This is an optimization exercise on Yosys and OpenROAD, whose aim is small area, a short achievable clock period and few clock cycles per item, not a production implementation.
At most, simulation tests tie the RTL to the original design; equivalence was not proved.
Not every run is shown, and edits may drop behaviour that the tests do not exercise.
No functional check of the RTL was part of runs 1, 2, 5 and 6.
Power and IR drop assume default switching activity.

**design.v**
```verilog
module COMP_Control(
    input clock,
    input rst,
    input start_trigger,
    input reset_act,
    input reset_data,
    input signed [15:0] K0,
    input signed [15:0] K1,
    input signed [15:0] K2,
    input signed [17:0] setPoint,
    input signed [17:0] data,
    output reg busy,
    output wire signed [15:0] COMP_output
    );
    reg [18:0] e0, e1;
    reg [47:0] S, C;
    reg [15:0] Kr;
    reg sB, sC;    
    wire load = start_trigger & ~busy & ~reset_act & ~rst;
    wire clr_all = rst | (reset_act & reset_data);
    wire [18:0] diff = {setPoint[17], setPoint} - {data[17], data};
    wire [15:0] KmA, KmB;
    KMUX umA (.busy(busy), .kr(Kr), .k2(K2), .y(KmA));
    KMUX umB (.busy(busy), .kr(Kr), .k2(K2), .y(KmB));
    wire acc_en = load | busy;
    wire d0_one = e1[0] ^ 1'b0;
    wire d0_two = (e1[1] & ~e1[0] & ~1'b0) | (~e1[1] & e1[0] & 1'b0);
    wire d0_neg = e1[1] & ~(e1[0] & 1'b0);
    wire d0_pp0 = (d0_one & KmA[0]) ^ d0_neg;
    wire d0_pp1; BOOTH ud0_pp1 (.one(d0_one), .two(d0_two), .neg(d0_neg), .k1(KmA[1]), .k0(KmA[0]), .y(d0_pp1));
    wire d0_pp2; BOOTH ud0_pp2 (.one(d0_one), .two(d0_two), .neg(d0_neg), .k1(KmA[2]), .k0(KmA[1]), .y(d0_pp2));
    wire d0_pp3; BOOTH ud0_pp3 (.one(d0_one), .two(d0_two), .neg(d0_neg), .k1(KmA[3]), .k0(KmA[2]), .y(d0_pp3));
    wire d0_pp4; BOOTH ud0_pp4 (.one(d0_one), .two(d0_two), .neg(d0_neg), .k1(KmA[4]), .k0(KmA[3]), .y(d0_pp4));
    wire d0_pp5; BOOTH ud0_pp5 (.one(d0_one), .two(d0_two), .neg(d0_neg), .k1(KmA[5]), .k0(KmA[4]), .y(d0_pp5));
    wire d0_pp6; BOOTH ud0_pp6 (.one(d0_one), .two(d0_two), .neg(d0_neg), .k1(KmA[6]), .k0(KmA[5]), .y(d0_pp6));
    wire d0_pp7; BOOTH ud0_pp7 (.one(d0_one), .two(d0_two), .neg(d0_neg), .k1(KmA[7]), .k0(KmA[6]), .y(d0_pp7));
    wire d0_pp8; BOOTH ud0_pp8 (.one(d0_one), .two(d0_two), .neg(d0_neg), .k1(KmA[8]), .k0(KmA[7]), .y(d0_pp8));
    wire d0_pp9; BOOTH ud0_pp9 (.one(d0_one), .two(d0_two), .neg(d0_neg), .k1(KmA[9]), .k0(KmA[8]), .y(d0_pp9));
    wire d0_pp10; BOOTH ud0_pp10 (.one(d0_one), .two(d0_two), .neg(d0_neg), .k1(KmA[10]), .k0(KmA[9]), .y(d0_pp10));
    wire d0_pp11; BOOTH ud0_pp11 (.one(d0_one), .two(d0_two), .neg(d0_neg), .k1(KmA[11]), .k0(KmA[10]), .y(d0_pp11));
    wire d0_pp12; BOOTH ud0_pp12 (.one(d0_one), .two(d0_two), .neg(d0_neg), .k1(KmA[12]), .k0(KmA[11]), .y(d0_pp12));
    wire d0_pp13; BOOTH ud0_pp13 (.one(d0_one), .two(d0_two), .neg(d0_neg), .k1(KmA[13]), .k0(KmA[12]), .y(d0_pp13));
    wire d0_pp14; BOOTH ud0_pp14 (.one(d0_one), .two(d0_two), .neg(d0_neg), .k1(KmA[14]), .k0(KmA[13]), .y(d0_pp14));
    wire d0_pp15; BOOTH ud0_pp15 (.one(d0_one), .two(d0_two), .neg(d0_neg), .k1(KmA[15]), .k0(KmA[14]), .y(d0_pp15));
    wire d0_pp16 = (d0_two & KmA[15]) ^ d0_neg;
    wire d1_one = e1[2] ^ e1[1];
    wire d1_two = (e1[3] & ~e1[2] & ~e1[1]) | (~e1[3] & e1[2] & e1[1]);
    wire d1_neg = e1[3] & ~(e1[2] & e1[1]);
    wire d1_pp0 = (d1_one & KmA[0]) ^ d1_neg;
    wire d1_pp1; BOOTH ud1_pp1 (.one(d1_one), .two(d1_two), .neg(d1_neg), .k1(KmA[1]), .k0(KmA[0]), .y(d1_pp1));
    wire d1_pp2; BOOTH ud1_pp2 (.one(d1_one), .two(d1_two), .neg(d1_neg), .k1(KmA[2]), .k0(KmA[1]), .y(d1_pp2));
    wire d1_pp3; BOOTH ud1_pp3 (.one(d1_one), .two(d1_two), .neg(d1_neg), .k1(KmA[3]), .k0(KmA[2]), .y(d1_pp3));
    wire d1_pp4; BOOTH ud1_pp4 (.one(d1_one), .two(d1_two), .neg(d1_neg), .k1(KmA[4]), .k0(KmA[3]), .y(d1_pp4));
    wire d1_pp5; BOOTH ud1_pp5 (.one(d1_one), .two(d1_two), .neg(d1_neg), .k1(KmA[5]), .k0(KmA[4]), .y(d1_pp5));
    wire d1_pp6; BOOTH ud1_pp6 (.one(d1_one), .two(d1_two), .neg(d1_neg), .k1(KmA[6]), .k0(KmA[5]), .y(d1_pp6));
    wire d1_pp7; BOOTH ud1_pp7 (.one(d1_one), .two(d1_two), .neg(d1_neg), .k1(KmA[7]), .k0(KmA[6]), .y(d1_pp7));
    wire d1_pp8; BOOTH ud1_pp8 (.one(d1_one), .two(d1_two), .neg(d1_neg), .k1(KmA[8]), .k0(KmA[7]), .y(d1_pp8));
    wire d1_pp9; BOOTH ud1_pp9 (.one(d1_one), .two(d1_two), .neg(d1_neg), .k1(KmA[9]), .k0(KmA[8]), .y(d1_pp9));
    wire d1_pp10; BOOTH ud1_pp10 (.one(d1_one), .two(d1_two), .neg(d1_neg), .k1(KmA[10]), .k0(KmA[9]), .y(d1_pp10));
    wire d1_pp11; BOOTH ud1_pp11 (.one(d1_one), .two(d1_two), .neg(d1_neg), .k1(KmA[11]), .k0(KmA[10]), .y(d1_pp11));
    wire d1_pp12; BOOTH ud1_pp12 (.one(d1_one), .two(d1_two), .neg(d1_neg), .k1(KmA[12]), .k0(KmA[11]), .y(d1_pp12));
    wire d1_pp13; BOOTH ud1_pp13 (.one(d1_one), .two(d1_two), .neg(d1_neg), .k1(KmA[13]), .k0(KmA[12]), .y(d1_pp13));
    wire d1_pp14; BOOTH ud1_pp14 (.one(d1_one), .two(d1_two), .neg(d1_neg), .k1(KmA[14]), .k0(KmA[13]), .y(d1_pp14));
    wire d1_pp15; BOOTH ud1_pp15 (.one(d1_one), .two(d1_two), .neg(d1_neg), .k1(KmA[15]), .k0(KmA[14]), .y(d1_pp15));
    wire d1_pp16 = (d1_two & KmA[15]) ^ d1_neg;
    wire d2_one = e1[4] ^ e1[3];
    wire d2_two = (e1[5] & ~e1[4] & ~e1[3]) | (~e1[5] & e1[4] & e1[3]);
    wire d2_neg = e1[5] & ~(e1[4] & e1[3]);
    wire d2_pp0 = (d2_one & KmA[0]) ^ d2_neg;
    wire d2_pp1; BOOTH ud2_pp1 (.one(d2_one), .two(d2_two), .neg(d2_neg), .k1(KmA[1]), .k0(KmA[0]), .y(d2_pp1));
    wire d2_pp2; BOOTH ud2_pp2 (.one(d2_one), .two(d2_two), .neg(d2_neg), .k1(KmA[2]), .k0(KmA[1]), .y(d2_pp2));
    wire d2_pp3; BOOTH ud2_pp3 (.one(d2_one), .two(d2_two), .neg(d2_neg), .k1(KmA[3]), .k0(KmA[2]), .y(d2_pp3));
    wire d2_pp4; BOOTH ud2_pp4 (.one(d2_one), .two(d2_two), .neg(d2_neg), .k1(KmA[4]), .k0(KmA[3]), .y(d2_pp4));
    wire d2_pp5; BOOTH ud2_pp5 (.one(d2_one), .two(d2_two), .neg(d2_neg), .k1(KmA[5]), .k0(KmA[4]), .y(d2_pp5));
    wire d2_pp6; BOOTH ud2_pp6 (.one(d2_one), .two(d2_two), .neg(d2_neg), .k1(KmA[6]), .k0(KmA[5]), .y(d2_pp6));
    wire d2_pp7; BOOTH ud2_pp7 (.one(d2_one), .two(d2_two), .neg(d2_neg), .k1(KmA[7]), .k0(KmA[6]), .y(d2_pp7));
    wire d2_pp8; BOOTH ud2_pp8 (.one(d2_one), .two(d2_two), .neg(d2_neg), .k1(KmA[8]), .k0(KmA[7]), .y(d2_pp8));
    wire d2_pp9; BOOTH ud2_pp9 (.one(d2_one), .two(d2_two), .neg(d2_neg), .k1(KmA[9]), .k0(KmA[8]), .y(d2_pp9));
    wire d2_pp10; BOOTH ud2_pp10 (.one(d2_one), .two(d2_two), .neg(d2_neg), .k1(KmA[10]), .k0(KmA[9]), .y(d2_pp10));
    wire d2_pp11; BOOTH ud2_pp11 (.one(d2_one), .two(d2_two), .neg(d2_neg), .k1(KmA[11]), .k0(KmA[10]), .y(d2_pp11));
    wire d2_pp12; BOOTH ud2_pp12 (.one(d2_one), .two(d2_two), .neg(d2_neg), .k1(KmA[12]), .k0(KmA[11]), .y(d2_pp12));
    wire d2_pp13; BOOTH ud2_pp13 (.one(d2_one), .two(d2_two), .neg(d2_neg), .k1(KmA[13]), .k0(KmA[12]), .y(d2_pp13));
    wire d2_pp14; BOOTH ud2_pp14 (.one(d2_one), .two(d2_two), .neg(d2_neg), .k1(KmA[14]), .k0(KmA[13]), .y(d2_pp14));
    wire d2_pp15; BOOTH ud2_pp15 (.one(d2_one), .two(d2_two), .neg(d2_neg), .k1(KmA[15]), .k0(KmA[14]), .y(d2_pp15));
    wire d2_pp16 = (d2_two & KmA[15]) ^ d2_neg;
    wire d3_one = e1[6] ^ e1[5];
    wire d3_two = (e1[7] & ~e1[6] & ~e1[5]) | (~e1[7] & e1[6] & e1[5]);
    wire d3_neg = e1[7] & ~(e1[6] & e1[5]);
    wire d3_pp0 = (d3_one & KmA[0]) ^ d3_neg;
    wire d3_pp1; BOOTH ud3_pp1 (.one(d3_one), .two(d3_two), .neg(d3_neg), .k1(KmA[1]), .k0(KmA[0]), .y(d3_pp1));
    wire d3_pp2; BOOTH ud3_pp2 (.one(d3_one), .two(d3_two), .neg(d3_neg), .k1(KmA[2]), .k0(KmA[1]), .y(d3_pp2));
    wire d3_pp3; BOOTH ud3_pp3 (.one(d3_one), .two(d3_two), .neg(d3_neg), .k1(KmA[3]), .k0(KmA[2]), .y(d3_pp3));
    wire d3_pp4; BOOTH ud3_pp4 (.one(d3_one), .two(d3_two), .neg(d3_neg), .k1(KmA[4]), .k0(KmA[3]), .y(d3_pp4));
    wire d3_pp5; BOOTH ud3_pp5 (.one(d3_one), .two(d3_two), .neg(d3_neg), .k1(KmA[5]), .k0(KmA[4]), .y(d3_pp5));
    wire d3_pp6; BOOTH ud3_pp6 (.one(d3_one), .two(d3_two), .neg(d3_neg), .k1(KmA[6]), .k0(KmA[5]), .y(d3_pp6));
    wire d3_pp7; BOOTH ud3_pp7 (.one(d3_one), .two(d3_two), .neg(d3_neg), .k1(KmA[7]), .k0(KmA[6]), .y(d3_pp7));
    wire d3_pp8; BOOTH ud3_pp8 (.one(d3_one), .two(d3_two), .neg(d3_neg), .k1(KmA[8]), .k0(KmA[7]), .y(d3_pp8));
    wire d3_pp9; BOOTH ud3_pp9 (.one(d3_one), .two(d3_two), .neg(d3_neg), .k1(KmA[9]), .k0(KmA[8]), .y(d3_pp9));
    wire d3_pp10; BOOTH ud3_pp10 (.one(d3_one), .two(d3_two), .neg(d3_neg), .k1(KmA[10]), .k0(KmA[9]), .y(d3_pp10));
    wire d3_pp11; BOOTH ud3_pp11 (.one(d3_one), .two(d3_two), .neg(d3_neg), .k1(KmA[11]), .k0(KmA[10]), .y(d3_pp11));
    wire d3_pp12; BOOTH ud3_pp12 (.one(d3_one), .two(d3_two), .neg(d3_neg), .k1(KmA[12]), .k0(KmA[11]), .y(d3_pp12));
    wire d3_pp13; BOOTH ud3_pp13 (.one(d3_one), .two(d3_two), .neg(d3_neg), .k1(KmA[13]), .k0(KmA[12]), .y(d3_pp13));
    wire d3_pp14; BOOTH ud3_pp14 (.one(d3_one), .two(d3_two), .neg(d3_neg), .k1(KmA[14]), .k0(KmA[13]), .y(d3_pp14));
    wire d3_pp15; BOOTH ud3_pp15 (.one(d3_one), .two(d3_two), .neg(d3_neg), .k1(KmA[15]), .k0(KmA[14]), .y(d3_pp15));
    wire d3_pp16 = (d3_two & KmA[15]) ^ d3_neg;
    wire d4_one = e1[8] ^ e1[7];
    wire d4_two = (e1[9] & ~e1[8] & ~e1[7]) | (~e1[9] & e1[8] & e1[7]);
    wire d4_neg = e1[9] & ~(e1[8] & e1[7]);
    wire d4_pp0 = (d4_one & KmA[0]) ^ d4_neg;
    wire d4_pp1; BOOTH ud4_pp1 (.one(d4_one), .two(d4_two), .neg(d4_neg), .k1(KmA[1]), .k0(KmA[0]), .y(d4_pp1));
    wire d4_pp2; BOOTH ud4_pp2 (.one(d4_one), .two(d4_two), .neg(d4_neg), .k1(KmA[2]), .k0(KmA[1]), .y(d4_pp2));
    wire d4_pp3; BOOTH ud4_pp3 (.one(d4_one), .two(d4_two), .neg(d4_neg), .k1(KmA[3]), .k0(KmA[2]), .y(d4_pp3));
    wire d4_pp4; BOOTH ud4_pp4 (.one(d4_one), .two(d4_two), .neg(d4_neg), .k1(KmA[4]), .k0(KmA[3]), .y(d4_pp4));
    wire d4_pp5; BOOTH ud4_pp5 (.one(d4_one), .two(d4_two), .neg(d4_neg), .k1(KmA[5]), .k0(KmA[4]), .y(d4_pp5));
    wire d4_pp6; BOOTH ud4_pp6 (.one(d4_one), .two(d4_two), .neg(d4_neg), .k1(KmA[6]), .k0(KmA[5]), .y(d4_pp6));
    wire d4_pp7; BOOTH ud4_pp7 (.one(d4_one), .two(d4_two), .neg(d4_neg), .k1(KmA[7]), .k0(KmA[6]), .y(d4_pp7));
    wire d4_pp8; BOOTH ud4_pp8 (.one(d4_one), .two(d4_two), .neg(d4_neg), .k1(KmA[8]), .k0(KmA[7]), .y(d4_pp8));
    wire d4_pp9; BOOTH ud4_pp9 (.one(d4_one), .two(d4_two), .neg(d4_neg), .k1(KmA[9]), .k0(KmA[8]), .y(d4_pp9));
    wire d4_pp10; BOOTH ud4_pp10 (.one(d4_one), .two(d4_two), .neg(d4_neg), .k1(KmA[10]), .k0(KmA[9]), .y(d4_pp10));
    wire d4_pp11; BOOTH ud4_pp11 (.one(d4_one), .two(d4_two), .neg(d4_neg), .k1(KmA[11]), .k0(KmA[10]), .y(d4_pp11));
    wire d4_pp12; BOOTH ud4_pp12 (.one(d4_one), .two(d4_two), .neg(d4_neg), .k1(KmA[12]), .k0(KmA[11]), .y(d4_pp12));
    wire d4_pp13; BOOTH ud4_pp13 (.one(d4_one), .two(d4_two), .neg(d4_neg), .k1(KmA[13]), .k0(KmA[12]), .y(d4_pp13));
    wire d4_pp14; BOOTH ud4_pp14 (.one(d4_one), .two(d4_two), .neg(d4_neg), .k1(KmA[14]), .k0(KmA[13]), .y(d4_pp14));
    wire d4_pp15; BOOTH ud4_pp15 (.one(d4_one), .two(d4_two), .neg(d4_neg), .k1(KmA[15]), .k0(KmA[14]), .y(d4_pp15));
    wire d4_pp16 = (d4_two & KmA[15]) ^ d4_neg;
    wire d5_one = e1[10] ^ e1[9];
    wire d5_two = (e1[11] & ~e1[10] & ~e1[9]) | (~e1[11] & e1[10] & e1[9]);
    wire d5_neg = e1[11] & ~(e1[10] & e1[9]);
    wire d5_pp0 = (d5_one & KmB[0]) ^ d5_neg;
    wire d5_pp1; BOOTH ud5_pp1 (.one(d5_one), .two(d5_two), .neg(d5_neg), .k1(KmB[1]), .k0(KmB[0]), .y(d5_pp1));
    wire d5_pp2; BOOTH ud5_pp2 (.one(d5_one), .two(d5_two), .neg(d5_neg), .k1(KmB[2]), .k0(KmB[1]), .y(d5_pp2));
    wire d5_pp3; BOOTH ud5_pp3 (.one(d5_one), .two(d5_two), .neg(d5_neg), .k1(KmB[3]), .k0(KmB[2]), .y(d5_pp3));
    wire d5_pp4; BOOTH ud5_pp4 (.one(d5_one), .two(d5_two), .neg(d5_neg), .k1(KmB[4]), .k0(KmB[3]), .y(d5_pp4));
    wire d5_pp5; BOOTH ud5_pp5 (.one(d5_one), .two(d5_two), .neg(d5_neg), .k1(KmB[5]), .k0(KmB[4]), .y(d5_pp5));
    wire d5_pp6; BOOTH ud5_pp6 (.one(d5_one), .two(d5_two), .neg(d5_neg), .k1(KmB[6]), .k0(KmB[5]), .y(d5_pp6));
    wire d5_pp7; BOOTH ud5_pp7 (.one(d5_one), .two(d5_two), .neg(d5_neg), .k1(KmB[7]), .k0(KmB[6]), .y(d5_pp7));
    wire d5_pp8; BOOTH ud5_pp8 (.one(d5_one), .two(d5_two), .neg(d5_neg), .k1(KmB[8]), .k0(KmB[7]), .y(d5_pp8));
    wire d5_pp9; BOOTH ud5_pp9 (.one(d5_one), .two(d5_two), .neg(d5_neg), .k1(KmB[9]), .k0(KmB[8]), .y(d5_pp9));
    wire d5_pp10; BOOTH ud5_pp10 (.one(d5_one), .two(d5_two), .neg(d5_neg), .k1(KmB[10]), .k0(KmB[9]), .y(d5_pp10));
    wire d5_pp11; BOOTH ud5_pp11 (.one(d5_one), .two(d5_two), .neg(d5_neg), .k1(KmB[11]), .k0(KmB[10]), .y(d5_pp11));
    wire d5_pp12; BOOTH ud5_pp12 (.one(d5_one), .two(d5_two), .neg(d5_neg), .k1(KmB[12]), .k0(KmB[11]), .y(d5_pp12));
    wire d5_pp13; BOOTH ud5_pp13 (.one(d5_one), .two(d5_two), .neg(d5_neg), .k1(KmB[13]), .k0(KmB[12]), .y(d5_pp13));
    wire d5_pp14; BOOTH ud5_pp14 (.one(d5_one), .two(d5_two), .neg(d5_neg), .k1(KmB[14]), .k0(KmB[13]), .y(d5_pp14));
    wire d5_pp15; BOOTH ud5_pp15 (.one(d5_one), .two(d5_two), .neg(d5_neg), .k1(KmB[15]), .k0(KmB[14]), .y(d5_pp15));
    wire d5_pp16 = (d5_two & KmB[15]) ^ d5_neg;
    wire d6_one = e1[12] ^ e1[11];
    wire d6_two = (e1[13] & ~e1[12] & ~e1[11]) | (~e1[13] & e1[12] & e1[11]);
    wire d6_neg = e1[13] & ~(e1[12] & e1[11]);
    wire d6_pp0 = (d6_one & KmB[0]) ^ d6_neg;
    wire d6_pp1; BOOTH ud6_pp1 (.one(d6_one), .two(d6_two), .neg(d6_neg), .k1(KmB[1]), .k0(KmB[0]), .y(d6_pp1));
    wire d6_pp2; BOOTH ud6_pp2 (.one(d6_one), .two(d6_two), .neg(d6_neg), .k1(KmB[2]), .k0(KmB[1]), .y(d6_pp2));
    wire d6_pp3; BOOTH ud6_pp3 (.one(d6_one), .two(d6_two), .neg(d6_neg), .k1(KmB[3]), .k0(KmB[2]), .y(d6_pp3));
    wire d6_pp4; BOOTH ud6_pp4 (.one(d6_one), .two(d6_two), .neg(d6_neg), .k1(KmB[4]), .k0(KmB[3]), .y(d6_pp4));
    wire d6_pp5; BOOTH ud6_pp5 (.one(d6_one), .two(d6_two), .neg(d6_neg), .k1(KmB[5]), .k0(KmB[4]), .y(d6_pp5));
    wire d6_pp6; BOOTH ud6_pp6 (.one(d6_one), .two(d6_two), .neg(d6_neg), .k1(KmB[6]), .k0(KmB[5]), .y(d6_pp6));
    wire d6_pp7; BOOTH ud6_pp7 (.one(d6_one), .two(d6_two), .neg(d6_neg), .k1(KmB[7]), .k0(KmB[6]), .y(d6_pp7));
    wire d6_pp8; BOOTH ud6_pp8 (.one(d6_one), .two(d6_two), .neg(d6_neg), .k1(KmB[8]), .k0(KmB[7]), .y(d6_pp8));
    wire d6_pp9; BOOTH ud6_pp9 (.one(d6_one), .two(d6_two), .neg(d6_neg), .k1(KmB[9]), .k0(KmB[8]), .y(d6_pp9));
    wire d6_pp10; BOOTH ud6_pp10 (.one(d6_one), .two(d6_two), .neg(d6_neg), .k1(KmB[10]), .k0(KmB[9]), .y(d6_pp10));
    wire d6_pp11; BOOTH ud6_pp11 (.one(d6_one), .two(d6_two), .neg(d6_neg), .k1(KmB[11]), .k0(KmB[10]), .y(d6_pp11));
    wire d6_pp12; BOOTH ud6_pp12 (.one(d6_one), .two(d6_two), .neg(d6_neg), .k1(KmB[12]), .k0(KmB[11]), .y(d6_pp12));
    wire d6_pp13; BOOTH ud6_pp13 (.one(d6_one), .two(d6_two), .neg(d6_neg), .k1(KmB[13]), .k0(KmB[12]), .y(d6_pp13));
    wire d6_pp14; BOOTH ud6_pp14 (.one(d6_one), .two(d6_two), .neg(d6_neg), .k1(KmB[14]), .k0(KmB[13]), .y(d6_pp14));
    wire d6_pp15; BOOTH ud6_pp15 (.one(d6_one), .two(d6_two), .neg(d6_neg), .k1(KmB[15]), .k0(KmB[14]), .y(d6_pp15));
    wire d6_pp16 = (d6_two & KmB[15]) ^ d6_neg;
    wire d7_one = e1[14] ^ e1[13];
    wire d7_two = (e1[15] & ~e1[14] & ~e1[13]) | (~e1[15] & e1[14] & e1[13]);
    wire d7_neg = e1[15] & ~(e1[14] & e1[13]);
    wire d7_pp0 = (d7_one & KmB[0]) ^ d7_neg;
    wire d7_pp1; BOOTH ud7_pp1 (.one(d7_one), .two(d7_two), .neg(d7_neg), .k1(KmB[1]), .k0(KmB[0]), .y(d7_pp1));
    wire d7_pp2; BOOTH ud7_pp2 (.one(d7_one), .two(d7_two), .neg(d7_neg), .k1(KmB[2]), .k0(KmB[1]), .y(d7_pp2));
    wire d7_pp3; BOOTH ud7_pp3 (.one(d7_one), .two(d7_two), .neg(d7_neg), .k1(KmB[3]), .k0(KmB[2]), .y(d7_pp3));
    wire d7_pp4; BOOTH ud7_pp4 (.one(d7_one), .two(d7_two), .neg(d7_neg), .k1(KmB[4]), .k0(KmB[3]), .y(d7_pp4));
    wire d7_pp5; BOOTH ud7_pp5 (.one(d7_one), .two(d7_two), .neg(d7_neg), .k1(KmB[5]), .k0(KmB[4]), .y(d7_pp5));
    wire d7_pp6; BOOTH ud7_pp6 (.one(d7_one), .two(d7_two), .neg(d7_neg), .k1(KmB[6]), .k0(KmB[5]), .y(d7_pp6));
    wire d7_pp7; BOOTH ud7_pp7 (.one(d7_one), .two(d7_two), .neg(d7_neg), .k1(KmB[7]), .k0(KmB[6]), .y(d7_pp7));
    wire d7_pp8; BOOTH ud7_pp8 (.one(d7_one), .two(d7_two), .neg(d7_neg), .k1(KmB[8]), .k0(KmB[7]), .y(d7_pp8));
    wire d7_pp9; BOOTH ud7_pp9 (.one(d7_one), .two(d7_two), .neg(d7_neg), .k1(KmB[9]), .k0(KmB[8]), .y(d7_pp9));
    wire d7_pp10; BOOTH ud7_pp10 (.one(d7_one), .two(d7_two), .neg(d7_neg), .k1(KmB[10]), .k0(KmB[9]), .y(d7_pp10));
    wire d7_pp11; BOOTH ud7_pp11 (.one(d7_one), .two(d7_two), .neg(d7_neg), .k1(KmB[11]), .k0(KmB[10]), .y(d7_pp11));
    wire d7_pp12; BOOTH ud7_pp12 (.one(d7_one), .two(d7_two), .neg(d7_neg), .k1(KmB[12]), .k0(KmB[11]), .y(d7_pp12));
    wire d7_pp13; BOOTH ud7_pp13 (.one(d7_one), .two(d7_two), .neg(d7_neg), .k1(KmB[13]), .k0(KmB[12]), .y(d7_pp13));
    wire d7_pp14; BOOTH ud7_pp14 (.one(d7_one), .two(d7_two), .neg(d7_neg), .k1(KmB[14]), .k0(KmB[13]), .y(d7_pp14));
    wire d7_pp15; BOOTH ud7_pp15 (.one(d7_one), .two(d7_two), .neg(d7_neg), .k1(KmB[15]), .k0(KmB[14]), .y(d7_pp15));
    wire d7_pp16 = (d7_two & KmB[15]) ^ d7_neg;
    wire d8_one = e1[16] ^ e1[15];
    wire d8_two = (e1[17] & ~e1[16] & ~e1[15]) | (~e1[17] & e1[16] & e1[15]);
    wire d8_neg = e1[17] & ~(e1[16] & e1[15]);
    wire d8_pp0 = (d8_one & KmB[0]) ^ d8_neg;
    wire d8_pp1; BOOTH ud8_pp1 (.one(d8_one), .two(d8_two), .neg(d8_neg), .k1(KmB[1]), .k0(KmB[0]), .y(d8_pp1));
    wire d8_pp2; BOOTH ud8_pp2 (.one(d8_one), .two(d8_two), .neg(d8_neg), .k1(KmB[2]), .k0(KmB[1]), .y(d8_pp2));
    wire d8_pp3; BOOTH ud8_pp3 (.one(d8_one), .two(d8_two), .neg(d8_neg), .k1(KmB[3]), .k0(KmB[2]), .y(d8_pp3));
    wire d8_pp4; BOOTH ud8_pp4 (.one(d8_one), .two(d8_two), .neg(d8_neg), .k1(KmB[4]), .k0(KmB[3]), .y(d8_pp4));
    wire d8_pp5; BOOTH ud8_pp5 (.one(d8_one), .two(d8_two), .neg(d8_neg), .k1(KmB[5]), .k0(KmB[4]), .y(d8_pp5));
    wire d8_pp6; BOOTH ud8_pp6 (.one(d8_one), .two(d8_two), .neg(d8_neg), .k1(KmB[6]), .k0(KmB[5]), .y(d8_pp6));
    wire d8_pp7; BOOTH ud8_pp7 (.one(d8_one), .two(d8_two), .neg(d8_neg), .k1(KmB[7]), .k0(KmB[6]), .y(d8_pp7));
    wire d8_pp8; BOOTH ud8_pp8 (.one(d8_one), .two(d8_two), .neg(d8_neg), .k1(KmB[8]), .k0(KmB[7]), .y(d8_pp8));
    wire d8_pp9; BOOTH ud8_pp9 (.one(d8_one), .two(d8_two), .neg(d8_neg), .k1(KmB[9]), .k0(KmB[8]), .y(d8_pp9));
    wire d8_pp10; BOOTH ud8_pp10 (.one(d8_one), .two(d8_two), .neg(d8_neg), .k1(KmB[10]), .k0(KmB[9]), .y(d8_pp10));
    wire d8_pp11; BOOTH ud8_pp11 (.one(d8_one), .two(d8_two), .neg(d8_neg), .k1(KmB[11]), .k0(KmB[10]), .y(d8_pp11));
    wire d8_pp12; BOOTH ud8_pp12 (.one(d8_one), .two(d8_two), .neg(d8_neg), .k1(KmB[12]), .k0(KmB[11]), .y(d8_pp12));
    wire d8_pp13; BOOTH ud8_pp13 (.one(d8_one), .two(d8_two), .neg(d8_neg), .k1(KmB[13]), .k0(KmB[12]), .y(d8_pp13));
    wire d8_pp14; BOOTH ud8_pp14 (.one(d8_one), .two(d8_two), .neg(d8_neg), .k1(KmB[14]), .k0(KmB[13]), .y(d8_pp14));
    wire d8_pp15; BOOTH ud8_pp15 (.one(d8_one), .two(d8_two), .neg(d8_neg), .k1(KmB[15]), .k0(KmB[14]), .y(d8_pp15));
    wire d8_pp16 = (d8_two & KmB[15]) ^ d8_neg;
    wire d9_one = e1[18] ^ e1[17];
    wire d9_two = (e1[18] & ~e1[18] & ~e1[17]) | (~e1[18] & e1[18] & e1[17]);
    wire d9_neg = e1[18] & ~(e1[18] & e1[17]);
    wire d9_pp0 = (d9_one & KmB[0]) ^ d9_neg;
    wire d9_pp1; BOOTH ud9_pp1 (.one(d9_one), .two(d9_two), .neg(d9_neg), .k1(KmB[1]), .k0(KmB[0]), .y(d9_pp1));
    wire d9_pp2; BOOTH ud9_pp2 (.one(d9_one), .two(d9_two), .neg(d9_neg), .k1(KmB[2]), .k0(KmB[1]), .y(d9_pp2));
    wire d9_pp3; BOOTH ud9_pp3 (.one(d9_one), .two(d9_two), .neg(d9_neg), .k1(KmB[3]), .k0(KmB[2]), .y(d9_pp3));
    wire d9_pp4; BOOTH ud9_pp4 (.one(d9_one), .two(d9_two), .neg(d9_neg), .k1(KmB[4]), .k0(KmB[3]), .y(d9_pp4));
    wire d9_pp5; BOOTH ud9_pp5 (.one(d9_one), .two(d9_two), .neg(d9_neg), .k1(KmB[5]), .k0(KmB[4]), .y(d9_pp5));
    wire d9_pp6; BOOTH ud9_pp6 (.one(d9_one), .two(d9_two), .neg(d9_neg), .k1(KmB[6]), .k0(KmB[5]), .y(d9_pp6));
    wire d9_pp7; BOOTH ud9_pp7 (.one(d9_one), .two(d9_two), .neg(d9_neg), .k1(KmB[7]), .k0(KmB[6]), .y(d9_pp7));
    wire d9_pp8; BOOTH ud9_pp8 (.one(d9_one), .two(d9_two), .neg(d9_neg), .k1(KmB[8]), .k0(KmB[7]), .y(d9_pp8));
    wire d9_pp9; BOOTH ud9_pp9 (.one(d9_one), .two(d9_two), .neg(d9_neg), .k1(KmB[9]), .k0(KmB[8]), .y(d9_pp9));
    wire d9_pp10; BOOTH ud9_pp10 (.one(d9_one), .two(d9_two), .neg(d9_neg), .k1(KmB[10]), .k0(KmB[9]), .y(d9_pp10));
    wire d9_pp11; BOOTH ud9_pp11 (.one(d9_one), .two(d9_two), .neg(d9_neg), .k1(KmB[11]), .k0(KmB[10]), .y(d9_pp11));
    wire d9_pp12; BOOTH ud9_pp12 (.one(d9_one), .two(d9_two), .neg(d9_neg), .k1(KmB[12]), .k0(KmB[11]), .y(d9_pp12));
    wire d9_pp13; BOOTH ud9_pp13 (.one(d9_one), .two(d9_two), .neg(d9_neg), .k1(KmB[13]), .k0(KmB[12]), .y(d9_pp13));
    wire d9_pp14; BOOTH ud9_pp14 (.one(d9_one), .two(d9_two), .neg(d9_neg), .k1(KmB[14]), .k0(KmB[13]), .y(d9_pp14));
    wire d9_pp15; BOOTH ud9_pp15 (.one(d9_one), .two(d9_two), .neg(d9_neg), .k1(KmB[15]), .k0(KmB[14]), .y(d9_pp15));
    wire d9_pp16 = (d9_two & KmB[15]) ^ d9_neg;
    wire kc0 = Kr[0] & sB;
    wire kc1 = Kr[1] & sB;
    wire kc2 = Kr[2] & sB;
    wire kc3 = Kr[3] & sB;
    wire kc4 = Kr[4] & sB;
    wire kc5 = Kr[5] & sB;
    wire kc6 = Kr[6] & sB;
    wire kc7 = Kr[7] & sB;
    wire kc8 = Kr[8] & sB;
    wire kc9 = Kr[9] & sB;
    wire kc10 = Kr[10] & sB;
    wire kc11 = Kr[11] & sB;
    wire kc12 = Kr[12] & sB;
    wire kc13 = Kr[13] & sB;
    wire kc14 = Kr[14] & sB;
    wire kc15 = Kr[15] & sB;
    wire h1_s = S[10] ^ C[10];
    wire h1_c = S[10] & C[10];
    wire h2_s = S[11] ^ C[11];
    wire h2_c = S[11] & C[11];
    wire f3_s, f3_c;
    FA uf3 (.a(S[12]), .b(C[12]), .c(kc12), .s(f3_s), .co(f3_c));
    wire h4_s = d0_pp12 ^ d1_pp10;
    wire h4_c = d0_pp12 & d1_pp10;
    wire f5_s, f5_c;
    FA uf5 (.a(S[13]), .b(C[13]), .c(kc13), .s(f5_s), .co(f5_c));
    wire h6_s = d0_pp13 ^ d1_pp11;
    wire h6_c = d0_pp13 & d1_pp11;
    wire f7_s, f7_c;
    FA uf7 (.a(S[14]), .b(C[14]), .c(kc14), .s(f7_s), .co(f7_c));
    wire f8_s, f8_c;
    FA uf8 (.a(d0_pp14), .b(d1_pp12), .c(d2_pp10), .s(f8_s), .co(f8_c));
    wire h9_s = d3_pp8 ^ d4_pp6;
    wire h9_c = d3_pp8 & d4_pp6;
    wire f10_s, f10_c;
    FA uf10 (.a(S[15]), .b(C[15]), .c(kc15), .s(f10_s), .co(f10_c));
    wire f11_s, f11_c;
    FA uf11 (.a(d0_pp15), .b(d1_pp13), .c(d2_pp11), .s(f11_s), .co(f11_c));
    wire h12_s = d3_pp9 ^ d4_pp7;
    wire h12_c = d3_pp9 & d4_pp7;
    wire f13_s, f13_c;
    FA uf13 (.a(S[16]), .b(C[16]), .c(d0_pp16), .s(f13_s), .co(f13_c));
    wire f14_s, f14_c;
    FA uf14 (.a(d1_pp14), .b(d2_pp12), .c(d3_pp10), .s(f14_s), .co(f14_c));
    wire f15_s, f15_c;
    FA uf15 (.a(d4_pp8), .b(d5_pp6), .c(d6_pp4), .s(f15_s), .co(f15_c));
    wire f16_s, f16_c;
    FA uf16 (.a(1'b1), .b(S[17]), .c(C[17]), .s(f16_s), .co(f16_c));
    wire f17_s, f17_c;
    FA uf17 (.a(~d0_neg), .b(d1_pp15), .c(d2_pp13), .s(f17_s), .co(f17_c));
    wire f18_s, f18_c;
    FA uf18 (.a(d3_pp11), .b(d4_pp9), .c(d5_pp7), .s(f18_s), .co(f18_c));
    wire f19_s, f19_c;
    FA uf19 (.a(1'b1), .b(S[18]), .c(C[18]), .s(f19_s), .co(f19_c));
    wire f20_s, f20_c;
    FA uf20 (.a(d1_pp16), .b(d2_pp14), .c(d3_pp12), .s(f20_s), .co(f20_c));
    wire f21_s, f21_c;
    FA uf21 (.a(d4_pp10), .b(d5_pp8), .c(d6_pp6), .s(f21_s), .co(f21_c));
    wire h22_s = d7_pp4 ^ d8_pp2;
    wire h22_c = d7_pp4 & d8_pp2;
    wire f23_s, f23_c;
    FA uf23 (.a(S[19]), .b(C[19]), .c(~d1_neg), .s(f23_s), .co(f23_c));
    wire f24_s, f24_c;
    FA uf24 (.a(d2_pp15), .b(d3_pp13), .c(d4_pp11), .s(f24_s), .co(f24_c));
    wire f25_s, f25_c;
    FA uf25 (.a(d5_pp9), .b(d6_pp7), .c(d7_pp5), .s(f25_s), .co(f25_c));
    wire f26_s, f26_c;
    FA uf26 (.a(1'b1), .b(S[20]), .c(C[20]), .s(f26_s), .co(f26_c));
    wire f27_s, f27_c;
    FA uf27 (.a(d2_pp16), .b(d3_pp14), .c(d4_pp12), .s(f27_s), .co(f27_c));
    wire h28_s = d5_pp10 ^ d6_pp8;
    wire h28_c = d5_pp10 & d6_pp8;
    wire f29_s, f29_c;
    FA uf29 (.a(S[21]), .b(C[21]), .c(~d2_neg), .s(f29_s), .co(f29_c));
    wire f30_s, f30_c;
    FA uf30 (.a(d3_pp15), .b(d4_pp13), .c(d5_pp11), .s(f30_s), .co(f30_c));
    wire f31_s, f31_c;
    FA uf31 (.a(1'b1), .b(S[22]), .c(C[22]), .s(f31_s), .co(f31_c));
    wire h32_s = d3_pp16 ^ d4_pp14;
    wire h32_c = d3_pp16 & d4_pp14;
    wire f33_s, f33_c;
    FA uf33 (.a(S[23]), .b(C[23]), .c(~d3_neg), .s(f33_s), .co(f33_c));
    wire h34_s = 1'b1 ^ S[24];
    wire h34_c = 1'b1 & S[24];
    wire h35_s = S[4] ^ C[4];
    wire h35_c = S[4] & C[4];
    wire h36_s = S[5] ^ C[5];
    wire h36_c = S[5] & C[5];
    wire f37_s, f37_c;
    FA uf37 (.a(S[6]), .b(C[6]), .c(kc6), .s(f37_s), .co(f37_c));
    wire h38_s = d0_pp6 ^ d1_pp4;
    wire h38_c = d0_pp6 & d1_pp4;
    wire f39_s, f39_c;
    FA uf39 (.a(S[7]), .b(C[7]), .c(kc7), .s(f39_s), .co(f39_c));
    wire h40_s = d0_pp7 ^ d1_pp5;
    wire h40_c = d0_pp7 & d1_pp5;
    wire f41_s, f41_c;
    FA uf41 (.a(S[8]), .b(C[8]), .c(kc8), .s(f41_s), .co(f41_c));
    wire f42_s, f42_c;
    FA uf42 (.a(d0_pp8), .b(d1_pp6), .c(d2_pp4), .s(f42_s), .co(f42_c));
    wire h43_s = d3_pp2 ^ d4_pp0;
    wire h43_c = d3_pp2 & d4_pp0;
    wire f44_s, f44_c;
    FA uf44 (.a(S[9]), .b(C[9]), .c(kc9), .s(f44_s), .co(f44_c));
    wire f45_s, f45_c;
    FA uf45 (.a(d0_pp9), .b(d1_pp7), .c(d2_pp5), .s(f45_s), .co(f45_c));
    wire h46_s = d3_pp3 ^ d4_pp1;
    wire h46_c = d3_pp3 & d4_pp1;
    wire f47_s, f47_c;
    FA uf47 (.a(h1_s), .b(kc10), .c(d0_pp10), .s(f47_s), .co(f47_c));
    wire f48_s, f48_c;
    FA uf48 (.a(d1_pp8), .b(d2_pp6), .c(d3_pp4), .s(f48_s), .co(f48_c));
    wire f49_s, f49_c;
    FA uf49 (.a(d4_pp2), .b(d5_pp0), .c(d5_neg), .s(f49_s), .co(f49_c));
    wire f50_s, f50_c;
    FA uf50 (.a(h1_c), .b(h2_s), .c(kc11), .s(f50_s), .co(f50_c));
    wire f51_s, f51_c;
    FA uf51 (.a(d0_pp11), .b(d1_pp9), .c(d2_pp7), .s(f51_s), .co(f51_c));
    wire f52_s, f52_c;
    FA uf52 (.a(d3_pp5), .b(d4_pp3), .c(d5_pp1), .s(f52_s), .co(f52_c));
    wire f53_s, f53_c;
    FA uf53 (.a(h2_c), .b(f3_s), .c(d2_pp8), .s(f53_s), .co(f53_c));
    wire f54_s, f54_c;
    FA uf54 (.a(d3_pp6), .b(d4_pp4), .c(d5_pp2), .s(f54_s), .co(f54_c));
    wire f55_s, f55_c;
    FA uf55 (.a(d6_pp0), .b(d6_neg), .c(h4_s), .s(f55_s), .co(f55_c));
    wire f56_s, f56_c;
    FA uf56 (.a(f3_c), .b(f5_s), .c(d2_pp9), .s(f56_s), .co(f56_c));
    wire f57_s, f57_c;
    FA uf57 (.a(d3_pp7), .b(d4_pp5), .c(d5_pp3), .s(f57_s), .co(f57_c));
    wire f58_s, f58_c;
    FA uf58 (.a(d6_pp1), .b(h4_c), .c(h6_s), .s(f58_s), .co(f58_c));
    wire f59_s, f59_c;
    FA uf59 (.a(f5_c), .b(f7_s), .c(d5_pp4), .s(f59_s), .co(f59_c));
    wire f60_s, f60_c;
    FA uf60 (.a(d6_pp2), .b(d7_pp0), .c(d7_neg), .s(f60_s), .co(f60_c));
    wire f61_s, f61_c;
    FA uf61 (.a(h6_c), .b(h9_s), .c(f8_s), .s(f61_s), .co(f61_c));
    wire f62_s, f62_c;
    FA uf62 (.a(f7_c), .b(f10_s), .c(d5_pp5), .s(f62_s), .co(f62_c));
    wire f63_s, f63_c;
    FA uf63 (.a(d6_pp3), .b(d7_pp1), .c(h9_c), .s(f63_s), .co(f63_c));
    wire f64_s, f64_c;
    FA uf64 (.a(h12_s), .b(f8_c), .c(f11_s), .s(f64_s), .co(f64_c));
    wire f65_s, f65_c;
    FA uf65 (.a(f10_c), .b(d7_pp2), .c(d8_pp0), .s(f65_s), .co(f65_c));
    wire f66_s, f66_c;
    FA uf66 (.a(d8_neg), .b(h12_c), .c(f11_c), .s(f66_s), .co(f66_c));
    wire f67_s, f67_c;
    FA uf67 (.a(f13_s), .b(f14_s), .c(f15_s), .s(f67_s), .co(f67_c));
    wire f68_s, f68_c;
    FA uf68 (.a(f16_s), .b(d6_pp5), .c(d7_pp3), .s(f68_s), .co(f68_c));
    wire f69_s, f69_c;
    FA uf69 (.a(d8_pp1), .b(f13_c), .c(f14_c), .s(f69_s), .co(f69_c));
    wire f70_s, f70_c;
    FA uf70 (.a(f15_c), .b(f17_s), .c(f18_s), .s(f70_s), .co(f70_c));
    wire f71_s, f71_c;
    FA uf71 (.a(f16_c), .b(f19_s), .c(d9_pp0), .s(f71_s), .co(f71_c));
    wire f72_s, f72_c;
    FA uf72 (.a(d9_neg), .b(h22_s), .c(f17_c), .s(f72_s), .co(f72_c));
    wire f73_s, f73_c;
    FA uf73 (.a(f18_c), .b(f20_s), .c(f21_s), .s(f73_s), .co(f73_c));
    wire f74_s, f74_c;
    FA uf74 (.a(f19_c), .b(d8_pp3), .c(d9_pp1), .s(f74_s), .co(f74_c));
    wire f75_s, f75_c;
    FA uf75 (.a(h22_c), .b(f20_c), .c(f21_c), .s(f75_s), .co(f75_c));
    wire f76_s, f76_c;
    FA uf76 (.a(f23_s), .b(f24_s), .c(f25_s), .s(f76_s), .co(f76_c));
    wire f77_s, f77_c;
    FA uf77 (.a(f26_s), .b(d7_pp6), .c(d8_pp4), .s(f77_s), .co(f77_c));
    wire f78_s, f78_c;
    FA uf78 (.a(d9_pp2), .b(h28_s), .c(f23_c), .s(f78_s), .co(f78_c));
    wire f79_s, f79_c;
    FA uf79 (.a(f24_c), .b(f25_c), .c(f27_s), .s(f79_s), .co(f79_c));
    wire f80_s, f80_c;
    FA uf80 (.a(f26_c), .b(d6_pp9), .c(d7_pp7), .s(f80_s), .co(f80_c));
    wire f81_s, f81_c;
    FA uf81 (.a(d8_pp5), .b(d9_pp3), .c(h28_c), .s(f81_s), .co(f81_c));
    wire f82_s, f82_c;
    FA uf82 (.a(f27_c), .b(f29_s), .c(f30_s), .s(f82_s), .co(f82_c));
    wire f83_s, f83_c;
    FA uf83 (.a(f31_s), .b(d5_pp12), .c(d6_pp10), .s(f83_s), .co(f83_c));
    wire f84_s, f84_c;
    FA uf84 (.a(d7_pp8), .b(d8_pp6), .c(d9_pp4), .s(f84_s), .co(f84_c));
    wire f85_s, f85_c;
    FA uf85 (.a(h32_s), .b(f29_c), .c(f30_c), .s(f85_s), .co(f85_c));
    wire f86_s, f86_c;
    FA uf86 (.a(f31_c), .b(d4_pp15), .c(d5_pp13), .s(f86_s), .co(f86_c));
    wire f87_s, f87_c;
    FA uf87 (.a(d6_pp11), .b(d7_pp9), .c(d8_pp7), .s(f87_s), .co(f87_c));
    wire f88_s, f88_c;
    FA uf88 (.a(d9_pp5), .b(h32_c), .c(f33_s), .s(f88_s), .co(f88_c));
    wire f89_s, f89_c;
    FA uf89 (.a(C[24]), .b(h34_s), .c(d4_pp16), .s(f89_s), .co(f89_c));
    wire f90_s, f90_c;
    FA uf90 (.a(d5_pp14), .b(d6_pp12), .c(d7_pp10), .s(f90_s), .co(f90_c));
    wire f91_s, f91_c;
    FA uf91 (.a(d8_pp8), .b(d9_pp6), .c(f33_c), .s(f91_s), .co(f91_c));
    wire f92_s, f92_c;
    FA uf92 (.a(S[25]), .b(C[25]), .c(h34_c), .s(f92_s), .co(f92_c));
    wire f93_s, f93_c;
    FA uf93 (.a(~d4_neg), .b(d5_pp15), .c(d6_pp13), .s(f93_s), .co(f93_c));
    wire f94_s, f94_c;
    FA uf94 (.a(d7_pp11), .b(d8_pp9), .c(d9_pp7), .s(f94_s), .co(f94_c));
    wire f95_s, f95_c;
    FA uf95 (.a(1'b1), .b(S[26]), .c(C[26]), .s(f95_s), .co(f95_c));
    wire f96_s, f96_c;
    FA uf96 (.a(d5_pp16), .b(d6_pp14), .c(d7_pp12), .s(f96_s), .co(f96_c));
    wire h97_s = d8_pp10 ^ d9_pp8;
    wire h97_c = d8_pp10 & d9_pp8;
    wire f98_s, f98_c;
    FA uf98 (.a(S[27]), .b(C[27]), .c(~d5_neg), .s(f98_s), .co(f98_c));
    wire f99_s, f99_c;
    FA uf99 (.a(d6_pp15), .b(d7_pp13), .c(d8_pp11), .s(f99_s), .co(f99_c));
    wire f100_s, f100_c;
    FA uf100 (.a(1'b1), .b(S[28]), .c(C[28]), .s(f100_s), .co(f100_c));
    wire h101_s = d6_pp16 ^ d7_pp14;
    wire h101_c = d6_pp16 & d7_pp14;
    wire f102_s, f102_c;
    FA uf102 (.a(S[29]), .b(C[29]), .c(~d6_neg), .s(f102_s), .co(f102_c));
    wire h103_s = 1'b1 ^ S[30];
    wire h103_c = 1'b1 & S[30];
    wire h104_s = S[0] ^ C[0];
    wire h104_c = S[0] & C[0];
    wire h105_s = S[1] ^ C[1];
    wire h105_c = S[1] & C[1];
    wire f106_s, f106_c;
    FA uf106 (.a(S[2]), .b(C[2]), .c(kc2), .s(f106_s), .co(f106_c));
    wire h107_s = d0_pp2 ^ d1_pp0;
    wire h107_c = d0_pp2 & d1_pp0;
    wire f108_s, f108_c;
    FA uf108 (.a(S[3]), .b(C[3]), .c(kc3), .s(f108_s), .co(f108_c));
    wire h109_s = d0_pp3 ^ d1_pp1;
    wire h109_c = d0_pp3 & d1_pp1;
    wire f110_s, f110_c;
    FA uf110 (.a(h35_s), .b(kc4), .c(d0_pp4), .s(f110_s), .co(f110_c));
    wire f111_s, f111_c;
    FA uf111 (.a(d1_pp2), .b(d2_pp0), .c(d2_neg), .s(f111_s), .co(f111_c));
    wire f112_s, f112_c;
    FA uf112 (.a(h35_c), .b(h36_s), .c(kc5), .s(f112_s), .co(f112_c));
    wire f113_s, f113_c;
    FA uf113 (.a(d0_pp5), .b(d1_pp3), .c(d2_pp1), .s(f113_s), .co(f113_c));
    wire f114_s, f114_c;
    FA uf114 (.a(h36_c), .b(f37_s), .c(d2_pp2), .s(f114_s), .co(f114_c));
    wire f115_s, f115_c;
    FA uf115 (.a(d3_pp0), .b(d3_neg), .c(h38_s), .s(f115_s), .co(f115_c));
    wire f116_s, f116_c;
    FA uf116 (.a(f37_c), .b(f39_s), .c(d2_pp3), .s(f116_s), .co(f116_c));
    wire f117_s, f117_c;
    FA uf117 (.a(d3_pp1), .b(h38_c), .c(h40_s), .s(f117_s), .co(f117_c));
    wire f118_s, f118_c;
    FA uf118 (.a(f39_c), .b(f41_s), .c(d4_neg), .s(f118_s), .co(f118_c));
    wire f119_s, f119_c;
    FA uf119 (.a(h40_c), .b(h43_s), .c(f42_s), .s(f119_s), .co(f119_c));
    wire f120_s, f120_c;
    FA uf120 (.a(f41_c), .b(f44_s), .c(h43_c), .s(f120_s), .co(f120_c));
    wire f121_s, f121_c;
    FA uf121 (.a(h46_s), .b(f42_c), .c(f45_s), .s(f121_s), .co(f121_c));
    wire f122_s, f122_c;
    FA uf122 (.a(f44_c), .b(h46_c), .c(f45_c), .s(f122_s), .co(f122_c));
    wire f123_s, f123_c;
    FA uf123 (.a(f47_s), .b(f48_s), .c(f49_s), .s(f123_s), .co(f123_c));
    wire f124_s, f124_c;
    FA uf124 (.a(f50_s), .b(f47_c), .c(f48_c), .s(f124_s), .co(f124_c));
    wire f125_s, f125_c;
    FA uf125 (.a(f49_c), .b(f51_s), .c(f52_s), .s(f125_s), .co(f125_c));
    wire f126_s, f126_c;
    FA uf126 (.a(f50_c), .b(f51_c), .c(f52_c), .s(f126_s), .co(f126_c));
    wire f127_s, f127_c;
    FA uf127 (.a(f53_s), .b(f54_s), .c(f55_s), .s(f127_s), .co(f127_c));
    wire f128_s, f128_c;
    FA uf128 (.a(f53_c), .b(f54_c), .c(f56_s), .s(f128_s), .co(f128_c));
    wire f129_s, f129_c;
    FA uf129 (.a(f57_s), .b(f55_c), .c(f58_s), .s(f129_s), .co(f129_c));
    wire f130_s, f130_c;
    FA uf130 (.a(f56_c), .b(f57_c), .c(f59_s), .s(f130_s), .co(f130_c));
    wire f131_s, f131_c;
    FA uf131 (.a(f60_s), .b(f58_c), .c(f61_s), .s(f131_s), .co(f131_c));
    wire f132_s, f132_c;
    FA uf132 (.a(f59_c), .b(f60_c), .c(f62_s), .s(f132_s), .co(f132_c));
    wire f133_s, f133_c;
    FA uf133 (.a(f63_s), .b(f61_c), .c(f64_s), .s(f133_s), .co(f133_c));
    wire f134_s, f134_c;
    FA uf134 (.a(f62_c), .b(f65_s), .c(f63_c), .s(f134_s), .co(f134_c));
    wire f135_s, f135_c;
    FA uf135 (.a(f64_c), .b(f66_s), .c(f67_s), .s(f135_s), .co(f135_c));
    wire f136_s, f136_c;
    FA uf136 (.a(f65_c), .b(f68_s), .c(f66_c), .s(f136_s), .co(f136_c));
    wire f137_s, f137_c;
    FA uf137 (.a(f69_s), .b(f67_c), .c(f70_s), .s(f137_s), .co(f137_c));
    wire f138_s, f138_c;
    FA uf138 (.a(f68_c), .b(f71_s), .c(f69_c), .s(f138_s), .co(f138_c));
    wire f139_s, f139_c;
    FA uf139 (.a(f72_s), .b(f70_c), .c(f73_s), .s(f139_s), .co(f139_c));
    wire f140_s, f140_c;
    FA uf140 (.a(f71_c), .b(f74_s), .c(f72_c), .s(f140_s), .co(f140_c));
    wire f141_s, f141_c;
    FA uf141 (.a(f73_c), .b(f75_s), .c(f76_s), .s(f141_s), .co(f141_c));
    wire f142_s, f142_c;
    FA uf142 (.a(f74_c), .b(f77_s), .c(f78_s), .s(f142_s), .co(f142_c));
    wire f143_s, f143_c;
    FA uf143 (.a(f75_c), .b(f76_c), .c(f79_s), .s(f143_s), .co(f143_c));
    wire f144_s, f144_c;
    FA uf144 (.a(f77_c), .b(f80_s), .c(f81_s), .s(f144_s), .co(f144_c));
    wire f145_s, f145_c;
    FA uf145 (.a(f78_c), .b(f79_c), .c(f82_s), .s(f145_s), .co(f145_c));
    wire f146_s, f146_c;
    FA uf146 (.a(f80_c), .b(f83_s), .c(f84_s), .s(f146_s), .co(f146_c));
    wire f147_s, f147_c;
    FA uf147 (.a(f81_c), .b(f82_c), .c(f85_s), .s(f147_s), .co(f147_c));
    wire f148_s, f148_c;
    FA uf148 (.a(f83_c), .b(f84_c), .c(f86_s), .s(f148_s), .co(f148_c));
    wire f149_s, f149_c;
    FA uf149 (.a(f87_s), .b(f85_c), .c(f88_s), .s(f149_s), .co(f149_c));
    wire f150_s, f150_c;
    FA uf150 (.a(f86_c), .b(f87_c), .c(f89_s), .s(f150_s), .co(f150_c));
    wire f151_s, f151_c;
    FA uf151 (.a(f90_s), .b(f88_c), .c(f91_s), .s(f151_s), .co(f151_c));
    wire f152_s, f152_c;
    FA uf152 (.a(f92_s), .b(f89_c), .c(f90_c), .s(f152_s), .co(f152_c));
    wire f153_s, f153_c;
    FA uf153 (.a(f93_s), .b(f94_s), .c(f91_c), .s(f153_s), .co(f153_c));
    wire f154_s, f154_c;
    FA uf154 (.a(f95_s), .b(f92_c), .c(h97_s), .s(f154_s), .co(f154_c));
    wire f155_s, f155_c;
    FA uf155 (.a(f93_c), .b(f94_c), .c(f96_s), .s(f155_s), .co(f155_c));
    wire f156_s, f156_c;
    FA uf156 (.a(f95_c), .b(d9_pp9), .c(h97_c), .s(f156_s), .co(f156_c));
    wire f157_s, f157_c;
    FA uf157 (.a(f96_c), .b(f98_s), .c(f99_s), .s(f157_s), .co(f157_c));
    wire f158_s, f158_c;
    FA uf158 (.a(f100_s), .b(d8_pp12), .c(d9_pp10), .s(f158_s), .co(f158_c));
    wire f159_s, f159_c;
    FA uf159 (.a(h101_s), .b(f98_c), .c(f99_c), .s(f159_s), .co(f159_c));
    wire f160_s, f160_c;
    FA uf160 (.a(f100_c), .b(d7_pp15), .c(d8_pp13), .s(f160_s), .co(f160_c));
    wire f161_s, f161_c;
    FA uf161 (.a(d9_pp11), .b(h101_c), .c(f102_s), .s(f161_s), .co(f161_c));
    wire f162_s, f162_c;
    FA uf162 (.a(C[30]), .b(h103_s), .c(d7_pp16), .s(f162_s), .co(f162_c));
    wire f163_s, f163_c;
    FA uf163 (.a(d8_pp14), .b(d9_pp12), .c(f102_c), .s(f163_s), .co(f163_c));
    wire f164_s, f164_c;
    FA uf164 (.a(S[31]), .b(C[31]), .c(h103_c), .s(f164_s), .co(f164_c));
    wire f165_s, f165_c;
    FA uf165 (.a(~d7_neg), .b(d8_pp15), .c(d9_pp13), .s(f165_s), .co(f165_c));
    wire f166_s, f166_c;
    FA uf166 (.a(1'b1), .b(S[32]), .c(C[32]), .s(f166_s), .co(f166_c));
    wire h167_s = d8_pp16 ^ d9_pp14;
    wire h167_c = d8_pp16 & d9_pp14;
    wire f168_s, f168_c;
    FA uf168 (.a(S[33]), .b(C[33]), .c(~d8_neg), .s(f168_s), .co(f168_c));
    wire h169_s = 1'b1 ^ S[34];
    wire h169_c = 1'b1 & S[34];
    wire h170_s = h104_s ^ kc0;
    wire h170_c = h104_s & kc0;
    wire f171_s, f171_c;
    FA uf171 (.a(h104_c), .b(h105_s), .c(kc1), .s(f171_s), .co(f171_c));
    wire f172_s, f172_c;
    FA uf172 (.a(h105_c), .b(f106_s), .c(d1_neg), .s(f172_s), .co(f172_c));
    wire f173_s, f173_c;
    FA uf173 (.a(f106_c), .b(f108_s), .c(h107_c), .s(f173_s), .co(f173_c));
    wire f174_s, f174_c;
    FA uf174 (.a(f108_c), .b(h109_c), .c(f110_s), .s(f174_s), .co(f174_c));
    wire f175_s, f175_c;
    FA uf175 (.a(f112_s), .b(f110_c), .c(f111_c), .s(f175_s), .co(f175_c));
    wire f176_s, f176_c;
    FA uf176 (.a(f112_c), .b(f113_c), .c(f114_s), .s(f176_s), .co(f176_c));
    wire f177_s, f177_c;
    FA uf177 (.a(f114_c), .b(f116_s), .c(f115_c), .s(f177_s), .co(f177_c));
    wire f178_s, f178_c;
    FA uf178 (.a(f116_c), .b(f118_s), .c(f117_c), .s(f178_s), .co(f178_c));
    wire f179_s, f179_c;
    FA uf179 (.a(f118_c), .b(f120_s), .c(f119_c), .s(f179_s), .co(f179_c));
    wire f180_s, f180_c;
    FA uf180 (.a(f120_c), .b(f121_c), .c(f122_s), .s(f180_s), .co(f180_c));
    wire f181_s, f181_c;
    FA uf181 (.a(f122_c), .b(f124_s), .c(f123_c), .s(f181_s), .co(f181_c));
    wire f182_s, f182_c;
    FA uf182 (.a(f124_c), .b(f125_c), .c(f126_s), .s(f182_s), .co(f182_c));
    wire f183_s, f183_c;
    FA uf183 (.a(f126_c), .b(f128_s), .c(f127_c), .s(f183_s), .co(f183_c));
    wire f184_s, f184_c;
    FA uf184 (.a(f128_c), .b(f130_s), .c(f129_c), .s(f184_s), .co(f184_c));
    wire f185_s, f185_c;
    FA uf185 (.a(f130_c), .b(f132_s), .c(f131_c), .s(f185_s), .co(f185_c));
    wire f186_s, f186_c;
    FA uf186 (.a(f132_c), .b(f134_s), .c(f133_c), .s(f186_s), .co(f186_c));
    wire f187_s, f187_c;
    FA uf187 (.a(f134_c), .b(f136_s), .c(f135_c), .s(f187_s), .co(f187_c));
    wire f188_s, f188_c;
    FA uf188 (.a(f136_c), .b(f138_s), .c(f137_c), .s(f188_s), .co(f188_c));
    wire f189_s, f189_c;
    FA uf189 (.a(f138_c), .b(f140_s), .c(f139_c), .s(f189_s), .co(f189_c));
    wire f190_s, f190_c;
    FA uf190 (.a(f140_c), .b(f142_s), .c(f141_c), .s(f190_s), .co(f190_c));
    wire f191_s, f191_c;
    FA uf191 (.a(f144_s), .b(f142_c), .c(f143_c), .s(f191_s), .co(f191_c));
    wire f192_s, f192_c;
    FA uf192 (.a(f146_s), .b(f144_c), .c(f145_c), .s(f192_s), .co(f192_c));
    wire f193_s, f193_c;
    FA uf193 (.a(f146_c), .b(f148_s), .c(f147_c), .s(f193_s), .co(f193_c));
    wire f194_s, f194_c;
    FA uf194 (.a(f148_c), .b(f150_s), .c(f149_c), .s(f194_s), .co(f194_c));
    wire f195_s, f195_c;
    FA uf195 (.a(f150_c), .b(f152_s), .c(f153_s), .s(f195_s), .co(f195_c));
    wire f196_s, f196_c;
    FA uf196 (.a(f154_s), .b(f152_c), .c(f155_s), .s(f196_s), .co(f196_c));
    wire f197_s, f197_c;
    FA uf197 (.a(f156_s), .b(f154_c), .c(f155_c), .s(f197_s), .co(f197_c));
    wire f198_s, f198_c;
    FA uf198 (.a(f158_s), .b(f156_c), .c(f157_c), .s(f198_s), .co(f198_c));
    wire f199_s, f199_c;
    FA uf199 (.a(f158_c), .b(f160_s), .c(f159_c), .s(f199_s), .co(f199_c));
    wire f200_s, f200_c;
    FA uf200 (.a(f160_c), .b(f162_s), .c(f161_c), .s(f200_s), .co(f200_c));
    wire f201_s, f201_c;
    FA uf201 (.a(f164_s), .b(f162_c), .c(f165_s), .s(f201_s), .co(f201_c));
    wire f202_s, f202_c;
    FA uf202 (.a(f166_s), .b(f164_c), .c(h167_s), .s(f202_s), .co(f202_c));
    wire f203_s, f203_c;
    FA uf203 (.a(f166_c), .b(d9_pp15), .c(h167_c), .s(f203_s), .co(f203_c));
    wire f204_s, f204_c;
    FA uf204 (.a(C[34]), .b(h169_s), .c(d9_pp16), .s(f204_s), .co(f204_c));
    wire f205_s, f205_c;
    FA uf205 (.a(S[35]), .b(C[35]), .c(h169_c), .s(f205_s), .co(f205_c));
    wire h206_s = 1'b1 ^ S[36];
    wire h206_c = 1'b1 & S[36];
    wire h207_s = 1'b1 ^ S[37];
    wire h207_c = 1'b1 & S[37];
    wire h208_s = 1'b1 ^ S[38];
    wire h208_c = 1'b1 & S[38];
    wire h209_s = 1'b1 ^ S[39];
    wire h209_c = 1'b1 & S[39];
    wire h210_s = 1'b1 ^ S[40];
    wire h210_c = 1'b1 & S[40];
    wire h211_s = 1'b1 ^ S[41];
    wire h211_c = 1'b1 & S[41];
    wire h212_s = 1'b1 ^ S[42];
    wire h212_c = 1'b1 & S[42];
    wire h213_s = 1'b1 ^ S[43];
    wire h213_c = 1'b1 & S[43];
    wire h214_s = 1'b1 ^ S[44];
    wire h214_c = 1'b1 & S[44];
    wire h215_s = 1'b1 ^ S[45];
    wire h215_c = 1'b1 & S[45];
    wire h216_s = 1'b1 ^ S[46];
    wire h216_c = 1'b1 & S[46];
    wire h217_s = 1'b1 ^ S[47];
    wire h217_c = 1'b1 & S[47];
    wire h218_s = h170_s ^ d0_pp0;
    wire h218_c = h170_s & d0_pp0;
    wire f219_s, f219_c;
    FA uf219 (.a(h170_c), .b(f171_s), .c(d0_pp1), .s(f219_s), .co(f219_c));
    wire f220_s, f220_c;
    FA uf220 (.a(f171_c), .b(h107_s), .c(f172_s), .s(f220_s), .co(f220_c));
    wire f221_s, f221_c;
    FA uf221 (.a(h109_s), .b(f172_c), .c(f173_s), .s(f221_s), .co(f221_c));
    wire f222_s, f222_c;
    FA uf222 (.a(f111_s), .b(f173_c), .c(f174_s), .s(f222_s), .co(f222_c));
    wire f223_s, f223_c;
    FA uf223 (.a(f113_s), .b(f174_c), .c(f175_s), .s(f223_s), .co(f223_c));
    wire f224_s, f224_c;
    FA uf224 (.a(f115_s), .b(f175_c), .c(f176_s), .s(f224_s), .co(f224_c));
    wire f225_s, f225_c;
    FA uf225 (.a(f117_s), .b(f176_c), .c(f177_s), .s(f225_s), .co(f225_c));
    wire f226_s, f226_c;
    FA uf226 (.a(f119_s), .b(f177_c), .c(f178_s), .s(f226_s), .co(f226_c));
    wire f227_s, f227_c;
    FA uf227 (.a(f121_s), .b(f178_c), .c(f179_s), .s(f227_s), .co(f227_c));
    wire f228_s, f228_c;
    FA uf228 (.a(f123_s), .b(f179_c), .c(f180_s), .s(f228_s), .co(f228_c));
    wire f229_s, f229_c;
    FA uf229 (.a(f125_s), .b(f180_c), .c(f181_s), .s(f229_s), .co(f229_c));
    wire f230_s, f230_c;
    FA uf230 (.a(f127_s), .b(f181_c), .c(f182_s), .s(f230_s), .co(f230_c));
    wire f231_s, f231_c;
    FA uf231 (.a(f129_s), .b(f182_c), .c(f183_s), .s(f231_s), .co(f231_c));
    wire f232_s, f232_c;
    FA uf232 (.a(f131_s), .b(f183_c), .c(f184_s), .s(f232_s), .co(f232_c));
    wire f233_s, f233_c;
    FA uf233 (.a(f133_s), .b(f184_c), .c(f185_s), .s(f233_s), .co(f233_c));
    wire f234_s, f234_c;
    FA uf234 (.a(f135_s), .b(f185_c), .c(f186_s), .s(f234_s), .co(f234_c));
    wire f235_s, f235_c;
    FA uf235 (.a(f137_s), .b(f186_c), .c(f187_s), .s(f235_s), .co(f235_c));
    wire f236_s, f236_c;
    FA uf236 (.a(f139_s), .b(f187_c), .c(f188_s), .s(f236_s), .co(f236_c));
    wire f237_s, f237_c;
    FA uf237 (.a(f141_s), .b(f188_c), .c(f189_s), .s(f237_s), .co(f237_c));
    wire f238_s, f238_c;
    FA uf238 (.a(f143_s), .b(f189_c), .c(f190_s), .s(f238_s), .co(f238_c));
    wire f239_s, f239_c;
    FA uf239 (.a(f145_s), .b(f190_c), .c(f191_s), .s(f239_s), .co(f239_c));
    wire f240_s, f240_c;
    FA uf240 (.a(f147_s), .b(f191_c), .c(f192_s), .s(f240_s), .co(f240_c));
    wire f241_s, f241_c;
    FA uf241 (.a(f149_s), .b(f192_c), .c(f193_s), .s(f241_s), .co(f241_c));
    wire f242_s, f242_c;
    FA uf242 (.a(f151_s), .b(f193_c), .c(f194_s), .s(f242_s), .co(f242_c));
    wire f243_s, f243_c;
    FA uf243 (.a(f151_c), .b(f194_c), .c(f195_s), .s(f243_s), .co(f243_c));
    wire f244_s, f244_c;
    FA uf244 (.a(f153_c), .b(f196_s), .c(f195_c), .s(f244_s), .co(f244_c));
    wire f245_s, f245_c;
    FA uf245 (.a(f157_s), .b(f196_c), .c(f197_s), .s(f245_s), .co(f245_c));
    wire f246_s, f246_c;
    FA uf246 (.a(f159_s), .b(f197_c), .c(f198_s), .s(f246_s), .co(f246_c));
    wire f247_s, f247_c;
    FA uf247 (.a(f161_s), .b(f198_c), .c(f199_s), .s(f247_s), .co(f247_c));
    wire f248_s, f248_c;
    FA uf248 (.a(f163_s), .b(f199_c), .c(f200_s), .s(f248_s), .co(f248_c));
    wire f249_s, f249_c;
    FA uf249 (.a(f163_c), .b(f201_s), .c(f200_c), .s(f249_s), .co(f249_c));
    wire f250_s, f250_c;
    FA uf250 (.a(f165_c), .b(f202_s), .c(f201_c), .s(f250_s), .co(f250_c));
    wire f251_s, f251_c;
    FA uf251 (.a(f168_s), .b(f203_s), .c(f202_c), .s(f251_s), .co(f251_c));
    wire f252_s, f252_c;
    FA uf252 (.a(f168_c), .b(f204_s), .c(f203_c), .s(f252_s), .co(f252_c));
    wire f253_s, f253_c;
    FA uf253 (.a(f205_s), .b(~d9_neg), .c(f204_c), .s(f253_s), .co(f253_c));
    wire f254_s, f254_c;
    FA uf254 (.a(C[36]), .b(h206_s), .c(f205_c), .s(f254_s), .co(f254_c));
    wire f255_s, f255_c;
    FA uf255 (.a(C[37]), .b(h206_c), .c(h207_s), .s(f255_s), .co(f255_c));
    wire f256_s, f256_c;
    FA uf256 (.a(C[38]), .b(h207_c), .c(h208_s), .s(f256_s), .co(f256_c));
    wire f257_s, f257_c;
    FA uf257 (.a(C[39]), .b(h208_c), .c(h209_s), .s(f257_s), .co(f257_c));
    wire f258_s, f258_c;
    FA uf258 (.a(C[40]), .b(h209_c), .c(h210_s), .s(f258_s), .co(f258_c));
    wire f259_s, f259_c;
    FA uf259 (.a(C[41]), .b(h210_c), .c(h211_s), .s(f259_s), .co(f259_c));
    wire f260_s, f260_c;
    FA uf260 (.a(C[42]), .b(h211_c), .c(h212_s), .s(f260_s), .co(f260_c));
    wire f261_s, f261_c;
    FA uf261 (.a(C[43]), .b(h212_c), .c(h213_s), .s(f261_s), .co(f261_c));
    wire f262_s, f262_c;
    FA uf262 (.a(C[44]), .b(h213_c), .c(h214_s), .s(f262_s), .co(f262_c));
    wire f263_s, f263_c;
    FA uf263 (.a(C[45]), .b(h214_c), .c(h215_s), .s(f263_s), .co(f263_c));
    wire f264_s, f264_c;
    FA uf264 (.a(C[46]), .b(h215_c), .c(h216_s), .s(f264_s), .co(f264_c));
    wire f265_s, f265_c;
    FA uf265 (.a(C[47]), .b(h216_c), .c(h217_s), .s(f265_s), .co(f265_c));
    wire oa_1; NAND2 uoa_1 (.a(S[14]), .b(C[14]), .y(oa_1));
    wire oa_2; NOR2 uoa_2 (.a(S[14]), .b(C[14]), .y(oa_2));
    wire oa_3; NAND2 uoa_3 (.a(S[13]), .b(C[13]), .y(oa_3));
    wire oa_4; NOR2 uoa_4 (.a(S[13]), .b(C[13]), .y(oa_4));
    wire oa_5; NAND2 uoa_5 (.a(S[12]), .b(C[12]), .y(oa_5));
    wire oa_6; NOR2 uoa_6 (.a(S[12]), .b(C[12]), .y(oa_6));
    wire oa_7; OAI21 uoa_7 (.a(oa_3), .b(oa_4), .c(oa_5), .y(oa_7));
    wire oa_8; NOR2 uoa_8 (.a(oa_4), .b(oa_6), .y(oa_8));
    wire oa_9; NAND2 uoa_9 (.a(S[11]), .b(C[11]), .y(oa_9));
    wire oa_10; NOR2 uoa_10 (.a(S[11]), .b(C[11]), .y(oa_10));
    wire oa_11; NAND2 uoa_11 (.a(S[10]), .b(C[10]), .y(oa_11));
    wire oa_12; NOR2 uoa_12 (.a(S[10]), .b(C[10]), .y(oa_12));
    wire oa_13; OAI21 uoa_13 (.a(oa_9), .b(oa_10), .c(oa_11), .y(oa_13));
    wire oa_14; NOR2 uoa_14 (.a(oa_10), .b(oa_12), .y(oa_14));
    wire oa_15; AOI21 uoa_15 (.a(oa_7), .b(oa_8), .c(oa_13), .y(oa_15));
    wire oa_16; NAND2 uoa_16 (.a(oa_8), .b(oa_14), .y(oa_16));
    wire oa_17; NAND2 uoa_17 (.a(S[9]), .b(C[9]), .y(oa_17));
    wire oa_18; NOR2 uoa_18 (.a(S[9]), .b(C[9]), .y(oa_18));
    wire oa_19; NAND2 uoa_19 (.a(S[8]), .b(C[8]), .y(oa_19));
    wire oa_20; NOR2 uoa_20 (.a(S[8]), .b(C[8]), .y(oa_20));
    wire oa_21; OAI21 uoa_21 (.a(oa_17), .b(oa_18), .c(oa_19), .y(oa_21));
    wire oa_22; NOR2 uoa_22 (.a(oa_18), .b(oa_20), .y(oa_22));
    wire oa_23; NAND2 uoa_23 (.a(S[7]), .b(C[7]), .y(oa_23));
    wire oa_24; NOR2 uoa_24 (.a(S[7]), .b(C[7]), .y(oa_24));
    wire oa_25; NAND2 uoa_25 (.a(S[6]), .b(C[6]), .y(oa_25));
    wire oa_26; NOR2 uoa_26 (.a(S[6]), .b(C[6]), .y(oa_26));
    wire oa_27; OAI21 uoa_27 (.a(oa_23), .b(oa_24), .c(oa_25), .y(oa_27));
    wire oa_28; NOR2 uoa_28 (.a(oa_24), .b(oa_26), .y(oa_28));
    wire oa_29; AOI21 uoa_29 (.a(oa_21), .b(oa_22), .c(oa_27), .y(oa_29));
    wire oa_30; NAND2 uoa_30 (.a(oa_22), .b(oa_28), .y(oa_30));
    wire oa_31; OAI21 uoa_31 (.a(oa_15), .b(oa_16), .c(oa_29), .y(oa_31));
    wire oa_32; NOR2 uoa_32 (.a(oa_16), .b(oa_30), .y(oa_32));
    wire oa_33; NAND2 uoa_33 (.a(S[5]), .b(C[5]), .y(oa_33));
    wire oa_34; NOR2 uoa_34 (.a(S[5]), .b(C[5]), .y(oa_34));
    wire oa_35; NAND2 uoa_35 (.a(S[4]), .b(C[4]), .y(oa_35));
    wire oa_36; NOR2 uoa_36 (.a(S[4]), .b(C[4]), .y(oa_36));
    wire oa_37; OAI21 uoa_37 (.a(oa_33), .b(oa_34), .c(oa_35), .y(oa_37));
    wire oa_38; NOR2 uoa_38 (.a(oa_34), .b(oa_36), .y(oa_38));
    wire oa_39; NAND2 uoa_39 (.a(S[3]), .b(C[3]), .y(oa_39));
    wire oa_40; NOR2 uoa_40 (.a(S[3]), .b(C[3]), .y(oa_40));
    wire oa_41; NAND2 uoa_41 (.a(S[2]), .b(C[2]), .y(oa_41));
    wire oa_42; NOR2 uoa_42 (.a(S[2]), .b(C[2]), .y(oa_42));
    wire oa_43; OAI21 uoa_43 (.a(oa_39), .b(oa_40), .c(oa_41), .y(oa_43));
    wire oa_44; NOR2 uoa_44 (.a(oa_40), .b(oa_42), .y(oa_44));
    wire oa_45; AOI21 uoa_45 (.a(oa_37), .b(oa_38), .c(oa_43), .y(oa_45));
    wire oa_46; NAND2 uoa_46 (.a(oa_38), .b(oa_44), .y(oa_46));
    wire oa_47; NAND2 uoa_47 (.a(S[1]), .b(C[1]), .y(oa_47));
    wire oa_48; NOR2 uoa_48 (.a(S[1]), .b(C[1]), .y(oa_48));
    wire oa_49; NAND2 uoa_49 (.a(S[0]), .b(C[0]), .y(oa_49));
    wire oa_50; NOR2 uoa_50 (.a(S[0]), .b(C[0]), .y(oa_50));
    wire oa_51; OAI21 uoa_51 (.a(oa_47), .b(oa_48), .c(oa_49), .y(oa_51));
    wire oa_52; OAI21 uoa_52 (.a(oa_45), .b(oa_46), .c(~oa_51), .y(oa_52));
    wire oa_53; AOI21 uoa_53 (.a(oa_31), .b(oa_32), .c(oa_52), .y(oa_53));
    wire oa_54; OAI21 uoa_54 (.a(oa_1), .b(oa_2), .c(oa_53), .y(oa_54));
    wire oa_55; NAND2 uoa_55 (.a(S[15]), .b(C[15]), .y(oa_55));
    wire oa_56; NOR2 uoa_56 (.a(S[15]), .b(C[15]), .y(oa_56));
    wire oa_57; OAI21 uoa_57 (.a(oa_55), .b(oa_56), .c(oa_1), .y(oa_57));
    wire oa_58; NOR2 uoa_58 (.a(oa_56), .b(oa_2), .y(oa_58));
    wire oa_59; AOI21 uoa_59 (.a(oa_57), .b(oa_58), .c(oa_7), .y(oa_59));
    wire oa_60; NAND2 uoa_60 (.a(oa_58), .b(oa_8), .y(oa_60));
    wire oa_61; AOI21 uoa_61 (.a(oa_13), .b(oa_14), .c(oa_21), .y(oa_61));
    wire oa_62; NAND2 uoa_62 (.a(oa_14), .b(oa_22), .y(oa_62));
    wire oa_63; OAI21 uoa_63 (.a(oa_59), .b(oa_60), .c(oa_61), .y(oa_63));
    wire oa_64; NOR2 uoa_64 (.a(oa_60), .b(oa_62), .y(oa_64));
    wire oa_65; AOI21 uoa_65 (.a(oa_27), .b(oa_28), .c(oa_37), .y(oa_65));
    wire oa_66; NAND2 uoa_66 (.a(oa_28), .b(oa_38), .y(oa_66));
    wire oa_67; AOI21 uoa_67 (.a(oa_43), .b(oa_44), .c(oa_51), .y(oa_67));
    wire oa_68; OAI21 uoa_68 (.a(oa_65), .b(oa_66), .c(oa_67), .y(oa_68));
    wire oa_69; AOI21 uoa_69 (.a(oa_63), .b(oa_64), .c(oa_68), .y(oa_69));
    wire oa_70; NAND2 uoa_70 (.a(S[16]), .b(C[16]), .y(oa_70));
    wire oa_71; NOR2 uoa_71 (.a(S[16]), .b(C[16]), .y(oa_71));
    wire oa_72; OAI21 uoa_72 (.a(oa_70), .b(oa_71), .c(oa_69), .y(oa_72));
    wire oa_73; NAND2 uoa_73 (.a(S[17]), .b(C[17]), .y(oa_73));
    wire oa_74; NOR2 uoa_74 (.a(S[17]), .b(C[17]), .y(oa_74));
    wire oa_75; OAI21 uoa_75 (.a(oa_73), .b(oa_74), .c(oa_70), .y(oa_75));
    wire oa_76; NOR2 uoa_76 (.a(oa_74), .b(oa_71), .y(oa_76));
    wire oa_77; AOI21 uoa_77 (.a(oa_75), .b(oa_76), .c(oa_57), .y(oa_77));
    wire oa_78; NAND2 uoa_78 (.a(oa_76), .b(oa_58), .y(oa_78));
    wire oa_79; OAI21 uoa_79 (.a(oa_77), .b(oa_78), .c(oa_15), .y(oa_79));
    wire oa_80; NOR2 uoa_80 (.a(oa_78), .b(oa_16), .y(oa_80));
    wire oa_81; OAI21 uoa_81 (.a(oa_29), .b(oa_30), .c(oa_45), .y(oa_81));
    wire oa_82; NOR2 uoa_82 (.a(oa_30), .b(oa_46), .y(oa_82));
    wire oa_83; AOI21 uoa_83 (.a(oa_79), .b(oa_80), .c(oa_81), .y(oa_83));
    wire oa_84; NAND2 uoa_84 (.a(oa_80), .b(oa_82), .y(oa_84));
    wire oa_85; OAI21 uoa_85 (.a(oa_83), .b(oa_84), .c(~oa_51), .y(oa_85));
    wire oa_86; NAND2 uoa_86 (.a(S[18]), .b(C[18]), .y(oa_86));
    wire oa_87; NOR2 uoa_87 (.a(S[18]), .b(C[18]), .y(oa_87));
    wire oa_88; OAI21 uoa_88 (.a(oa_86), .b(oa_87), .c(~oa_85), .y(oa_88));
    wire oa_89; NAND2 uoa_89 (.a(S[19]), .b(C[19]), .y(oa_89));
    wire oa_90; NOR2 uoa_90 (.a(S[19]), .b(C[19]), .y(oa_90));
    wire oa_91; OAI21 uoa_91 (.a(oa_89), .b(oa_90), .c(oa_86), .y(oa_91));
    wire oa_92; NOR2 uoa_92 (.a(oa_90), .b(oa_87), .y(oa_92));
    wire oa_93; AOI21 uoa_93 (.a(oa_91), .b(oa_92), .c(oa_75), .y(oa_93));
    wire oa_94; NAND2 uoa_94 (.a(oa_92), .b(oa_76), .y(oa_94));
    wire oa_95; OAI21 uoa_95 (.a(oa_93), .b(oa_94), .c(oa_59), .y(oa_95));
    wire oa_96; NOR2 uoa_96 (.a(oa_94), .b(oa_60), .y(oa_96));
    wire oa_97; OAI21 uoa_97 (.a(oa_61), .b(oa_62), .c(oa_65), .y(oa_97));
    wire oa_98; NOR2 uoa_98 (.a(oa_62), .b(oa_66), .y(oa_98));
    wire oa_99; AOI21 uoa_99 (.a(oa_95), .b(oa_96), .c(oa_97), .y(oa_99));
    wire oa_100; NAND2 uoa_100 (.a(oa_96), .b(oa_98), .y(oa_100));
    wire oa_101; OAI21 uoa_101 (.a(oa_99), .b(oa_100), .c(oa_67), .y(oa_101));
    wire oa_102; NAND2 uoa_102 (.a(S[20]), .b(C[20]), .y(oa_102));
    wire oa_103; NOR2 uoa_103 (.a(S[20]), .b(C[20]), .y(oa_103));
    wire oa_104; OAI21 uoa_104 (.a(oa_102), .b(oa_103), .c(~oa_101), .y(oa_104));
    wire oa_105; NAND2 uoa_105 (.a(S[21]), .b(C[21]), .y(oa_105));
    wire oa_106; NOR2 uoa_106 (.a(S[21]), .b(C[21]), .y(oa_106));
    wire oa_107; OAI21 uoa_107 (.a(oa_105), .b(oa_106), .c(oa_102), .y(oa_107));
    wire oa_108; NOR2 uoa_108 (.a(oa_106), .b(oa_103), .y(oa_108));
    wire oa_109; AOI21 uoa_109 (.a(oa_107), .b(oa_108), .c(oa_91), .y(oa_109));
    wire oa_110; NAND2 uoa_110 (.a(oa_108), .b(oa_92), .y(oa_110));
    wire oa_111; OAI21 uoa_111 (.a(oa_109), .b(oa_110), .c(oa_77), .y(oa_111));
    wire oa_112; NOR2 uoa_112 (.a(oa_110), .b(oa_78), .y(oa_112));
    wire oa_113; AOI21 uoa_113 (.a(oa_111), .b(oa_112), .c(oa_31), .y(oa_113));
    wire oa_114; NAND2 uoa_114 (.a(oa_112), .b(oa_32), .y(oa_114));
    wire oa_115; OAI21 uoa_115 (.a(oa_113), .b(oa_114), .c(~oa_52), .y(oa_115));
    wire oa_116; NAND2 uoa_116 (.a(S[22]), .b(C[22]), .y(oa_116));
    wire oa_117; NOR2 uoa_117 (.a(S[22]), .b(C[22]), .y(oa_117));
    wire oa_118; OAI21 uoa_118 (.a(oa_116), .b(oa_117), .c(~oa_115), .y(oa_118));
    wire oa_119; NAND2 uoa_119 (.a(S[23]), .b(C[23]), .y(oa_119));
    wire oa_120; NOR2 uoa_120 (.a(S[23]), .b(C[23]), .y(oa_120));
    wire oa_121; OAI21 uoa_121 (.a(oa_119), .b(oa_120), .c(oa_116), .y(oa_121));
    wire oa_122; NOR2 uoa_122 (.a(oa_120), .b(oa_117), .y(oa_122));
    wire oa_123; AOI21 uoa_123 (.a(oa_121), .b(oa_122), .c(oa_107), .y(oa_123));
    wire oa_124; NAND2 uoa_124 (.a(oa_122), .b(oa_108), .y(oa_124));
    wire oa_125; OAI21 uoa_125 (.a(oa_123), .b(oa_124), .c(oa_93), .y(oa_125));
    wire oa_126; NOR2 uoa_126 (.a(oa_124), .b(oa_94), .y(oa_126));
    wire oa_127; AOI21 uoa_127 (.a(oa_125), .b(oa_126), .c(oa_63), .y(oa_127));
    wire oa_128; NAND2 uoa_128 (.a(oa_126), .b(oa_64), .y(oa_128));
    wire oa_129; OAI21 uoa_129 (.a(oa_127), .b(oa_128), .c(~oa_68), .y(oa_129));
    wire oa_130; NAND2 uoa_130 (.a(S[24]), .b(C[24]), .y(oa_130));
    wire oa_131; NOR2 uoa_131 (.a(S[24]), .b(C[24]), .y(oa_131));
    wire oa_132; OAI21 uoa_132 (.a(oa_130), .b(oa_131), .c(~oa_129), .y(oa_132));
    wire oa_133; NAND2 uoa_133 (.a(S[25]), .b(C[25]), .y(oa_133));
    wire oa_134; NOR2 uoa_134 (.a(S[25]), .b(C[25]), .y(oa_134));
    wire oa_135; OAI21 uoa_135 (.a(oa_133), .b(oa_134), .c(oa_130), .y(oa_135));
    wire oa_136; NOR2 uoa_136 (.a(oa_134), .b(oa_131), .y(oa_136));
    wire oa_137; AOI21 uoa_137 (.a(oa_135), .b(oa_136), .c(oa_121), .y(oa_137));
    wire oa_138; NAND2 uoa_138 (.a(oa_136), .b(oa_122), .y(oa_138));
    wire oa_139; OAI21 uoa_139 (.a(oa_137), .b(oa_138), .c(oa_109), .y(oa_139));
    wire oa_140; NOR2 uoa_140 (.a(oa_138), .b(oa_110), .y(oa_140));
    wire oa_141; AOI21 uoa_141 (.a(oa_139), .b(oa_140), .c(oa_79), .y(oa_141));
    wire oa_142; NAND2 uoa_142 (.a(oa_140), .b(oa_80), .y(oa_142));
    wire oa_143; AOI21 uoa_143 (.a(oa_81), .b(oa_82), .c(oa_51), .y(oa_143));
    wire oa_144; OAI21 uoa_144 (.a(oa_141), .b(oa_142), .c(oa_143), .y(oa_144));
    wire oa_145; NAND2 uoa_145 (.a(S[26]), .b(C[26]), .y(oa_145));
    wire oa_146; NOR2 uoa_146 (.a(S[26]), .b(C[26]), .y(oa_146));
    wire oa_147; OAI21 uoa_147 (.a(oa_145), .b(oa_146), .c(~oa_144), .y(oa_147));
    wire oa_148; NAND2 uoa_148 (.a(S[27]), .b(C[27]), .y(oa_148));
    wire oa_149; NOR2 uoa_149 (.a(S[27]), .b(C[27]), .y(oa_149));
    wire oa_150; OAI21 uoa_150 (.a(oa_148), .b(oa_149), .c(oa_145), .y(oa_150));
    wire oa_151; NOR2 uoa_151 (.a(oa_149), .b(oa_146), .y(oa_151));
    wire oa_152; AOI21 uoa_152 (.a(oa_150), .b(oa_151), .c(oa_135), .y(oa_152));
    wire oa_153; NAND2 uoa_153 (.a(oa_151), .b(oa_136), .y(oa_153));
    wire oa_154; OAI21 uoa_154 (.a(oa_152), .b(oa_153), .c(oa_123), .y(oa_154));
    wire oa_155; NOR2 uoa_155 (.a(oa_153), .b(oa_124), .y(oa_155));
    wire oa_156; AOI21 uoa_156 (.a(oa_154), .b(oa_155), .c(oa_95), .y(oa_156));
    wire oa_157; NAND2 uoa_157 (.a(oa_155), .b(oa_96), .y(oa_157));
    wire oa_158; AOI21 uoa_158 (.a(oa_97), .b(oa_98), .c(~oa_67), .y(oa_158));
    wire oa_159; OAI21 uoa_159 (.a(oa_156), .b(oa_157), .c(oa_158), .y(oa_159));
    wire oa_160; NAND2 uoa_160 (.a(S[28]), .b(C[28]), .y(oa_160));
    wire oa_161; NOR2 uoa_161 (.a(S[28]), .b(C[28]), .y(oa_161));
    wire oa_162; OAI21 uoa_162 (.a(oa_160), .b(oa_161), .c(~oa_159), .y(oa_162));
    wire oa_163; NAND2 uoa_163 (.a(S[46]), .b(C[46]), .y(oa_163));
    wire oa_164; NOR2 uoa_164 (.a(S[46]), .b(C[46]), .y(oa_164));
    wire oa_165; NAND2 uoa_165 (.a(S[45]), .b(C[45]), .y(oa_165));
    wire oa_166; NOR2 uoa_166 (.a(S[45]), .b(C[45]), .y(oa_166));
    wire oa_167; NAND2 uoa_167 (.a(S[44]), .b(C[44]), .y(oa_167));
    wire oa_168; NOR2 uoa_168 (.a(S[44]), .b(C[44]), .y(oa_168));
    wire oa_169; OAI21 uoa_169 (.a(oa_165), .b(oa_166), .c(oa_167), .y(oa_169));
    wire oa_170; NOR2 uoa_170 (.a(oa_166), .b(oa_168), .y(oa_170));
    wire oa_171; NAND2 uoa_171 (.a(S[43]), .b(C[43]), .y(oa_171));
    wire oa_172; NOR2 uoa_172 (.a(S[43]), .b(C[43]), .y(oa_172));
    wire oa_173; NAND2 uoa_173 (.a(S[42]), .b(C[42]), .y(oa_173));
    wire oa_174; NOR2 uoa_174 (.a(S[42]), .b(C[42]), .y(oa_174));
    wire oa_175; OAI21 uoa_175 (.a(oa_171), .b(oa_172), .c(oa_173), .y(oa_175));
    wire oa_176; NOR2 uoa_176 (.a(oa_172), .b(oa_174), .y(oa_176));
    wire oa_177; AOI21 uoa_177 (.a(oa_169), .b(oa_170), .c(oa_175), .y(oa_177));
    wire oa_178; NAND2 uoa_178 (.a(oa_170), .b(oa_176), .y(oa_178));
    wire oa_179; NAND2 uoa_179 (.a(S[41]), .b(C[41]), .y(oa_179));
    wire oa_180; NOR2 uoa_180 (.a(S[41]), .b(C[41]), .y(oa_180));
    wire oa_181; NAND2 uoa_181 (.a(S[40]), .b(C[40]), .y(oa_181));
    wire oa_182; NOR2 uoa_182 (.a(S[40]), .b(C[40]), .y(oa_182));
    wire oa_183; OAI21 uoa_183 (.a(oa_179), .b(oa_180), .c(oa_181), .y(oa_183));
    wire oa_184; NOR2 uoa_184 (.a(oa_180), .b(oa_182), .y(oa_184));
    wire oa_185; NAND2 uoa_185 (.a(S[39]), .b(C[39]), .y(oa_185));
    wire oa_186; NOR2 uoa_186 (.a(S[39]), .b(C[39]), .y(oa_186));
    wire oa_187; NAND2 uoa_187 (.a(S[38]), .b(C[38]), .y(oa_187));
    wire oa_188; NOR2 uoa_188 (.a(S[38]), .b(C[38]), .y(oa_188));
    wire oa_189; OAI21 uoa_189 (.a(oa_185), .b(oa_186), .c(oa_187), .y(oa_189));
    wire oa_190; NOR2 uoa_190 (.a(oa_186), .b(oa_188), .y(oa_190));
    wire oa_191; AOI21 uoa_191 (.a(oa_183), .b(oa_184), .c(oa_189), .y(oa_191));
    wire oa_192; NAND2 uoa_192 (.a(oa_184), .b(oa_190), .y(oa_192));
    wire oa_193; OAI21 uoa_193 (.a(oa_177), .b(oa_178), .c(oa_191), .y(oa_193));
    wire oa_194; NOR2 uoa_194 (.a(oa_178), .b(oa_192), .y(oa_194));
    wire oa_195; NAND2 uoa_195 (.a(S[37]), .b(C[37]), .y(oa_195));
    wire oa_196; NOR2 uoa_196 (.a(S[37]), .b(C[37]), .y(oa_196));
    wire oa_197; NAND2 uoa_197 (.a(S[36]), .b(C[36]), .y(oa_197));
    wire oa_198; NOR2 uoa_198 (.a(S[36]), .b(C[36]), .y(oa_198));
    wire oa_199; OAI21 uoa_199 (.a(oa_195), .b(oa_196), .c(oa_197), .y(oa_199));
    wire oa_200; NOR2 uoa_200 (.a(oa_196), .b(oa_198), .y(oa_200));
    wire oa_201; NAND2 uoa_201 (.a(S[35]), .b(C[35]), .y(oa_201));
    wire oa_202; NOR2 uoa_202 (.a(S[35]), .b(C[35]), .y(oa_202));
    wire oa_203; NAND2 uoa_203 (.a(S[34]), .b(C[34]), .y(oa_203));
    wire oa_204; NOR2 uoa_204 (.a(S[34]), .b(C[34]), .y(oa_204));
    wire oa_205; OAI21 uoa_205 (.a(oa_201), .b(oa_202), .c(oa_203), .y(oa_205));
    wire oa_206; NOR2 uoa_206 (.a(oa_202), .b(oa_204), .y(oa_206));
    wire oa_207; AOI21 uoa_207 (.a(oa_199), .b(oa_200), .c(oa_205), .y(oa_207));
    wire oa_208; NAND2 uoa_208 (.a(oa_200), .b(oa_206), .y(oa_208));
    wire oa_209; NAND2 uoa_209 (.a(S[33]), .b(C[33]), .y(oa_209));
    wire oa_210; NOR2 uoa_210 (.a(S[33]), .b(C[33]), .y(oa_210));
    wire oa_211; NAND2 uoa_211 (.a(S[32]), .b(C[32]), .y(oa_211));
    wire oa_212; NOR2 uoa_212 (.a(S[32]), .b(C[32]), .y(oa_212));
    wire oa_213; OAI21 uoa_213 (.a(oa_209), .b(oa_210), .c(oa_211), .y(oa_213));
    wire oa_214; NOR2 uoa_214 (.a(oa_210), .b(oa_212), .y(oa_214));
    wire oa_215; NAND2 uoa_215 (.a(S[31]), .b(C[31]), .y(oa_215));
    wire oa_216; NOR2 uoa_216 (.a(S[31]), .b(C[31]), .y(oa_216));
    wire oa_217; NAND2 uoa_217 (.a(S[30]), .b(C[30]), .y(oa_217));
    wire oa_218; NOR2 uoa_218 (.a(S[30]), .b(C[30]), .y(oa_218));
    wire oa_219; OAI21 uoa_219 (.a(oa_215), .b(oa_216), .c(oa_217), .y(oa_219));
    wire oa_220; NOR2 uoa_220 (.a(oa_216), .b(oa_218), .y(oa_220));
    wire oa_221; AOI21 uoa_221 (.a(oa_213), .b(oa_214), .c(oa_219), .y(oa_221));
    wire oa_222; NAND2 uoa_222 (.a(oa_214), .b(oa_220), .y(oa_222));
    wire oa_223; OAI21 uoa_223 (.a(oa_207), .b(oa_208), .c(oa_221), .y(oa_223));
    wire oa_224; NOR2 uoa_224 (.a(oa_208), .b(oa_222), .y(oa_224));
    wire oa_225; AOI21 uoa_225 (.a(oa_193), .b(oa_194), .c(oa_223), .y(oa_225));
    wire oa_226; NAND2 uoa_226 (.a(oa_194), .b(oa_224), .y(oa_226));
    wire oa_227; NAND2 uoa_227 (.a(S[29]), .b(C[29]), .y(oa_227));
    wire oa_228; NOR2 uoa_228 (.a(S[29]), .b(C[29]), .y(oa_228));
    wire oa_229; OAI21 uoa_229 (.a(oa_227), .b(oa_228), .c(oa_160), .y(oa_229));
    wire oa_230; NOR2 uoa_230 (.a(oa_228), .b(oa_161), .y(oa_230));
    wire oa_231; AOI21 uoa_231 (.a(oa_229), .b(oa_230), .c(oa_150), .y(oa_231));
    wire oa_232; NAND2 uoa_232 (.a(oa_230), .b(oa_151), .y(oa_232));
    wire oa_233; OAI21 uoa_233 (.a(oa_231), .b(oa_232), .c(oa_137), .y(oa_233));
    wire oa_234; NOR2 uoa_234 (.a(oa_232), .b(oa_138), .y(oa_234));
    wire oa_235; AOI21 uoa_235 (.a(oa_233), .b(oa_234), .c(oa_111), .y(oa_235));
    wire oa_236; NAND2 uoa_236 (.a(oa_234), .b(oa_112), .y(oa_236));
    wire oa_237; OAI21 uoa_237 (.a(oa_225), .b(oa_226), .c(oa_235), .y(oa_237));
    wire oa_238; NOR2 uoa_238 (.a(oa_226), .b(oa_236), .y(oa_238));
    wire oa_239; AOI21 uoa_239 (.a(oa_237), .b(oa_238), .c(~oa_53), .y(oa_239));
    wire oa_240; OAI21 uoa_240 (.a(oa_163), .b(oa_164), .c(oa_239), .y(oa_240));
    assign COMP_output = {(S[47] ^ C[47] ^ oa_240), (S[29] ^ C[29] ^ oa_162), (S[28] ^ C[28] ^ oa_159), (S[27] ^ C[27] ^ oa_147), (S[26] ^ C[26] ^ oa_144), (S[25] ^ C[25] ^ oa_132), (S[24] ^ C[24] ^ oa_129), (S[23] ^ C[23] ^ oa_118), (S[22] ^ C[22] ^ oa_115), (S[21] ^ C[21] ^ oa_104), (S[20] ^ C[20] ^ oa_101), (S[19] ^ C[19] ^ oa_88), (S[18] ^ C[18] ^ oa_85), (S[17] ^ C[17] ^ oa_72), (S[16] ^ C[16] ^ ~oa_69), (S[15] ^ C[15] ^ oa_54)};
    wire [47:0] S_n, C_n;
    assign S_n[0] = d0_neg;
    assign C_n[0] = h218_s;
    assign S_n[1] = h218_c;
    assign C_n[1] = f219_s;
    assign S_n[2] = f219_c;
    assign C_n[2] = f220_s;
    assign S_n[3] = f220_c;
    assign C_n[3] = f221_s;
    assign S_n[4] = f221_c;
    assign C_n[4] = f222_s;
    assign S_n[5] = f222_c;
    assign C_n[5] = f223_s;
    assign S_n[6] = f223_c;
    assign C_n[6] = f224_s;
    assign S_n[7] = f224_c;
    assign C_n[7] = f225_s;
    assign S_n[8] = f225_c;
    assign C_n[8] = f226_s;
    assign S_n[9] = f226_c;
    assign C_n[9] = f227_s;
    assign S_n[10] = f227_c;
    assign C_n[10] = f228_s;
    assign S_n[11] = f228_c;
    assign C_n[11] = f229_s;
    assign S_n[12] = f229_c;
    assign C_n[12] = f230_s;
    assign S_n[13] = f230_c;
    assign C_n[13] = f231_s;
    assign S_n[14] = f231_c;
    assign C_n[14] = f232_s;
    assign S_n[15] = f232_c;
    assign C_n[15] = f233_s;
    assign S_n[16] = f233_c;
    assign C_n[16] = f234_s;
    assign S_n[17] = f234_c;
    assign C_n[17] = f235_s;
    assign S_n[18] = f235_c;
    assign C_n[18] = f236_s;
    assign S_n[19] = f236_c;
    assign C_n[19] = f237_s;
    assign S_n[20] = f237_c;
    assign C_n[20] = f238_s;
    assign S_n[21] = f238_c;
    assign C_n[21] = f239_s;
    assign S_n[22] = f239_c;
    assign C_n[22] = f240_s;
    assign S_n[23] = f240_c;
    assign C_n[23] = f241_s;
    assign S_n[24] = f241_c;
    assign C_n[24] = f242_s;
    assign S_n[25] = f242_c;
    assign C_n[25] = f243_s;
    assign S_n[26] = f244_s;
    assign C_n[26] = f243_c;
    assign S_n[27] = f245_s;
    assign C_n[27] = f244_c;
    assign S_n[28] = f245_c;
    assign C_n[28] = f246_s;
    assign S_n[29] = f246_c;
    assign C_n[29] = f247_s;
    assign S_n[30] = f247_c;
    assign C_n[30] = f248_s;
    assign S_n[31] = f248_c;
    assign C_n[31] = f249_s;
    assign S_n[32] = f250_s;
    assign C_n[32] = f249_c;
    assign S_n[33] = f251_s;
    assign C_n[33] = f250_c;
    assign S_n[34] = f252_s;
    assign C_n[34] = f251_c;
    assign S_n[35] = f253_s;
    assign C_n[35] = f252_c;
    assign S_n[36] = f254_s;
    assign C_n[36] = f253_c;
    assign S_n[37] = f255_s;
    assign C_n[37] = f254_c;
    assign S_n[38] = f255_c;
    assign C_n[38] = f256_s;
    assign S_n[39] = f256_c;
    assign C_n[39] = f257_s;
    assign S_n[40] = f257_c;
    assign C_n[40] = f258_s;
    assign S_n[41] = f258_c;
    assign C_n[41] = f259_s;
    assign S_n[42] = f259_c;
    assign C_n[42] = f260_s;
    assign S_n[43] = f260_c;
    assign C_n[43] = f261_s;
    assign S_n[44] = f261_c;
    assign C_n[44] = f262_s;
    assign S_n[45] = f262_c;
    assign C_n[45] = f263_s;
    assign S_n[46] = f263_c;
    assign C_n[46] = f264_s;
    assign S_n[47] = f264_c;
    assign C_n[47] = f265_s;
    always @(posedge clock) begin
        Kr <= sB ? K0 : K1;
        if (rst) begin
            busy <= 1'b0;
            sB <= 1'b0;
            sC <= 1'b0;
        end else begin
            busy <= load | sB;
            sB <= load;
            sC <= sB;
        end
        if (clr_all) begin
            S <= 48'd0;
            C <= 48'd0;
            e0 <= 19'd0;
            e1 <= 19'd0;
        end else begin
            if (acc_en) begin
                S <= S_n;
                C <= C_n;
            end
            if (reset_act) begin
                e0 <= 19'd0;
            end else if (load) begin
                e0 <= diff;
                e1 <= ~e0;
            end else if (sB) begin
                e0 <= ~e1;
                e1 <= e0;
            end else if (sC) begin
                e0 <= e1;
                e1 <= e0;
            end
        end
    end
endmodule
module FA(input a, input b, input c, output s, output co);
    assign s = a ^ b ^ c;
    assign co = (a & b) | (a & c) | (b & c);
endmodule
module FAX(input a, input b, input c, output s, output co);
    XOR3 ux (.a(a), .b(b), .c(c), .y(s));
    MAJ3 um (.a(a), .b(b), .c(c), .y(co));
endmodule
module XOR3(input a, input b, input c, output y);
    assign y = a ^ b ^ c;
endmodule
module MAJ3(input a, input b, input c, output y);
    assign y = (a & b) | (a & c) | (b & c);
endmodule
module BOOTH(input one, input two, input neg, input k1, input k0, output y);
    assign y = ((one & k1) | (two & k0)) ^ neg;
endmodule
module KMUX(input busy, input [15:0] kr, input [15:0] k2, output [15:0] y);
    assign y = busy ? kr : k2;
endmodule
module AOI21(input a, input b, input c, output y);    
    assign y = ~(a | (b & c));
endmodule
module OAI21(input a, input b, input c, output y);    
    assign y = ~(a & (b | c));
endmodule
module NAND2(input a, input b, output y);
    assign y = ~(a & b);
endmodule
module NOR2(input a, input b, output y);
    assign y = ~(a | b);
endmodule
module XOR2(input a, input b, output y);
    assign y = a ^ b;
endmodule
module XNOR2(input a, input b, output y);
    assign y = ~(a ^ b);
endmodule
```
**flow/run.sh**
```bash
#!/bin/bash
# The standard layout (standard.sh: the standard flow's synthesis, floorplan, placement,
# CTS, routing) at the design's clock period and constraints, with two
# changes to how hard the resizer works:
#  - repair_timing aims for a setup slack of SETUP_MARGIN ns instead of 0,
#    so the critical paths get sized and buffered although the 12 ns clock
#    would already be met;
#  - the port buffers are buf_2 cells rather than the resizer's pick.
set -euo pipefail
cd "$(dirname "$0")/.."
SETUP_MARGIN=$(cat flow/setup_margin.txt)
bash standard.sh "SETUP_SLACK_MARGIN=$SETUP_MARGIN" \
  "BUFFER_PORTS_ARGS=-buffer_cell sky130_fd_sc_hd__buf_2" finish > standard_make.log 2>&1
```
**flow/setup_margin.txt**
```
6.0
```
**standard.sh**
```bash
#!/bin/bash
# synth_recipe.tcl (not shown) runs the flow's synth.tcl, then flattens the netlist and writes it again
# the make line also repeats each setting of config.mk as NAME=value (left out here)
make -C /OpenROAD-flow-scripts/flow DESIGN_CONFIG=/design/flow/config.mk WORK_HOME=/design/flow/orfs CLKGATE_MAP_FILE= SYNTH_SCRIPT=/design/flow/synth_recipe.tcl "${@:-finish}"
```
**config.mk**
```make
export PLATFORM = sky130hd
export DESIGN_NAME = COMP_Control
export DESIGN_NICKNAME = COMP_Control
export VERILOG_FILES = /design/flow/design.v
export SDC_FILE = /design/flow/constraint.sdc
export NUM_CORES = 4
export LEC_CHECK = 0
export CAP_MARGIN = 20
export CORE_MARGIN = 2
export CORE_UTILIZATION = 40
export SLEW_MARGIN = 20
export SYNTH_HIERARCHICAL = 1
export SYNTH_MINIMUM_KEEP_SIZE = 0
```
**constraint.sdc**
```tcl
create_clock -name core_clock -period 12.0 [get_ports {clock}]
set_input_delay 2.4000 -clock core_clock [delete_from_list [all_inputs] [get_ports {clock}]]
set_output_delay 2.4000 -clock core_clock [all_outputs]
set_load 0.01 [all_outputs]
```
### The metal 1 layer, run 1

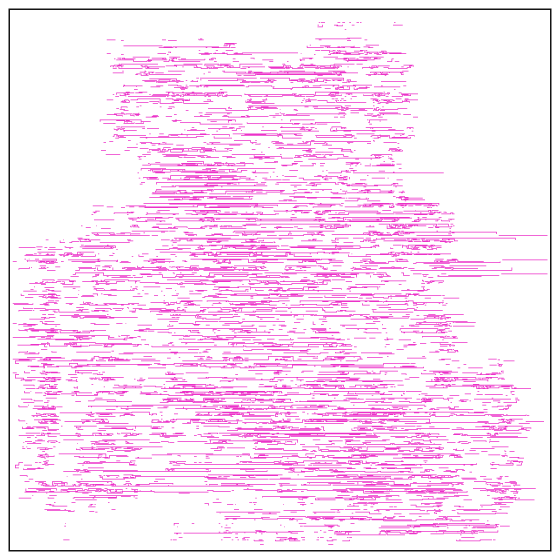
share of all routed wire: 44%
main direction: horizontal

### Signal wires on met2, run 1

Scale bar: 50 µm. Cells faint in the background.
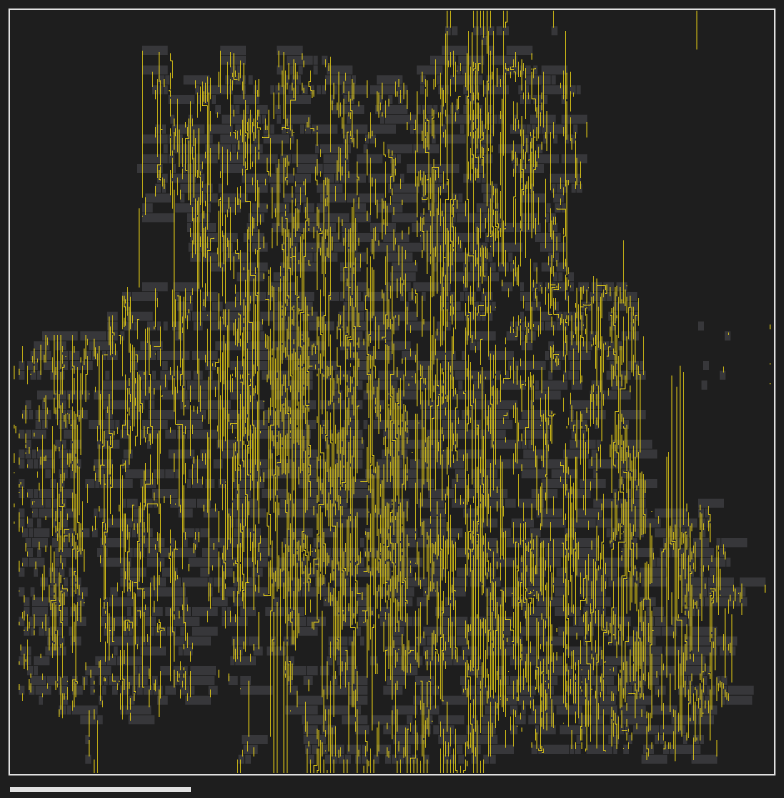
share of all routed wire: 48%
longest straight run: 92.0 µm

==> flow_summary_export.csv, run 1 <==
group,metric,value,unit
detailed_routing,dr.pass1.iters,5,
worst_setup_path,cpLargestDelayFamily,"adder cells",
min_path,hold_class,"flop to flop",
global_route,grt_max_degree,102,
floorplanning,dieArea,44550,µm²
timing,final_hold_viol_count,0,
logic_synthesis,synth_edf_count,0,
global_route,antenna_found_initial,1,
logic_synthesis,synth.most_common_cell,"nand2_1",
timing,whs,480.7,ps
timing,relSlewSlack,24.80,%
logic_synthesis,synth_cell_types,52,
logic_synthesis,netlist_top_cells_count,"nand2_1 (304), fa_1 (227), xnor2_1 (221), dfxtp_1 (153), nor2_1 (151)",
power,p_leak,0.006902,µW
detailed_routing,postRouteAntennaNets,0,
cts,clk_pin_slew,60,ps
timing,tightest_slew,1128,ps
place,dp_hpwl,35.03,mm
timing,fin_tns_setup,0,ps
place,globalplace.congestion,0.8559,
cts,cts_buffer_depth,2,
worst_setup_path,cp_num_buf_inv,1,
logic_synthesis,ys_seq_area_share,17.86,%
global_route,grt_pass1_wl,75.33,mm
floorplanning,num_rows,75,
cells_and_area,area.growth.synth_to_final,10.67,%
power,powerDensity,150.7,nW/µm²
cts,cts_tree,"done",
cts,postCtsSetupRepairBufs,0,
cts,cts_num_sinks,153,
timing,slew_viol_final,0,
worst_setup_path,slowest_stage,"fa_1",
detailed_routing,drt_first_iter_violations,795,
detailed_routing,drc,0,
power,peakVddDrop,0.0001293,V
detailed_routing,wl,46.25,mm
worst_setup_path,endpoint_kind,"flop",
floorplanning,die_w,211.1,µm
logic_synthesis,synthArstFlopShare,0,%
worst_setup_path,cpPeakStageDelay,500,ps
logic_synthesis,ys_seq_elements,153,
timing,skew,12.61,ps
worst_setup_path,crit_path_cell_trace,"buf_2 > mux2_2 > a22oi_2 > xnor2_1 > fa_1 > fa_1 > fa_1 > fa_1 > fa_1 > nand2_1 > a21oi_1",
timing,finalSetupViolations,0,
worst_setup_path,crit_fanout,10,
flow_run,drv_cap,0,
detailed_routing,avgRoutedWirePerCell,18.93,µm
outcome,status,"no timing/DRC/antenna violations",
detailed_routing,viasPerCell,5.422,
place,port_buffers,105,
logic_synthesis,yosys.area.top_type_share,26.50,%
worst_setup_path,cp_common_cell,"fa_1",
worst_setup_path,cp.arrival,5910,ps
global_route,overflow,0,
global_route,grt.total_usage,21.72,%
logic_synthesis,synthTopCellsByArea,"fa_1 (26%), dfxtp_1 (18%), xnor2_1 (11%)",
logic_synthesis,avgSynthCellArea,9.614,µm²
timing,fmax,180.8,MHz
floorplanning,io_pins,106,
cts,htreeDepth,4,
timing,finalCritPeriodShare,46.09,%
floorplanning,initial_core_util,40.71,%
worst_setup_path,crit_required,12380,ps
floorplanning,die_h,211.1,µm
global_route,grt_pass1_vias,13580,
logic_synthesis,ys_warn_count,7,
cts,root_buffer,"clkbuf_16",
logic_synthesis,yosys.area.top_type,"fa_1",
cts,cts_buffers,17,
cells_and_area,drive_above_1_share,21.95,%
worst_setup_path,cp-start-kind,"input port",
cts,hold_buffers,0,
timing,grt_setup_unrepaired,"false",
timing,min_period,5531,ps
cells_and_area,antenna_cells,0,
cells_and_area,fin_nets,2258,
cts,insertion_delay,470,ps
cts,cts-resized-gates,0,
logic_synthesis,synth_top_flop_cell,"dfxtp_1",
logic_synthesis,synth_cells,1784,
detailed_routing,vias,13250,
floorplanning,core,42130,µm²
worst_setup_path,critPathKind,"input port to flop",
logic_synthesis,syn_area,17150,µm²
### The metal 4 layer, run 1

Cells faint in the background.
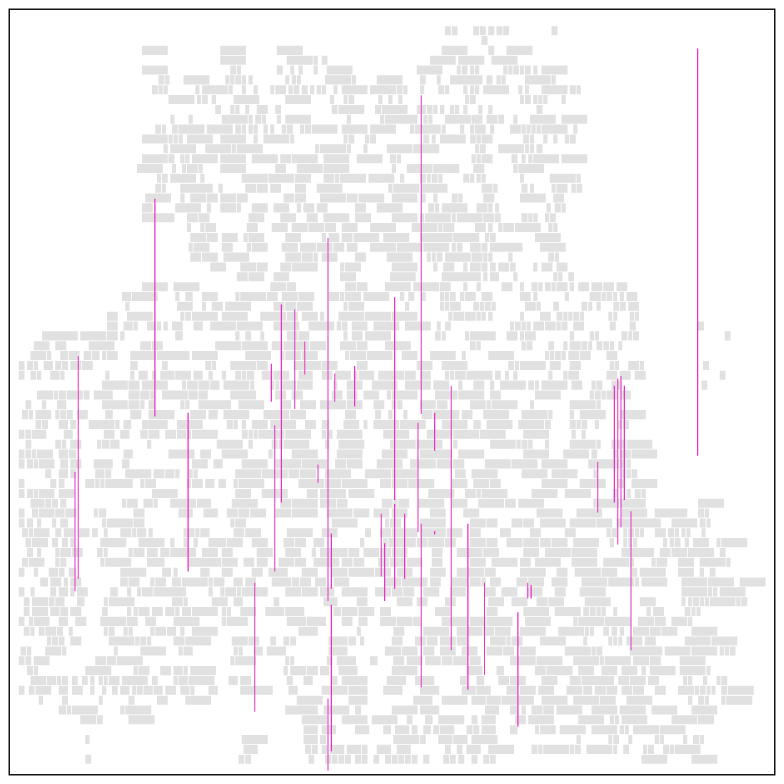
wire length on this layer: 1370 µm
main direction: vertical
longest straight run: 112 µm
nets with wire on the layer: 33
share of all routed wire: 3.0%

==> run 1: report_power, final <==
part	switching, µW	internal [µW]	total (µW)
combinational	883	739	1620
clock	245	307	552
sequential	112	574	686
total	1240	1620	2860
==> run 1: worst paths after layout <==
kind | start | slack (ps) | cells past startpoint | to
max | K2[13] | 6470 | 11 | C[17]
min | C[0] | 480 | 2 | C[0]
max reg2reg | e1[1] | 7320 | 11 | C[17]
min reg2reg | C[0] | 480 | 2 | C[0]
==> run 1: per-layer routing <==
layer	vias to the layer above	GRT usage [%]	wire length, µm
met1	6502	28.48	20310
met2	385	36.06	22110
met4	2	8.038	1370
met3	88	3.583	2451
li1	6268	-	-
met5	-	0	12
==> run 1: metrics by stage <==
stage                     std cells  instance area, µm²  util [%]  power, µW  worst slack [ps]
final                          2443               18980     45.05       2860              6469
after CTS                      2442               18950     44.98       2894              6504
after global routing           2443               18980     45.05       3138              6374
after floorplan                1804               17230         -       1883              6359
after global placement         2410               18370     43.60       2282              6083
after detailed placement       2410               18370     43.60       2325              6013
==> run 1: worst min-delay path, cell delays in order, from the launching register on <==
cell and delay (ps):
dfxtp_1 320, nand2_1 60, a21oi_1 50
==> run 1: placed cells by master, fill, tap and decap left out, types with 28 or more instances in the layout <==
master | Yosys | routed
nand2_1 | 304 | 304
ha_1 | 51 | 51
buf_2 | 18 | 105
inv_1 | 64 | 64
a21oi_1 | 118 | 117
mux2_2 | 28 | 28
fa_1 | 227 | 227
a22oi_2 | 150 | 150
nor2_1 | 151 | 149
dfxtp_1 | 153 | 152
a21oi_2 | 33 | 34
xnor2_1 | 221 | 221
o21ai_1 | 56 | 57
==> run 1: logic make-up after synthesis <==
| logic type | Yosys count | share of synthesized area, % |
|---|---|---|
| buf+inv | 126 | 3.210 |
| mux | 48 | 3.589 |
| fa+ha+maj | 278 | 30.22 |
| simple gates | 497 | 11.51 |
| other cells | 2 | 0.04379 |
| compound gates | 446 | 21.62 |
| xor+xnor | 234 | 11.95 |
| flops | 153 | 17.86 |
==> run 1: per-module statistics from Yosys (local to each module, per instance) <==
module	copies in the design	area, µm²	cells inside	flops+latches
COMP_Control	1	7819	983	153
BOOTH	150	21.27	2	0
NAND2	72	3.754	1	0
NOR2	82	3.754	1	0
KMUX	2	249.0	18	0
FA	226	20.02	1	0
OAI21	54	5.005	1	0
AOI21	31	8.758	1	0
==> run 1: final cells by class <==
cell class | count | area (µm²)
fill | 3965 | 23150
multi-input combinational | 1525 | 13710
sequential | 153 | 3064
timing repair buffer | 129 | 713.2
tap | 539 | 674.4
clock buffer | 19 | 432.9
inverter | 65 | 244.0
clock inverter | 13 | 146.4
==> run 1: state kept, by name, summed over array words and instances, names as in the netlist <==
name	flops
C	48
S	48
e0	19
e1	19
Kr	16
busy	1
sB	1
sC	1
## Run 2: files that changed since run 1, shown whole
==> design.v <==
module COMP_Control(
    input clock,
    input rst,
    input start_trigger,
    input reset_act,
    input reset_data,
    input signed [15:0] K0,
    input signed [15:0] K1,
    input signed [15:0] K2,
    input signed [17:0] setPoint,
    input signed [17:0] data,
    output reg busy,
    output wire signed [15:0] COMP_output
    );
    reg [18:0] e0, e1;
    reg [47:0] S, C;
    reg [15:0] Kr;
    reg sB, sC;    
    wire load = start_trigger & ~busy & ~reset_act & ~rst;
    wire clr_all = rst | (reset_act & reset_data);
    wire [18:0] diff = {setPoint[17], setPoint} - {data[17], data};
    wire go = start_trigger & ~reset_act;
    wire [15:0] Km;
    KMUX umA (.busy(busy), .go(go), .kr(Kr), .k2(K2), .y(Km));
    wire d0_one = e1[0] ^ 1'b0;
    wire d0_two = (e1[1] & ~e1[0] & ~1'b0) | (~e1[1] & e1[0] & 1'b0);
    wire d0_neg = (e1[1] & ~(e1[0] & 1'b0)) ^ sB;
    wire d0_pp0 = ((d0_one & Km[0])) ^ d0_neg;
    wire d0_pp1 = ((d0_one & Km[1]) | (d0_two & Km[0])) ^ d0_neg;
    wire d0_pp2 = ((d0_one & Km[2]) | (d0_two & Km[1])) ^ d0_neg;
    wire d0_pp3 = ((d0_one & Km[3]) | (d0_two & Km[2])) ^ d0_neg;
    wire d0_pp4 = ((d0_one & Km[4]) | (d0_two & Km[3])) ^ d0_neg;
    wire d0_pp5 = ((d0_one & Km[5]) | (d0_two & Km[4])) ^ d0_neg;
    wire d0_pp6 = ((d0_one & Km[6]) | (d0_two & Km[5])) ^ d0_neg;
    wire d0_pp7 = ((d0_one & Km[7]) | (d0_two & Km[6])) ^ d0_neg;
    wire d0_pp8 = ((d0_one & Km[8]) | (d0_two & Km[7])) ^ d0_neg;
    wire d0_pp9 = ((d0_one & Km[9]) | (d0_two & Km[8])) ^ d0_neg;
    wire d0_pp10 = ((d0_one & Km[10]) | (d0_two & Km[9])) ^ d0_neg;
    wire d0_pp11 = ((d0_one & Km[11]) | (d0_two & Km[10])) ^ d0_neg;
    wire d0_pp12 = ((d0_one & Km[12]) | (d0_two & Km[11])) ^ d0_neg;
    wire d0_pp13 = ((d0_one & Km[13]) | (d0_two & Km[12])) ^ d0_neg;
    wire d0_pp14 = ((d0_one & Km[14]) | (d0_two & Km[13])) ^ d0_neg;
    wire d0_pp15 = ((d0_one & Km[15]) | (d0_two & Km[14])) ^ d0_neg;
    wire d0_pp16 = ((d0_two & Km[15])) ^ d0_neg;
    wire d1_one = e1[2] ^ e1[1];
    wire d1_two = (e1[3] & ~e1[2] & ~e1[1]) | (~e1[3] & e1[2] & e1[1]);
    wire d1_neg = (e1[3] & ~(e1[2] & e1[1])) ^ sB;
    wire d1_pp0 = ((d1_one & Km[0])) ^ d1_neg;
    wire d1_pp1 = ((d1_one & Km[1]) | (d1_two & Km[0])) ^ d1_neg;
    wire d1_pp2 = ((d1_one & Km[2]) | (d1_two & Km[1])) ^ d1_neg;
    wire d1_pp3 = ((d1_one & Km[3]) | (d1_two & Km[2])) ^ d1_neg;
    wire d1_pp4 = ((d1_one & Km[4]) | (d1_two & Km[3])) ^ d1_neg;
    wire d1_pp5 = ((d1_one & Km[5]) | (d1_two & Km[4])) ^ d1_neg;
    wire d1_pp6 = ((d1_one & Km[6]) | (d1_two & Km[5])) ^ d1_neg;
    wire d1_pp7 = ((d1_one & Km[7]) | (d1_two & Km[6])) ^ d1_neg;
    wire d1_pp8 = ((d1_one & Km[8]) | (d1_two & Km[7])) ^ d1_neg;
    wire d1_pp9 = ((d1_one & Km[9]) | (d1_two & Km[8])) ^ d1_neg;
    wire d1_pp10 = ((d1_one & Km[10]) | (d1_two & Km[9])) ^ d1_neg;
    wire d1_pp11 = ((d1_one & Km[11]) | (d1_two & Km[10])) ^ d1_neg;
    wire d1_pp12 = ((d1_one & Km[12]) | (d1_two & Km[11])) ^ d1_neg;
    wire d1_pp13 = ((d1_one & Km[13]) | (d1_two & Km[12])) ^ d1_neg;
    wire d1_pp14 = ((d1_one & Km[14]) | (d1_two & Km[13])) ^ d1_neg;
    wire d1_pp15 = ((d1_one & Km[15]) | (d1_two & Km[14])) ^ d1_neg;
    wire d1_pp16 = ((d1_two & Km[15])) ^ d1_neg;
    wire d2_one = e1[4] ^ e1[3];
    wire d2_two = (e1[5] & ~e1[4] & ~e1[3]) | (~e1[5] & e1[4] & e1[3]);
    wire d2_neg = (e1[5] & ~(e1[4] & e1[3])) ^ sB;
    wire d2_pp0 = ((d2_one & Km[0])) ^ d2_neg;
    wire d2_pp1 = ((d2_one & Km[1]) | (d2_two & Km[0])) ^ d2_neg;
    wire d2_pp2 = ((d2_one & Km[2]) | (d2_two & Km[1])) ^ d2_neg;
    wire d2_pp3 = ((d2_one & Km[3]) | (d2_two & Km[2])) ^ d2_neg;
    wire d2_pp4 = ((d2_one & Km[4]) | (d2_two & Km[3])) ^ d2_neg;
    wire d2_pp5 = ((d2_one & Km[5]) | (d2_two & Km[4])) ^ d2_neg;
    wire d2_pp6 = ((d2_one & Km[6]) | (d2_two & Km[5])) ^ d2_neg;
    wire d2_pp7 = ((d2_one & Km[7]) | (d2_two & Km[6])) ^ d2_neg;
    wire d2_pp8 = ((d2_one & Km[8]) | (d2_two & Km[7])) ^ d2_neg;
    wire d2_pp9 = ((d2_one & Km[9]) | (d2_two & Km[8])) ^ d2_neg;
    wire d2_pp10 = ((d2_one & Km[10]) | (d2_two & Km[9])) ^ d2_neg;
    wire d2_pp11 = ((d2_one & Km[11]) | (d2_two & Km[10])) ^ d2_neg;
    wire d2_pp12 = ((d2_one & Km[12]) | (d2_two & Km[11])) ^ d2_neg;
    wire d2_pp13 = ((d2_one & Km[13]) | (d2_two & Km[12])) ^ d2_neg;
    wire d2_pp14 = ((d2_one & Km[14]) | (d2_two & Km[13])) ^ d2_neg;
    wire d2_pp15 = ((d2_one & Km[15]) | (d2_two & Km[14])) ^ d2_neg;
    wire d2_pp16 = ((d2_two & Km[15])) ^ d2_neg;
    wire d3_one = e1[6] ^ e1[5];
    wire d3_two = (e1[7] & ~e1[6] & ~e1[5]) | (~e1[7] & e1[6] & e1[5]);
    wire d3_neg = (e1[7] & ~(e1[6] & e1[5])) ^ sB;
    wire d3_pp0 = ((d3_one & Km[0])) ^ d3_neg;
    wire d3_pp1 = ((d3_one & Km[1]) | (d3_two & Km[0])) ^ d3_neg;
    wire d3_pp2 = ((d3_one & Km[2]) | (d3_two & Km[1])) ^ d3_neg;
    wire d3_pp3 = ((d3_one & Km[3]) | (d3_two & Km[2])) ^ d3_neg;
    wire d3_pp4 = ((d3_one & Km[4]) | (d3_two & Km[3])) ^ d3_neg;
    wire d3_pp5 = ((d3_one & Km[5]) | (d3_two & Km[4])) ^ d3_neg;
    wire d3_pp6 = ((d3_one & Km[6]) | (d3_two & Km[5])) ^ d3_neg;
    wire d3_pp7 = ((d3_one & Km[7]) | (d3_two & Km[6])) ^ d3_neg;
    wire d3_pp8 = ((d3_one & Km[8]) | (d3_two & Km[7])) ^ d3_neg;
    wire d3_pp9 = ((d3_one & Km[9]) | (d3_two & Km[8])) ^ d3_neg;
    wire d3_pp10 = ((d3_one & Km[10]) | (d3_two & Km[9])) ^ d3_neg;
    wire d3_pp11 = ((d3_one & Km[11]) | (d3_two & Km[10])) ^ d3_neg;
    wire d3_pp12 = ((d3_one & Km[12]) | (d3_two & Km[11])) ^ d3_neg;
    wire d3_pp13 = ((d3_one & Km[13]) | (d3_two & Km[12])) ^ d3_neg;
    wire d3_pp14 = ((d3_one & Km[14]) | (d3_two & Km[13])) ^ d3_neg;
    wire d3_pp15 = ((d3_one & Km[15]) | (d3_two & Km[14])) ^ d3_neg;
    wire d3_pp16 = ((d3_two & Km[15])) ^ d3_neg;
    wire d4_one = e1[8] ^ e1[7];
    wire d4_two = (e1[9] & ~e1[8] & ~e1[7]) | (~e1[9] & e1[8] & e1[7]);
    wire d4_neg = (e1[9] & ~(e1[8] & e1[7])) ^ sB;
    wire d4_pp0 = ((d4_one & Km[0])) ^ d4_neg;
    wire d4_pp1 = ((d4_one & Km[1]) | (d4_two & Km[0])) ^ d4_neg;
    wire d4_pp2 = ((d4_one & Km[2]) | (d4_two & Km[1])) ^ d4_neg;
    wire d4_pp3 = ((d4_one & Km[3]) | (d4_two & Km[2])) ^ d4_neg;
    wire d4_pp4 = ((d4_one & Km[4]) | (d4_two & Km[3])) ^ d4_neg;
    wire d4_pp5 = ((d4_one & Km[5]) | (d4_two & Km[4])) ^ d4_neg;
    wire d4_pp6 = ((d4_one & Km[6]) | (d4_two & Km[5])) ^ d4_neg;
    wire d4_pp7 = ((d4_one & Km[7]) | (d4_two & Km[6])) ^ d4_neg;
    wire d4_pp8 = ((d4_one & Km[8]) | (d4_two & Km[7])) ^ d4_neg;
    wire d4_pp9 = ((d4_one & Km[9]) | (d4_two & Km[8])) ^ d4_neg;
    wire d4_pp10 = ((d4_one & Km[10]) | (d4_two & Km[9])) ^ d4_neg;
    wire d4_pp11 = ((d4_one & Km[11]) | (d4_two & Km[10])) ^ d4_neg;
    wire d4_pp12 = ((d4_one & Km[12]) | (d4_two & Km[11])) ^ d4_neg;
    wire d4_pp13 = ((d4_one & Km[13]) | (d4_two & Km[12])) ^ d4_neg;
    wire d4_pp14 = ((d4_one & Km[14]) | (d4_two & Km[13])) ^ d4_neg;
    wire d4_pp15 = ((d4_one & Km[15]) | (d4_two & Km[14])) ^ d4_neg;
    wire d4_pp16 = ((d4_two & Km[15])) ^ d4_neg;
    wire d5_one = e1[10] ^ e1[9];
    wire d5_two = (e1[11] & ~e1[10] & ~e1[9]) | (~e1[11] & e1[10] & e1[9]);
    wire d5_neg = (e1[11] & ~(e1[10] & e1[9])) ^ sB;
    wire d5_pp0 = ((d5_one & Km[0])) ^ d5_neg;
    wire d5_pp1 = ((d5_one & Km[1]) | (d5_two & Km[0])) ^ d5_neg;
    wire d5_pp2 = ((d5_one & Km[2]) | (d5_two & Km[1])) ^ d5_neg;
    wire d5_pp3 = ((d5_one & Km[3]) | (d5_two & Km[2])) ^ d5_neg;
    wire d5_pp4 = ((d5_one & Km[4]) | (d5_two & Km[3])) ^ d5_neg;
    wire d5_pp5 = ((d5_one & Km[5]) | (d5_two & Km[4])) ^ d5_neg;
    wire d5_pp6 = ((d5_one & Km[6]) | (d5_two & Km[5])) ^ d5_neg;
    wire d5_pp7 = ((d5_one & Km[7]) | (d5_two & Km[6])) ^ d5_neg;
    wire d5_pp8 = ((d5_one & Km[8]) | (d5_two & Km[7])) ^ d5_neg;
    wire d5_pp9 = ((d5_one & Km[9]) | (d5_two & Km[8])) ^ d5_neg;
    wire d5_pp10 = ((d5_one & Km[10]) | (d5_two & Km[9])) ^ d5_neg;
    wire d5_pp11 = ((d5_one & Km[11]) | (d5_two & Km[10])) ^ d5_neg;
    wire d5_pp12 = ((d5_one & Km[12]) | (d5_two & Km[11])) ^ d5_neg;
    wire d5_pp13 = ((d5_one & Km[13]) | (d5_two & Km[12])) ^ d5_neg;
    wire d5_pp14 = ((d5_one & Km[14]) | (d5_two & Km[13])) ^ d5_neg;
    wire d5_pp15 = ((d5_one & Km[15]) | (d5_two & Km[14])) ^ d5_neg;
    wire d5_pp16 = ((d5_two & Km[15])) ^ d5_neg;
    wire d6_one = e1[12] ^ e1[11];
    wire d6_two = (e1[13] & ~e1[12] & ~e1[11]) | (~e1[13] & e1[12] & e1[11]);
    wire d6_neg = (e1[13] & ~(e1[12] & e1[11])) ^ sB;
    wire d6_pp0 = ((d6_one & Km[0])) ^ d6_neg;
    wire d6_pp1 = ((d6_one & Km[1]) | (d6_two & Km[0])) ^ d6_neg;
    wire d6_pp2 = ((d6_one & Km[2]) | (d6_two & Km[1])) ^ d6_neg;
    wire d6_pp3 = ((d6_one & Km[3]) | (d6_two & Km[2])) ^ d6_neg;
    wire d6_pp4 = ((d6_one & Km[4]) | (d6_two & Km[3])) ^ d6_neg;
    wire d6_pp5 = ((d6_one & Km[5]) | (d6_two & Km[4])) ^ d6_neg;
    wire d6_pp6 = ((d6_one & Km[6]) | (d6_two & Km[5])) ^ d6_neg;
    wire d6_pp7 = ((d6_one & Km[7]) | (d6_two & Km[6])) ^ d6_neg;
    wire d6_pp8 = ((d6_one & Km[8]) | (d6_two & Km[7])) ^ d6_neg;
    wire d6_pp9 = ((d6_one & Km[9]) | (d6_two & Km[8])) ^ d6_neg;
    wire d6_pp10 = ((d6_one & Km[10]) | (d6_two & Km[9])) ^ d6_neg;
    wire d6_pp11 = ((d6_one & Km[11]) | (d6_two & Km[10])) ^ d6_neg;
    wire d6_pp12 = ((d6_one & Km[12]) | (d6_two & Km[11])) ^ d6_neg;
    wire d6_pp13 = ((d6_one & Km[13]) | (d6_two & Km[12])) ^ d6_neg;
    wire d6_pp14 = ((d6_one & Km[14]) | (d6_two & Km[13])) ^ d6_neg;
    wire d6_pp15 = ((d6_one & Km[15]) | (d6_two & Km[14])) ^ d6_neg;
    wire d6_pp16 = ((d6_two & Km[15])) ^ d6_neg;
    wire d7_one = e1[14] ^ e1[13];
    wire d7_two = (e1[15] & ~e1[14] & ~e1[13]) | (~e1[15] & e1[14] & e1[13]);
    wire d7_neg = (e1[15] & ~(e1[14] & e1[13])) ^ sB;
    wire d7_pp0 = ((d7_one & Km[0])) ^ d7_neg;
    wire d7_pp1 = ((d7_one & Km[1]) | (d7_two & Km[0])) ^ d7_neg;
    wire d7_pp2 = ((d7_one & Km[2]) | (d7_two & Km[1])) ^ d7_neg;
    wire d7_pp3 = ((d7_one & Km[3]) | (d7_two & Km[2])) ^ d7_neg;
    wire d7_pp4 = ((d7_one & Km[4]) | (d7_two & Km[3])) ^ d7_neg;
    wire d7_pp5 = ((d7_one & Km[5]) | (d7_two & Km[4])) ^ d7_neg;
    wire d7_pp6 = ((d7_one & Km[6]) | (d7_two & Km[5])) ^ d7_neg;
    wire d7_pp7 = ((d7_one & Km[7]) | (d7_two & Km[6])) ^ d7_neg;
    wire d7_pp8 = ((d7_one & Km[8]) | (d7_two & Km[7])) ^ d7_neg;
    wire d7_pp9 = ((d7_one & Km[9]) | (d7_two & Km[8])) ^ d7_neg;
    wire d7_pp10 = ((d7_one & Km[10]) | (d7_two & Km[9])) ^ d7_neg;
    wire d7_pp11 = ((d7_one & Km[11]) | (d7_two & Km[10])) ^ d7_neg;
    wire d7_pp12 = ((d7_one & Km[12]) | (d7_two & Km[11])) ^ d7_neg;
    wire d7_pp13 = ((d7_one & Km[13]) | (d7_two & Km[12])) ^ d7_neg;
    wire d7_pp14 = ((d7_one & Km[14]) | (d7_two & Km[13])) ^ d7_neg;
    wire d7_pp15 = ((d7_one & Km[15]) | (d7_two & Km[14])) ^ d7_neg;
    wire d7_pp16 = ((d7_two & Km[15])) ^ d7_neg;
    wire d8_one = e1[16] ^ e1[15];
    wire d8_two = (e1[17] & ~e1[16] & ~e1[15]) | (~e1[17] & e1[16] & e1[15]);
    wire d8_neg = (e1[17] & ~(e1[16] & e1[15])) ^ sB;
    wire d8_pp0 = ((d8_one & Km[0])) ^ d8_neg;
    wire d8_pp1 = ((d8_one & Km[1]) | (d8_two & Km[0])) ^ d8_neg;
    wire d8_pp2 = ((d8_one & Km[2]) | (d8_two & Km[1])) ^ d8_neg;
    wire d8_pp3 = ((d8_one & Km[3]) | (d8_two & Km[2])) ^ d8_neg;
    wire d8_pp4 = ((d8_one & Km[4]) | (d8_two & Km[3])) ^ d8_neg;
    wire d8_pp5 = ((d8_one & Km[5]) | (d8_two & Km[4])) ^ d8_neg;
    wire d8_pp6 = ((d8_one & Km[6]) | (d8_two & Km[5])) ^ d8_neg;
    wire d8_pp7 = ((d8_one & Km[7]) | (d8_two & Km[6])) ^ d8_neg;
    wire d8_pp8 = ((d8_one & Km[8]) | (d8_two & Km[7])) ^ d8_neg;
    wire d8_pp9 = ((d8_one & Km[9]) | (d8_two & Km[8])) ^ d8_neg;
    wire d8_pp10 = ((d8_one & Km[10]) | (d8_two & Km[9])) ^ d8_neg;
    wire d8_pp11 = ((d8_one & Km[11]) | (d8_two & Km[10])) ^ d8_neg;
    wire d8_pp12 = ((d8_one & Km[12]) | (d8_two & Km[11])) ^ d8_neg;
    wire d8_pp13 = ((d8_one & Km[13]) | (d8_two & Km[12])) ^ d8_neg;
    wire d8_pp14 = ((d8_one & Km[14]) | (d8_two & Km[13])) ^ d8_neg;
    wire d8_pp15 = ((d8_one & Km[15]) | (d8_two & Km[14])) ^ d8_neg;
    wire d8_pp16 = ((d8_two & Km[15])) ^ d8_neg;
    wire d9_one = e1[18] ^ e1[17];
    wire d9_two = (e1[18] & ~e1[18] & ~e1[17]) | (~e1[18] & e1[18] & e1[17]);
    wire d9_neg = (e1[18] & ~(e1[18] & e1[17])) ^ sB;
    wire d9_pp0 = ((d9_one & Km[0])) ^ d9_neg;
    wire d9_pp1 = ((d9_one & Km[1]) | (d9_two & Km[0])) ^ d9_neg;
    wire d9_pp2 = ((d9_one & Km[2]) | (d9_two & Km[1])) ^ d9_neg;
    wire d9_pp3 = ((d9_one & Km[3]) | (d9_two & Km[2])) ^ d9_neg;
    wire d9_pp4 = ((d9_one & Km[4]) | (d9_two & Km[3])) ^ d9_neg;
    wire d9_pp5 = ((d9_one & Km[5]) | (d9_two & Km[4])) ^ d9_neg;
    wire d9_pp6 = ((d9_one & Km[6]) | (d9_two & Km[5])) ^ d9_neg;
    wire d9_pp7 = ((d9_one & Km[7]) | (d9_two & Km[6])) ^ d9_neg;
    wire d9_pp8 = ((d9_one & Km[8]) | (d9_two & Km[7])) ^ d9_neg;
    wire d9_pp9 = ((d9_one & Km[9]) | (d9_two & Km[8])) ^ d9_neg;
    wire d9_pp10 = ((d9_one & Km[10]) | (d9_two & Km[9])) ^ d9_neg;
    wire d9_pp11 = ((d9_one & Km[11]) | (d9_two & Km[10])) ^ d9_neg;
    wire d9_pp12 = ((d9_one & Km[12]) | (d9_two & Km[11])) ^ d9_neg;
    wire d9_pp13 = ((d9_one & Km[13]) | (d9_two & Km[12])) ^ d9_neg;
    wire d9_pp14 = ((d9_one & Km[14]) | (d9_two & Km[13])) ^ d9_neg;
    wire d9_pp15 = ((d9_one & Km[15]) | (d9_two & Km[14])) ^ d9_neg;
    wire d9_pp16 = ((d9_two & Km[15])) ^ d9_neg;
    wire h1_s = S[12] ^ C[12];
    wire h1_c = S[12] & C[12];
    wire h2_s = S[13] ^ C[13];
    wire h2_c = S[13] & C[13];
    wire f3_s, f3_c;
    FA uf3 (.a(S[14]), .b(C[14]), .c(d0_pp14), .s(f3_s), .co(f3_c));
    wire h4_s = d1_pp12 ^ d2_pp10;
    wire h4_c = d1_pp12 & d2_pp10;
    wire f5_s, f5_c;
    FA uf5 (.a(S[15]), .b(C[15]), .c(d0_pp15), .s(f5_s), .co(f5_c));
    wire h6_s = d1_pp13 ^ d2_pp11;
    wire h6_c = d1_pp13 & d2_pp11;
    wire f7_s, f7_c;
    FA uf7 (.a(S[16]), .b(C[16]), .c(d0_pp16), .s(f7_s), .co(f7_c));
    wire f8_s, f8_c;
    FA uf8 (.a(d1_pp14), .b(d2_pp12), .c(d3_pp10), .s(f8_s), .co(f8_c));
    wire h9_s = d4_pp8 ^ d5_pp6;
    wire h9_c = d4_pp8 & d5_pp6;
    wire f10_s, f10_c;
    FA uf10 (.a(1'b1), .b(S[17]), .c(C[17]), .s(f10_s), .co(f10_c));
    wire f11_s, f11_c;
    FA uf11 (.a(~d0_neg), .b(d1_pp15), .c(d2_pp13), .s(f11_s), .co(f11_c));
    wire f12_s, f12_c;
    FA uf12 (.a(d3_pp11), .b(d4_pp9), .c(d5_pp7), .s(f12_s), .co(f12_c));
    wire f13_s, f13_c;
    FA uf13 (.a(1'b1), .b(S[18]), .c(C[18]), .s(f13_s), .co(f13_c));
    wire f14_s, f14_c;
    FA uf14 (.a(d1_pp16), .b(d2_pp14), .c(d3_pp12), .s(f14_s), .co(f14_c));
    wire f15_s, f15_c;
    FA uf15 (.a(d4_pp10), .b(d5_pp8), .c(d6_pp6), .s(f15_s), .co(f15_c));
    wire h16_s = d7_pp4 ^ d8_pp2;
    wire h16_c = d7_pp4 & d8_pp2;
    wire f17_s, f17_c;
    FA uf17 (.a(S[19]), .b(C[19]), .c(~d1_neg), .s(f17_s), .co(f17_c));
    wire f18_s, f18_c;
    FA uf18 (.a(d2_pp15), .b(d3_pp13), .c(d4_pp11), .s(f18_s), .co(f18_c));
    wire f19_s, f19_c;
    FA uf19 (.a(d5_pp9), .b(d6_pp7), .c(d7_pp5), .s(f19_s), .co(f19_c));
    wire f20_s, f20_c;
    FA uf20 (.a(1'b1), .b(S[20]), .c(C[20]), .s(f20_s), .co(f20_c));
    wire f21_s, f21_c;
    FA uf21 (.a(d2_pp16), .b(d3_pp14), .c(d4_pp12), .s(f21_s), .co(f21_c));
    wire h22_s = d5_pp10 ^ d6_pp8;
    wire h22_c = d5_pp10 & d6_pp8;
    wire f23_s, f23_c;
    FA uf23 (.a(S[21]), .b(C[21]), .c(~d2_neg), .s(f23_s), .co(f23_c));
    wire f24_s, f24_c;
    FA uf24 (.a(d3_pp15), .b(d4_pp13), .c(d5_pp11), .s(f24_s), .co(f24_c));
    wire f25_s, f25_c;
    FA uf25 (.a(1'b1), .b(S[22]), .c(C[22]), .s(f25_s), .co(f25_c));
    wire h26_s = d3_pp16 ^ d4_pp14;
    wire h26_c = d3_pp16 & d4_pp14;
    wire f27_s, f27_c;
    FA uf27 (.a(S[23]), .b(C[23]), .c(~d3_neg), .s(f27_s), .co(f27_c));
    wire h28_s = 1'b1 ^ S[24];
    wire h28_c = 1'b1 & S[24];
    wire h29_s = S[6] ^ C[6];
    wire h29_c = S[6] & C[6];
    wire h30_s = S[7] ^ C[7];
    wire h30_c = S[7] & C[7];
    wire f31_s, f31_c;
    FA uf31 (.a(S[8]), .b(C[8]), .c(d0_pp8), .s(f31_s), .co(f31_c));
    wire h32_s = d1_pp6 ^ d2_pp4;
    wire h32_c = d1_pp6 & d2_pp4;
    wire f33_s, f33_c;
    FA uf33 (.a(S[9]), .b(C[9]), .c(d0_pp9), .s(f33_s), .co(f33_c));
    wire h34_s = d1_pp7 ^ d2_pp5;
    wire h34_c = d1_pp7 & d2_pp5;
    wire f35_s, f35_c;
    FA uf35 (.a(S[10]), .b(C[10]), .c(d0_pp10), .s(f35_s), .co(f35_c));
    wire f36_s, f36_c;
    FA uf36 (.a(d1_pp8), .b(d2_pp6), .c(d3_pp4), .s(f36_s), .co(f36_c));
    wire h37_s = d4_pp2 ^ d5_pp0;
    wire h37_c = d4_pp2 & d5_pp0;
    wire f38_s, f38_c;
    FA uf38 (.a(S[11]), .b(C[11]), .c(d0_pp11), .s(f38_s), .co(f38_c));
    wire f39_s, f39_c;
    FA uf39 (.a(d1_pp9), .b(d2_pp7), .c(d3_pp5), .s(f39_s), .co(f39_c));
    wire h40_s = d4_pp3 ^ d5_pp1;
    wire h40_c = d4_pp3 & d5_pp1;
    wire f41_s, f41_c;
    FA uf41 (.a(h1_s), .b(d0_pp12), .c(d1_pp10), .s(f41_s), .co(f41_c));
    wire f42_s, f42_c;
    FA uf42 (.a(d2_pp8), .b(d3_pp6), .c(d4_pp4), .s(f42_s), .co(f42_c));
    wire f43_s, f43_c;
    FA uf43 (.a(d5_pp2), .b(d6_pp0), .c(d6_neg), .s(f43_s), .co(f43_c));
    wire f44_s, f44_c;
    FA uf44 (.a(h1_c), .b(h2_s), .c(d0_pp13), .s(f44_s), .co(f44_c));
    wire f45_s, f45_c;
    FA uf45 (.a(d1_pp11), .b(d2_pp9), .c(d3_pp7), .s(f45_s), .co(f45_c));
    wire f46_s, f46_c;
    FA uf46 (.a(d4_pp5), .b(d5_pp3), .c(d6_pp1), .s(f46_s), .co(f46_c));
    wire f47_s, f47_c;
    FA uf47 (.a(h2_c), .b(d3_pp8), .c(d4_pp6), .s(f47_s), .co(f47_c));
    wire f48_s, f48_c;
    FA uf48 (.a(d5_pp4), .b(d6_pp2), .c(d7_pp0), .s(f48_s), .co(f48_c));
    wire f49_s, f49_c;
    FA uf49 (.a(d7_neg), .b(h4_s), .c(f3_s), .s(f49_s), .co(f49_c));
    wire f50_s, f50_c;
    FA uf50 (.a(d3_pp9), .b(d4_pp7), .c(d5_pp5), .s(f50_s), .co(f50_c));
    wire f51_s, f51_c;
    FA uf51 (.a(d6_pp3), .b(d7_pp1), .c(h4_c), .s(f51_s), .co(f51_c));
    wire f52_s, f52_c;
    FA uf52 (.a(h6_s), .b(f3_c), .c(f5_s), .s(f52_s), .co(f52_c));
    wire f53_s, f53_c;
    FA uf53 (.a(d6_pp4), .b(d7_pp2), .c(d8_pp0), .s(f53_s), .co(f53_c));
    wire f54_s, f54_c;
    FA uf54 (.a(d8_neg), .b(h6_c), .c(h9_s), .s(f54_s), .co(f54_c));
    wire f55_s, f55_c;
    FA uf55 (.a(f5_c), .b(f7_s), .c(f8_s), .s(f55_s), .co(f55_c));
    wire f56_s, f56_c;
    FA uf56 (.a(f10_s), .b(d6_pp5), .c(d7_pp3), .s(f56_s), .co(f56_c));
    wire f57_s, f57_c;
    FA uf57 (.a(d8_pp1), .b(h9_c), .c(f7_c), .s(f57_s), .co(f57_c));
    wire f58_s, f58_c;
    FA uf58 (.a(f8_c), .b(f11_s), .c(f12_s), .s(f58_s), .co(f58_c));
    wire f59_s, f59_c;
    FA uf59 (.a(f10_c), .b(f13_s), .c(d9_pp0), .s(f59_s), .co(f59_c));
    wire f60_s, f60_c;
    FA uf60 (.a(d9_neg), .b(h16_s), .c(f11_c), .s(f60_s), .co(f60_c));
    wire f61_s, f61_c;
    FA uf61 (.a(f12_c), .b(f14_s), .c(f15_s), .s(f61_s), .co(f61_c));
    wire f62_s, f62_c;
    FA uf62 (.a(f13_c), .b(d8_pp3), .c(d9_pp1), .s(f62_s), .co(f62_c));
    wire f63_s, f63_c;
    FA uf63 (.a(h16_c), .b(f14_c), .c(f15_c), .s(f63_s), .co(f63_c));
    wire f64_s, f64_c;
    FA uf64 (.a(f17_s), .b(f18_s), .c(f19_s), .s(f64_s), .co(f64_c));
    wire f65_s, f65_c;
    FA uf65 (.a(f20_s), .b(d7_pp6), .c(d8_pp4), .s(f65_s), .co(f65_c));
    wire f66_s, f66_c;
    FA uf66 (.a(d9_pp2), .b(h22_s), .c(f17_c), .s(f66_s), .co(f66_c));
    wire f67_s, f67_c;
    FA uf67 (.a(f18_c), .b(f19_c), .c(f21_s), .s(f67_s), .co(f67_c));
    wire f68_s, f68_c;
    FA uf68 (.a(f20_c), .b(d6_pp9), .c(d7_pp7), .s(f68_s), .co(f68_c));
    wire f69_s, f69_c;
    FA uf69 (.a(d8_pp5), .b(d9_pp3), .c(h22_c), .s(f69_s), .co(f69_c));
    wire f70_s, f70_c;
    FA uf70 (.a(f21_c), .b(f23_s), .c(f24_s), .s(f70_s), .co(f70_c));
    wire f71_s, f71_c;
    FA uf71 (.a(f25_s), .b(d5_pp12), .c(d6_pp10), .s(f71_s), .co(f71_c));
    wire f72_s, f72_c;
    FA uf72 (.a(d7_pp8), .b(d8_pp6), .c(d9_pp4), .s(f72_s), .co(f72_c));
    wire f73_s, f73_c;
    FA uf73 (.a(h26_s), .b(f23_c), .c(f24_c), .s(f73_s), .co(f73_c));
    wire f74_s, f74_c;
    FA uf74 (.a(f25_c), .b(d4_pp15), .c(d5_pp13), .s(f74_s), .co(f74_c));
    wire f75_s, f75_c;
    FA uf75 (.a(d6_pp11), .b(d7_pp9), .c(d8_pp7), .s(f75_s), .co(f75_c));
    wire f76_s, f76_c;
    FA uf76 (.a(d9_pp5), .b(h26_c), .c(f27_s), .s(f76_s), .co(f76_c));
    wire f77_s, f77_c;
    FA uf77 (.a(C[24]), .b(h28_s), .c(d4_pp16), .s(f77_s), .co(f77_c));
    wire f78_s, f78_c;
    FA uf78 (.a(d5_pp14), .b(d6_pp12), .c(d7_pp10), .s(f78_s), .co(f78_c));
    wire f79_s, f79_c;
    FA uf79 (.a(d8_pp8), .b(d9_pp6), .c(f27_c), .s(f79_s), .co(f79_c));
    wire f80_s, f80_c;
    FA uf80 (.a(S[25]), .b(C[25]), .c(h28_c), .s(f80_s), .co(f80_c));
    wire f81_s, f81_c;
    FA uf81 (.a(~d4_neg), .b(d5_pp15), .c(d6_pp13), .s(f81_s), .co(f81_c));
    wire f82_s, f82_c;
    FA uf82 (.a(d7_pp11), .b(d8_pp9), .c(d9_pp7), .s(f82_s), .co(f82_c));
    wire f83_s, f83_c;
    FA uf83 (.a(1'b1), .b(S[26]), .c(C[26]), .s(f83_s), .co(f83_c));
    wire f84_s, f84_c;
    FA uf84 (.a(d5_pp16), .b(d6_pp14), .c(d7_pp12), .s(f84_s), .co(f84_c));
    wire h85_s = d8_pp10 ^ d9_pp8;
    wire h85_c = d8_pp10 & d9_pp8;
    wire f86_s, f86_c;
    FA uf86 (.a(S[27]), .b(C[27]), .c(~d5_neg), .s(f86_s), .co(f86_c));
    wire f87_s, f87_c;
    FA uf87 (.a(d6_pp15), .b(d7_pp13), .c(d8_pp11), .s(f87_s), .co(f87_c));
    wire f88_s, f88_c;
    FA uf88 (.a(1'b1), .b(S[28]), .c(C[28]), .s(f88_s), .co(f88_c));
    wire h89_s = d6_pp16 ^ d7_pp14;
    wire h89_c = d6_pp16 & d7_pp14;
    wire f90_s, f90_c;
    FA uf90 (.a(S[29]), .b(C[29]), .c(~d6_neg), .s(f90_s), .co(f90_c));
    wire h91_s = 1'b1 ^ S[30];
    wire h91_c = 1'b1 & S[30];
    wire h92_s = S[2] ^ C[2];
    wire h92_c = S[2] & C[2];
    wire h93_s = S[3] ^ C[3];
    wire h93_c = S[3] & C[3];
    wire f94_s, f94_c;
    FA uf94 (.a(S[4]), .b(C[4]), .c(d0_pp4), .s(f94_s), .co(f94_c));
    wire h95_s = d1_pp2 ^ d2_pp0;
    wire h95_c = d1_pp2 & d2_pp0;
    wire f96_s, f96_c;
    FA uf96 (.a(S[5]), .b(C[5]), .c(d0_pp5), .s(f96_s), .co(f96_c));
    wire h97_s = d1_pp3 ^ d2_pp1;
    wire h97_c = d1_pp3 & d2_pp1;
    wire f98_s, f98_c;
    FA uf98 (.a(h29_s), .b(d0_pp6), .c(d1_pp4), .s(f98_s), .co(f98_c));
    wire f99_s, f99_c;
    FA uf99 (.a(d2_pp2), .b(d3_pp0), .c(d3_neg), .s(f99_s), .co(f99_c));
    wire f100_s, f100_c;
    FA uf100 (.a(h29_c), .b(h30_s), .c(d0_pp7), .s(f100_s), .co(f100_c));
    wire f101_s, f101_c;
    FA uf101 (.a(d1_pp5), .b(d2_pp3), .c(d3_pp1), .s(f101_s), .co(f101_c));
    wire f102_s, f102_c;
    FA uf102 (.a(h30_c), .b(d3_pp2), .c(d4_pp0), .s(f102_s), .co(f102_c));
    wire f103_s, f103_c;
    FA uf103 (.a(d4_neg), .b(h32_s), .c(f31_s), .s(f103_s), .co(f103_c));
    wire f104_s, f104_c;
    FA uf104 (.a(d3_pp3), .b(d4_pp1), .c(h32_c), .s(f104_s), .co(f104_c));
    wire f105_s, f105_c;
    FA uf105 (.a(h34_s), .b(f31_c), .c(f33_s), .s(f105_s), .co(f105_c));
    wire f106_s, f106_c;
    FA uf106 (.a(d5_neg), .b(h34_c), .c(h37_s), .s(f106_s), .co(f106_c));
    wire f107_s, f107_c;
    FA uf107 (.a(f33_c), .b(f35_s), .c(f36_s), .s(f107_s), .co(f107_c));
    wire f108_s, f108_c;
    FA uf108 (.a(h37_c), .b(h40_s), .c(f35_c), .s(f108_s), .co(f108_c));
    wire f109_s, f109_c;
    FA uf109 (.a(f36_c), .b(f38_s), .c(f39_s), .s(f109_s), .co(f109_c));
    wire f110_s, f110_c;
    FA uf110 (.a(h40_c), .b(f38_c), .c(f39_c), .s(f110_s), .co(f110_c));
    wire f111_s, f111_c;
    FA uf111 (.a(f41_s), .b(f42_s), .c(f43_s), .s(f111_s), .co(f111_c));
    wire f112_s, f112_c;
    FA uf112 (.a(f41_c), .b(f42_c), .c(f43_c), .s(f112_s), .co(f112_c));
    wire f113_s, f113_c;
    FA uf113 (.a(f44_s), .b(f45_s), .c(f46_s), .s(f113_s), .co(f113_c));
    wire f114_s, f114_c;
    FA uf114 (.a(f44_c), .b(f45_c), .c(f46_c), .s(f114_s), .co(f114_c));
    wire f115_s, f115_c;
    FA uf115 (.a(f47_s), .b(f48_s), .c(f49_s), .s(f115_s), .co(f115_c));
    wire f116_s, f116_c;
    FA uf116 (.a(f47_c), .b(f48_c), .c(f50_s), .s(f116_s), .co(f116_c));
    wire f117_s, f117_c;
    FA uf117 (.a(f51_s), .b(f49_c), .c(f52_s), .s(f117_s), .co(f117_c));
    wire f118_s, f118_c;
    FA uf118 (.a(f50_c), .b(f53_s), .c(f51_c), .s(f118_s), .co(f118_c));
    wire f119_s, f119_c;
    FA uf119 (.a(f54_s), .b(f52_c), .c(f55_s), .s(f119_s), .co(f119_c));
    wire f120_s, f120_c;
    FA uf120 (.a(f53_c), .b(f56_s), .c(f54_c), .s(f120_s), .co(f120_c));
    wire f121_s, f121_c;
    FA uf121 (.a(f57_s), .b(f55_c), .c(f58_s), .s(f121_s), .co(f121_c));
    wire f122_s, f122_c;
    FA uf122 (.a(f56_c), .b(f59_s), .c(f57_c), .s(f122_s), .co(f122_c));
    wire f123_s, f123_c;
    FA uf123 (.a(f60_s), .b(f58_c), .c(f61_s), .s(f123_s), .co(f123_c));
    wire f124_s, f124_c;
    FA uf124 (.a(f59_c), .b(f62_s), .c(f60_c), .s(f124_s), .co(f124_c));
    wire f125_s, f125_c;
    FA uf125 (.a(f61_c), .b(f63_s), .c(f64_s), .s(f125_s), .co(f125_c));
    wire f126_s, f126_c;
    FA uf126 (.a(f62_c), .b(f65_s), .c(f66_s), .s(f126_s), .co(f126_c));
    wire f127_s, f127_c;
    FA uf127 (.a(f63_c), .b(f64_c), .c(f67_s), .s(f127_s), .co(f127_c));
    wire f128_s, f128_c;
    FA uf128 (.a(f65_c), .b(f68_s), .c(f69_s), .s(f128_s), .co(f128_c));
    wire f129_s, f129_c;
    FA uf129 (.a(f66_c), .b(f67_c), .c(f70_s), .s(f129_s), .co(f129_c));
    wire f130_s, f130_c;
    FA uf130 (.a(f68_c), .b(f71_s), .c(f72_s), .s(f130_s), .co(f130_c));
    wire f131_s, f131_c;
    FA uf131 (.a(f69_c), .b(f70_c), .c(f73_s), .s(f131_s), .co(f131_c));
    wire f132_s, f132_c;
    FA uf132 (.a(f71_c), .b(f72_c), .c(f74_s), .s(f132_s), .co(f132_c));
    wire f133_s, f133_c;
    FA uf133 (.a(f75_s), .b(f73_c), .c(f76_s), .s(f133_s), .co(f133_c));
    wire f134_s, f134_c;
    FA uf134 (.a(f74_c), .b(f75_c), .c(f77_s), .s(f134_s), .co(f134_c));
    wire f135_s, f135_c;
    FA uf135 (.a(f78_s), .b(f76_c), .c(f79_s), .s(f135_s), .co(f135_c));
    wire f136_s, f136_c;
    FA uf136 (.a(f80_s), .b(f77_c), .c(f78_c), .s(f136_s), .co(f136_c));
    wire f137_s, f137_c;
    FA uf137 (.a(f81_s), .b(f82_s), .c(f79_c), .s(f137_s), .co(f137_c));
    wire f138_s, f138_c;
    FA uf138 (.a(f83_s), .b(f80_c), .c(h85_s), .s(f138_s), .co(f138_c));
    wire f139_s, f139_c;
    FA uf139 (.a(f81_c), .b(f82_c), .c(f84_s), .s(f139_s), .co(f139_c));
    wire f140_s, f140_c;
    FA uf140 (.a(f83_c), .b(d9_pp9), .c(h85_c), .s(f140_s), .co(f140_c));
    wire f141_s, f141_c;
    FA uf141 (.a(f84_c), .b(f86_s), .c(f87_s), .s(f141_s), .co(f141_c));
    wire f142_s, f142_c;
    FA uf142 (.a(f88_s), .b(d8_pp12), .c(d9_pp10), .s(f142_s), .co(f142_c));
    wire f143_s, f143_c;
    FA uf143 (.a(h89_s), .b(f86_c), .c(f87_c), .s(f143_s), .co(f143_c));
    wire f144_s, f144_c;
    FA uf144 (.a(f88_c), .b(d7_pp15), .c(d8_pp13), .s(f144_s), .co(f144_c));
    wire f145_s, f145_c;
    FA uf145 (.a(d9_pp11), .b(h89_c), .c(f90_s), .s(f145_s), .co(f145_c));
    wire f146_s, f146_c;
    FA uf146 (.a(C[30]), .b(h91_s), .c(d7_pp16), .s(f146_s), .co(f146_c));
    wire f147_s, f147_c;
    FA uf147 (.a(d8_pp14), .b(d9_pp12), .c(f90_c), .s(f147_s), .co(f147_c));
    wire f148_s, f148_c;
    FA uf148 (.a(S[31]), .b(C[31]), .c(h91_c), .s(f148_s), .co(f148_c));
    wire f149_s, f149_c;
    FA uf149 (.a(~d7_neg), .b(d8_pp15), .c(d9_pp13), .s(f149_s), .co(f149_c));
    wire f150_s, f150_c;
    FA uf150 (.a(1'b1), .b(S[32]), .c(C[32]), .s(f150_s), .co(f150_c));
    wire h151_s = d8_pp16 ^ d9_pp14;
    wire h151_c = d8_pp16 & d9_pp14;
    wire f152_s, f152_c;
    FA uf152 (.a(S[33]), .b(C[33]), .c(~d8_neg), .s(f152_s), .co(f152_c));
    wire h153_s = 1'b1 ^ S[34];
    wire h153_c = 1'b1 & S[34];
    wire h154_s = S[0] ^ C[0];
    wire h154_c = S[0] & C[0];
    wire h155_s = S[1] ^ C[1];
    wire h155_c = S[1] & C[1];
    wire f156_s, f156_c;
    FA uf156 (.a(h92_s), .b(d0_pp2), .c(d1_pp0), .s(f156_s), .co(f156_c));
    wire f157_s, f157_c;
    FA uf157 (.a(h92_c), .b(h93_s), .c(d0_pp3), .s(f157_s), .co(f157_c));
    wire f158_s, f158_c;
    FA uf158 (.a(h93_c), .b(d2_neg), .c(h95_s), .s(f158_s), .co(f158_c));
    wire f159_s, f159_c;
    FA uf159 (.a(h95_c), .b(h97_s), .c(f94_c), .s(f159_s), .co(f159_c));
    wire f160_s, f160_c;
    FA uf160 (.a(h97_c), .b(f96_c), .c(f98_s), .s(f160_s), .co(f160_c));
    wire f161_s, f161_c;
    FA uf161 (.a(f98_c), .b(f99_c), .c(f100_s), .s(f161_s), .co(f161_c));
    wire f162_s, f162_c;
    FA uf162 (.a(f100_c), .b(f101_c), .c(f102_s), .s(f162_s), .co(f162_c));
    wire f163_s, f163_c;
    FA uf163 (.a(f102_c), .b(f104_s), .c(f103_c), .s(f163_s), .co(f163_c));
    wire f164_s, f164_c;
    FA uf164 (.a(f104_c), .b(f106_s), .c(f105_c), .s(f164_s), .co(f164_c));
    wire f165_s, f165_c;
    FA uf165 (.a(f106_c), .b(f108_s), .c(f107_c), .s(f165_s), .co(f165_c));
    wire f166_s, f166_c;
    FA uf166 (.a(f108_c), .b(f109_c), .c(f110_s), .s(f166_s), .co(f166_c));
    wire f167_s, f167_c;
    FA uf167 (.a(f110_c), .b(f111_c), .c(f112_s), .s(f167_s), .co(f167_c));
    wire f168_s, f168_c;
    FA uf168 (.a(f112_c), .b(f113_c), .c(f114_s), .s(f168_s), .co(f168_c));
    wire f169_s, f169_c;
    FA uf169 (.a(f114_c), .b(f116_s), .c(f115_c), .s(f169_s), .co(f169_c));
    wire f170_s, f170_c;
    FA uf170 (.a(f116_c), .b(f118_s), .c(f117_c), .s(f170_s), .co(f170_c));
    wire f171_s, f171_c;
    FA uf171 (.a(f118_c), .b(f120_s), .c(f119_c), .s(f171_s), .co(f171_c));
    wire f172_s, f172_c;
    FA uf172 (.a(f120_c), .b(f122_s), .c(f121_c), .s(f172_s), .co(f172_c));
    wire f173_s, f173_c;
    FA uf173 (.a(f122_c), .b(f124_s), .c(f123_c), .s(f173_s), .co(f173_c));
    wire f174_s, f174_c;
    FA uf174 (.a(f124_c), .b(f126_s), .c(f125_c), .s(f174_s), .co(f174_c));
    wire f175_s, f175_c;
    FA uf175 (.a(f128_s), .b(f126_c), .c(f127_c), .s(f175_s), .co(f175_c));
    wire f176_s, f176_c;
    FA uf176 (.a(f130_s), .b(f128_c), .c(f129_c), .s(f176_s), .co(f176_c));
    wire f177_s, f177_c;
    FA uf177 (.a(f130_c), .b(f132_s), .c(f131_c), .s(f177_s), .co(f177_c));
    wire f178_s, f178_c;
    FA uf178 (.a(f132_c), .b(f134_s), .c(f133_c), .s(f178_s), .co(f178_c));
    wire f179_s, f179_c;
    FA uf179 (.a(f134_c), .b(f136_s), .c(f137_s), .s(f179_s), .co(f179_c));
    wire f180_s, f180_c;
    FA uf180 (.a(f138_s), .b(f136_c), .c(f139_s), .s(f180_s), .co(f180_c));
    wire f181_s, f181_c;
    FA uf181 (.a(f140_s), .b(f138_c), .c(f139_c), .s(f181_s), .co(f181_c));
    wire f182_s, f182_c;
    FA uf182 (.a(f142_s), .b(f140_c), .c(f141_c), .s(f182_s), .co(f182_c));
    wire f183_s, f183_c;
    FA uf183 (.a(f142_c), .b(f144_s), .c(f143_c), .s(f183_s), .co(f183_c));
    wire f184_s, f184_c;
    FA uf184 (.a(f144_c), .b(f146_s), .c(f145_c), .s(f184_s), .co(f184_c));
    wire f185_s, f185_c;
    FA uf185 (.a(f148_s), .b(f146_c), .c(f149_s), .s(f185_s), .co(f185_c));
    wire f186_s, f186_c;
    FA uf186 (.a(f150_s), .b(f148_c), .c(h151_s), .s(f186_s), .co(f186_c));
    wire f187_s, f187_c;
    FA uf187 (.a(f150_c), .b(d9_pp15), .c(h151_c), .s(f187_s), .co(f187_c));
    wire f188_s, f188_c;
    FA uf188 (.a(C[34]), .b(h153_s), .c(d9_pp16), .s(f188_s), .co(f188_c));
    wire f189_s, f189_c;
    FA uf189 (.a(S[35]), .b(C[35]), .c(h153_c), .s(f189_s), .co(f189_c));
    wire h190_s = 1'b1 ^ S[36];
    wire h190_c = 1'b1 & S[36];
    wire h191_s = 1'b1 ^ S[37];
    wire h191_c = 1'b1 & S[37];
    wire h192_s = 1'b1 ^ S[38];
    wire h192_c = 1'b1 & S[38];
    wire h193_s = 1'b1 ^ S[39];
    wire h193_c = 1'b1 & S[39];
    wire h194_s = 1'b1 ^ S[40];
    wire h194_c = 1'b1 & S[40];
    wire h195_s = 1'b1 ^ S[41];
    wire h195_c = 1'b1 & S[41];
    wire h196_s = 1'b1 ^ S[42];
    wire h196_c = 1'b1 & S[42];
    wire h197_s = 1'b1 ^ S[43];
    wire h197_c = 1'b1 & S[43];
    wire h198_s = 1'b1 ^ S[44];
    wire h198_c = 1'b1 & S[44];
    wire h199_s = 1'b1 ^ S[45];
    wire h199_c = 1'b1 & S[45];
    wire h200_s = 1'b1 ^ S[46];
    wire h200_c = 1'b1 & S[46];
    wire h201_s = 1'b1 ^ S[47];
    wire h201_c = 1'b1 & S[47];
    wire h202_s = h154_s ^ d0_pp0;
    wire h202_c = h154_s & d0_pp0;
    wire f203_s, f203_c;
    FA uf203 (.a(h154_c), .b(h155_s), .c(d0_pp1), .s(f203_s), .co(f203_c));
    wire f204_s, f204_c;
    FA uf204 (.a(h155_c), .b(d1_neg), .c(f156_s), .s(f204_s), .co(f204_c));
    wire f205_s, f205_c;
    FA uf205 (.a(d1_pp1), .b(f156_c), .c(f157_s), .s(f205_s), .co(f205_c));
    wire f206_s, f206_c;
    FA uf206 (.a(f157_c), .b(f94_s), .c(f158_s), .s(f206_s), .co(f206_c));
    wire f207_s, f207_c;
    FA uf207 (.a(f96_s), .b(f158_c), .c(f159_s), .s(f207_s), .co(f207_c));
    wire f208_s, f208_c;
    FA uf208 (.a(f99_s), .b(f159_c), .c(f160_s), .s(f208_s), .co(f208_c));
    wire f209_s, f209_c;
    FA uf209 (.a(f101_s), .b(f160_c), .c(f161_s), .s(f209_s), .co(f209_c));
    wire f210_s, f210_c;
    FA uf210 (.a(f161_c), .b(f103_s), .c(f162_s), .s(f210_s), .co(f210_c));
    wire f211_s, f211_c;
    FA uf211 (.a(f162_c), .b(f105_s), .c(f163_s), .s(f211_s), .co(f211_c));
    wire f212_s, f212_c;
    FA uf212 (.a(f107_s), .b(f163_c), .c(f164_s), .s(f212_s), .co(f212_c));
    wire f213_s, f213_c;
    FA uf213 (.a(f109_s), .b(f164_c), .c(f165_s), .s(f213_s), .co(f213_c));
    wire f214_s, f214_c;
    FA uf214 (.a(f111_s), .b(f165_c), .c(f166_s), .s(f214_s), .co(f214_c));
    wire f215_s, f215_c;
    FA uf215 (.a(f113_s), .b(f166_c), .c(f167_s), .s(f215_s), .co(f215_c));
    wire f216_s, f216_c;
    FA uf216 (.a(f167_c), .b(f115_s), .c(f168_s), .s(f216_s), .co(f216_c));
    wire f217_s, f217_c;
    FA uf217 (.a(f168_c), .b(f117_s), .c(f169_s), .s(f217_s), .co(f217_c));
    wire f218_s, f218_c;
    FA uf218 (.a(f119_s), .b(f169_c), .c(f170_s), .s(f218_s), .co(f218_c));
    wire f219_s, f219_c;
    FA uf219 (.a(f121_s), .b(f170_c), .c(f171_s), .s(f219_s), .co(f219_c));
    wire f220_s, f220_c;
    FA uf220 (.a(f123_s), .b(f171_c), .c(f172_s), .s(f220_s), .co(f220_c));
    wire f221_s, f221_c;
    FA uf221 (.a(f125_s), .b(f172_c), .c(f173_s), .s(f221_s), .co(f221_c));
    wire f222_s, f222_c;
    FA uf222 (.a(f127_s), .b(f173_c), .c(f174_s), .s(f222_s), .co(f222_c));
    wire f223_s, f223_c;
    FA uf223 (.a(f129_s), .b(f174_c), .c(f175_s), .s(f223_s), .co(f223_c));
    wire f224_s, f224_c;
    FA uf224 (.a(f131_s), .b(f175_c), .c(f176_s), .s(f224_s), .co(f224_c));
    wire f225_s, f225_c;
    FA uf225 (.a(f133_s), .b(f176_c), .c(f177_s), .s(f225_s), .co(f225_c));
    wire f226_s, f226_c;
    FA uf226 (.a(f135_s), .b(f177_c), .c(f178_s), .s(f226_s), .co(f226_c));
    wire f227_s, f227_c;
    FA uf227 (.a(f135_c), .b(f178_c), .c(f179_s), .s(f227_s), .co(f227_c));
    wire f228_s, f228_c;
    FA uf228 (.a(f137_c), .b(f180_s), .c(f179_c), .s(f228_s), .co(f228_c));
    wire f229_s, f229_c;
    FA uf229 (.a(f141_s), .b(f180_c), .c(f181_s), .s(f229_s), .co(f229_c));
    wire f230_s, f230_c;
    FA uf230 (.a(f143_s), .b(f181_c), .c(f182_s), .s(f230_s), .co(f230_c));
    wire f231_s, f231_c;
    FA uf231 (.a(f145_s), .b(f182_c), .c(f183_s), .s(f231_s), .co(f231_c));
    wire f232_s, f232_c;
    FA uf232 (.a(f147_s), .b(f183_c), .c(f184_s), .s(f232_s), .co(f232_c));
    wire f233_s, f233_c;
    FA uf233 (.a(f147_c), .b(f185_s), .c(f184_c), .s(f233_s), .co(f233_c));
    wire f234_s, f234_c;
    FA uf234 (.a(f149_c), .b(f186_s), .c(f185_c), .s(f234_s), .co(f234_c));
    wire f235_s, f235_c;
    FA uf235 (.a(f152_s), .b(f187_s), .c(f186_c), .s(f235_s), .co(f235_c));
    wire f236_s, f236_c;
    FA uf236 (.a(f152_c), .b(f188_s), .c(f187_c), .s(f236_s), .co(f236_c));
    wire f237_s, f237_c;
    FA uf237 (.a(f189_s), .b(~d9_neg), .c(f188_c), .s(f237_s), .co(f237_c));
    wire f238_s, f238_c;
    FA uf238 (.a(C[36]), .b(h190_s), .c(f189_c), .s(f238_s), .co(f238_c));
    wire f239_s, f239_c;
    FA uf239 (.a(C[37]), .b(h190_c), .c(h191_s), .s(f239_s), .co(f239_c));
    wire f240_s, f240_c;
    FA uf240 (.a(C[38]), .b(h191_c), .c(h192_s), .s(f240_s), .co(f240_c));
    wire f241_s, f241_c;
    FA uf241 (.a(C[39]), .b(h192_c), .c(h193_s), .s(f241_s), .co(f241_c));
    wire f242_s, f242_c;
    FA uf242 (.a(C[40]), .b(h193_c), .c(h194_s), .s(f242_s), .co(f242_c));
    wire f243_s, f243_c;
    FA uf243 (.a(C[41]), .b(h194_c), .c(h195_s), .s(f243_s), .co(f243_c));
    wire f244_s, f244_c;
    FA uf244 (.a(C[42]), .b(h195_c), .c(h196_s), .s(f244_s), .co(f244_c));
    wire f245_s, f245_c;
    FA uf245 (.a(C[43]), .b(h196_c), .c(h197_s), .s(f245_s), .co(f245_c));
    wire f246_s, f246_c;
    FA uf246 (.a(C[44]), .b(h197_c), .c(h198_s), .s(f246_s), .co(f246_c));
    wire f247_s, f247_c;
    FA uf247 (.a(C[45]), .b(h198_c), .c(h199_s), .s(f247_s), .co(f247_c));
    wire f248_s, f248_c;
    FA uf248 (.a(C[46]), .b(h199_c), .c(h200_s), .s(f248_s), .co(f248_c));
    wire f249_s, f249_c;
    FA uf249 (.a(C[47]), .b(h200_c), .c(h201_s), .s(f249_s), .co(f249_c));
    wire oa_1; NAND2 uoa_1 (.a(S[14]), .b(C[14]), .y(oa_1));
    wire oa_2; NOR2 uoa_2 (.a(S[14]), .b(C[14]), .y(oa_2));
    wire oa_3; NAND2 uoa_3 (.a(S[13]), .b(C[13]), .y(oa_3));
    wire oa_4; NOR2 uoa_4 (.a(S[13]), .b(C[13]), .y(oa_4));
    wire oa_5; NAND2 uoa_5 (.a(S[12]), .b(C[12]), .y(oa_5));
    wire oa_6; NOR2 uoa_6 (.a(S[12]), .b(C[12]), .y(oa_6));
    wire oa_7; OAI21 uoa_7 (.a(oa_3), .b(oa_4), .c(oa_5), .y(oa_7));
    wire oa_8; NOR2 uoa_8 (.a(oa_4), .b(oa_6), .y(oa_8));
    wire oa_9; NAND2 uoa_9 (.a(S[11]), .b(C[11]), .y(oa_9));
    wire oa_10; NOR2 uoa_10 (.a(S[11]), .b(C[11]), .y(oa_10));
    wire oa_11; NAND2 uoa_11 (.a(S[10]), .b(C[10]), .y(oa_11));
    wire oa_12; NOR2 uoa_12 (.a(S[10]), .b(C[10]), .y(oa_12));
    wire oa_13; OAI21 uoa_13 (.a(oa_9), .b(oa_10), .c(oa_11), .y(oa_13));
    wire oa_14; NOR2 uoa_14 (.a(oa_10), .b(oa_12), .y(oa_14));
    wire oa_15; AOI21 uoa_15 (.a(oa_7), .b(oa_8), .c(oa_13), .y(oa_15));
    wire oa_16; NAND2 uoa_16 (.a(oa_8), .b(oa_14), .y(oa_16));
    wire oa_17; NAND2 uoa_17 (.a(S[9]), .b(C[9]), .y(oa_17));
    wire oa_18; NOR2 uoa_18 (.a(S[9]), .b(C[9]), .y(oa_18));
    wire oa_19; NAND2 uoa_19 (.a(S[8]), .b(C[8]), .y(oa_19));
    wire oa_20; NOR2 uoa_20 (.a(S[8]), .b(C[8]), .y(oa_20));
    wire oa_21; OAI21 uoa_21 (.a(oa_17), .b(oa_18), .c(oa_19), .y(oa_21));
    wire oa_22; NOR2 uoa_22 (.a(oa_18), .b(oa_20), .y(oa_22));
    wire oa_23; NAND2 uoa_23 (.a(S[7]), .b(C[7]), .y(oa_23));
    wire oa_24; NOR2 uoa_24 (.a(S[7]), .b(C[7]), .y(oa_24));
    wire oa_25; NAND2 uoa_25 (.a(S[6]), .b(C[6]), .y(oa_25));
    wire oa_26; NOR2 uoa_26 (.a(S[6]), .b(C[6]), .y(oa_26));
    wire oa_27; OAI21 uoa_27 (.a(oa_23), .b(oa_24), .c(oa_25), .y(oa_27));
    wire oa_28; NOR2 uoa_28 (.a(oa_24), .b(oa_26), .y(oa_28));
    wire oa_29; AOI21 uoa_29 (.a(oa_21), .b(oa_22), .c(oa_27), .y(oa_29));
    wire oa_30; NAND2 uoa_30 (.a(oa_22), .b(oa_28), .y(oa_30));
    wire oa_31; OAI21 uoa_31 (.a(oa_15), .b(oa_16), .c(oa_29), .y(oa_31));
    wire oa_32; NOR2 uoa_32 (.a(oa_16), .b(oa_30), .y(oa_32));
    wire oa_33; NAND2 uoa_33 (.a(S[5]), .b(C[5]), .y(oa_33));
    wire oa_34; NOR2 uoa_34 (.a(S[5]), .b(C[5]), .y(oa_34));
    wire oa_35; NAND2 uoa_35 (.a(S[4]), .b(C[4]), .y(oa_35));
    wire oa_36; NOR2 uoa_36 (.a(S[4]), .b(C[4]), .y(oa_36));
    wire oa_37; OAI21 uoa_37 (.a(oa_33), .b(oa_34), .c(oa_35), .y(oa_37));
    wire oa_38; NOR2 uoa_38 (.a(oa_34), .b(oa_36), .y(oa_38));
    wire oa_39; NAND2 uoa_39 (.a(S[3]), .b(C[3]), .y(oa_39));
    wire oa_40; NOR2 uoa_40 (.a(S[3]), .b(C[3]), .y(oa_40));
    wire oa_41; NAND2 uoa_41 (.a(S[2]), .b(C[2]), .y(oa_41));
    wire oa_42; NOR2 uoa_42 (.a(S[2]), .b(C[2]), .y(oa_42));
    wire oa_43; OAI21 uoa_43 (.a(oa_39), .b(oa_40), .c(oa_41), .y(oa_43));
    wire oa_44; NOR2 uoa_44 (.a(oa_40), .b(oa_42), .y(oa_44));
    wire oa_45; AOI21 uoa_45 (.a(oa_37), .b(oa_38), .c(oa_43), .y(oa_45));
    wire oa_46; NAND2 uoa_46 (.a(oa_38), .b(oa_44), .y(oa_46));
    wire oa_47; NAND2 uoa_47 (.a(S[1]), .b(C[1]), .y(oa_47));
    wire oa_48; NOR2 uoa_48 (.a(S[1]), .b(C[1]), .y(oa_48));
    wire oa_49; NAND2 uoa_49 (.a(S[0]), .b(C[0]), .y(oa_49));
    wire oa_50; NOR2 uoa_50 (.a(S[0]), .b(C[0]), .y(oa_50));
    wire oa_51; OAI21 uoa_51 (.a(oa_47), .b(oa_48), .c(oa_49), .y(oa_51));
    wire oa_52; OAI21 uoa_52 (.a(oa_45), .b(oa_46), .c(~oa_51), .y(oa_52));
    wire oa_53; AOI21 uoa_53 (.a(oa_31), .b(oa_32), .c(oa_52), .y(oa_53));
    wire oa_54; OAI21 uoa_54 (.a(oa_1), .b(oa_2), .c(oa_53), .y(oa_54));
    wire oa_55; NAND2 uoa_55 (.a(S[15]), .b(C[15]), .y(oa_55));
    wire oa_56; NOR2 uoa_56 (.a(S[15]), .b(C[15]), .y(oa_56));
    wire oa_57; OAI21 uoa_57 (.a(oa_55), .b(oa_56), .c(oa_1), .y(oa_57));
    wire oa_58; NOR2 uoa_58 (.a(oa_56), .b(oa_2), .y(oa_58));
    wire oa_59; AOI21 uoa_59 (.a(oa_57), .b(oa_58), .c(oa_7), .y(oa_59));
    wire oa_60; NAND2 uoa_60 (.a(oa_58), .b(oa_8), .y(oa_60));
    wire oa_61; AOI21 uoa_61 (.a(oa_13), .b(oa_14), .c(oa_21), .y(oa_61));
    wire oa_62; NAND2 uoa_62 (.a(oa_14), .b(oa_22), .y(oa_62));
    wire oa_63; OAI21 uoa_63 (.a(oa_59), .b(oa_60), .c(oa_61), .y(oa_63));
    wire oa_64; NOR2 uoa_64 (.a(oa_60), .b(oa_62), .y(oa_64));
    wire oa_65; AOI21 uoa_65 (.a(oa_27), .b(oa_28), .c(oa_37), .y(oa_65));
    wire oa_66; NAND2 uoa_66 (.a(oa_28), .b(oa_38), .y(oa_66));
    wire oa_67; AOI21 uoa_67 (.a(oa_43), .b(oa_44), .c(oa_51), .y(oa_67));
    wire oa_68; OAI21 uoa_68 (.a(oa_65), .b(oa_66), .c(oa_67), .y(oa_68));
    wire oa_69; AOI21 uoa_69 (.a(oa_63), .b(oa_64), .c(oa_68), .y(oa_69));
    wire oa_70; NAND2 uoa_70 (.a(S[16]), .b(C[16]), .y(oa_70));
    wire oa_71; NOR2 uoa_71 (.a(S[16]), .b(C[16]), .y(oa_71));
    wire oa_72; OAI21 uoa_72 (.a(oa_70), .b(oa_71), .c(oa_69), .y(oa_72));
    wire oa_73; NAND2 uoa_73 (.a(S[17]), .b(C[17]), .y(oa_73));
    wire oa_74; NOR2 uoa_74 (.a(S[17]), .b(C[17]), .y(oa_74));
    wire oa_75; OAI21 uoa_75 (.a(oa_73), .b(oa_74), .c(oa_70), .y(oa_75));
    wire oa_76; NOR2 uoa_76 (.a(oa_74), .b(oa_71), .y(oa_76));
    wire oa_77; AOI21 uoa_77 (.a(oa_75), .b(oa_76), .c(oa_57), .y(oa_77));
    wire oa_78; NAND2 uoa_78 (.a(oa_76), .b(oa_58), .y(oa_78));
    wire oa_79; OAI21 uoa_79 (.a(oa_77), .b(oa_78), .c(oa_15), .y(oa_79));
    wire oa_80; NOR2 uoa_80 (.a(oa_78), .b(oa_16), .y(oa_80));
    wire oa_81; OAI21 uoa_81 (.a(oa_29), .b(oa_30), .c(oa_45), .y(oa_81));
    wire oa_82; NOR2 uoa_82 (.a(oa_30), .b(oa_46), .y(oa_82));
    wire oa_83; AOI21 uoa_83 (.a(oa_79), .b(oa_80), .c(oa_81), .y(oa_83));
    wire oa_84; NAND2 uoa_84 (.a(oa_80), .b(oa_82), .y(oa_84));
    wire oa_85; OAI21 uoa_85 (.a(oa_83), .b(oa_84), .c(~oa_51), .y(oa_85));
    wire oa_86; NAND2 uoa_86 (.a(S[18]), .b(C[18]), .y(oa_86));
    wire oa_87; NOR2 uoa_87 (.a(S[18]), .b(C[18]), .y(oa_87));
    wire oa_88; OAI21 uoa_88 (.a(oa_86), .b(oa_87), .c(~oa_85), .y(oa_88));
    wire oa_89; NAND2 uoa_89 (.a(S[19]), .b(C[19]), .y(oa_89));
    wire oa_90; NOR2 uoa_90 (.a(S[19]), .b(C[19]), .y(oa_90));
    wire oa_91; OAI21 uoa_91 (.a(oa_89), .b(oa_90), .c(oa_86), .y(oa_91));
    wire oa_92; NOR2 uoa_92 (.a(oa_90), .b(oa_87), .y(oa_92));
    wire oa_93; AOI21 uoa_93 (.a(oa_91), .b(oa_92), .c(oa_75), .y(oa_93));
    wire oa_94; NAND2 uoa_94 (.a(oa_92), .b(oa_76), .y(oa_94));
    wire oa_95; OAI21 uoa_95 (.a(oa_93), .b(oa_94), .c(oa_59), .y(oa_95));
    wire oa_96; NOR2 uoa_96 (.a(oa_94), .b(oa_60), .y(oa_96));
    wire oa_97; OAI21 uoa_97 (.a(oa_61), .b(oa_62), .c(oa_65), .y(oa_97));
    wire oa_98; NOR2 uoa_98 (.a(oa_62), .b(oa_66), .y(oa_98));
    wire oa_99; AOI21 uoa_99 (.a(oa_95), .b(oa_96), .c(oa_97), .y(oa_99));
    wire oa_100; NAND2 uoa_100 (.a(oa_96), .b(oa_98), .y(oa_100));
    wire oa_101; OAI21 uoa_101 (.a(oa_99), .b(oa_100), .c(oa_67), .y(oa_101));
    wire oa_102; NAND2 uoa_102 (.a(S[20]), .b(C[20]), .y(oa_102));
    wire oa_103; NOR2 uoa_103 (.a(S[20]), .b(C[20]), .y(oa_103));
    wire oa_104; OAI21 uoa_104 (.a(oa_102), .b(oa_103), .c(~oa_101), .y(oa_104));
    wire oa_105; NAND2 uoa_105 (.a(S[21]), .b(C[21]), .y(oa_105));
    wire oa_106; NOR2 uoa_106 (.a(S[21]), .b(C[21]), .y(oa_106));
    wire oa_107; OAI21 uoa_107 (.a(oa_105), .b(oa_106), .c(oa_102), .y(oa_107));
    wire oa_108; NOR2 uoa_108 (.a(oa_106), .b(oa_103), .y(oa_108));
    wire oa_109; AOI21 uoa_109 (.a(oa_107), .b(oa_108), .c(oa_91), .y(oa_109));
    wire oa_110; NAND2 uoa_110 (.a(oa_108), .b(oa_92), .y(oa_110));
    wire oa_111; OAI21 uoa_111 (.a(oa_109), .b(oa_110), .c(oa_77), .y(oa_111));
    wire oa_112; NOR2 uoa_112 (.a(oa_110), .b(oa_78), .y(oa_112));
    wire oa_113; AOI21 uoa_113 (.a(oa_111), .b(oa_112), .c(oa_31), .y(oa_113));
    wire oa_114; NAND2 uoa_114 (.a(oa_112), .b(oa_32), .y(oa_114));
    wire oa_115; OAI21 uoa_115 (.a(oa_113), .b(oa_114), .c(~oa_52), .y(oa_115));
    wire oa_116; NAND2 uoa_116 (.a(S[22]), .b(C[22]), .y(oa_116));
    wire oa_117; NOR2 uoa_117 (.a(S[22]), .b(C[22]), .y(oa_117));
    wire oa_118; OAI21 uoa_118 (.a(oa_116), .b(oa_117), .c(~oa_115), .y(oa_118));
    wire oa_119; NAND2 uoa_119 (.a(S[23]), .b(C[23]), .y(oa_119));
    wire oa_120; NOR2 uoa_120 (.a(S[23]), .b(C[23]), .y(oa_120));
    wire oa_121; OAI21 uoa_121 (.a(oa_119), .b(oa_120), .c(oa_116), .y(oa_121));
    wire oa_122; NOR2 uoa_122 (.a(oa_120), .b(oa_117), .y(oa_122));
    wire oa_123; AOI21 uoa_123 (.a(oa_121), .b(oa_122), .c(oa_107), .y(oa_123));
    wire oa_124; NAND2 uoa_124 (.a(oa_122), .b(oa_108), .y(oa_124));
    wire oa_125; OAI21 uoa_125 (.a(oa_123), .b(oa_124), .c(oa_93), .y(oa_125));
    wire oa_126; NOR2 uoa_126 (.a(oa_124), .b(oa_94), .y(oa_126));
    wire oa_127; AOI21 uoa_127 (.a(oa_125), .b(oa_126), .c(oa_63), .y(oa_127));
    wire oa_128; NAND2 uoa_128 (.a(oa_126), .b(oa_64), .y(oa_128));
    wire oa_129; OAI21 uoa_129 (.a(oa_127), .b(oa_128), .c(~oa_68), .y(oa_129));
    wire oa_130; NAND2 uoa_130 (.a(S[24]), .b(C[24]), .y(oa_130));
    wire oa_131; NOR2 uoa_131 (.a(S[24]), .b(C[24]), .y(oa_131));
    wire oa_132; OAI21 uoa_132 (.a(oa_130), .b(oa_131), .c(~oa_129), .y(oa_132));
    wire oa_133; NAND2 uoa_133 (.a(S[25]), .b(C[25]), .y(oa_133));
    wire oa_134; NOR2 uoa_134 (.a(S[25]), .b(C[25]), .y(oa_134));
    wire oa_135; OAI21 uoa_135 (.a(oa_133), .b(oa_134), .c(oa_130), .y(oa_135));
    wire oa_136; NOR2 uoa_136 (.a(oa_134), .b(oa_131), .y(oa_136));
    wire oa_137; AOI21 uoa_137 (.a(oa_135), .b(oa_136), .c(oa_121), .y(oa_137));
    wire oa_138; NAND2 uoa_138 (.a(oa_136), .b(oa_122), .y(oa_138));
    wire oa_139; OAI21 uoa_139 (.a(oa_137), .b(oa_138), .c(oa_109), .y(oa_139));
    wire oa_140; NOR2 uoa_140 (.a(oa_138), .b(oa_110), .y(oa_140));
    wire oa_141; AOI21 uoa_141 (.a(oa_139), .b(oa_140), .c(oa_79), .y(oa_141));
    wire oa_142; NAND2 uoa_142 (.a(oa_140), .b(oa_80), .y(oa_142));
    wire oa_143; AOI21 uoa_143 (.a(oa_81), .b(oa_82), .c(oa_51), .y(oa_143));
    wire oa_144; OAI21 uoa_144 (.a(oa_141), .b(oa_142), .c(oa_143), .y(oa_144));
    wire oa_145; NAND2 uoa_145 (.a(S[26]), .b(C[26]), .y(oa_145));
    wire oa_146; NOR2 uoa_146 (.a(S[26]), .b(C[26]), .y(oa_146));
    wire oa_147; OAI21 uoa_147 (.a(oa_145), .b(oa_146), .c(~oa_144), .y(oa_147));
    wire oa_148; NAND2 uoa_148 (.a(S[27]), .b(C[27]), .y(oa_148));
    wire oa_149; NOR2 uoa_149 (.a(S[27]), .b(C[27]), .y(oa_149));
    wire oa_150; OAI21 uoa_150 (.a(oa_148), .b(oa_149), .c(oa_145), .y(oa_150));
    wire oa_151; NOR2 uoa_151 (.a(oa_149), .b(oa_146), .y(oa_151));
    wire oa_152; AOI21 uoa_152 (.a(oa_150), .b(oa_151), .c(oa_135), .y(oa_152));
    wire oa_153; NAND2 uoa_153 (.a(oa_151), .b(oa_136), .y(oa_153));
    wire oa_154; OAI21 uoa_154 (.a(oa_152), .b(oa_153), .c(oa_123), .y(oa_154));
    wire oa_155; NOR2 uoa_155 (.a(oa_153), .b(oa_124), .y(oa_155));
    wire oa_156; AOI21 uoa_156 (.a(oa_154), .b(oa_155), .c(oa_95), .y(oa_156));
    wire oa_157; NAND2 uoa_157 (.a(oa_155), .b(oa_96), .y(oa_157));
    wire oa_158; AOI21 uoa_158 (.a(oa_97), .b(oa_98), .c(~oa_67), .y(oa_158));
    wire oa_159; OAI21 uoa_159 (.a(oa_156), .b(oa_157), .c(oa_158), .y(oa_159));
    wire oa_160; NAND2 uoa_160 (.a(S[28]), .b(C[28]), .y(oa_160));
    wire oa_161; NOR2 uoa_161 (.a(S[28]), .b(C[28]), .y(oa_161));
    wire oa_162; OAI21 uoa_162 (.a(oa_160), .b(oa_161), .c(~oa_159), .y(oa_162));
    wire oa_163; NAND2 uoa_163 (.a(S[46]), .b(C[46]), .y(oa_163));
    wire oa_164; NOR2 uoa_164 (.a(S[46]), .b(C[46]), .y(oa_164));
    wire oa_165; NAND2 uoa_165 (.a(S[45]), .b(C[45]), .y(oa_165));
    wire oa_166; NOR2 uoa_166 (.a(S[45]), .b(C[45]), .y(oa_166));
    wire oa_167; NAND2 uoa_167 (.a(S[44]), .b(C[44]), .y(oa_167));
    wire oa_168; NOR2 uoa_168 (.a(S[44]), .b(C[44]), .y(oa_168));
    wire oa_169; OAI21 uoa_169 (.a(oa_165), .b(oa_166), .c(oa_167), .y(oa_169));
    wire oa_170; NOR2 uoa_170 (.a(oa_166), .b(oa_168), .y(oa_170));
    wire oa_171; NAND2 uoa_171 (.a(S[43]), .b(C[43]), .y(oa_171));
    wire oa_172; NOR2 uoa_172 (.a(S[43]), .b(C[43]), .y(oa_172));
    wire oa_173; NAND2 uoa_173 (.a(S[42]), .b(C[42]), .y(oa_173));
    wire oa_174; NOR2 uoa_174 (.a(S[42]), .b(C[42]), .y(oa_174));
    wire oa_175; OAI21 uoa_175 (.a(oa_171), .b(oa_172), .c(oa_173), .y(oa_175));
    wire oa_176; NOR2 uoa_176 (.a(oa_172), .b(oa_174), .y(oa_176));
    wire oa_177; AOI21 uoa_177 (.a(oa_169), .b(oa_170), .c(oa_175), .y(oa_177));
    wire oa_178; NAND2 uoa_178 (.a(oa_170), .b(oa_176), .y(oa_178));
    wire oa_179; NAND2 uoa_179 (.a(S[41]), .b(C[41]), .y(oa_179));
    wire oa_180; NOR2 uoa_180 (.a(S[41]), .b(C[41]), .y(oa_180));
    wire oa_181; NAND2 uoa_181 (.a(S[40]), .b(C[40]), .y(oa_181));
    wire oa_182; NOR2 uoa_182 (.a(S[40]), .b(C[40]), .y(oa_182));
    wire oa_183; OAI21 uoa_183 (.a(oa_179), .b(oa_180), .c(oa_181), .y(oa_183));
    wire oa_184; NOR2 uoa_184 (.a(oa_180), .b(oa_182), .y(oa_184));
    wire oa_185; NAND2 uoa_185 (.a(S[39]), .b(C[39]), .y(oa_185));
    wire oa_186; NOR2 uoa_186 (.a(S[39]), .b(C[39]), .y(oa_186));
    wire oa_187; NAND2 uoa_187 (.a(S[38]), .b(C[38]), .y(oa_187));
    wire oa_188; NOR2 uoa_188 (.a(S[38]), .b(C[38]), .y(oa_188));
    wire oa_189; OAI21 uoa_189 (.a(oa_185), .b(oa_186), .c(oa_187), .y(oa_189));
    wire oa_190; NOR2 uoa_190 (.a(oa_186), .b(oa_188), .y(oa_190));
    wire oa_191; AOI21 uoa_191 (.a(oa_183), .b(oa_184), .c(oa_189), .y(oa_191));
    wire oa_192; NAND2 uoa_192 (.a(oa_184), .b(oa_190), .y(oa_192));
    wire oa_193; OAI21 uoa_193 (.a(oa_177), .b(oa_178), .c(oa_191), .y(oa_193));
    wire oa_194; NOR2 uoa_194 (.a(oa_178), .b(oa_192), .y(oa_194));
    wire oa_195; NAND2 uoa_195 (.a(S[37]), .b(C[37]), .y(oa_195));
    wire oa_196; NOR2 uoa_196 (.a(S[37]), .b(C[37]), .y(oa_196));
    wire oa_197; NAND2 uoa_197 (.a(S[36]), .b(C[36]), .y(oa_197));
    wire oa_198; NOR2 uoa_198 (.a(S[36]), .b(C[36]), .y(oa_198));
    wire oa_199; OAI21 uoa_199 (.a(oa_195), .b(oa_196), .c(oa_197), .y(oa_199));
    wire oa_200; NOR2 uoa_200 (.a(oa_196), .b(oa_198), .y(oa_200));
    wire oa_201; NAND2 uoa_201 (.a(S[35]), .b(C[35]), .y(oa_201));
    wire oa_202; NOR2 uoa_202 (.a(S[35]), .b(C[35]), .y(oa_202));
    wire oa_203; NAND2 uoa_203 (.a(S[34]), .b(C[34]), .y(oa_203));
    wire oa_204; NOR2 uoa_204 (.a(S[34]), .b(C[34]), .y(oa_204));
    wire oa_205; OAI21 uoa_205 (.a(oa_201), .b(oa_202), .c(oa_203), .y(oa_205));
    wire oa_206; NOR2 uoa_206 (.a(oa_202), .b(oa_204), .y(oa_206));
    wire oa_207; AOI21 uoa_207 (.a(oa_199), .b(oa_200), .c(oa_205), .y(oa_207));
    wire oa_208; NAND2 uoa_208 (.a(oa_200), .b(oa_206), .y(oa_208));
    wire oa_209; NAND2 uoa_209 (.a(S[33]), .b(C[33]), .y(oa_209));
    wire oa_210; NOR2 uoa_210 (.a(S[33]), .b(C[33]), .y(oa_210));
    wire oa_211; NAND2 uoa_211 (.a(S[32]), .b(C[32]), .y(oa_211));
    wire oa_212; NOR2 uoa_212 (.a(S[32]), .b(C[32]), .y(oa_212));
    wire oa_213; OAI21 uoa_213 (.a(oa_209), .b(oa_210), .c(oa_211), .y(oa_213));
    wire oa_214; NOR2 uoa_214 (.a(oa_210), .b(oa_212), .y(oa_214));
    wire oa_215; NAND2 uoa_215 (.a(S[31]), .b(C[31]), .y(oa_215));
    wire oa_216; NOR2 uoa_216 (.a(S[31]), .b(C[31]), .y(oa_216));
    wire oa_217; NAND2 uoa_217 (.a(S[30]), .b(C[30]), .y(oa_217));
    wire oa_218; NOR2 uoa_218 (.a(S[30]), .b(C[30]), .y(oa_218));
    wire oa_219; OAI21 uoa_219 (.a(oa_215), .b(oa_216), .c(oa_217), .y(oa_219));
    wire oa_220; NOR2 uoa_220 (.a(oa_216), .b(oa_218), .y(oa_220));
    wire oa_221; AOI21 uoa_221 (.a(oa_213), .b(oa_214), .c(oa_219), .y(oa_221));
    wire oa_222; NAND2 uoa_222 (.a(oa_214), .b(oa_220), .y(oa_222));
    wire oa_223; OAI21 uoa_223 (.a(oa_207), .b(oa_208), .c(oa_221), .y(oa_223));
    wire oa_224; NOR2 uoa_224 (.a(oa_208), .b(oa_222), .y(oa_224));
    wire oa_225; AOI21 uoa_225 (.a(oa_193), .b(oa_194), .c(oa_223), .y(oa_225));
    wire oa_226; NAND2 uoa_226 (.a(oa_194), .b(oa_224), .y(oa_226));
    wire oa_227; NAND2 uoa_227 (.a(S[29]), .b(C[29]), .y(oa_227));
    wire oa_228; NOR2 uoa_228 (.a(S[29]), .b(C[29]), .y(oa_228));
    wire oa_229; OAI21 uoa_229 (.a(oa_227), .b(oa_228), .c(oa_160), .y(oa_229));
    wire oa_230; NOR2 uoa_230 (.a(oa_228), .b(oa_161), .y(oa_230));
    wire oa_231; AOI21 uoa_231 (.a(oa_229), .b(oa_230), .c(oa_150), .y(oa_231));
    wire oa_232; NAND2 uoa_232 (.a(oa_230), .b(oa_151), .y(oa_232));
    wire oa_233; OAI21 uoa_233 (.a(oa_231), .b(oa_232), .c(oa_137), .y(oa_233));
    wire oa_234; NOR2 uoa_234 (.a(oa_232), .b(oa_138), .y(oa_234));
    wire oa_235; AOI21 uoa_235 (.a(oa_233), .b(oa_234), .c(oa_111), .y(oa_235));
    wire oa_236; NAND2 uoa_236 (.a(oa_234), .b(oa_112), .y(oa_236));
    wire oa_237; OAI21 uoa_237 (.a(oa_225), .b(oa_226), .c(oa_235), .y(oa_237));
    wire oa_238; NOR2 uoa_238 (.a(oa_226), .b(oa_236), .y(oa_238));
    wire oa_239; AOI21 uoa_239 (.a(oa_237), .b(oa_238), .c(~oa_53), .y(oa_239));
    wire oa_240; OAI21 uoa_240 (.a(oa_163), .b(oa_164), .c(oa_239), .y(oa_240));
    assign COMP_output = {(S[47] ^ C[47] ^ oa_240), (S[29] ^ C[29] ^ oa_162), (S[28] ^ C[28] ^ oa_159), (S[27] ^ C[27] ^ oa_147), (S[26] ^ C[26] ^ oa_144), (S[25] ^ C[25] ^ oa_132), (S[24] ^ C[24] ^ oa_129), (S[23] ^ C[23] ^ oa_118), (S[22] ^ C[22] ^ oa_115), (S[21] ^ C[21] ^ oa_104), (S[20] ^ C[20] ^ oa_101), (S[19] ^ C[19] ^ oa_88), (S[18] ^ C[18] ^ oa_85), (S[17] ^ C[17] ^ oa_72), (S[16] ^ C[16] ^ ~oa_69), (S[15] ^ C[15] ^ oa_54)};
    wire [47:0] S_n, C_n;
    assign S_n[0] = d0_neg;
    assign C_n[0] = h202_s;
    assign S_n[1] = h202_c;
    assign C_n[1] = f203_s;
    assign S_n[2] = f203_c;
    assign C_n[2] = f204_s;
    assign S_n[3] = f204_c;
    assign C_n[3] = f205_s;
    assign S_n[4] = f205_c;
    assign C_n[4] = f206_s;
    assign S_n[5] = f206_c;
    assign C_n[5] = f207_s;
    assign S_n[6] = f207_c;
    assign C_n[6] = f208_s;
    assign S_n[7] = f208_c;
    assign C_n[7] = f209_s;
    assign S_n[8] = f209_c;
    assign C_n[8] = f210_s;
    assign S_n[9] = f210_c;
    assign C_n[9] = f211_s;
    assign S_n[10] = f211_c;
    assign C_n[10] = f212_s;
    assign S_n[11] = f212_c;
    assign C_n[11] = f213_s;
    assign S_n[12] = f213_c;
    assign C_n[12] = f214_s;
    assign S_n[13] = f214_c;
    assign C_n[13] = f215_s;
    assign S_n[14] = f215_c;
    assign C_n[14] = f216_s;
    assign S_n[15] = f216_c;
    assign C_n[15] = f217_s;
    assign S_n[16] = f217_c;
    assign C_n[16] = f218_s;
    assign S_n[17] = f218_c;
    assign C_n[17] = f219_s;
    assign S_n[18] = f219_c;
    assign C_n[18] = f220_s;
    assign S_n[19] = f220_c;
    assign C_n[19] = f221_s;
    assign S_n[20] = f221_c;
    assign C_n[20] = f222_s;
    assign S_n[21] = f222_c;
    assign C_n[21] = f223_s;
    assign S_n[22] = f223_c;
    assign C_n[22] = f224_s;
    assign S_n[23] = f224_c;
    assign C_n[23] = f225_s;
    assign S_n[24] = f225_c;
    assign C_n[24] = f226_s;
    assign S_n[25] = f226_c;
    assign C_n[25] = f227_s;
    assign S_n[26] = f228_s;
    assign C_n[26] = f227_c;
    assign S_n[27] = f229_s;
    assign C_n[27] = f228_c;
    assign S_n[28] = f229_c;
    assign C_n[28] = f230_s;
    assign S_n[29] = f230_c;
    assign C_n[29] = f231_s;
    assign S_n[30] = f231_c;
    assign C_n[30] = f232_s;
    assign S_n[31] = f232_c;
    assign C_n[31] = f233_s;
    assign S_n[32] = f234_s;
    assign C_n[32] = f233_c;
    assign S_n[33] = f235_s;
    assign C_n[33] = f234_c;
    assign S_n[34] = f236_s;
    assign C_n[34] = f235_c;
    assign S_n[35] = f237_s;
    assign C_n[35] = f236_c;
    assign S_n[36] = f238_s;
    assign C_n[36] = f237_c;
    assign S_n[37] = f239_s;
    assign C_n[37] = f238_c;
    assign S_n[38] = f239_c;
    assign C_n[38] = f240_s;
    assign S_n[39] = f240_c;
    assign C_n[39] = f241_s;
    assign S_n[40] = f241_c;
    assign C_n[40] = f242_s;
    assign S_n[41] = f242_c;
    assign C_n[41] = f243_s;
    assign S_n[42] = f243_c;
    assign C_n[42] = f244_s;
    assign S_n[43] = f244_c;
    assign C_n[43] = f245_s;
    assign S_n[44] = f245_c;
    assign C_n[44] = f246_s;
    assign S_n[45] = f246_c;
    assign C_n[45] = f247_s;
    assign S_n[46] = f247_c;
    assign C_n[46] = f248_s;
    assign S_n[47] = f248_c;
    assign C_n[47] = f249_s;
    always @(posedge clock) begin
        Kr <= sB ? K0 : K1;
        if (rst) begin
            busy <= 1'b0;
            sB <= 1'b0;
            sC <= 1'b0;
        end else begin
            busy <= load | sB;
            sB <= load;
            sC <= sB;
        end
        if (clr_all) begin
            S <= 48'd0;
            C <= 48'd0;
            e0 <= 19'd0;
            e1 <= 19'd0;
        end else begin
            S <= S_n;
            C <= C_n;
            if (reset_act) begin
                e0 <= 19'd0;
            end else if (load) begin
                e0 <= diff;
                e1 <= e0;
            end else if (busy) begin
                e0 <= e1;
                e1 <= e0;
            end
        end
    end
endmodule
module FA(input a, input b, input c, output s, output co);
    assign s = a ^ b ^ c;
    assign co = (a & b) | (a & c) | (b & c);
endmodule
module FAX(input a, input b, input c, output s, output co);
    XOR3 ux (.a(a), .b(b), .c(c), .y(s));
    MAJ3 um (.a(a), .b(b), .c(c), .y(co));
endmodule
module XOR3(input a, input b, input c, output y);
    assign y = a ^ b ^ c;
endmodule
module MAJ3(input a, input b, input c, output y);
    assign y = (a & b) | (a & c) | (b & c);
endmodule
module KMUX(input busy, input go, input [15:0] kr, input [15:0] k2, output [15:0] y);
    assign y = busy ? kr : (k2 & {16{go}});
endmodule
module AOI21(input a, input b, input c, output y);    
    assign y = ~(a | (b & c));
endmodule
module OAI21(input a, input b, input c, output y);    
    assign y = ~(a & (b | c));
endmodule
module NAND2(input a, input b, output y);
    assign y = ~(a & b);
endmodule
module NOR2(input a, input b, output y);
    assign y = ~(a | b);
endmodule
module XOR2(input a, input b, output y);
    assign y = a ^ b;
endmodule
module XNOR2(input a, input b, output y);
    assign y = ~(a ^ b);
endmodule
==> config.mk <==
export PLATFORM = sky130hd
export DESIGN_NAME = COMP_Control
export DESIGN_NICKNAME = COMP_Control
export VERILOG_FILES = /design/flow/design.v
export SDC_FILE = /design/flow/constraint.sdc
export NUM_CORES = 4
export LEC_CHECK = 0
export CAP_MARGIN = 20
export CORE_MARGIN = 2
export CORE_UTILIZATION = 40
export CTS_BUF_LIST = sky130_fd_sc_hd__clkbuf_8
export SLEW_MARGIN = 20
export SYNTH_HIERARCHICAL = 1
export SYNTH_MINIMUM_KEEP_SIZE = 0
==> flow_summary_export.csv, run 2 <==
group,metric,value,unit
outcome,status,"no timing/DRC/antenna violations",
logic_synthesis,syn_area,15450,µm²
power,p_int,1401,µW
logic_synthesis,synth_xor_area_share,13.49,%
power,pwr-share-comb,51.0,%
detailed_routing,postRouteAntennaNets,0,
detailed_routing,viasPerCell,5.189,
global_route,grt_max_degree,96,
logic_synthesis,synth_top_flop_cell,"dfxtp_1",
worst_setup_path,endpoint_kind,"flop",
worst_setup_path,crit_fanout,14,
cells_and_area,layout.cells.most_common,"xnor2_1",
floorplanning,core,37840,µm²
worst_setup_path,reg2reg_to,"C[19]",
logic_synthesis,synthArstFlopShare,0,%
detailed_routing,dr.pass1.iters,5,
floorplanning,num_rows,71,
place,place_area,16410,µm²
floorplanning,initial_core_util,40.82,%
logic_synthesis,ys_warn_count,7,
logic_synthesis,synthTopCellsByArea,"fa_1 (27%), dfxtp_1 (20%), xnor2_1 (12%)",
global_route,antenna_found_initial,0,
timing,grt_setup_unrepaired,"false",
cts,cts_buffers,17,
logic_synthesis,ys_seq_area_share,19.70,%
place,dp_hpwl,29.86,mm
global_route,grt.total_usage,20.23,%
min_path,hold_class,"flop to flop",
cts,cts_num_sinks,152,
cells_and_area,area.growth.synth_to_final,10.83,%
power,p_switching,962.9,µW
power,swShare,40.74,%
cells_and_area,top_regs,"C x48, S x48",
worst_setup_path,cp-start-kind,"input port",
timing,tightest_slew,1026,ps
logic_synthesis,ys_seq_elements,152,
cts,cts_buffer_depth,2,
logic_synthesis,synth.area.mux_share,1.887,%
cts,hold_buffers,0,
worst_setup_path,crit_required,12370,ps
cells_and_area,fillers,3657,
logic_synthesis,yosys.area.top_type_share,27.34,%
cts,insertion_delay,470,ps
cts,clk_pin_slew,90,ps
timing,slew_viol_final,0,
logic_synthesis,synth.most_common_cell,"fa_1",
logic_synthesis,synth-compound-area-share,14.78,%
worst_setup_path,critPathKind,"input port to flop",
worst_setup_path,reg2reg_depth,12,
timing,min_period,5886,ps
cells_and_area,fin_util,45.24,%
power,p_leak,0.006678,µW
global_route,overflow,0,
floorplanning,dieArea,40210,µm²
worst_setup_path,cp.arrival,6260,ps
timing,finalSetupViolations,0,
run 2: changes by cell type in the layout (fill, tap and decap cells not counted), moves of 17 or more:
cell / change
nor3b_1: +17
nor2b_1: +20
fa_2: +21
clkbuf_8: +19
nand2_1: -140
a21oi_1: -56
fa_1: -37
clkbuf_16: -17
a22oi_1: +100
a22oi_2: -132
nor2_1: -37
mux2_4: -20
and2_1: +77
run 2: routing by layer:
metal / wire length (µm) / share of wire, % / vias up / GRT usage (%)
met2: 18640 / 47 / 309 / 32.47
met5: 0 / 0 / - / 0
met1: 18370 / 46 / 5647 / 28.13
met4: 836 / 2.1 / 0 / 6.508
met3: 1897 / 4.8 / 43 / 2.971
li1: - / - / 5526 / -
run 2: critical path, stage by stage:
cell and delay, ps:
buf_2 230, nor2b_4 80, nor2b_4 140, buf_12 170, buf_4 130, a22o_4 300, a22oi_1 240, xnor2_1 130
fa_1 560, fa_2 460, fa_2 370, fa_1 500, fa_1 400, and2_1 140
run 2: layout make-up:
class	count	area share (%)
sequential	152	17.79
multi-input combinational	1321	69.87
clock inverter	12	0.8769
tap	511	3.734
antenna	1	0.01462
inverter	65	1.425
timing repair buffer	140	4.765
clock buffer	19	1.527
run 2: power by group through the flow:
| stage | clock [µW] | combinational, µW | sequential, µW |
|---|---|---|---|
| final | 422 | 1210 | 736 |
| after floorplan | 0 | 927 | 711 |
| after global placement | 0 | 1170 | 745 |
| after global routing | 456 | 1420 | 757 |
| after CTS | 436 | 1220 | 737 |
| after detailed placement | 0 | 1200 | 748 |
run 2: metrics by stage:
step / std cells / total power (µW) / worst slack (ps)
CTS: 2201 / 2396 / 6032
global placement: 2166 / 1917 / 4905
finish: 2221 / 2363 / 6114
floorplan: 1646 / 1638 / 5697
detailed placement: 2166 / 1952 / 4810
global route: 2220 / 2631 / 6011
run 2: how the worst min path moves through the flow:
stage                        end  cells after the start  slack (ps)
after floorplan           e1[14]                      2         430
after global placement     e1[7]                      2         430
after detailed placement   e1[7]                      2         440
after CTS                 e1[14]                      2         450
after global routing       e1[8]                      2         470
final                     e1[14]                      2         450
run 2: cells by family after synthesis:
logic type	Yosys count
AOI/OAI and AO/OA	342
xor gates and xnor gates	237
adders and majority gates	262
buffers and inverters	173
DFF	152
muxes	27
other	1
and+or+nand+nor	446
run 2: repair_timing:
action / 4_1_cts / 5_1_grt
buffers inserted: 4 / 19
pin swaps: 1 / 6
gates resized for setup: 14 / 6
cloned: 0 / 0
setup endpoints to repair: 36 / 14
run 2: Yosys stat by module (local to each module, per instance):
module	cell area, µm²	flip-flops and latches	cells	times used
COMP_Control	9923	152	1167	1
FA	20.02	0	1	210
NOR2	3.754	0	1	82
NAND2	3.754	0	1	72
OAI21	5.005	0	1	54
KMUX	201.4	0	24	1
AOI21	8.758	0	1	31
### The metal 4 layer, run 2

Cells faint in the background.
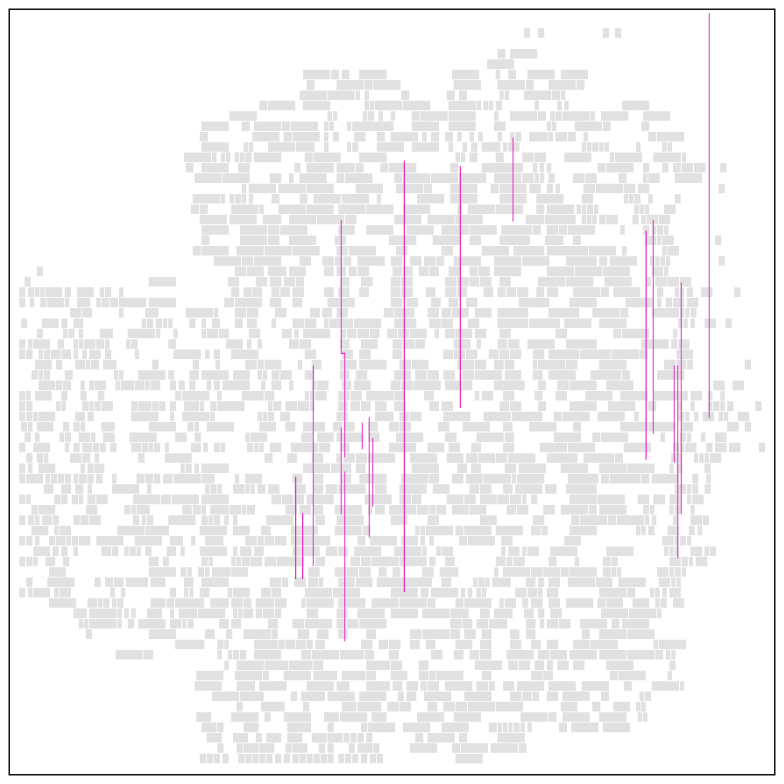
nets with wire on the layer: 16
wire length on this layer: 837 µm

### The metal 1 layer, run 2

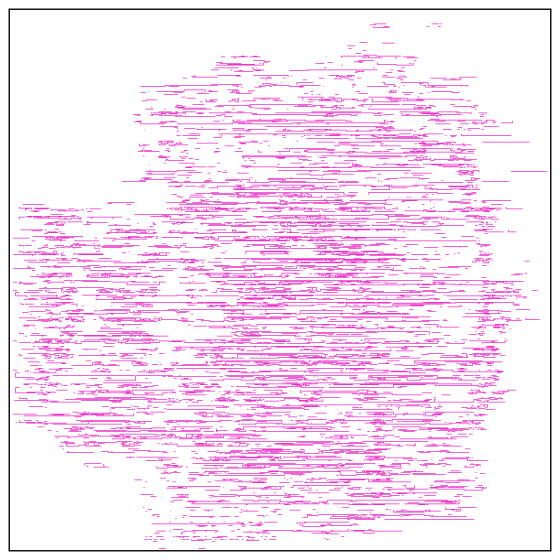
main direction: horizontal
nets with wire on the layer: 1874
longest straight run: 49.7 µm

### Pin placement, run 2

Scale bar: 50 µm. Pins as bars across the die edge, other pins in grey.
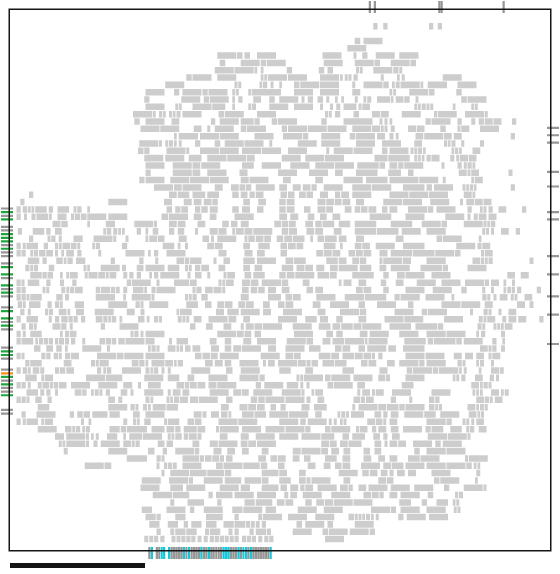
legend:
  `reset_data`:
    colour: orange
    pins: 1
    direction: input
    edge: left
  `K0`:
    colour: cyan
    pins: 16
    direction: input
    edge: bottom
  `setPoint`:
    colour: green
    pins: 18
    direction: input
    edge: left

==> inputs of run 3 (changes only) <==
--- a/design.v
+++ b/design.v
@@ -21,5 +21,4 @@
     wire [18:0] diff = {setPoint[17], setPoint} - {data[17], data};
-    wire go = start_trigger & ~reset_act;
-    wire [15:0] Km;
-    KMUX umA (.busy(busy), .go(go), .kr(Kr), .k2(K2), .y(Km));
+    wire [15:0] Km = busy ? Kr : K2;
+    wire acc_en = load | busy;
     wire d0_one = e1[0] ^ 1'b0;
@@ -1077,4 +1076,6 @@
         end else begin
-            S <= S_n;
-            C <= C_n;
+            if (acc_en) begin
+                S <= S_n;
+                C <= C_n;
+            end
             if (reset_act) begin
@@ -1105,5 +1106,2 @@
 endmodule
-module KMUX(input busy, input go, input [15:0] kr, input [15:0] k2, output [15:0] y);
-    assign y = busy ? kr : (k2 & {16{go}});
-endmodule
 module AOI21(input a, input b, input c, output y);    
==> flow_summary_export.csv, run 3 <==
group,metric,value,unit
worst_setup_path,cp-start-kind,"input port",
logic_synthesis,synth_top_family_by_area,"adder cells",
global_route,grt.total_usage,21.81,%
timing,skew,13.87,ps
place,dp_cells,2360,
place,globalplace.congestion,0.8918,
floorplanning,dieArea,41800,µm²
logic_synthesis,yosys.area.top_type_share,26.28,%
logic_synthesis,synth-adder-area-share,30.26,%
cts,root_buffer,"clkbuf_8",
logic_synthesis,syn_area,16070,µm²
place,port_buffers,105,
cells_and_area,drive_above_1_share,13.12,%
floorplanning,initial_core_util,40.45,%
logic_synthesis,synth_top_flop_cell,"dfxtp_1",
power,total_power,1975,µW
logic_synthesis,yosys.area.top_type,"fa_1",
power,powerDensity,114.0,nW/µm²
detailed_routing,viasPerCell,5.343,
detailed_routing,drc,0,
power,p_leak,0.006495,µW
global_route,grt_max_degree,98,
cells_and_area,layout.cells.most_common,"nand2_1",
logic_synthesis,yosys.area_share.simple,13.34,%
floorplanning,die_w,204.4,µm
cells_and_area,top_regs,"C x48, S x48",
logic_synthesis,synth.most_common_cell,"nand2_1",
detailed_routing,dr.pass1.iters,5,
logic_synthesis,ys_seq_area_share,18.93,%
logic_synthesis,synth_cell_types,61,
outcome,status,"no timing/DRC/antenna violations",
timing,fmax,177.1,MHz
logic_synthesis,synth-compound-area-share,17.15,%
floorplanning,io_pins,106,
timing,fin_tns_setup,0,ps
logic_synthesis,avgSynthCellArea,8.835,µm²
cts,cts-resized-gates,0,
logic_synthesis,synth.area.mux_share,2.818,%
logic_synthesis,ys_seq_elements,152,
timing,min_period,5646,ps
timing,relSlewSlack,27.03,%
logic_synthesis,netlist_top_cells_count,"nand2_1 (355), fa_1 (211), xnor2_1 (205), dfxtp_1 (152), a21oi_1 (143)",
place,dp_hpwl,32.24,mm
cts,cts_buffer_depth,2,
logic_synthesis,synth_cells,1819,
logic_synthesis,synthArstFlopShare,0,%
min_path,hold_class,"flop to flop",
cts,cts_num_sinks,152,
timing,tightest_slew,1095,ps
worst_setup_path,cp.arrival,6080,ps
worst_setup_path,critPathKind,"input port to flop",
cells_and_area,fin_nets,2205,
logic_synthesis,synth_xor_area_share,12.91,%
cells_and_area,final_cell_mix,"nand2_1 (355), fa_1 (211), xnor2_1 (205)",
cts,hold_buffers,0,
flow_run,drv_cap,0,
Testbench counts for the RTL of run 3, summed over its fixed seeds: cycles 72,000, items 24,000.
[run 3: cell types whose count changed after synthesis, moves of 10 or more]
cell / change
and2_1: -95
a22o_2: -10
a21oi_1: +81
a2bb2oi_1: +14
nor3b_1: -18
buf_2: +25
nand2_1: +191
clkbuf_1: -11
[run 3: path summary, 6_finish.rpt]
| path | start | to | slack (ps) | cells past startpoint |
|---|---|---|---|---|
| setup / recovery | K2[14] | C[15] | 6350 | 12 |
| hold / removal | e0[12] | e1[12] | 440 | 2 |
| setup reg to reg | e1[5] | C[20] | 7130 | 12 |
| hold reg to reg | e0[12] | e1[12] | 440 | 2 |
[run 3: kinds of logic (layout without fill, tap and decap cells)]
group	Yosys count	after routing
buffers and inverters	173	215
AO/OA/AOI/OAI	428	428
AND/OR/NAND/NOR	529	529
other	1	8
XOR/XNOR	236	236
flip-flops	152	152
multiplexers	38	38
adder cells (fa/ha/maj)	262	262
[run 3: stage by stage]
step / hold WS, ps / cell area [µm²]
after floorplan: 427.4 / 16090
after global placement: 435.7 / 16910
after detailed placement: 442.6 / 16910
after CTS: 443.4 / 17310
after global routing: 468.6 / 17320
final: 437.9 / 17320
[run 3: area by class of cell]
cell class                      instances  area, µm²  share of cell area (%)
Antenna cell                            1      2.502                 0.01445
Timing Repair Buffer                  121      645.6                   3.729
Clock inverter                         14      152.6                  0.8816
Multi-Input combinational cell       1500      12330                   71.22
Inverter                               62      232.7                   1.344
Tap cell                              525      656.9                   3.794
Sequential cell                       152       3045                   17.59
Clock buffer                           18      247.7                   1.431
[run 3: report_power, final]
group / internal [µW] / total (µW) / switching, µW
sequential: 552 / 623 / 71.2
clock: 178 / 415 / 237
combinational: 420 / 937 / 517
[run 3: routing by layer]
layer,global-route usage [%],wire length [µm],vias to the layer above,share of wire (%)
li1,-,-,6125,-
met1,29.88,19540,6212,45
met2,34.62,20180,390,46
met3,3.938,2638,58,6.1
met4,7.583,1099,0,2.5
met5,0,0,-,0
[run 3: critical path, stage by stage]
cell and delay, ps:
buf_2 100, mux2_2 440, xor2_1 210, a2bb2oi_1 200
xnor2_1 220, fa_1 500, fa_1 460, fa_1 390
fa_1 460, fa_1 490, nand2_1 50, a21oi_1 170
[run 3: modules after synthesis (local to each module, per instance)]
module        cells inside  times used  flops+latches
NAND2                    1          72              0
COMP_Control          1370           1            152
AOI21                    1          31              0
FA                       1         210              0
OAI21                    1          54              0
NOR2                     1          82              0
### Placement view, run 3

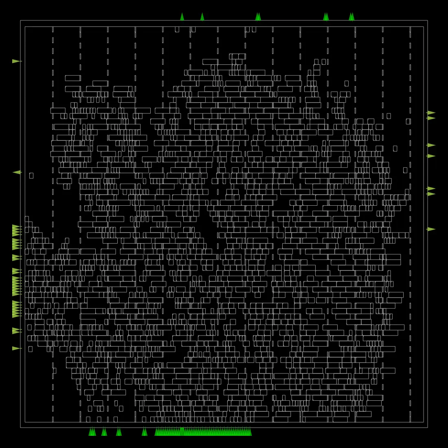
Fill cells: 3912
row cnt: 73
Layout Cells excl Fill: 2393
Final Util: 43.58%
Core Area: 39730 µm²

### The metal 4 layer, run 3

Cells faint in the background.
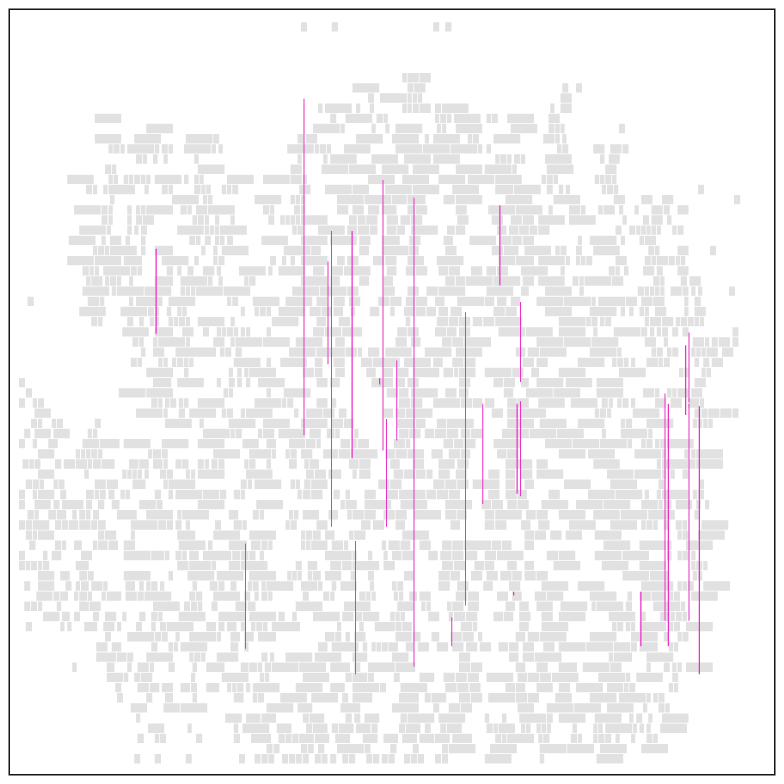
nets with wire on the layer: 23
longest straight run: 125 µm
share of all routed wire: 2.5%
main direction: vertical

### Pin placement, run 3

Scale bar: 50 µm. Pins as bars across the die edge, other pins in grey.
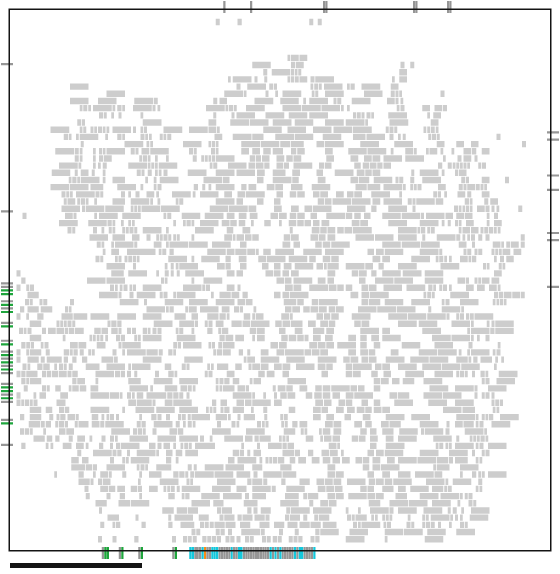
legend:
  `reset_data`:
    colour: orange
    pins: 1
    direction: input
    edge: bottom
  `setPoint`:
    colour: green
    pins: 18
    direction: input
    edge: 13 left, 5 bottom
  `K0`:
    colour: cyan
    pins: 16
    direction: input
    edge: bottom

==> inputs of run 4 (changes only) <==
--- a/flow/run.sh
+++ b/flow/run.sh
@@ -7,3 +7,3 @@
 #    would already be met;
-#  - the port buffers are buf_2 cells rather than the resizer's pick.
+#  - the port buffers are buf_1 cells rather than the resizer's pick.
 set -euo pipefail
@@ -12,2 +12,2 @@
 bash standard.sh "SETUP_SLACK_MARGIN=$SETUP_MARGIN" \
-  "BUFFER_PORTS_ARGS=-buffer_cell sky130_fd_sc_hd__buf_2" finish > standard_make.log 2>&1
+  "BUFFER_PORTS_ARGS=-buffer_cell sky130_fd_sc_hd__buf_1" finish > standard_make.log 2>&1
==> flow_summary_export.csv, run 4 <==
group,metric,value,unit
outcome,status,"no timing/DRC/antenna violations",
cts,hold_buffers,0,
cts,cts_num_sinks,152,
cts,cts_tree,"done",
flow_run,drv_cap,0,
logic_synthesis,synth_top_flop_cell,"dfxtp_1",
place,place_area,16790,µm²
global_route,grt.total_usage,21.97,%
worst_setup_path,crit_fanout,19,
cells_and_area,final_cell_mix,"nand2_1 (355), fa_1 (211), xnor2_1 (205)",
timing,fmax,177.5,MHz
global_route,global_route.usage.met3,4.066,%
timing,skew,23.67,ps
timing,min_period,5633,ps
logic_synthesis,synth.most_common_cell,"nand2_1",
logic_synthesis,ys_warn_count,7,
logic_synthesis,syn_area,16070,µm²
place,dp_cells,2361,
cts,cts_buffer_depth,2,
logic_synthesis,yosys.area.top_type,"fa_1",
worst_setup_path,critPathKind,"input port to flop",
detailed_routing,drt_first_iter_violations,940,
cells_and_area,layout.cells.most_common,"nand2_1",
timing,final_hold_viol_count,0,
cts,cts-resized-gates,0,
logic_synthesis,netlist_top_cells_count,"nand2_1 (355), fa_1 (211), xnor2_1 (205), dfxtp_1 (152), a21oi_1 (143)",
cts,postCtsSetupRepairBufs,0,
worst_setup_path,crit_required,12440,ps
worst_setup_path,reg2reg_depth,13,
global_route,overflow,0,
worst_setup_path,cp.arrival,6080,ps
detailed_routing,vias,12920,
floorplanning,dieArea,41800,µm²
cells_and_area,area.growth.synth_to_final,7.233,%
detailed_routing,avgRoutedWirePerCell,18.28,µm
logic_synthesis,synth_cells,1819,
logic_synthesis,avgSynthCellArea,8.835,µm²
logic_synthesis,synthTopCellsByArea,"fa_1 (26%), dfxtp_1 (19%), xnor2_1 (11%)",
cts,root_buffer,"clkbuf_8",
logic_synthesis,yosys.area.top_type_share,26.28,%
global_route,grtUsageMet2,34.60,%
worst_setup_path,cp-start-kind,"input port",
floorplanning,io_pins,106,
power,powerDensity,114.2,nW/µm²
cts,htreeDepth,4,
cts,cts_buffers,17,
timing,tightest_slew,1101,ps
global_route,grt_pass1_wl,71.95,mm
detailed_routing,dr.pass1.iters,8,
floorplanning,die_h,204.4,µm
global_route,top_usage_layer,"met2",
worst_setup_path,worstReg2RegStart,"e1[1]",
cells_and_area,fillers,3919,
global_route,grt_max_degree,98,
logic_synthesis,synth_edf_count,0,
min_path,hold_start,"e0[7]",
power,p_leak,0.006201,µW
logic_synthesis,ys_seq_elements,152,
global_route,grt_pass1_vias,13220,
cells_and_area,fin_nets,2207,
timing,finalSetupViolations,0,
timing,slew_viol_final,0,
==> run 4: area by class of cell <==
| type | instances | area (µm²) | area share, % |
|---|---|---|---|
| antenna | 1 | 2.502 | 0.01452 |
| clock buffer | 17 | 234.0 | 1.358 |
| clock inverter | 15 | 180.2 | 1.046 |
| inverter | 62 | 232.7 | 1.350 |
| multi-input combinational | 1500 | 12330 | 71.56 |
| sequential | 152 | 3045 | 17.67 |
| tap | 525 | 656.9 | 3.812 |
| timing repair buffer | 123 | 549.3 | 3.187 |
==> run 4: logic make-up (layout without fill, tap and decap cells) <==
| logic type | count (synthesis) | after routing | share of synthesized area, % |
|---|---|---|---|
| other | 1 | 8 | 0.02333 |
| and+or+nand+nor | 529 | 529 | 13.34 |
| adders and majority gates | 262 | 262 | 30.26 |
| DFF | 152 | 152 | 18.93 |
| buffers and inverters | 173 | 217 | 4.562 |
| AOI/OAI and AO/OA | 428 | 428 | 17.15 |
| muxes | 38 | 38 | 2.818 |
| xor gates and xnor gates | 236 | 236 | 12.91 |
==> run 4: routing by layer <==
layer	wire, µm	vias to the layer above
li1	-	6128
met1	19720	6316
met2	20070	405
met3	2590	74
met4	1394	0
met5	0	-
==> run 4: where the power goes <==
part	leakage, µW	internal (µW)	switching, µW	total (µW)
combinational	0.00476	412	523	936
sequential	0.00124	552	70.7	622
clock	0.000204	159	252	411
==> run 4: modules after synthesis, one instance, submodules excluded <==
| module | cells | flip-flops and latches | times used |
|---|---|---|---|
| NOR2 | 1 | 0 | 82 |
| AOI21 | 1 | 0 | 31 |
| COMP_Control | 1370 | 152 | 1 |
| OAI21 | 1 | 0 | 54 |
| NAND2 | 1 | 0 | 72 |
| FA | 1 | 0 | 210 |
==> run 4: worst max-delay path, stage by stage <==
cell and delay (ps):
buf_1 70, mux2_2 440, xor2_1 210, a2bb2oi_1 220, xnor2_1 220, fa_1 510
fa_1 420, fa_1 420, fa_1 470, fa_1 500, nand2_1 50, a21oi_1 140
==> run 4: through the flow <==
step / setup WS [ps] / util (%) / power [µW]
after floorplan: 6250 / - / 1333
after global placement: 5914 / 42.25 / 1553
after detailed placement: 5817 / 42.25 / 1577
after CTS: 6384 / 43.30 / 1993
after global routing: 6185 / 43.37 / 2167
final: 6367 / 43.37 / 1969
==> run 4: worst max path at each step <==
stage	end	slack, ps	cells past startpoint
2_1_floorplan	C[18]	6250	11
3_3_place_gp	C[15]	5910	12
3_5_place_dp	C[16]	5820	12
4_1_cts	C[16]	6380	12
5_1_grt	COMP_output[14]	6180	11
6_report	C[16]	6370	12
### The metal 1 layer, run 4

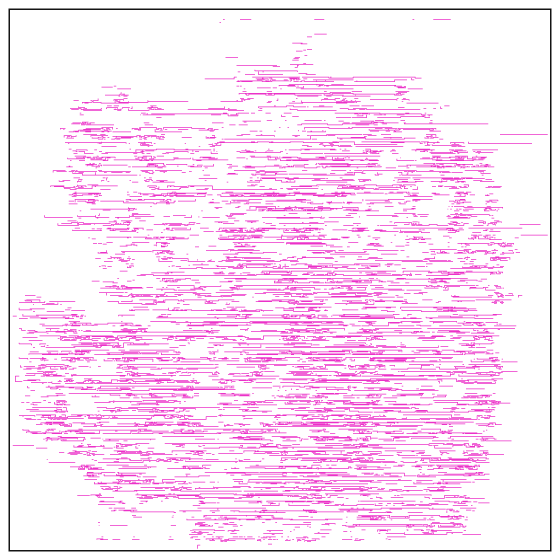
nets with wire on the layer: 2028
main direction: horizontal
wire length on this layer: 19700 µm
share of all routed wire: 45%

### Placement view, run 4

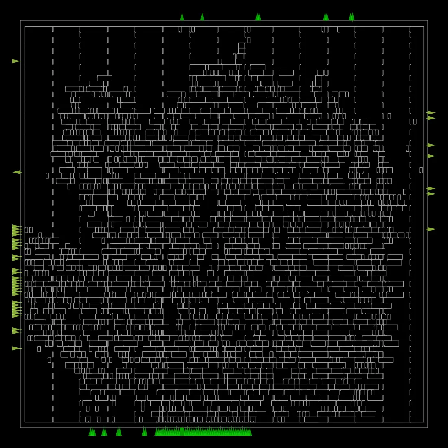
Final Util: 43.37%
FF+latch count: 152

### The metal 4 layer, run 4

Cells faint in the background.
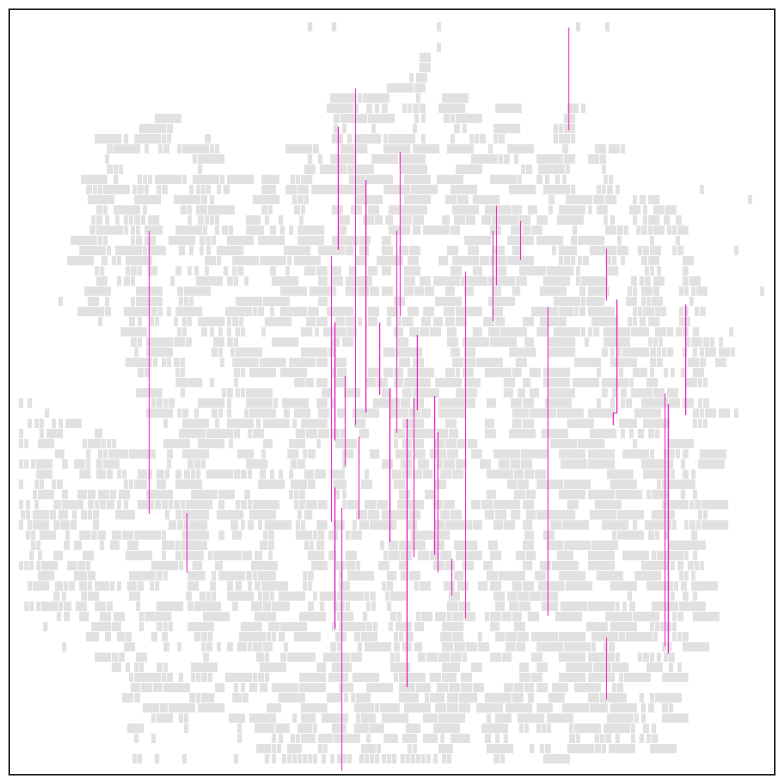
nets with wire on the layer: 28
main direction: vertical
longest straight run: 92.5 µm

==> run 5: too many edits to list; what changed since run 4 <==
design.v: 1124 -> 1128 lines; modules unchanged: 10
  COMP_Control: edited, 1092 -> 1093 lines
  KMUX: new, 3 lines
==> module KMUX as of run 5 <==
module KMUX(input busy, input go, input [15:0] kr, input [15:0] k2, output [15:0] y);
    assign y = busy ? kr : (k2 & {16{go}});
endmodule
--- a/flow/run.sh
+++ b/flow/run.sh
@@ -6,8 +6,8 @@
 #    so the critical paths get sized and buffered although the 12 ns clock
 #    would already be met;
-#  - the port buffers are buf_1 cells rather than the resizer's pick.
+#  - the port buffers are buf_2 cells rather than the resizer's pick.
 set -euo pipefail
 cd "$(dirname "$0")/.."
 SETUP_MARGIN=$(cat flow/setup_margin.txt)
 bash standard.sh "SETUP_SLACK_MARGIN=$SETUP_MARGIN" \
-  "BUFFER_PORTS_ARGS=-buffer_cell sky130_fd_sc_hd__buf_1" finish > standard_make.log 2>&1
+  "BUFFER_PORTS_ARGS=-buffer_cell sky130_fd_sc_hd__buf_2" finish > standard_make.log 2>&1
==> flow_summary_export.csv, run 5 <==
group,metric,value,unit
cts,cts_buffers,17,
timing,skew,21.17,ps
cts,cts_tree,"done",
worst_setup_path,cpPeakStageDelay,510,ps
outcome,status,"no timing/DRC/antenna violations",
logic_synthesis,syn_area,15590,µm²
logic_synthesis,netlist_top_cells_count,"fa_1 (211), xnor2_1 (207), nand2_1 (163), dfxtp_1 (152), a22oi_1 (121)",
global_route,grt_pass1_wl,66.43,mm
logic_synthesis,synthTopCellsByArea,"fa_1 (27%), dfxtp_1 (20%), xnor2_1 (12%)",
logic_synthesis,synth.most_common_cell,"fa_1",
logic_synthesis,yosys.area_share.simple,13.59,%
worst_setup_path,reg2reg_depth,10,
power,p_leak,0.006656,µW
cells_and_area,drive_above_1_share,15.24,%
cells_and_area,antenna_cells,0,
timing,final_hold_viol_count,0,
cells_and_area,fin_cells,2218,
global_route,grt.total_usage,20.93,%
detailed_routing,postRouteAntennaNets,0,
cts,root_buffer,"clkbuf_8",
worst_setup_path,cp_num_buf_inv,2,
floorplanning,initial_core_util,40.45,%
cells_and_area,fillers,3805,
logic_synthesis,synth-adder-area-share,31.18,%
logic_synthesis,synth_cell_types,58,
logic_synthesis,synthArstFlopShare,0,%
worst_setup_path,critPathKind,"input port to flop",
logic_synthesis,synth_top_flop_cell,"dfxtp_1",
place,dp_hpwl,32.22,mm
cts,cts_buffer_depth,2,
worst_setup_path,slowest_stage,"fa_1",
logic_synthesis,synth_xor_area_share,13.41,%
worst_setup_path,endpoint_kind,"flop",
timing,relSlewSlack,38.14,%
worst_setup_path,crit_path_cell_trace,"buf_2 > nor2b_4 > nor2b_4 > buf_12 > a22o_1 > a22oi_1 > xnor2_1 > ha_1 > fa_1 > fa_1 > fa_1 > fa_1 > and2_1",
power,powerDensity,136.9,nW/µm²
cells_and_area,fin_util,44.06,%
detailed_routing,wl,41.17,mm
floorplanning,dieArea,40580,µm²
cells_and_area,layout.cells.most_common,"fa_1",
logic_synthesis,synth-compound-area-share,15.77,%
logic_synthesis,ys_seq_elements,152,
logic_synthesis,synth.area.mux_share,1.918,%
detailed_routing,drt_first_iter_violations,686,
logic_synthesis,synth_top_family_by_area,"adder cells",
detailed_routing,viasPerCell,5.264,
floorplanning,die_h,201.5,µm
logic_synthesis,synth_edf_count,0,
detailed_routing,dr.pass1.iters,7,
min_path,hold_depth,2,
floorplanning,io_pins,106,
timing,fin_tns_setup,0,ps
timing,tightest_slew,921.3,ps
place,dp_cells,2179,
min_path,hold_class,"flop to flop",
detailed_routing,vias,11680,
timing,fmax,169.0,MHz
logic_synthesis,ys_seq_area_share,19.51,%
floorplanning,core,38560,µm²
floorplanning,die_w,201.5,µm
==> run 5: changes by cell type after synthesis, sizes merged, moves of 13 or more <==
cell | previous run | this run
and2 | 0 | 96
a22o | 0 | 28
nor3b | 0 | 16
a21oi | 175 | 92
buf | 51 | 38
a2bb2oi | 14 | 0
nand2 | 355 | 164
==> run 5: power by group <==
part           switching, µW  internal, µW  leakage [µW]  total [µW]
logic                    631           554       0.00521        1180
registers                119           608       0.00125         726
clock network            226           189      0.000201         415
total                    975          1350       0.00666        2330
==> run 5: timing repair <==
action,4_1_cts,5_1_grt
hold endpoints to repair,0,0
gates resized for setup,1,12
hold buffers,0,0
setup endpoints to repair,10,22
buffers inserted,0,7
cloned,0,0
==> run 5: per-stage QoR <==
stage	setup WS [ps]	hold WS (ps)	area, µm²
finish	6083	446.0	16990
global route	5997	465.1	16990
CTS	6000	448.7	16830
detailed placement	5335	442.5	16430
global placement	5212	432.0	16430
floorplan	6016	429.4	15640
==> run 5: worst paths after layout <==
check                                from  endpoint  slack, ps
worst max-delay path            reset_act     C[19]       6080
worst max register to register         sB     C[20]       7010
worst min register to register      e0[8]     e1[8]        450
worst min-delay path                e0[8]     e1[8]        450
==> run 5: logic make-up (layout without fill, tap and decap cells) <==
group / count (synthesis) / in the layout
fa+ha+maj: 262 / 262
flops: 152 / 152
simple gates: 440 / 440
mux: 27 / 27
buf+inv: 170 / 218
xor+xnor: 238 / 238
other cells: 1 / 7
compound gates: 356 / 356
==> run 5: area by class of cell <==
class                      instances  area, µm²  area share [%]
clock buffer                      17      234.0           1.377
tap                              518      648.1           3.816
timing repair buffer             126      708.2           4.169
sequential                       152       3045           17.93
inverter                          60      225.2           1.326
clock inverter                    15      165.2          0.9723
multi-input combinational       1330      11960           70.41
==> run 5: layer usage <==
layer,vias up,wire length (µm),track usage [%]
met5,-,0,0.3571
met3,43,2283,4.244
met1,5767,18130,27.16
li1,5558,-,-
met4,0,913,6.513
met2,308,19840,35.09
==> run 5: worst reg2reg max path, stage by stage, from the launching register on <==
cell and delay, ps:
dfxtp_2 740, buf_4 510, xnor2_1 400, inv_2 450
xnor2_1 280, fa_1 530, fa_1 450, fa_1 480
fa_1 510, fa_1 400, and2_1 140
==> run 5: per-module statistics from Yosys (local to each module, per instance) <==
module,times used,cells inside,cell area (µm²)
COMP_Control,1,1149,9868
NAND2,72,1,3.754
FA,210,1,20.02
NOR2,82,1,3.754
OAI21,54,1,5.005
KMUX,2,24,201.4
AOI21,31,1,8.758
### The metal 1 layer, run 5

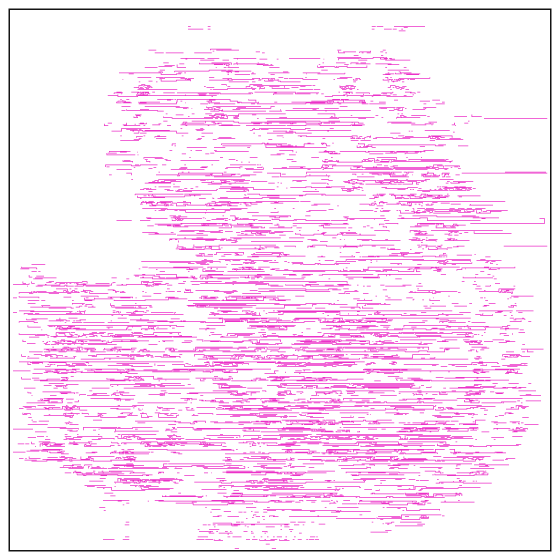
share of all routed wire: 44%
wire length on this layer: 18100 µm
main direction: horizontal
nets with wire on the layer: 1865
longest straight run: 65.3 µm

### Signal wires on met2, run 5

Scale bar: 50 µm. Cells faint in the background.
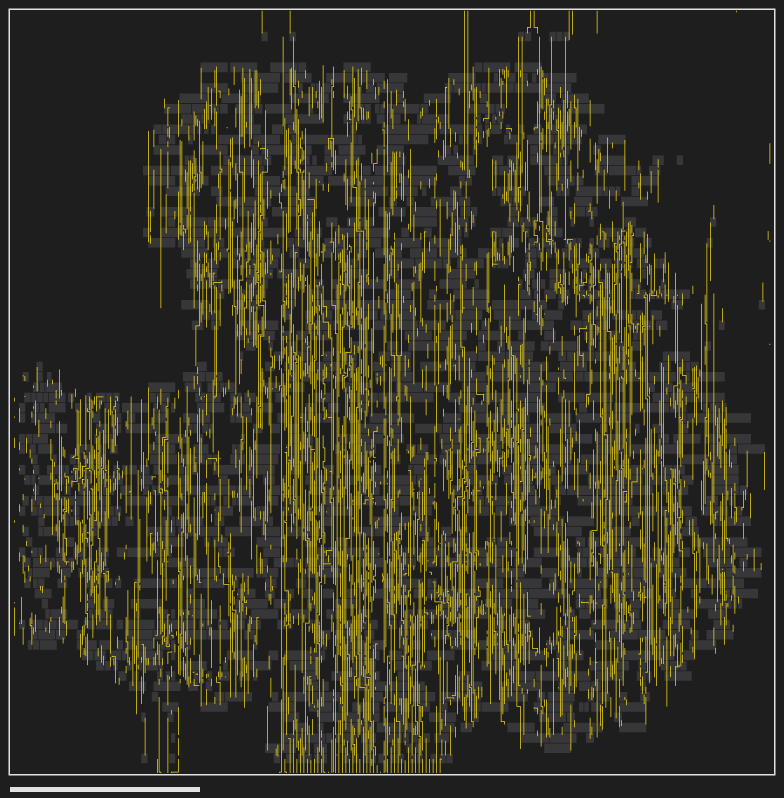
share of all routed wire: 48%
main direction: vertical

### Pin placement, run 5

Scale bar: 50 µm. Pins as bars across the die edge, other pins in grey.
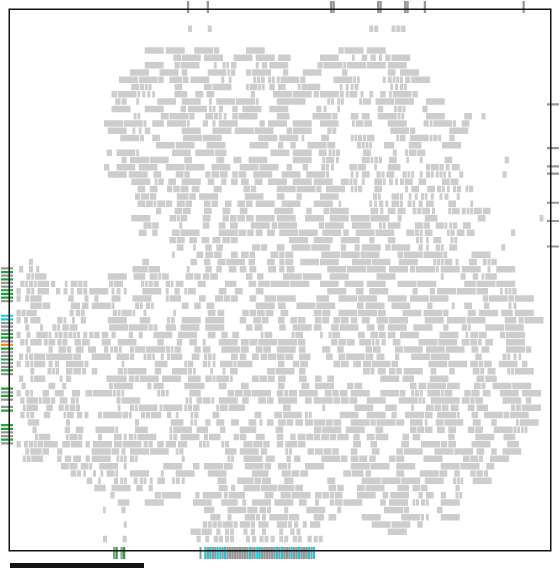
legend:
  `setPoint`:
    colour: green
    pins: 18
    direction: input
    edge: 16 left, 2 bottom
  `reset_data`:
    colour: orange
    pins: 1
    direction: input
    edge: left
  `K0`:
    colour: cyan
    pins: 16
    direction: input
    edge: 14 bottom, 2 left
all pins by edge: 50 bottom, 39 left, 10 top, 7 right

==> inputs of run 6 (changes only) <==
--- a/design.v
+++ b/design.v
@@ -21,7 +21,6 @@
     wire [18:0] diff = {setPoint[17], setPoint} - {data[17], data};
-    wire go = start_trigger & ~reset_act;
     wire [15:0] Km;
-    KMUX umA (.busy(busy), .go(go), .kr(Kr), .k2(K2), .y(Km));
+    KMUX umA (.busy(busy), .start(start_trigger), .ract(reset_act), .kr(Kr), .k2(K2), .y(Km));
     wire [15:0] KmB;    
-    KMUX umB (.busy(busy), .go(go), .kr(Kr), .k2(K2), .y(KmB));
+    KMUX umB (.busy(busy), .start(start_trigger), .ract(reset_act), .kr(Kr), .k2(K2), .y(KmB));
     wire d0_one = e1[0] ^ 1'b0;
@@ -1107,3 +1106,4 @@
 endmodule
-module KMUX(input busy, input go, input [15:0] kr, input [15:0] k2, output [15:0] y);
+module KMUX(input busy, input start, input ract, input [15:0] kr, input [15:0] k2, output [15:0] y);
+    wire go = start & ~ract;
     assign y = busy ? kr : (k2 & {16{go}});
==> flow_summary_export.csv, run 6 <==
group,metric,value,unit
power,total_power,2388,µW
detailed_routing,drt_first_iter_violations,761,
cts,clk_pin_slew,90,ps
timing,fin_tns_setup,0,ps
global_route,grt_pass1_wl,67.04,mm
worst_setup_path,crit_fanout,26,
logic_synthesis,netlist_top_cells_count,"fa_1 (211), xnor2_1 (210), nand2_1 (185), dfxtp_1 (152), a22oi_1 (120)",
detailed_routing,viasPerCell,5.252,
worst_setup_path,cp.arrival,6300,ps
power,peakVddDrop,0.00005984,V
cts,insertion_delay,500,ps
timing,grt_setup_unrepaired,"false",
timing,fmax,169.2,MHz
floorplanning,initial_core_util,40.66,%
cts,hold_buffers,0,
detailed_routing,drc,0,
timing,min_period,5911,ps
flow_run,drv_cap,0,
timing,slew_viol_final,0,
floorplanning,die_w,202.4,µm
place,dp_hpwl,32.19,mm
timing,relSlewSlack,37.03,%
cells_and_area,area.growth.synth_to_final,9.898,%
logic_synthesis,synth_top_flop_cell,"dfxtp_1",
cells_and_area,drive_above_1_share,15.12,%
logic_synthesis,ys_seq_elements,152,
global_route,grt_max_degree,96,
cells_and_area,final_cell_mix,"fa_1 (211), xnor2_1 (210), nand2_1 (185)",
logic_synthesis,ys_warn_count,7,
floorplanning,num_rows,72,
detailed_routing,postRouteAntennaNets,0,
cts,htreeDepth,4,
cts,cts_num_sinks,152,
logic_synthesis,yosys.area.top_type,"fa_1",
floorplanning,die_h,202.4,µm
timing,setup_slack,6089,ps
timing,finalCritPeriodShare,49.26,%
detailed_routing,vias,11960,
cts,cts_tree,"done",
detailed_routing,wl,41.28,mm
outcome,status,"no timing/DRC/antenna violations",
detailed_routing,dr.pass1.iters,5,
place,place_ws,4964,ps
logic_synthesis,ys_seq_area_share,19.32,%
logic_synthesis,synth_cells,1698,
cells_and_area,layout.cells.most_common,"fa_1",
worst_setup_path,crit_required,12390,ps
logic_synthesis,synth_cell_types,60,
floorplanning,dieArea,40980,µm²
worst_setup_path,endpoint_kind,"flop",
logic_synthesis,synthArstFlopShare,0,%
cells_and_area,fillers,3793,
logic_synthesis,synth.most_common_cell,"fa_1",
worst_setup_path,critPathKind,"input port to flop",
timing,finalSetupViolations,0,
cells_and_area,fin_nets,2097,
cts,root_buffer,"clkbuf_8",
logic_synthesis,yosys.area.top_type_share,26.82,%
global_route,antenna_found_initial,0,
floorplanning,io_pins,106,
power,powerDensity,137.9,nW/µm²
detailed_routing,avgRoutedWirePerCell,18.13,µm
logic_synthesis,avgSynthCellArea,9.276,µm²
place,globalplace.congestion,0.8878,
cts,cts_buffers,17,
floorplanning,core,38740,µm²
cells_and_area,antenna_cells,0,
timing,skew,15.76,ps
min_path,hold_class,"flop to flop",
logic_synthesis,synth_edf_count,0,
worst_setup_path,cp-start-kind,"input port",
cells_and_area,top_regs,"C x48, S x48",
place,port_buffers,105,
cts,cts_buffer_depth,2,
global_route,overflow,0,
logic_synthesis,synthTopCellsByArea,"fa_1 (27%), dfxtp_1 (19%), xnor2_1 (12%)",
timing,final_hold_viol_count,0,
global_route,grt_pass1_vias,12370,
logic_synthesis,syn_area,15750,µm²
power,p_leak,0.006739,µW
timing,tightest_slew,938.2,ps
global_route,grt.total_usage,20.96,%
## run 6: cell count changes in the layout (fill, tap and decap cells not counted), sizes merged, moves of 5 or more
cell and change:
nand2b +32, a22o -28, o21ai +24, nand2 +22, nor2 +10, nand3 -7, buf +6, mux2 -6
a211oi +5
## run 6: worst max-delay path, cell delays in order
cell and delay, ps:
buf_4 320, nand2b_4 270, o21ai_2 590, a22oi_1 170, xnor2_1 240, ha_1 290, fa_1 480, fa_1 460
fa_1 510, fa_1 400, and2_1 140
## run 6: final timing paths
check                startpoint      to  slack, ps  cells past startpoint
setup / recovery  start_trigger   C[17]       6090                     11
hold / removal           e0[12]  e1[12]        450                      2
setup reg to reg             sB   C[22]       7070                     10
hold reg to reg          e0[12]  e1[12]        450                      2
## run 6: cell families after synthesis
group	synth area share, %
AND/OR/NAND/NOR	15.03
AO/OA/AOI/OAI	15.06
other	0.02381
adder cells (fa/ha/maj)	30.87
buffers and inverters	4.528
flip-flops	19.32
XOR/XNOR	13.45
multiplexers	1.724
## run 6: cell type report
class	instances	area, µm²	share of cell area [%]
flip-flops and latches	152	3045	17.59
multi-input cells	1381	12220	70.57
inverters	62	232.7	1.344
repair buffers	132	768.2	4.438
clock inverters	15	165.2	0.9541
well taps	518	648.1	3.744
clock buffers	17	234.0	1.352
## run 6: per-stage QoR
step | cell area (µm²) | instances | utilization [%] | hold slack (ps)
5_1_grt | 17310 | 2277 | 44.69 | 476.6
3_5_place_dp | 16620 | 2237 | 42.91 | 437.3
3_3_place_gp | 16620 | 2237 | 42.91 | 431.0
2_1_floorplan | 15770 | 1704 | - | 427.1
4_1_cts | 17110 | 2269 | 44.16 | 450.3
6_report | 17310 | 2277 | 44.69 | 449.4
## run 6: per-module statistics from Yosys, one instance, submodules excluded
module | times used | flip-flops and latches
COMP_Control | 1 | 152
AOI21 | 31 | 0
OAI21 | 54 | 0
NAND2 | 72 | 0
NOR2 | 82 | 0
KMUX | 2 | 0
FA | 210 | 0
## run 6: timing repair
item                                    CTS  global route
endpoints found under the setup margin   28            23
pin swaps                                 0             7
gates cloned                              0             0
buffers inserted                          0             8
resized for setup                        20            15
## run 6: where the power goes
| part | total, µW | switching (µW) | internal, µW |
|---|---|---|---|
| clock network | 413 | 225 | 189 |
| registers | 731 | 121 | 611 |
| logic | 1240 | 661 | 582 |
## run 6: metal layers
layer | routed length (µm) | track usage (%) | vias to the layer above
li1 | - | - | 5678
met3 | 2311 | 3.322 | 56
met5 | 0 | 0 | -
met4 | 1092 | 7.247 | 0
met2 | 19380 | 34.61 | 384
met1 | 18500 | 27.94 | 5841
### Pin placement, run 6

Scale bar: 50 µm. Pins as bars across the die edge, other pins in grey.
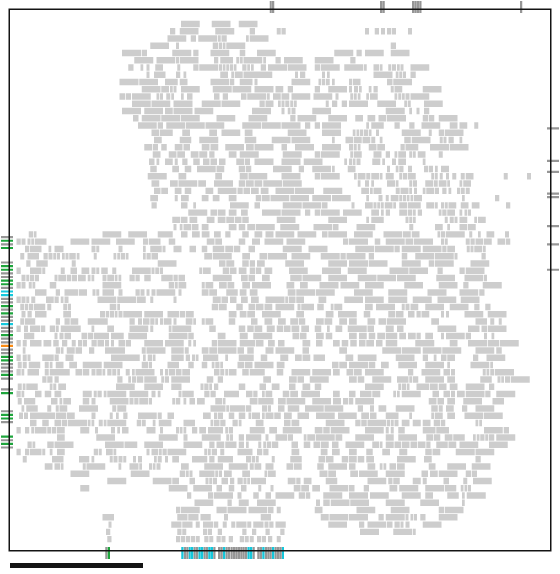
legend:
  `reset_data`:
    colour: orange
    pins: 1
    direction: input
    edge: left
  `setPoint`:
    colour: green
    pins: 18
    direction: input
    edge: 17 left, 1 bottom
  `K0`:
    colour: cyan
    pins: 16
    direction: input
    edge: 13 bottom, 3 left
all pins by edge: 47 left, 42 bottom, 9 top, 8 right

### Signal wires on met2, run 6

Scale bar: 50 µm. Cells faint in the background.
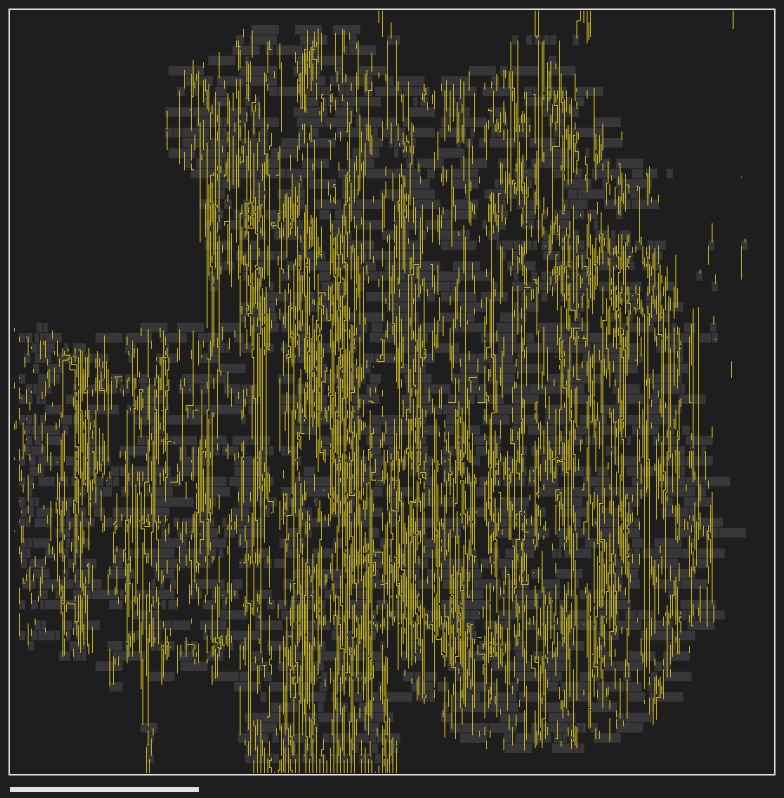
main direction: vertical
nets with wire on the layer: 1708
wire length on this layer: 19400 µm
longest straight run: 99.3 µm

### The metal 4 layer, run 6

Cells faint in the background.
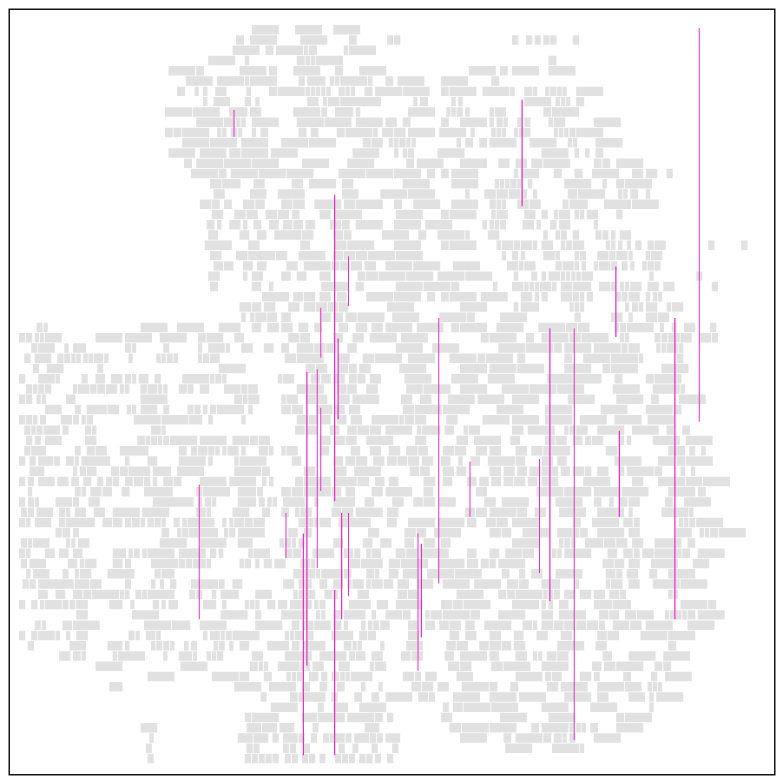
longest straight run: 109 µm
main direction: vertical

==> inputs of run 7 (changes only) <==
--- a/design.v
+++ b/design.v
@@ -22,5 +22,6 @@
     wire [15:0] Km;
-    KMUX umA (.busy(busy), .start(start_trigger), .ract(reset_act), .kr(Kr), .k2(K2), .y(Km));
+    KMUX umA (.busy(busy), .kr(Kr), .k2(K2), .y(Km));
+    wire acc_en = load | busy;
     wire [15:0] KmB;    
-    KMUX umB (.busy(busy), .start(start_trigger), .ract(reset_act), .kr(Kr), .k2(K2), .y(KmB));
+    KMUX umB (.busy(busy), .kr(Kr), .k2(K2), .y(KmB));
     wire d0_one = e1[0] ^ 1'b0;
@@ -1078,4 +1079,6 @@
         end else begin
-            S <= S_n;
-            C <= C_n;
+            if (acc_en) begin
+                S <= S_n;
+                C <= C_n;
+            end
             if (reset_act) begin
@@ -1106,5 +1109,4 @@
 endmodule
-module KMUX(input busy, input start, input ract, input [15:0] kr, input [15:0] k2, output [15:0] y);
-    wire go = start & ~ract;
-    assign y = busy ? kr : (k2 & {16{go}});
+module KMUX(input busy, input [15:0] kr, input [15:0] k2, output [15:0] y);
+    assign y = busy ? kr : k2;
 endmodule
==> flow/setup_margin.txt (replaced) <==
6.6
==> flow_summary_export.csv, run 7 <==
group,metric,value,unit
global_route,grt_pass1_wl,72.91,mm
power,peakVddDrop,0.00007275,V
logic_synthesis,avgSynthCellArea,8.806,µm²
timing,grt_setup_unrepaired,"true",
cells_and_area,regArea,3065,µm²
logic_synthesis,synth.most_common_cell,"nand2_1",
worst_setup_path,cp_num_buf_inv,1,
timing,fmax,185.3,MHz
floorplanning,die_w,205.8,µm
timing,fin_tns_setup,0,ps
place,place_area,17150,µm²
worst_setup_path,cp.arrival,5740,ps
cells_and_area,multi_input_area,12760,µm²
cts,root_buffer,"clkbuf_8",
worst_setup_path,crit_required,12340,ps
detailed_routing,vias,13090,
place,globalplace.congestion,0.8905,
cts,cts_buffers,17,
worst_setup_path,crit_fanout,5,
cells_and_area,fin_nets,2223,
floorplanning,io_pins,106,
global_route,grt_max_degree,99,
timing,min_period,5396,ps
cts,clk_pin_slew,90,ps
place,dp_hpwl,33.49,mm
detailed_routing,postRouteAntennaNets,0,
cells_and_area,final_cell_mix,"nand2_1 (344), xnor2_1 (203), fa_1 (194)",
min_path,hold_depth,2,
timing,skew,20.91,ps
logic_synthesis,synth-adder-area-share,29.86,%
outcome,status,"no timing/DRC/antenna violations",
floorplanning,initial_core_util,40.79,%
worst_setup_path,critPathKind,"input port to flop",
power,total_power,2059,µW
logic_synthesis,synth_edf_count,0,
worst_setup_path,cpLargestDelayFamily,"adder cells",
cells_and_area,drive_above_1_share,17.35,%
cells_and_area,area.growth.synth_to_final,9.337,%
place,port_buffers,105,
logic_synthesis,synthTopCellsByArea,"fa_1 (26%), dfxtp_1 (19%), xnor2_1 (11%)",
power,p_leak,0.006639,µW
timing,final_hold_viol_count,0,
logic_synthesis,netlist_top_cells_count,"nand2_1 (345), fa_1 (211), xnor2_1 (207), a21oi_1 (160), dfxtp_1 (152)",
timing,tightest_slew,869.5,ps
cells_and_area,antenna_cells,0,
logic_synthesis,syn_area,16280,µm²
detailed_routing,dr.pass1.iters,5,
cts,insertion_delay,500,ps
logic_synthesis,ys_seq_elements,152,
logic_synthesis,ys_seq_area_share,18.69,%
logic_synthesis,synth_xor_area_share,13.01,%
global_route,overflow,0,
global_route,grt_pass1_vias,13400,
cells_and_area,top_regs,"C x48, S x48",
floorplanning,dieArea,42340,µm²
worst_setup_path,cp_common_cell,"fa_2",
logic_synthesis,ys_warn_count,7,
logic_synthesis,yosys.area.top_type,"fa_1",
cts,cts_tree,"done",
worst_setup_path,cpPeakStageDelay,530,ps
worst_setup_path,reg2reg_slack,6820,ps
worst_setup_path,cp_num_cells,12,
worst_setup_path,cp-start-kind,"input port",
detailed_routing,wl,45.43,mm
logic_synthesis,yosys.area.top_type_share,25.94,%
cts,htreeDepth,4,
min_path,hold_class,"flop to flop",
worst_setup_path,crit_path_cell_trace,"buf_2 > mux2_4 > xor2_1 > a21oi_2 > xnor2_2 > fa_1 > fa_2 > fa_2 > fa_2 > fa_1 > nand2_1 > a21oi_2",
logic_synthesis,yosys.area_share.simple,13.02,%
global_route,antenna_found_initial,0,
worst_setup_path,reg2reg_depth,13,
detailed_routing,avgRoutedWirePerCell,18.85,µm
floorplanning,num_rows,73,
timing,relSlewSlack,41.62,%
power,powerDensity,115.6,nW/µm²
cts,cts_num_sinks,152,
worst_setup_path,endpoint_kind,"flop",
logic_synthesis,synth.area.mux_share,4.273,%
timing,slew_viol_final,0,
logic_synthesis,synth-compound-area-share,16.29,%
logic_synthesis,synth_cell_types,54,
logic_synthesis,synthArstFlopShare,0,%
worst_setup_path,slowest_stage,"fa_2",
flow_run,drv_cap,0,
floorplanning,die_h,205.8,µm
detailed_routing,viasPerCell,5.433,
cts,cts_buffer_depth,2,
detailed_routing,drt_first_iter_violations,958,
detailed_routing,drc,0,
cells_and_area,layout.cells.most_common,"nand2_1",
logic_synthesis,synth_cells,1849,
Testbench counts for the RTL of run 7, summed over its fixed seeds: cycles 72,000, items 24,000.
run 7: cell types whose count changed in the layout (fill, tap and decap cells not counted), sizes merged, moves of 3 or more:
cell,change
nand2,+159
a21oi,+98
and2,-96
mux2,+33
nand2b,-32
o21ai,-26
buf,-6
nor2,-4
nor2b,+3
nor3b,-3
xnor2,-3
xor2,+3
run 7: worst reg2reg max path, stage by stage (launching register included):
cell     delay, ps
dfxtp_1        320
buf_4          400
ha_1           250
nor2b_1         50
xnor2_1        680
inv_2          500
xnor2_1        310
fa_1           590
fa_2           460
fa_1           400
fa_2           540
fa_1           400
nand2_1         70
a21oi_1         80
run 7: kinds of logic (layout without fill, tap and decap cells):
family                     count (synthesis)  in the layout
buffers and inverters                    193            221
other                                      1              7
adders and majority gates                262            262
xor gates and xnor gates                 241            241
muxes                                     56             58
DFF                                      152            152
AOI/OAI and AO/OA                        425            425
and+or+nand+nor                          519            519
run 7: power breakdown:
| group | switching [µW] | internal (µW) | total (µW) |
|---|---|---|---|
| logic | 561 | 451 | 1010 |
| clock network | 230 | 189 | 418 |
| registers | 72.7 | 555 | 628 |
| total | 863 | 1200 | 2060 |
run 7: per-module statistics from Yosys (local to each module, per instance):
| module | area (µm²) | flops+latches |
|---|---|---|
| AOI21 | 8.758 | 0 |
| COMP_Control | 10460 | 152 |
| FA | 20.02 | 0 |
| KMUX | 249.0 | 0 |
| NAND2 | 3.754 | 0 |
| NOR2 | 3.754 | 0 |
| OAI21 | 5.005 | 0 |
run 7: final timing paths:
path	to	from
max reg2reg	C[19]	e1[1]
min reg2reg	e1[0]	e0[0]
min	e1[0]	e0[0]
max	C[15]	K2[14]
run 7: area by class of cell:
class / instances / area share [%]
multi-input cells: 1512 / 71.68
flip-flops and latches: 152 / 17.22
repair buffers: 126 / 3.859
well taps: 525 / 3.690
inverters: 63 / 1.328
clock buffers: 17 / 1.314
clock inverters: 15 / 0.9137
run 7: repair_timing:
action | 4_1_cts | 5_1_grt
pin swaps | 0 | 6
hold buffers | 0 | 0
setup buffers | 0 | 3
setup endpoints to repair | 6 | 22
gates resized for setup | 6 | 53
gates cloned | 0 | 2
run 7: per-stage QoR:
stage	hold WS, ps	setup slack [ps]	util (%)	instances
final	458.6	6604	44.60	2410
after global routing	465.4	6531	44.60	2410
after CTS	457.4	6605	44.00	2405
after detailed placement	443.8	6015	42.96	2373
after global placement	431.4	6040	42.96	2373
after floorplan	427.1	6320	-	1855
run 7: routing by layer:
metal  vias to the layer above  GRT usage (%)  wire length [µm]
met1                      6441          28.67             19510
met5                         -              0                 0
met4                         0          8.273              1479
li1                       6171              -                 -
met2                       404          36.92             21830
met3                        78          3.944              2611
### The metal 1 layer, run 7

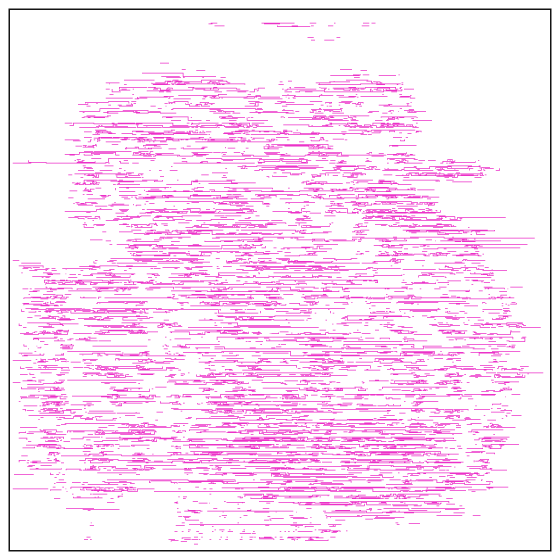
main direction: horizontal
wire length on this layer: 19500 µm
longest straight run: 52.0 µm
share of all routed wire: 43%

### Signal wires on met2, run 7

Scale bar: 50 µm. Cells faint in the background.
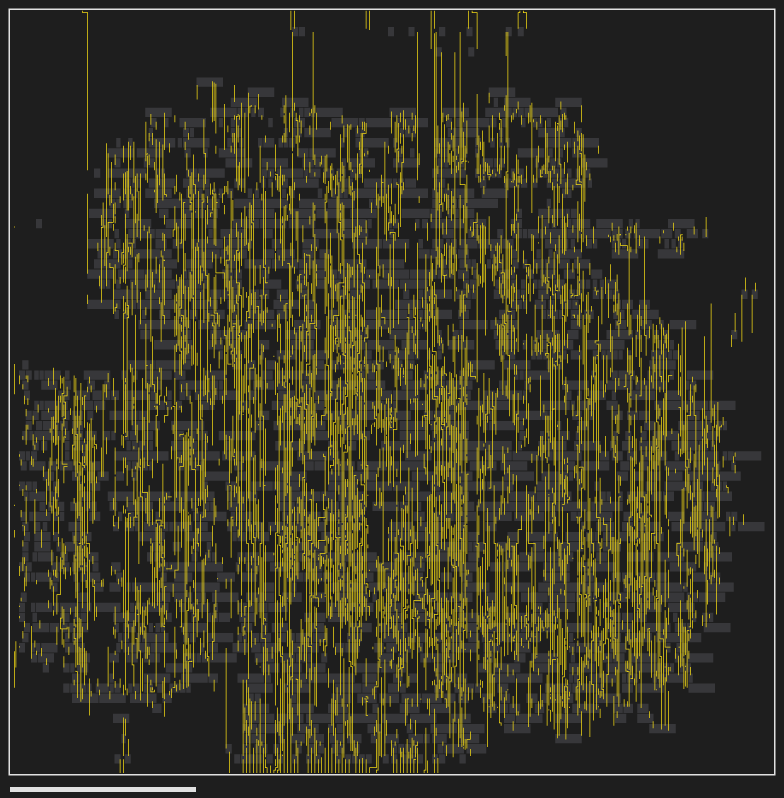
longest straight run: 73.8 µm
nets with wire on the layer: 1806
share of all routed wire: 48%

### Placement view, run 7

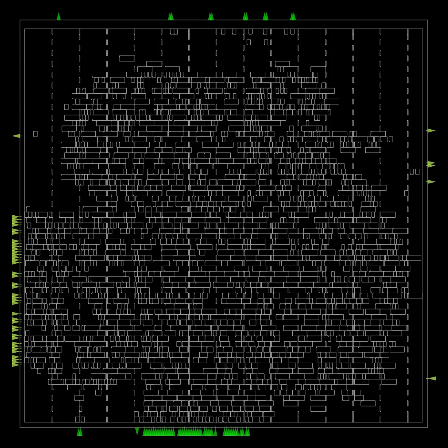
Fill cells: 3893
Core Area: 39910 µm²
Final Util: 44.60%
Layout Cells excl Fill: 2410
well tap count: 525

==> inputs of run 8 (changes only) <==
==> flow/setup_margin.txt (replaced) <==
6.8
==> flow_summary_export.csv, run 8 <==
group,metric,value,unit
timing,skew,10.33,ps
place,port_buffers,105,
cts,insertion_delay,500,ps
worst_setup_path,crit_fanout,8,
timing,grt_setup_unrepaired,"true",
power,p_switching,879.4,µW
worst_setup_path,reg2reg_slack,6840,ps
timing,relSlewSlack,27.39,%
timing,finalCritPeriodShare,45.13,%
cells_and_area,regArea,3094,µm²
worst_setup_path,crit_required,12420,ps
global_route,grt.total_usage,22.59,%
floorplanning,core,39910,µm²
global_route,overflow,0,
worst_setup_path,reg2reg_depth,13,
worst_setup_path,cp.arrival,5840,ps
power,swShare,42.44,%
cells_and_area,area.growth.synth_to_final,11.65,%
timing,slew_viol_final,0,
global_route,grt_max_degree,99,
min_path,hold_class,"flop to flop",
cts,root_buffer,"clkbuf_8",
cts,clk_pin_slew,100,ps
timing,setup_slack,6584,ps
logic_synthesis,yosys.area.top_type_share,25.94,%
timing,finalSetupViolations,0,
cells_and_area,antenna_cells,0,
global_route,grt_pass1_vias,13500,
worst_setup_path,reg2reg_to,"C[18]",
logic_synthesis,syn_area,16280,µm²
timing,tightest_slew,1089,ps
cells_and_area,layout.cells.most_common,"nand2_1",
timing,fin_tns_setup,0,ps
worst_setup_path,worstReg2RegStart,"e1[1]",
floorplanning,initial_core_util,40.79,%
flow_run,drv_cap,0,
min_path,whs_endpoint,"e1[13]",
place,place_ws,6029,ps
cts,cts_buffer_depth,2,
detailed_routing,drc,0,
cts,cts_tree,"done",
detailed_routing,wl,45.95,mm
outcome,status,"no timing/DRC/antenna violations",
floorplanning,io_pins,106,
global_route,grt_pass1_wl,73.83,mm
cells_and_area,top_regs,"C x48, S x48",
global_route,antenna_found_initial,0,
cells_and_area,final_cell_mix,"nand2_1 (342), xnor2_1 (201), fa_1 (173)",
timing,fmax,184.6,MHz
detailed_routing,vias,13150,
power,p_leak,0.006732,µW
floorplanning,num_rows,73,
floorplanning,die_w,205.8,µm
power,power_frac_clock,19.4,%
worst_setup_path,endpoint_kind,"flop",
logic_synthesis,netlist_top_cells_count,"nand2_1 (345), fa_1 (211), xnor2_1 (207), a21oi_1 (160), dfxtp_1 (152)",
detailed_routing,viasPerCell,5.428,
logic_synthesis,avgSynthCellArea,8.806,µm²
cts,htreeDepth,4,
logic_synthesis,synth_cells,1849,
logic_synthesis,ys_seq_area_share,18.69,%
logic_synthesis,yosys.area.top_type,"fa_1",
place,dp_hpwl,33.36,mm
logic_synthesis,ys_seq_elements,152,
power,p_int,1192,µW
min_path,hold_start,"e0[13]",
cells_and_area,fillers,3827,
power,power_frac_seq,30.3,%
logic_synthesis,synth.most_common_cell,"nand2_1",
logic_synthesis,synth_top_flop_cell,"dfxtp_1",
detailed_routing,drt_first_iter_violations,1049,
cts,cts_buffers,17,
timing,min_period,5416,ps
detailed_routing,postRouteAntennaNets,0,
cts,cts_num_sinks,152,
floorplanning,die_h,205.8,µm
min_path,hold_depth,2,
worst_setup_path,cp-start-kind,"input port",
logic_synthesis,synthTopCellsByArea,"fa_1 (26%), dfxtp_1 (19%), xnor2_1 (11%)",
==> run 8: cell counts after synthesis <==
No cell type changed its count.
==> run 8: layout make-up <==
type | count | share of cell area, %
multi-input cells | 1512 | 71.59
flip-flops and latches | 152 | 17.02
repair buffers | 139 | 4.405
well taps | 525 | 3.613
inverters | 63 | 1.301
clock buffers | 17 | 1.287
clock inverters | 15 | 0.7778
==> run 8: cell families (layout without fill, tap and decap cells) <==
| family | count (synthesis) | in the layout | share of synthesized area (%) |
|---|---|---|---|
| AND/OR/NAND/NOR | 519 | 519 | 13.02 |
| buffers and inverters | 193 | 234 | 4.834 |
| XOR/XNOR | 241 | 241 | 13.01 |
| AO/OA/AOI/OAI | 425 | 425 | 16.29 |
| multiplexers | 56 | 58 | 4.273 |
| flip-flops | 152 | 152 | 18.69 |
| other | 1 | 7 | 0.02303 |
| adder cells (fa/ha/maj) | 262 | 262 | 29.86 |
==> run 8: routing by layer <==
layer  up-vias  track usage (%)  wire (µm)
li1       6186                -          -
met4         0            8.171       1416
met3        80            4.498       2701
met1      6453            28.82      19660
met2       433            37.88      22170
met5         -                0          0
==> run 8: what timing repair did <==
action	CTS	global route
resized for setup	47	85
endpoints found under the setup margin	28	38
hold buffers	0	0
cloned	1	1
pin swaps	17	18
setup buffers	11	5
==> run 8: modules after synthesis (local to each module, per instance) <==
module	times used	flops+latches	cell area, µm²	cells inside
NAND2	72	0	3.754	1
NOR2	82	0	3.754	1
KMUX	2	0	249.0	18
OAI21	54	0	5.005	1
COMP_Control	1	152	10460	1364
FA	210	0	20.02	1
AOI21	31	0	8.758	1
==> run 8: worst max-delay path by stage <==
stage           start  endpoint  cells past startpoint
2_1_floorplan  K2[14]     C[15]                     12
3_3_place_gp   K2[15]     C[17]                     12
3_5_place_dp   K2[15]     C[18]                     11
4_1_cts        K2[14]     C[15]                     12
5_1_grt        K2[15]     C[16]                     12
6_report       K2[15]     C[20]                     11
==> run 8: metrics by stage <==
step	total power (µW)	hold slack (ps)	instances	instance area (µm²)	util (%)
after global routing	2267	468.2	2423	18180	45.54
after detailed placement	1638	442.3	2373	17240	43.18
final	2072	444.9	2423	18180	45.54
after CTS	2072	453.5	2417	17890	44.82
after global placement	1623	432.0	2373	17240	43.18
after floorplan	1365	427.1	1855	16560	-
==> run 8: critical path, stage by stage <==
cell	delay, ps
buf_6	100
mux2_4	330
a22oi_2	230
xnor2_2	120
fa_2	610
fa_2	450
fa_2	380
fa_2	460
fa_2	540
nand2_1	50
a21oi_1	160
==> run 8: power groups by stage <==
stage / Sequential, µW / Combinational (µW) / Clock (µW)
final: 628 / 1040 / 403
after global routing: 640 / 1190 / 433
after global placement: 632 / 991 / 0
after detailed placement: 633 / 1000 / 0
after CTS: 623 / 1030 / 415
after floorplan: 614 / 751 / 0
### The metal 4 layer, run 8

Cells faint in the background.
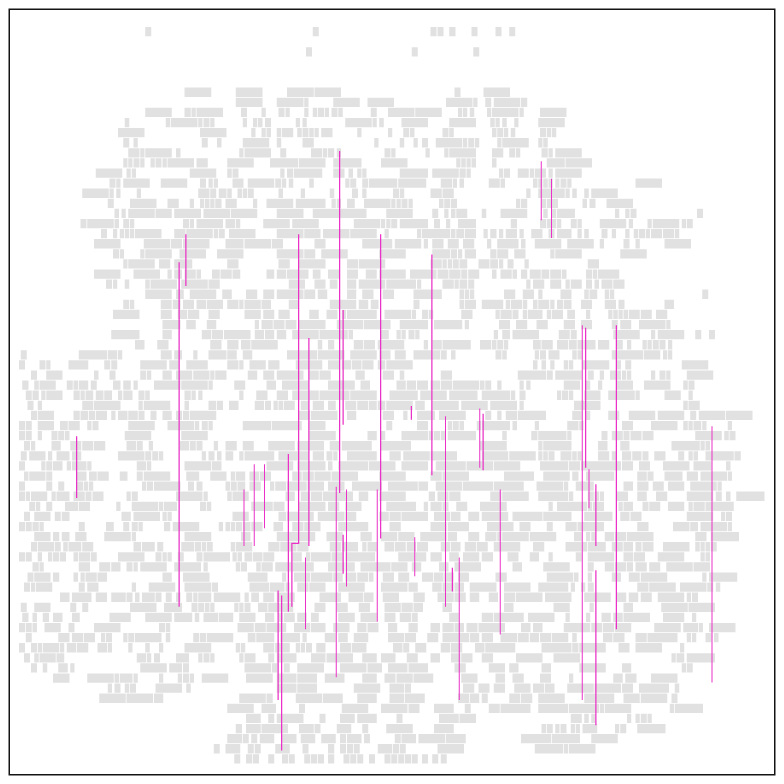
wire length on this layer: 1420 µm
share of all routed wire: 3.1%
nets with wire on the layer: 33

### Pin placement, run 8

Scale bar: 50 µm. Pins as bars across the die edge, other pins in grey.
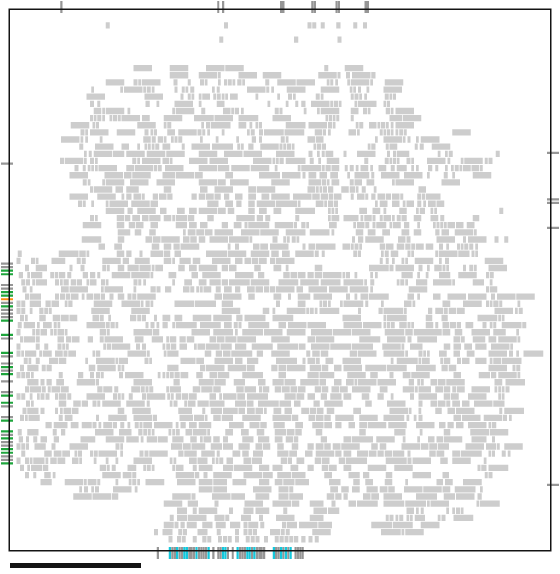
legend:
  `reset_data`:
    colour: orange
    pins: 1
    direction: input
    edge: left
  `K0`:
    colour: cyan
    pins: 16
    direction: input
    edge: bottom
  `setPoint`:
    colour: green
    pins: 18
    direction: input
    edge: left
all pins by edge: 49 bottom, 41 left, 11 top, 5 right

### The metal 1 layer, run 8

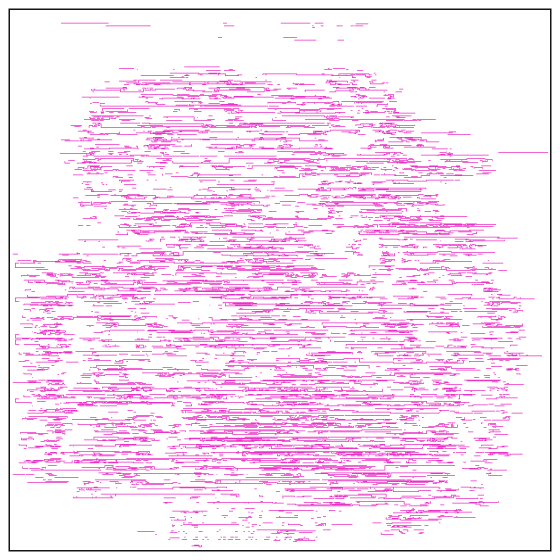
nets with wire on the layer: 2046
share of all routed wire: 43%
longest straight run: 49.2 µm
main direction: horizontal
wire length on this layer: 19700 µm

==> inputs of run 9 (changes only) <==
==> flow/setup_margin.txt (replaced) <==
6.4
==> flow_summary_export.csv, run 9 <==
group,metric,value,unit
outcome,status,"no timing/DRC/antenna violations",
worst_setup_path,slowest_stage,"fa_1",
place,port_buffers,105,
detailed_routing,postRouteAntennaNets,0,
detailed_routing,drt_first_iter_violations,881,
floorplanning,core,39910,µm²
detailed_routing,viasPerCell,5.383,
detailed_routing,drc,0,
place,dp_hpwl,33.30,mm
logic_synthesis,synth-adder-area-share,29.86,%
timing,tightest_slew,920.8,ps
worst_setup_path,crit_fanout,10,
detailed_routing,top_layer_used,"met4",
timing,slew_viol_final,0,
worst_setup_path,cpPeakStageDelay,640,ps
logic_synthesis,synth_top_flop_cell,"dfxtp_1",
worst_setup_path,crit_required,12430,ps
logic_synthesis,synth_edf_count,0,
worst_setup_path,crit_path_cell_trace,"buf_2 > mux2_2 > a22oi_1 > xnor2_1 > fa_1 > fa_1 > fa_1 > fa_1 > fa_1 > nand2_1 > a21oi_1",
detailed_routing,wl,44.25,mm
cts,cts_tree,"done",
global_route,grt_max_degree,81,
place,place_ws,6063,ps
place,dp_cells,2374,
worst_setup_path,endpoint_kind,"flop",
logic_synthesis,syn_area,16280,µm²
cells_and_area,area.growth.synth_to_final,7.692,%
power,p_leak,0.006578,µW
timing,skew,18.17,ps
floorplanning,dieArea,42340,µm²
floorplanning,die_h,205.8,µm
floorplanning,num_rows,73,
logic_synthesis,synth.area.mux_share,4.273,%
global_route,antenna_found_initial,0,
timing,whs,453.4,ps
logic_synthesis,synth-compound-area-share,16.29,%
cts,clk_pin_slew,90,ps
cells_and_area,drive_above_1_share,14.04,%
detailed_routing,wl_met1,18.83,mm
place,globalplace.congestion,0.8997,
timing,fmax,183.2,MHz
logic_synthesis,yosys.area.top_type,"fa_1",
logic_synthesis,yosys.area_share.simple,13.02,%
logic_synthesis,netlist_top_cells_count,"nand2_1 (345), fa_1 (211), xnor2_1 (207), a21oi_1 (160), dfxtp_1 (152)",
cts,cts_buffers,17,
timing,grt_setup_unrepaired,"true",
cts,cts_buffer_depth,2,
timing,finalCritPeriodShare,45.50,%
power,peakVddDrop,0.00006381,V
worst_setup_path,cpLargestDelayFamily,"adder cells",
detailed_routing,wl_met2,21.55,mm
cells_and_area,fin_cells,2406,
timing,min_period,5460,ps
power,powerDensity,114.1,nW/µm²
floorplanning,io_pins,106,
global_route,overflow,0,
logic_synthesis,synth_cell_types,54,
cells_and_area,fin_nets,2219,
detailed_routing,dr.pass1.iters,6,
logic_synthesis,avgSynthCellArea,8.806,µm²
worst_setup_path,critPathKind,"input port to flop",
detailed_routing,wl_met3,2.542,mm
detailed_routing,vias,12950,
min_path,hold_class,"flop to flop",
logic_synthesis,synthTopCellsByArea,"fa_1 (26%), dfxtp_1 (19%), xnor2_1 (11%)",
logic_synthesis,synth.most_common_cell,"nand2_1",
logic_synthesis,synth_cells,1849,
place,place_area,17130,µm²
logic_synthesis,synth_xor_area_share,13.01,%
cells_and_area,top_regs,"C x48, S x48",
logic_synthesis,yosys.area.top_type_share,25.94,%
cts,insertion_delay,520,ps
cells_and_area,layout.cells.most_common,"nand2_1",
cts,postCtsSetupRepairBufs,0,
cts,root_buffer,"clkbuf_8",
logic_synthesis,synthArstFlopShare,0,%
cells_and_area,antenna_cells,0,
timing,relSlewSlack,38.61,%
floorplanning,initial_core_util,40.79,%
flow_run,drv_cap,0,
global_route,grt_pass1_wl,72.04,mm
timing,fin_tns_setup,0,ps
timing,finalSetupViolations,0,
timing,final_hold_viol_count,0,
cts,cts_num_sinks,152,
logic_synthesis,ys_warn_count,7,
cts,htreeDepth,4,
cells_and_area,final_cell_mix,"nand2_1 (344), fa_1 (208), xnor2_1 (207)",
floorplanning,die_w,205.8,µm
worst_setup_path,cp_common_cell,"fa_1",
cells_and_area,postLayoutCellArea,17530,µm²
logic_synthesis,ys_seq_area_share,18.69,%
worst_setup_path,cp.arrival,5890,ps
timing,setup_slack,6540,ps
-- run 9: worst register-to-register path: cells and delay by family (launching register included) --
family	cells	cell delay (ps)
buffers and inverters	2	870
flip-flops	1	330
XOR/XNOR	2	1010
AND/OR/NAND/NOR	2	110
AO/OA/AOI/OAI	1	150
adder cells (fa/ha/maj)	6	2580
-- run 9: through the flow --
step / power (µW) / utilization [%]
global route: 2194 / 43.93
floorplan: 1349 / -
finish: 2000 / 43.93
CTS: 2034 / 43.90
global placement: 1596 / 42.92
detailed placement: 1610 / 42.92
-- run 9: final timing paths --
| path | cells past startpoint | slack (ps) | endpoint | start |
|---|---|---|---|---|
| worst max-delay path | 11 | 6540 | C[22] | K2[15] |
| worst max register to register | 13 | 6880 | C[20] | e1[1] |
| worst min-delay path | 2 | 450 | e1[10] | e0[10] |
| worst min register to register | 2 | 450 | e1[10] | e0[10] |
-- run 9: per-layer routing --
layer | up-vias | GRT usage, %
met3 | 63 | 3.674
met2 | 383 | 37.36
met1 | 6357 | 27.96
met5 | - | 0
met4 | 0 | 7.991
li1 | 6148 | -
-- run 9: area by class of cell --
cell class	count	area (µm²)
fillers	3933	22380
multi-input cells	1510	12540
flip-flops and latches	152	3045
repair buffers	124	668.1
well taps	525	656.9
inverters	63	236.5
clock buffers	17	234.0
clock inverters	15	157.7
-- run 9: cell families after synthesis --
kind of cell | after synthesis
AND/OR/NAND/NOR | 519
AO/OA/AOI/OAI | 425
adder cells (fa/ha/maj) | 262
XOR/XNOR | 241
buffers and inverters | 193
flip-flops | 152
multiplexers | 56
other | 1
-- run 9: power breakdown --
group | total (µW) | leakage, µW | switching, µW | internal, µW
Clock | 411 | 0.000199 | 239 | 172
Combinational | 969 | 0.00514 | 537 | 433
Sequential | 620 | 0.00124 | 68.1 | 552
-- run 9: what timing repair did --
action | CTS | global route
resized for setup | 0 | 4
hold endpoints to repair | 0 | 0
hold buffers | 0 | 0
endpoints found under the setup margin | 0 | 4
-- run 9: modules after synthesis (local to each module, per instance) --
module | cells | flops+latches | copies in the design
NAND2 | 1 | 0 | 72
COMP_Control | 1364 | 152 | 1
NOR2 | 1 | 0 | 82
KMUX | 18 | 0 | 2
FA | 1 | 0 | 210
OAI21 | 1 | 0 | 54
AOI21 | 1 | 0 | 31
### The metal 1 layer, run 9

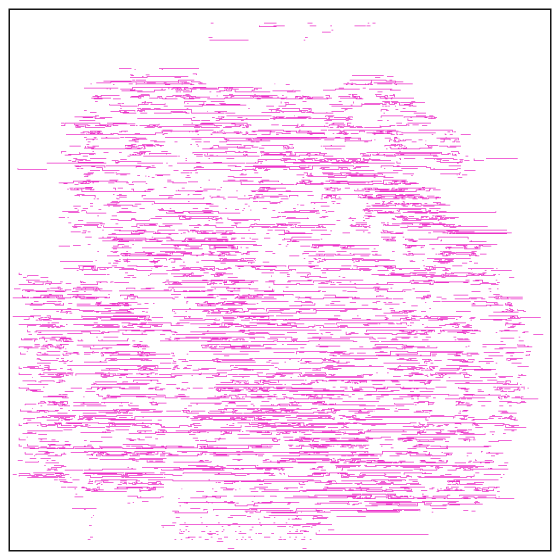
wire length on this layer: 18800 µm
share of all routed wire: 43%
nets with wire on the layer: 2007
longest straight run: 58.0 µm

### Pin placement, run 9

Scale bar: 50 µm. Pins as bars across the die edge, other pins in grey.
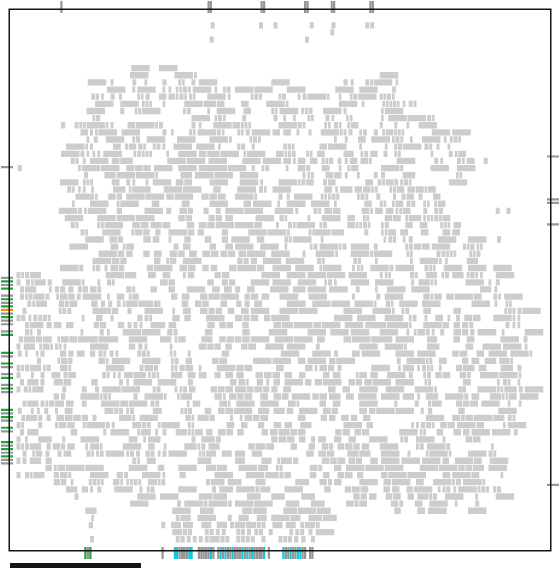
legend:
  `K0`:
    colour: cyan
    pins: 16
    direction: input
    edge: bottom
  `setPoint`:
    colour: green
    pins: 18
    direction: input
    edge: 16 left, 2 bottom
  `reset_data`:
    colour: orange
    pins: 1
    direction: input
    edge: left

### Placement view, run 9

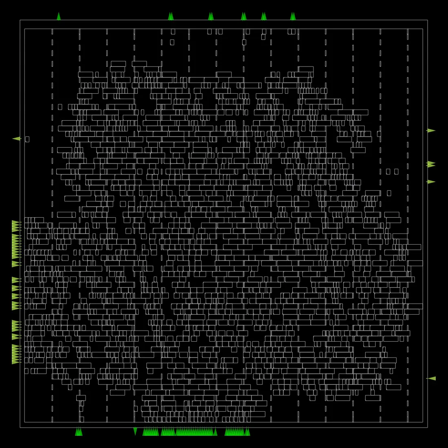
Final Util: 43.93%
Fill cells: 3933

## port drivers added, routing unchanged
In the flow no input, the clock included, has a driving cell. The finished layouts below were timed again as built, in two steps.
Step 1 assumes that a clkbuf_16 drives the clock port and a buf_2 every other input.
Step 2 times the ports against the registers' clock, not the clock port: input delays grow and output delays shrink by t, the midpoint of the rising clock arrivals with the driver on.
Slacks: no drivers / after step 1 / after step 2; pairs: no drivers / after step 1.
| run | shift t [ns] | setup WS [ns] |
|---|---|---|
| run 1 | 0.513 | 6.469 / 6.501 / 5.988 |
| run 2 | 0.519 | 6.114 / 6.134 / 5.615 |
| run 3 | 0.556 | 6.354 / 6.384 / 5.828 |
| run 4 | 0.556 | 6.367 / 6.396 / 5.840 |
| run 5 | 0.536 | 6.083 / 6.096 / 5.560 |
| run 6 | 0.547 | 6.089 / 6.091 / 5.544 |
| run 7 | 0.540 | 6.604 / 6.631 / 6.091 |
| run 8 | 0.542 | 6.584 / 6.599 / 6.057 |
| run 9 | 0.558 | 6.540 / 6.566 / 6.007 |
After both steps every run listed still meets setup and hold.
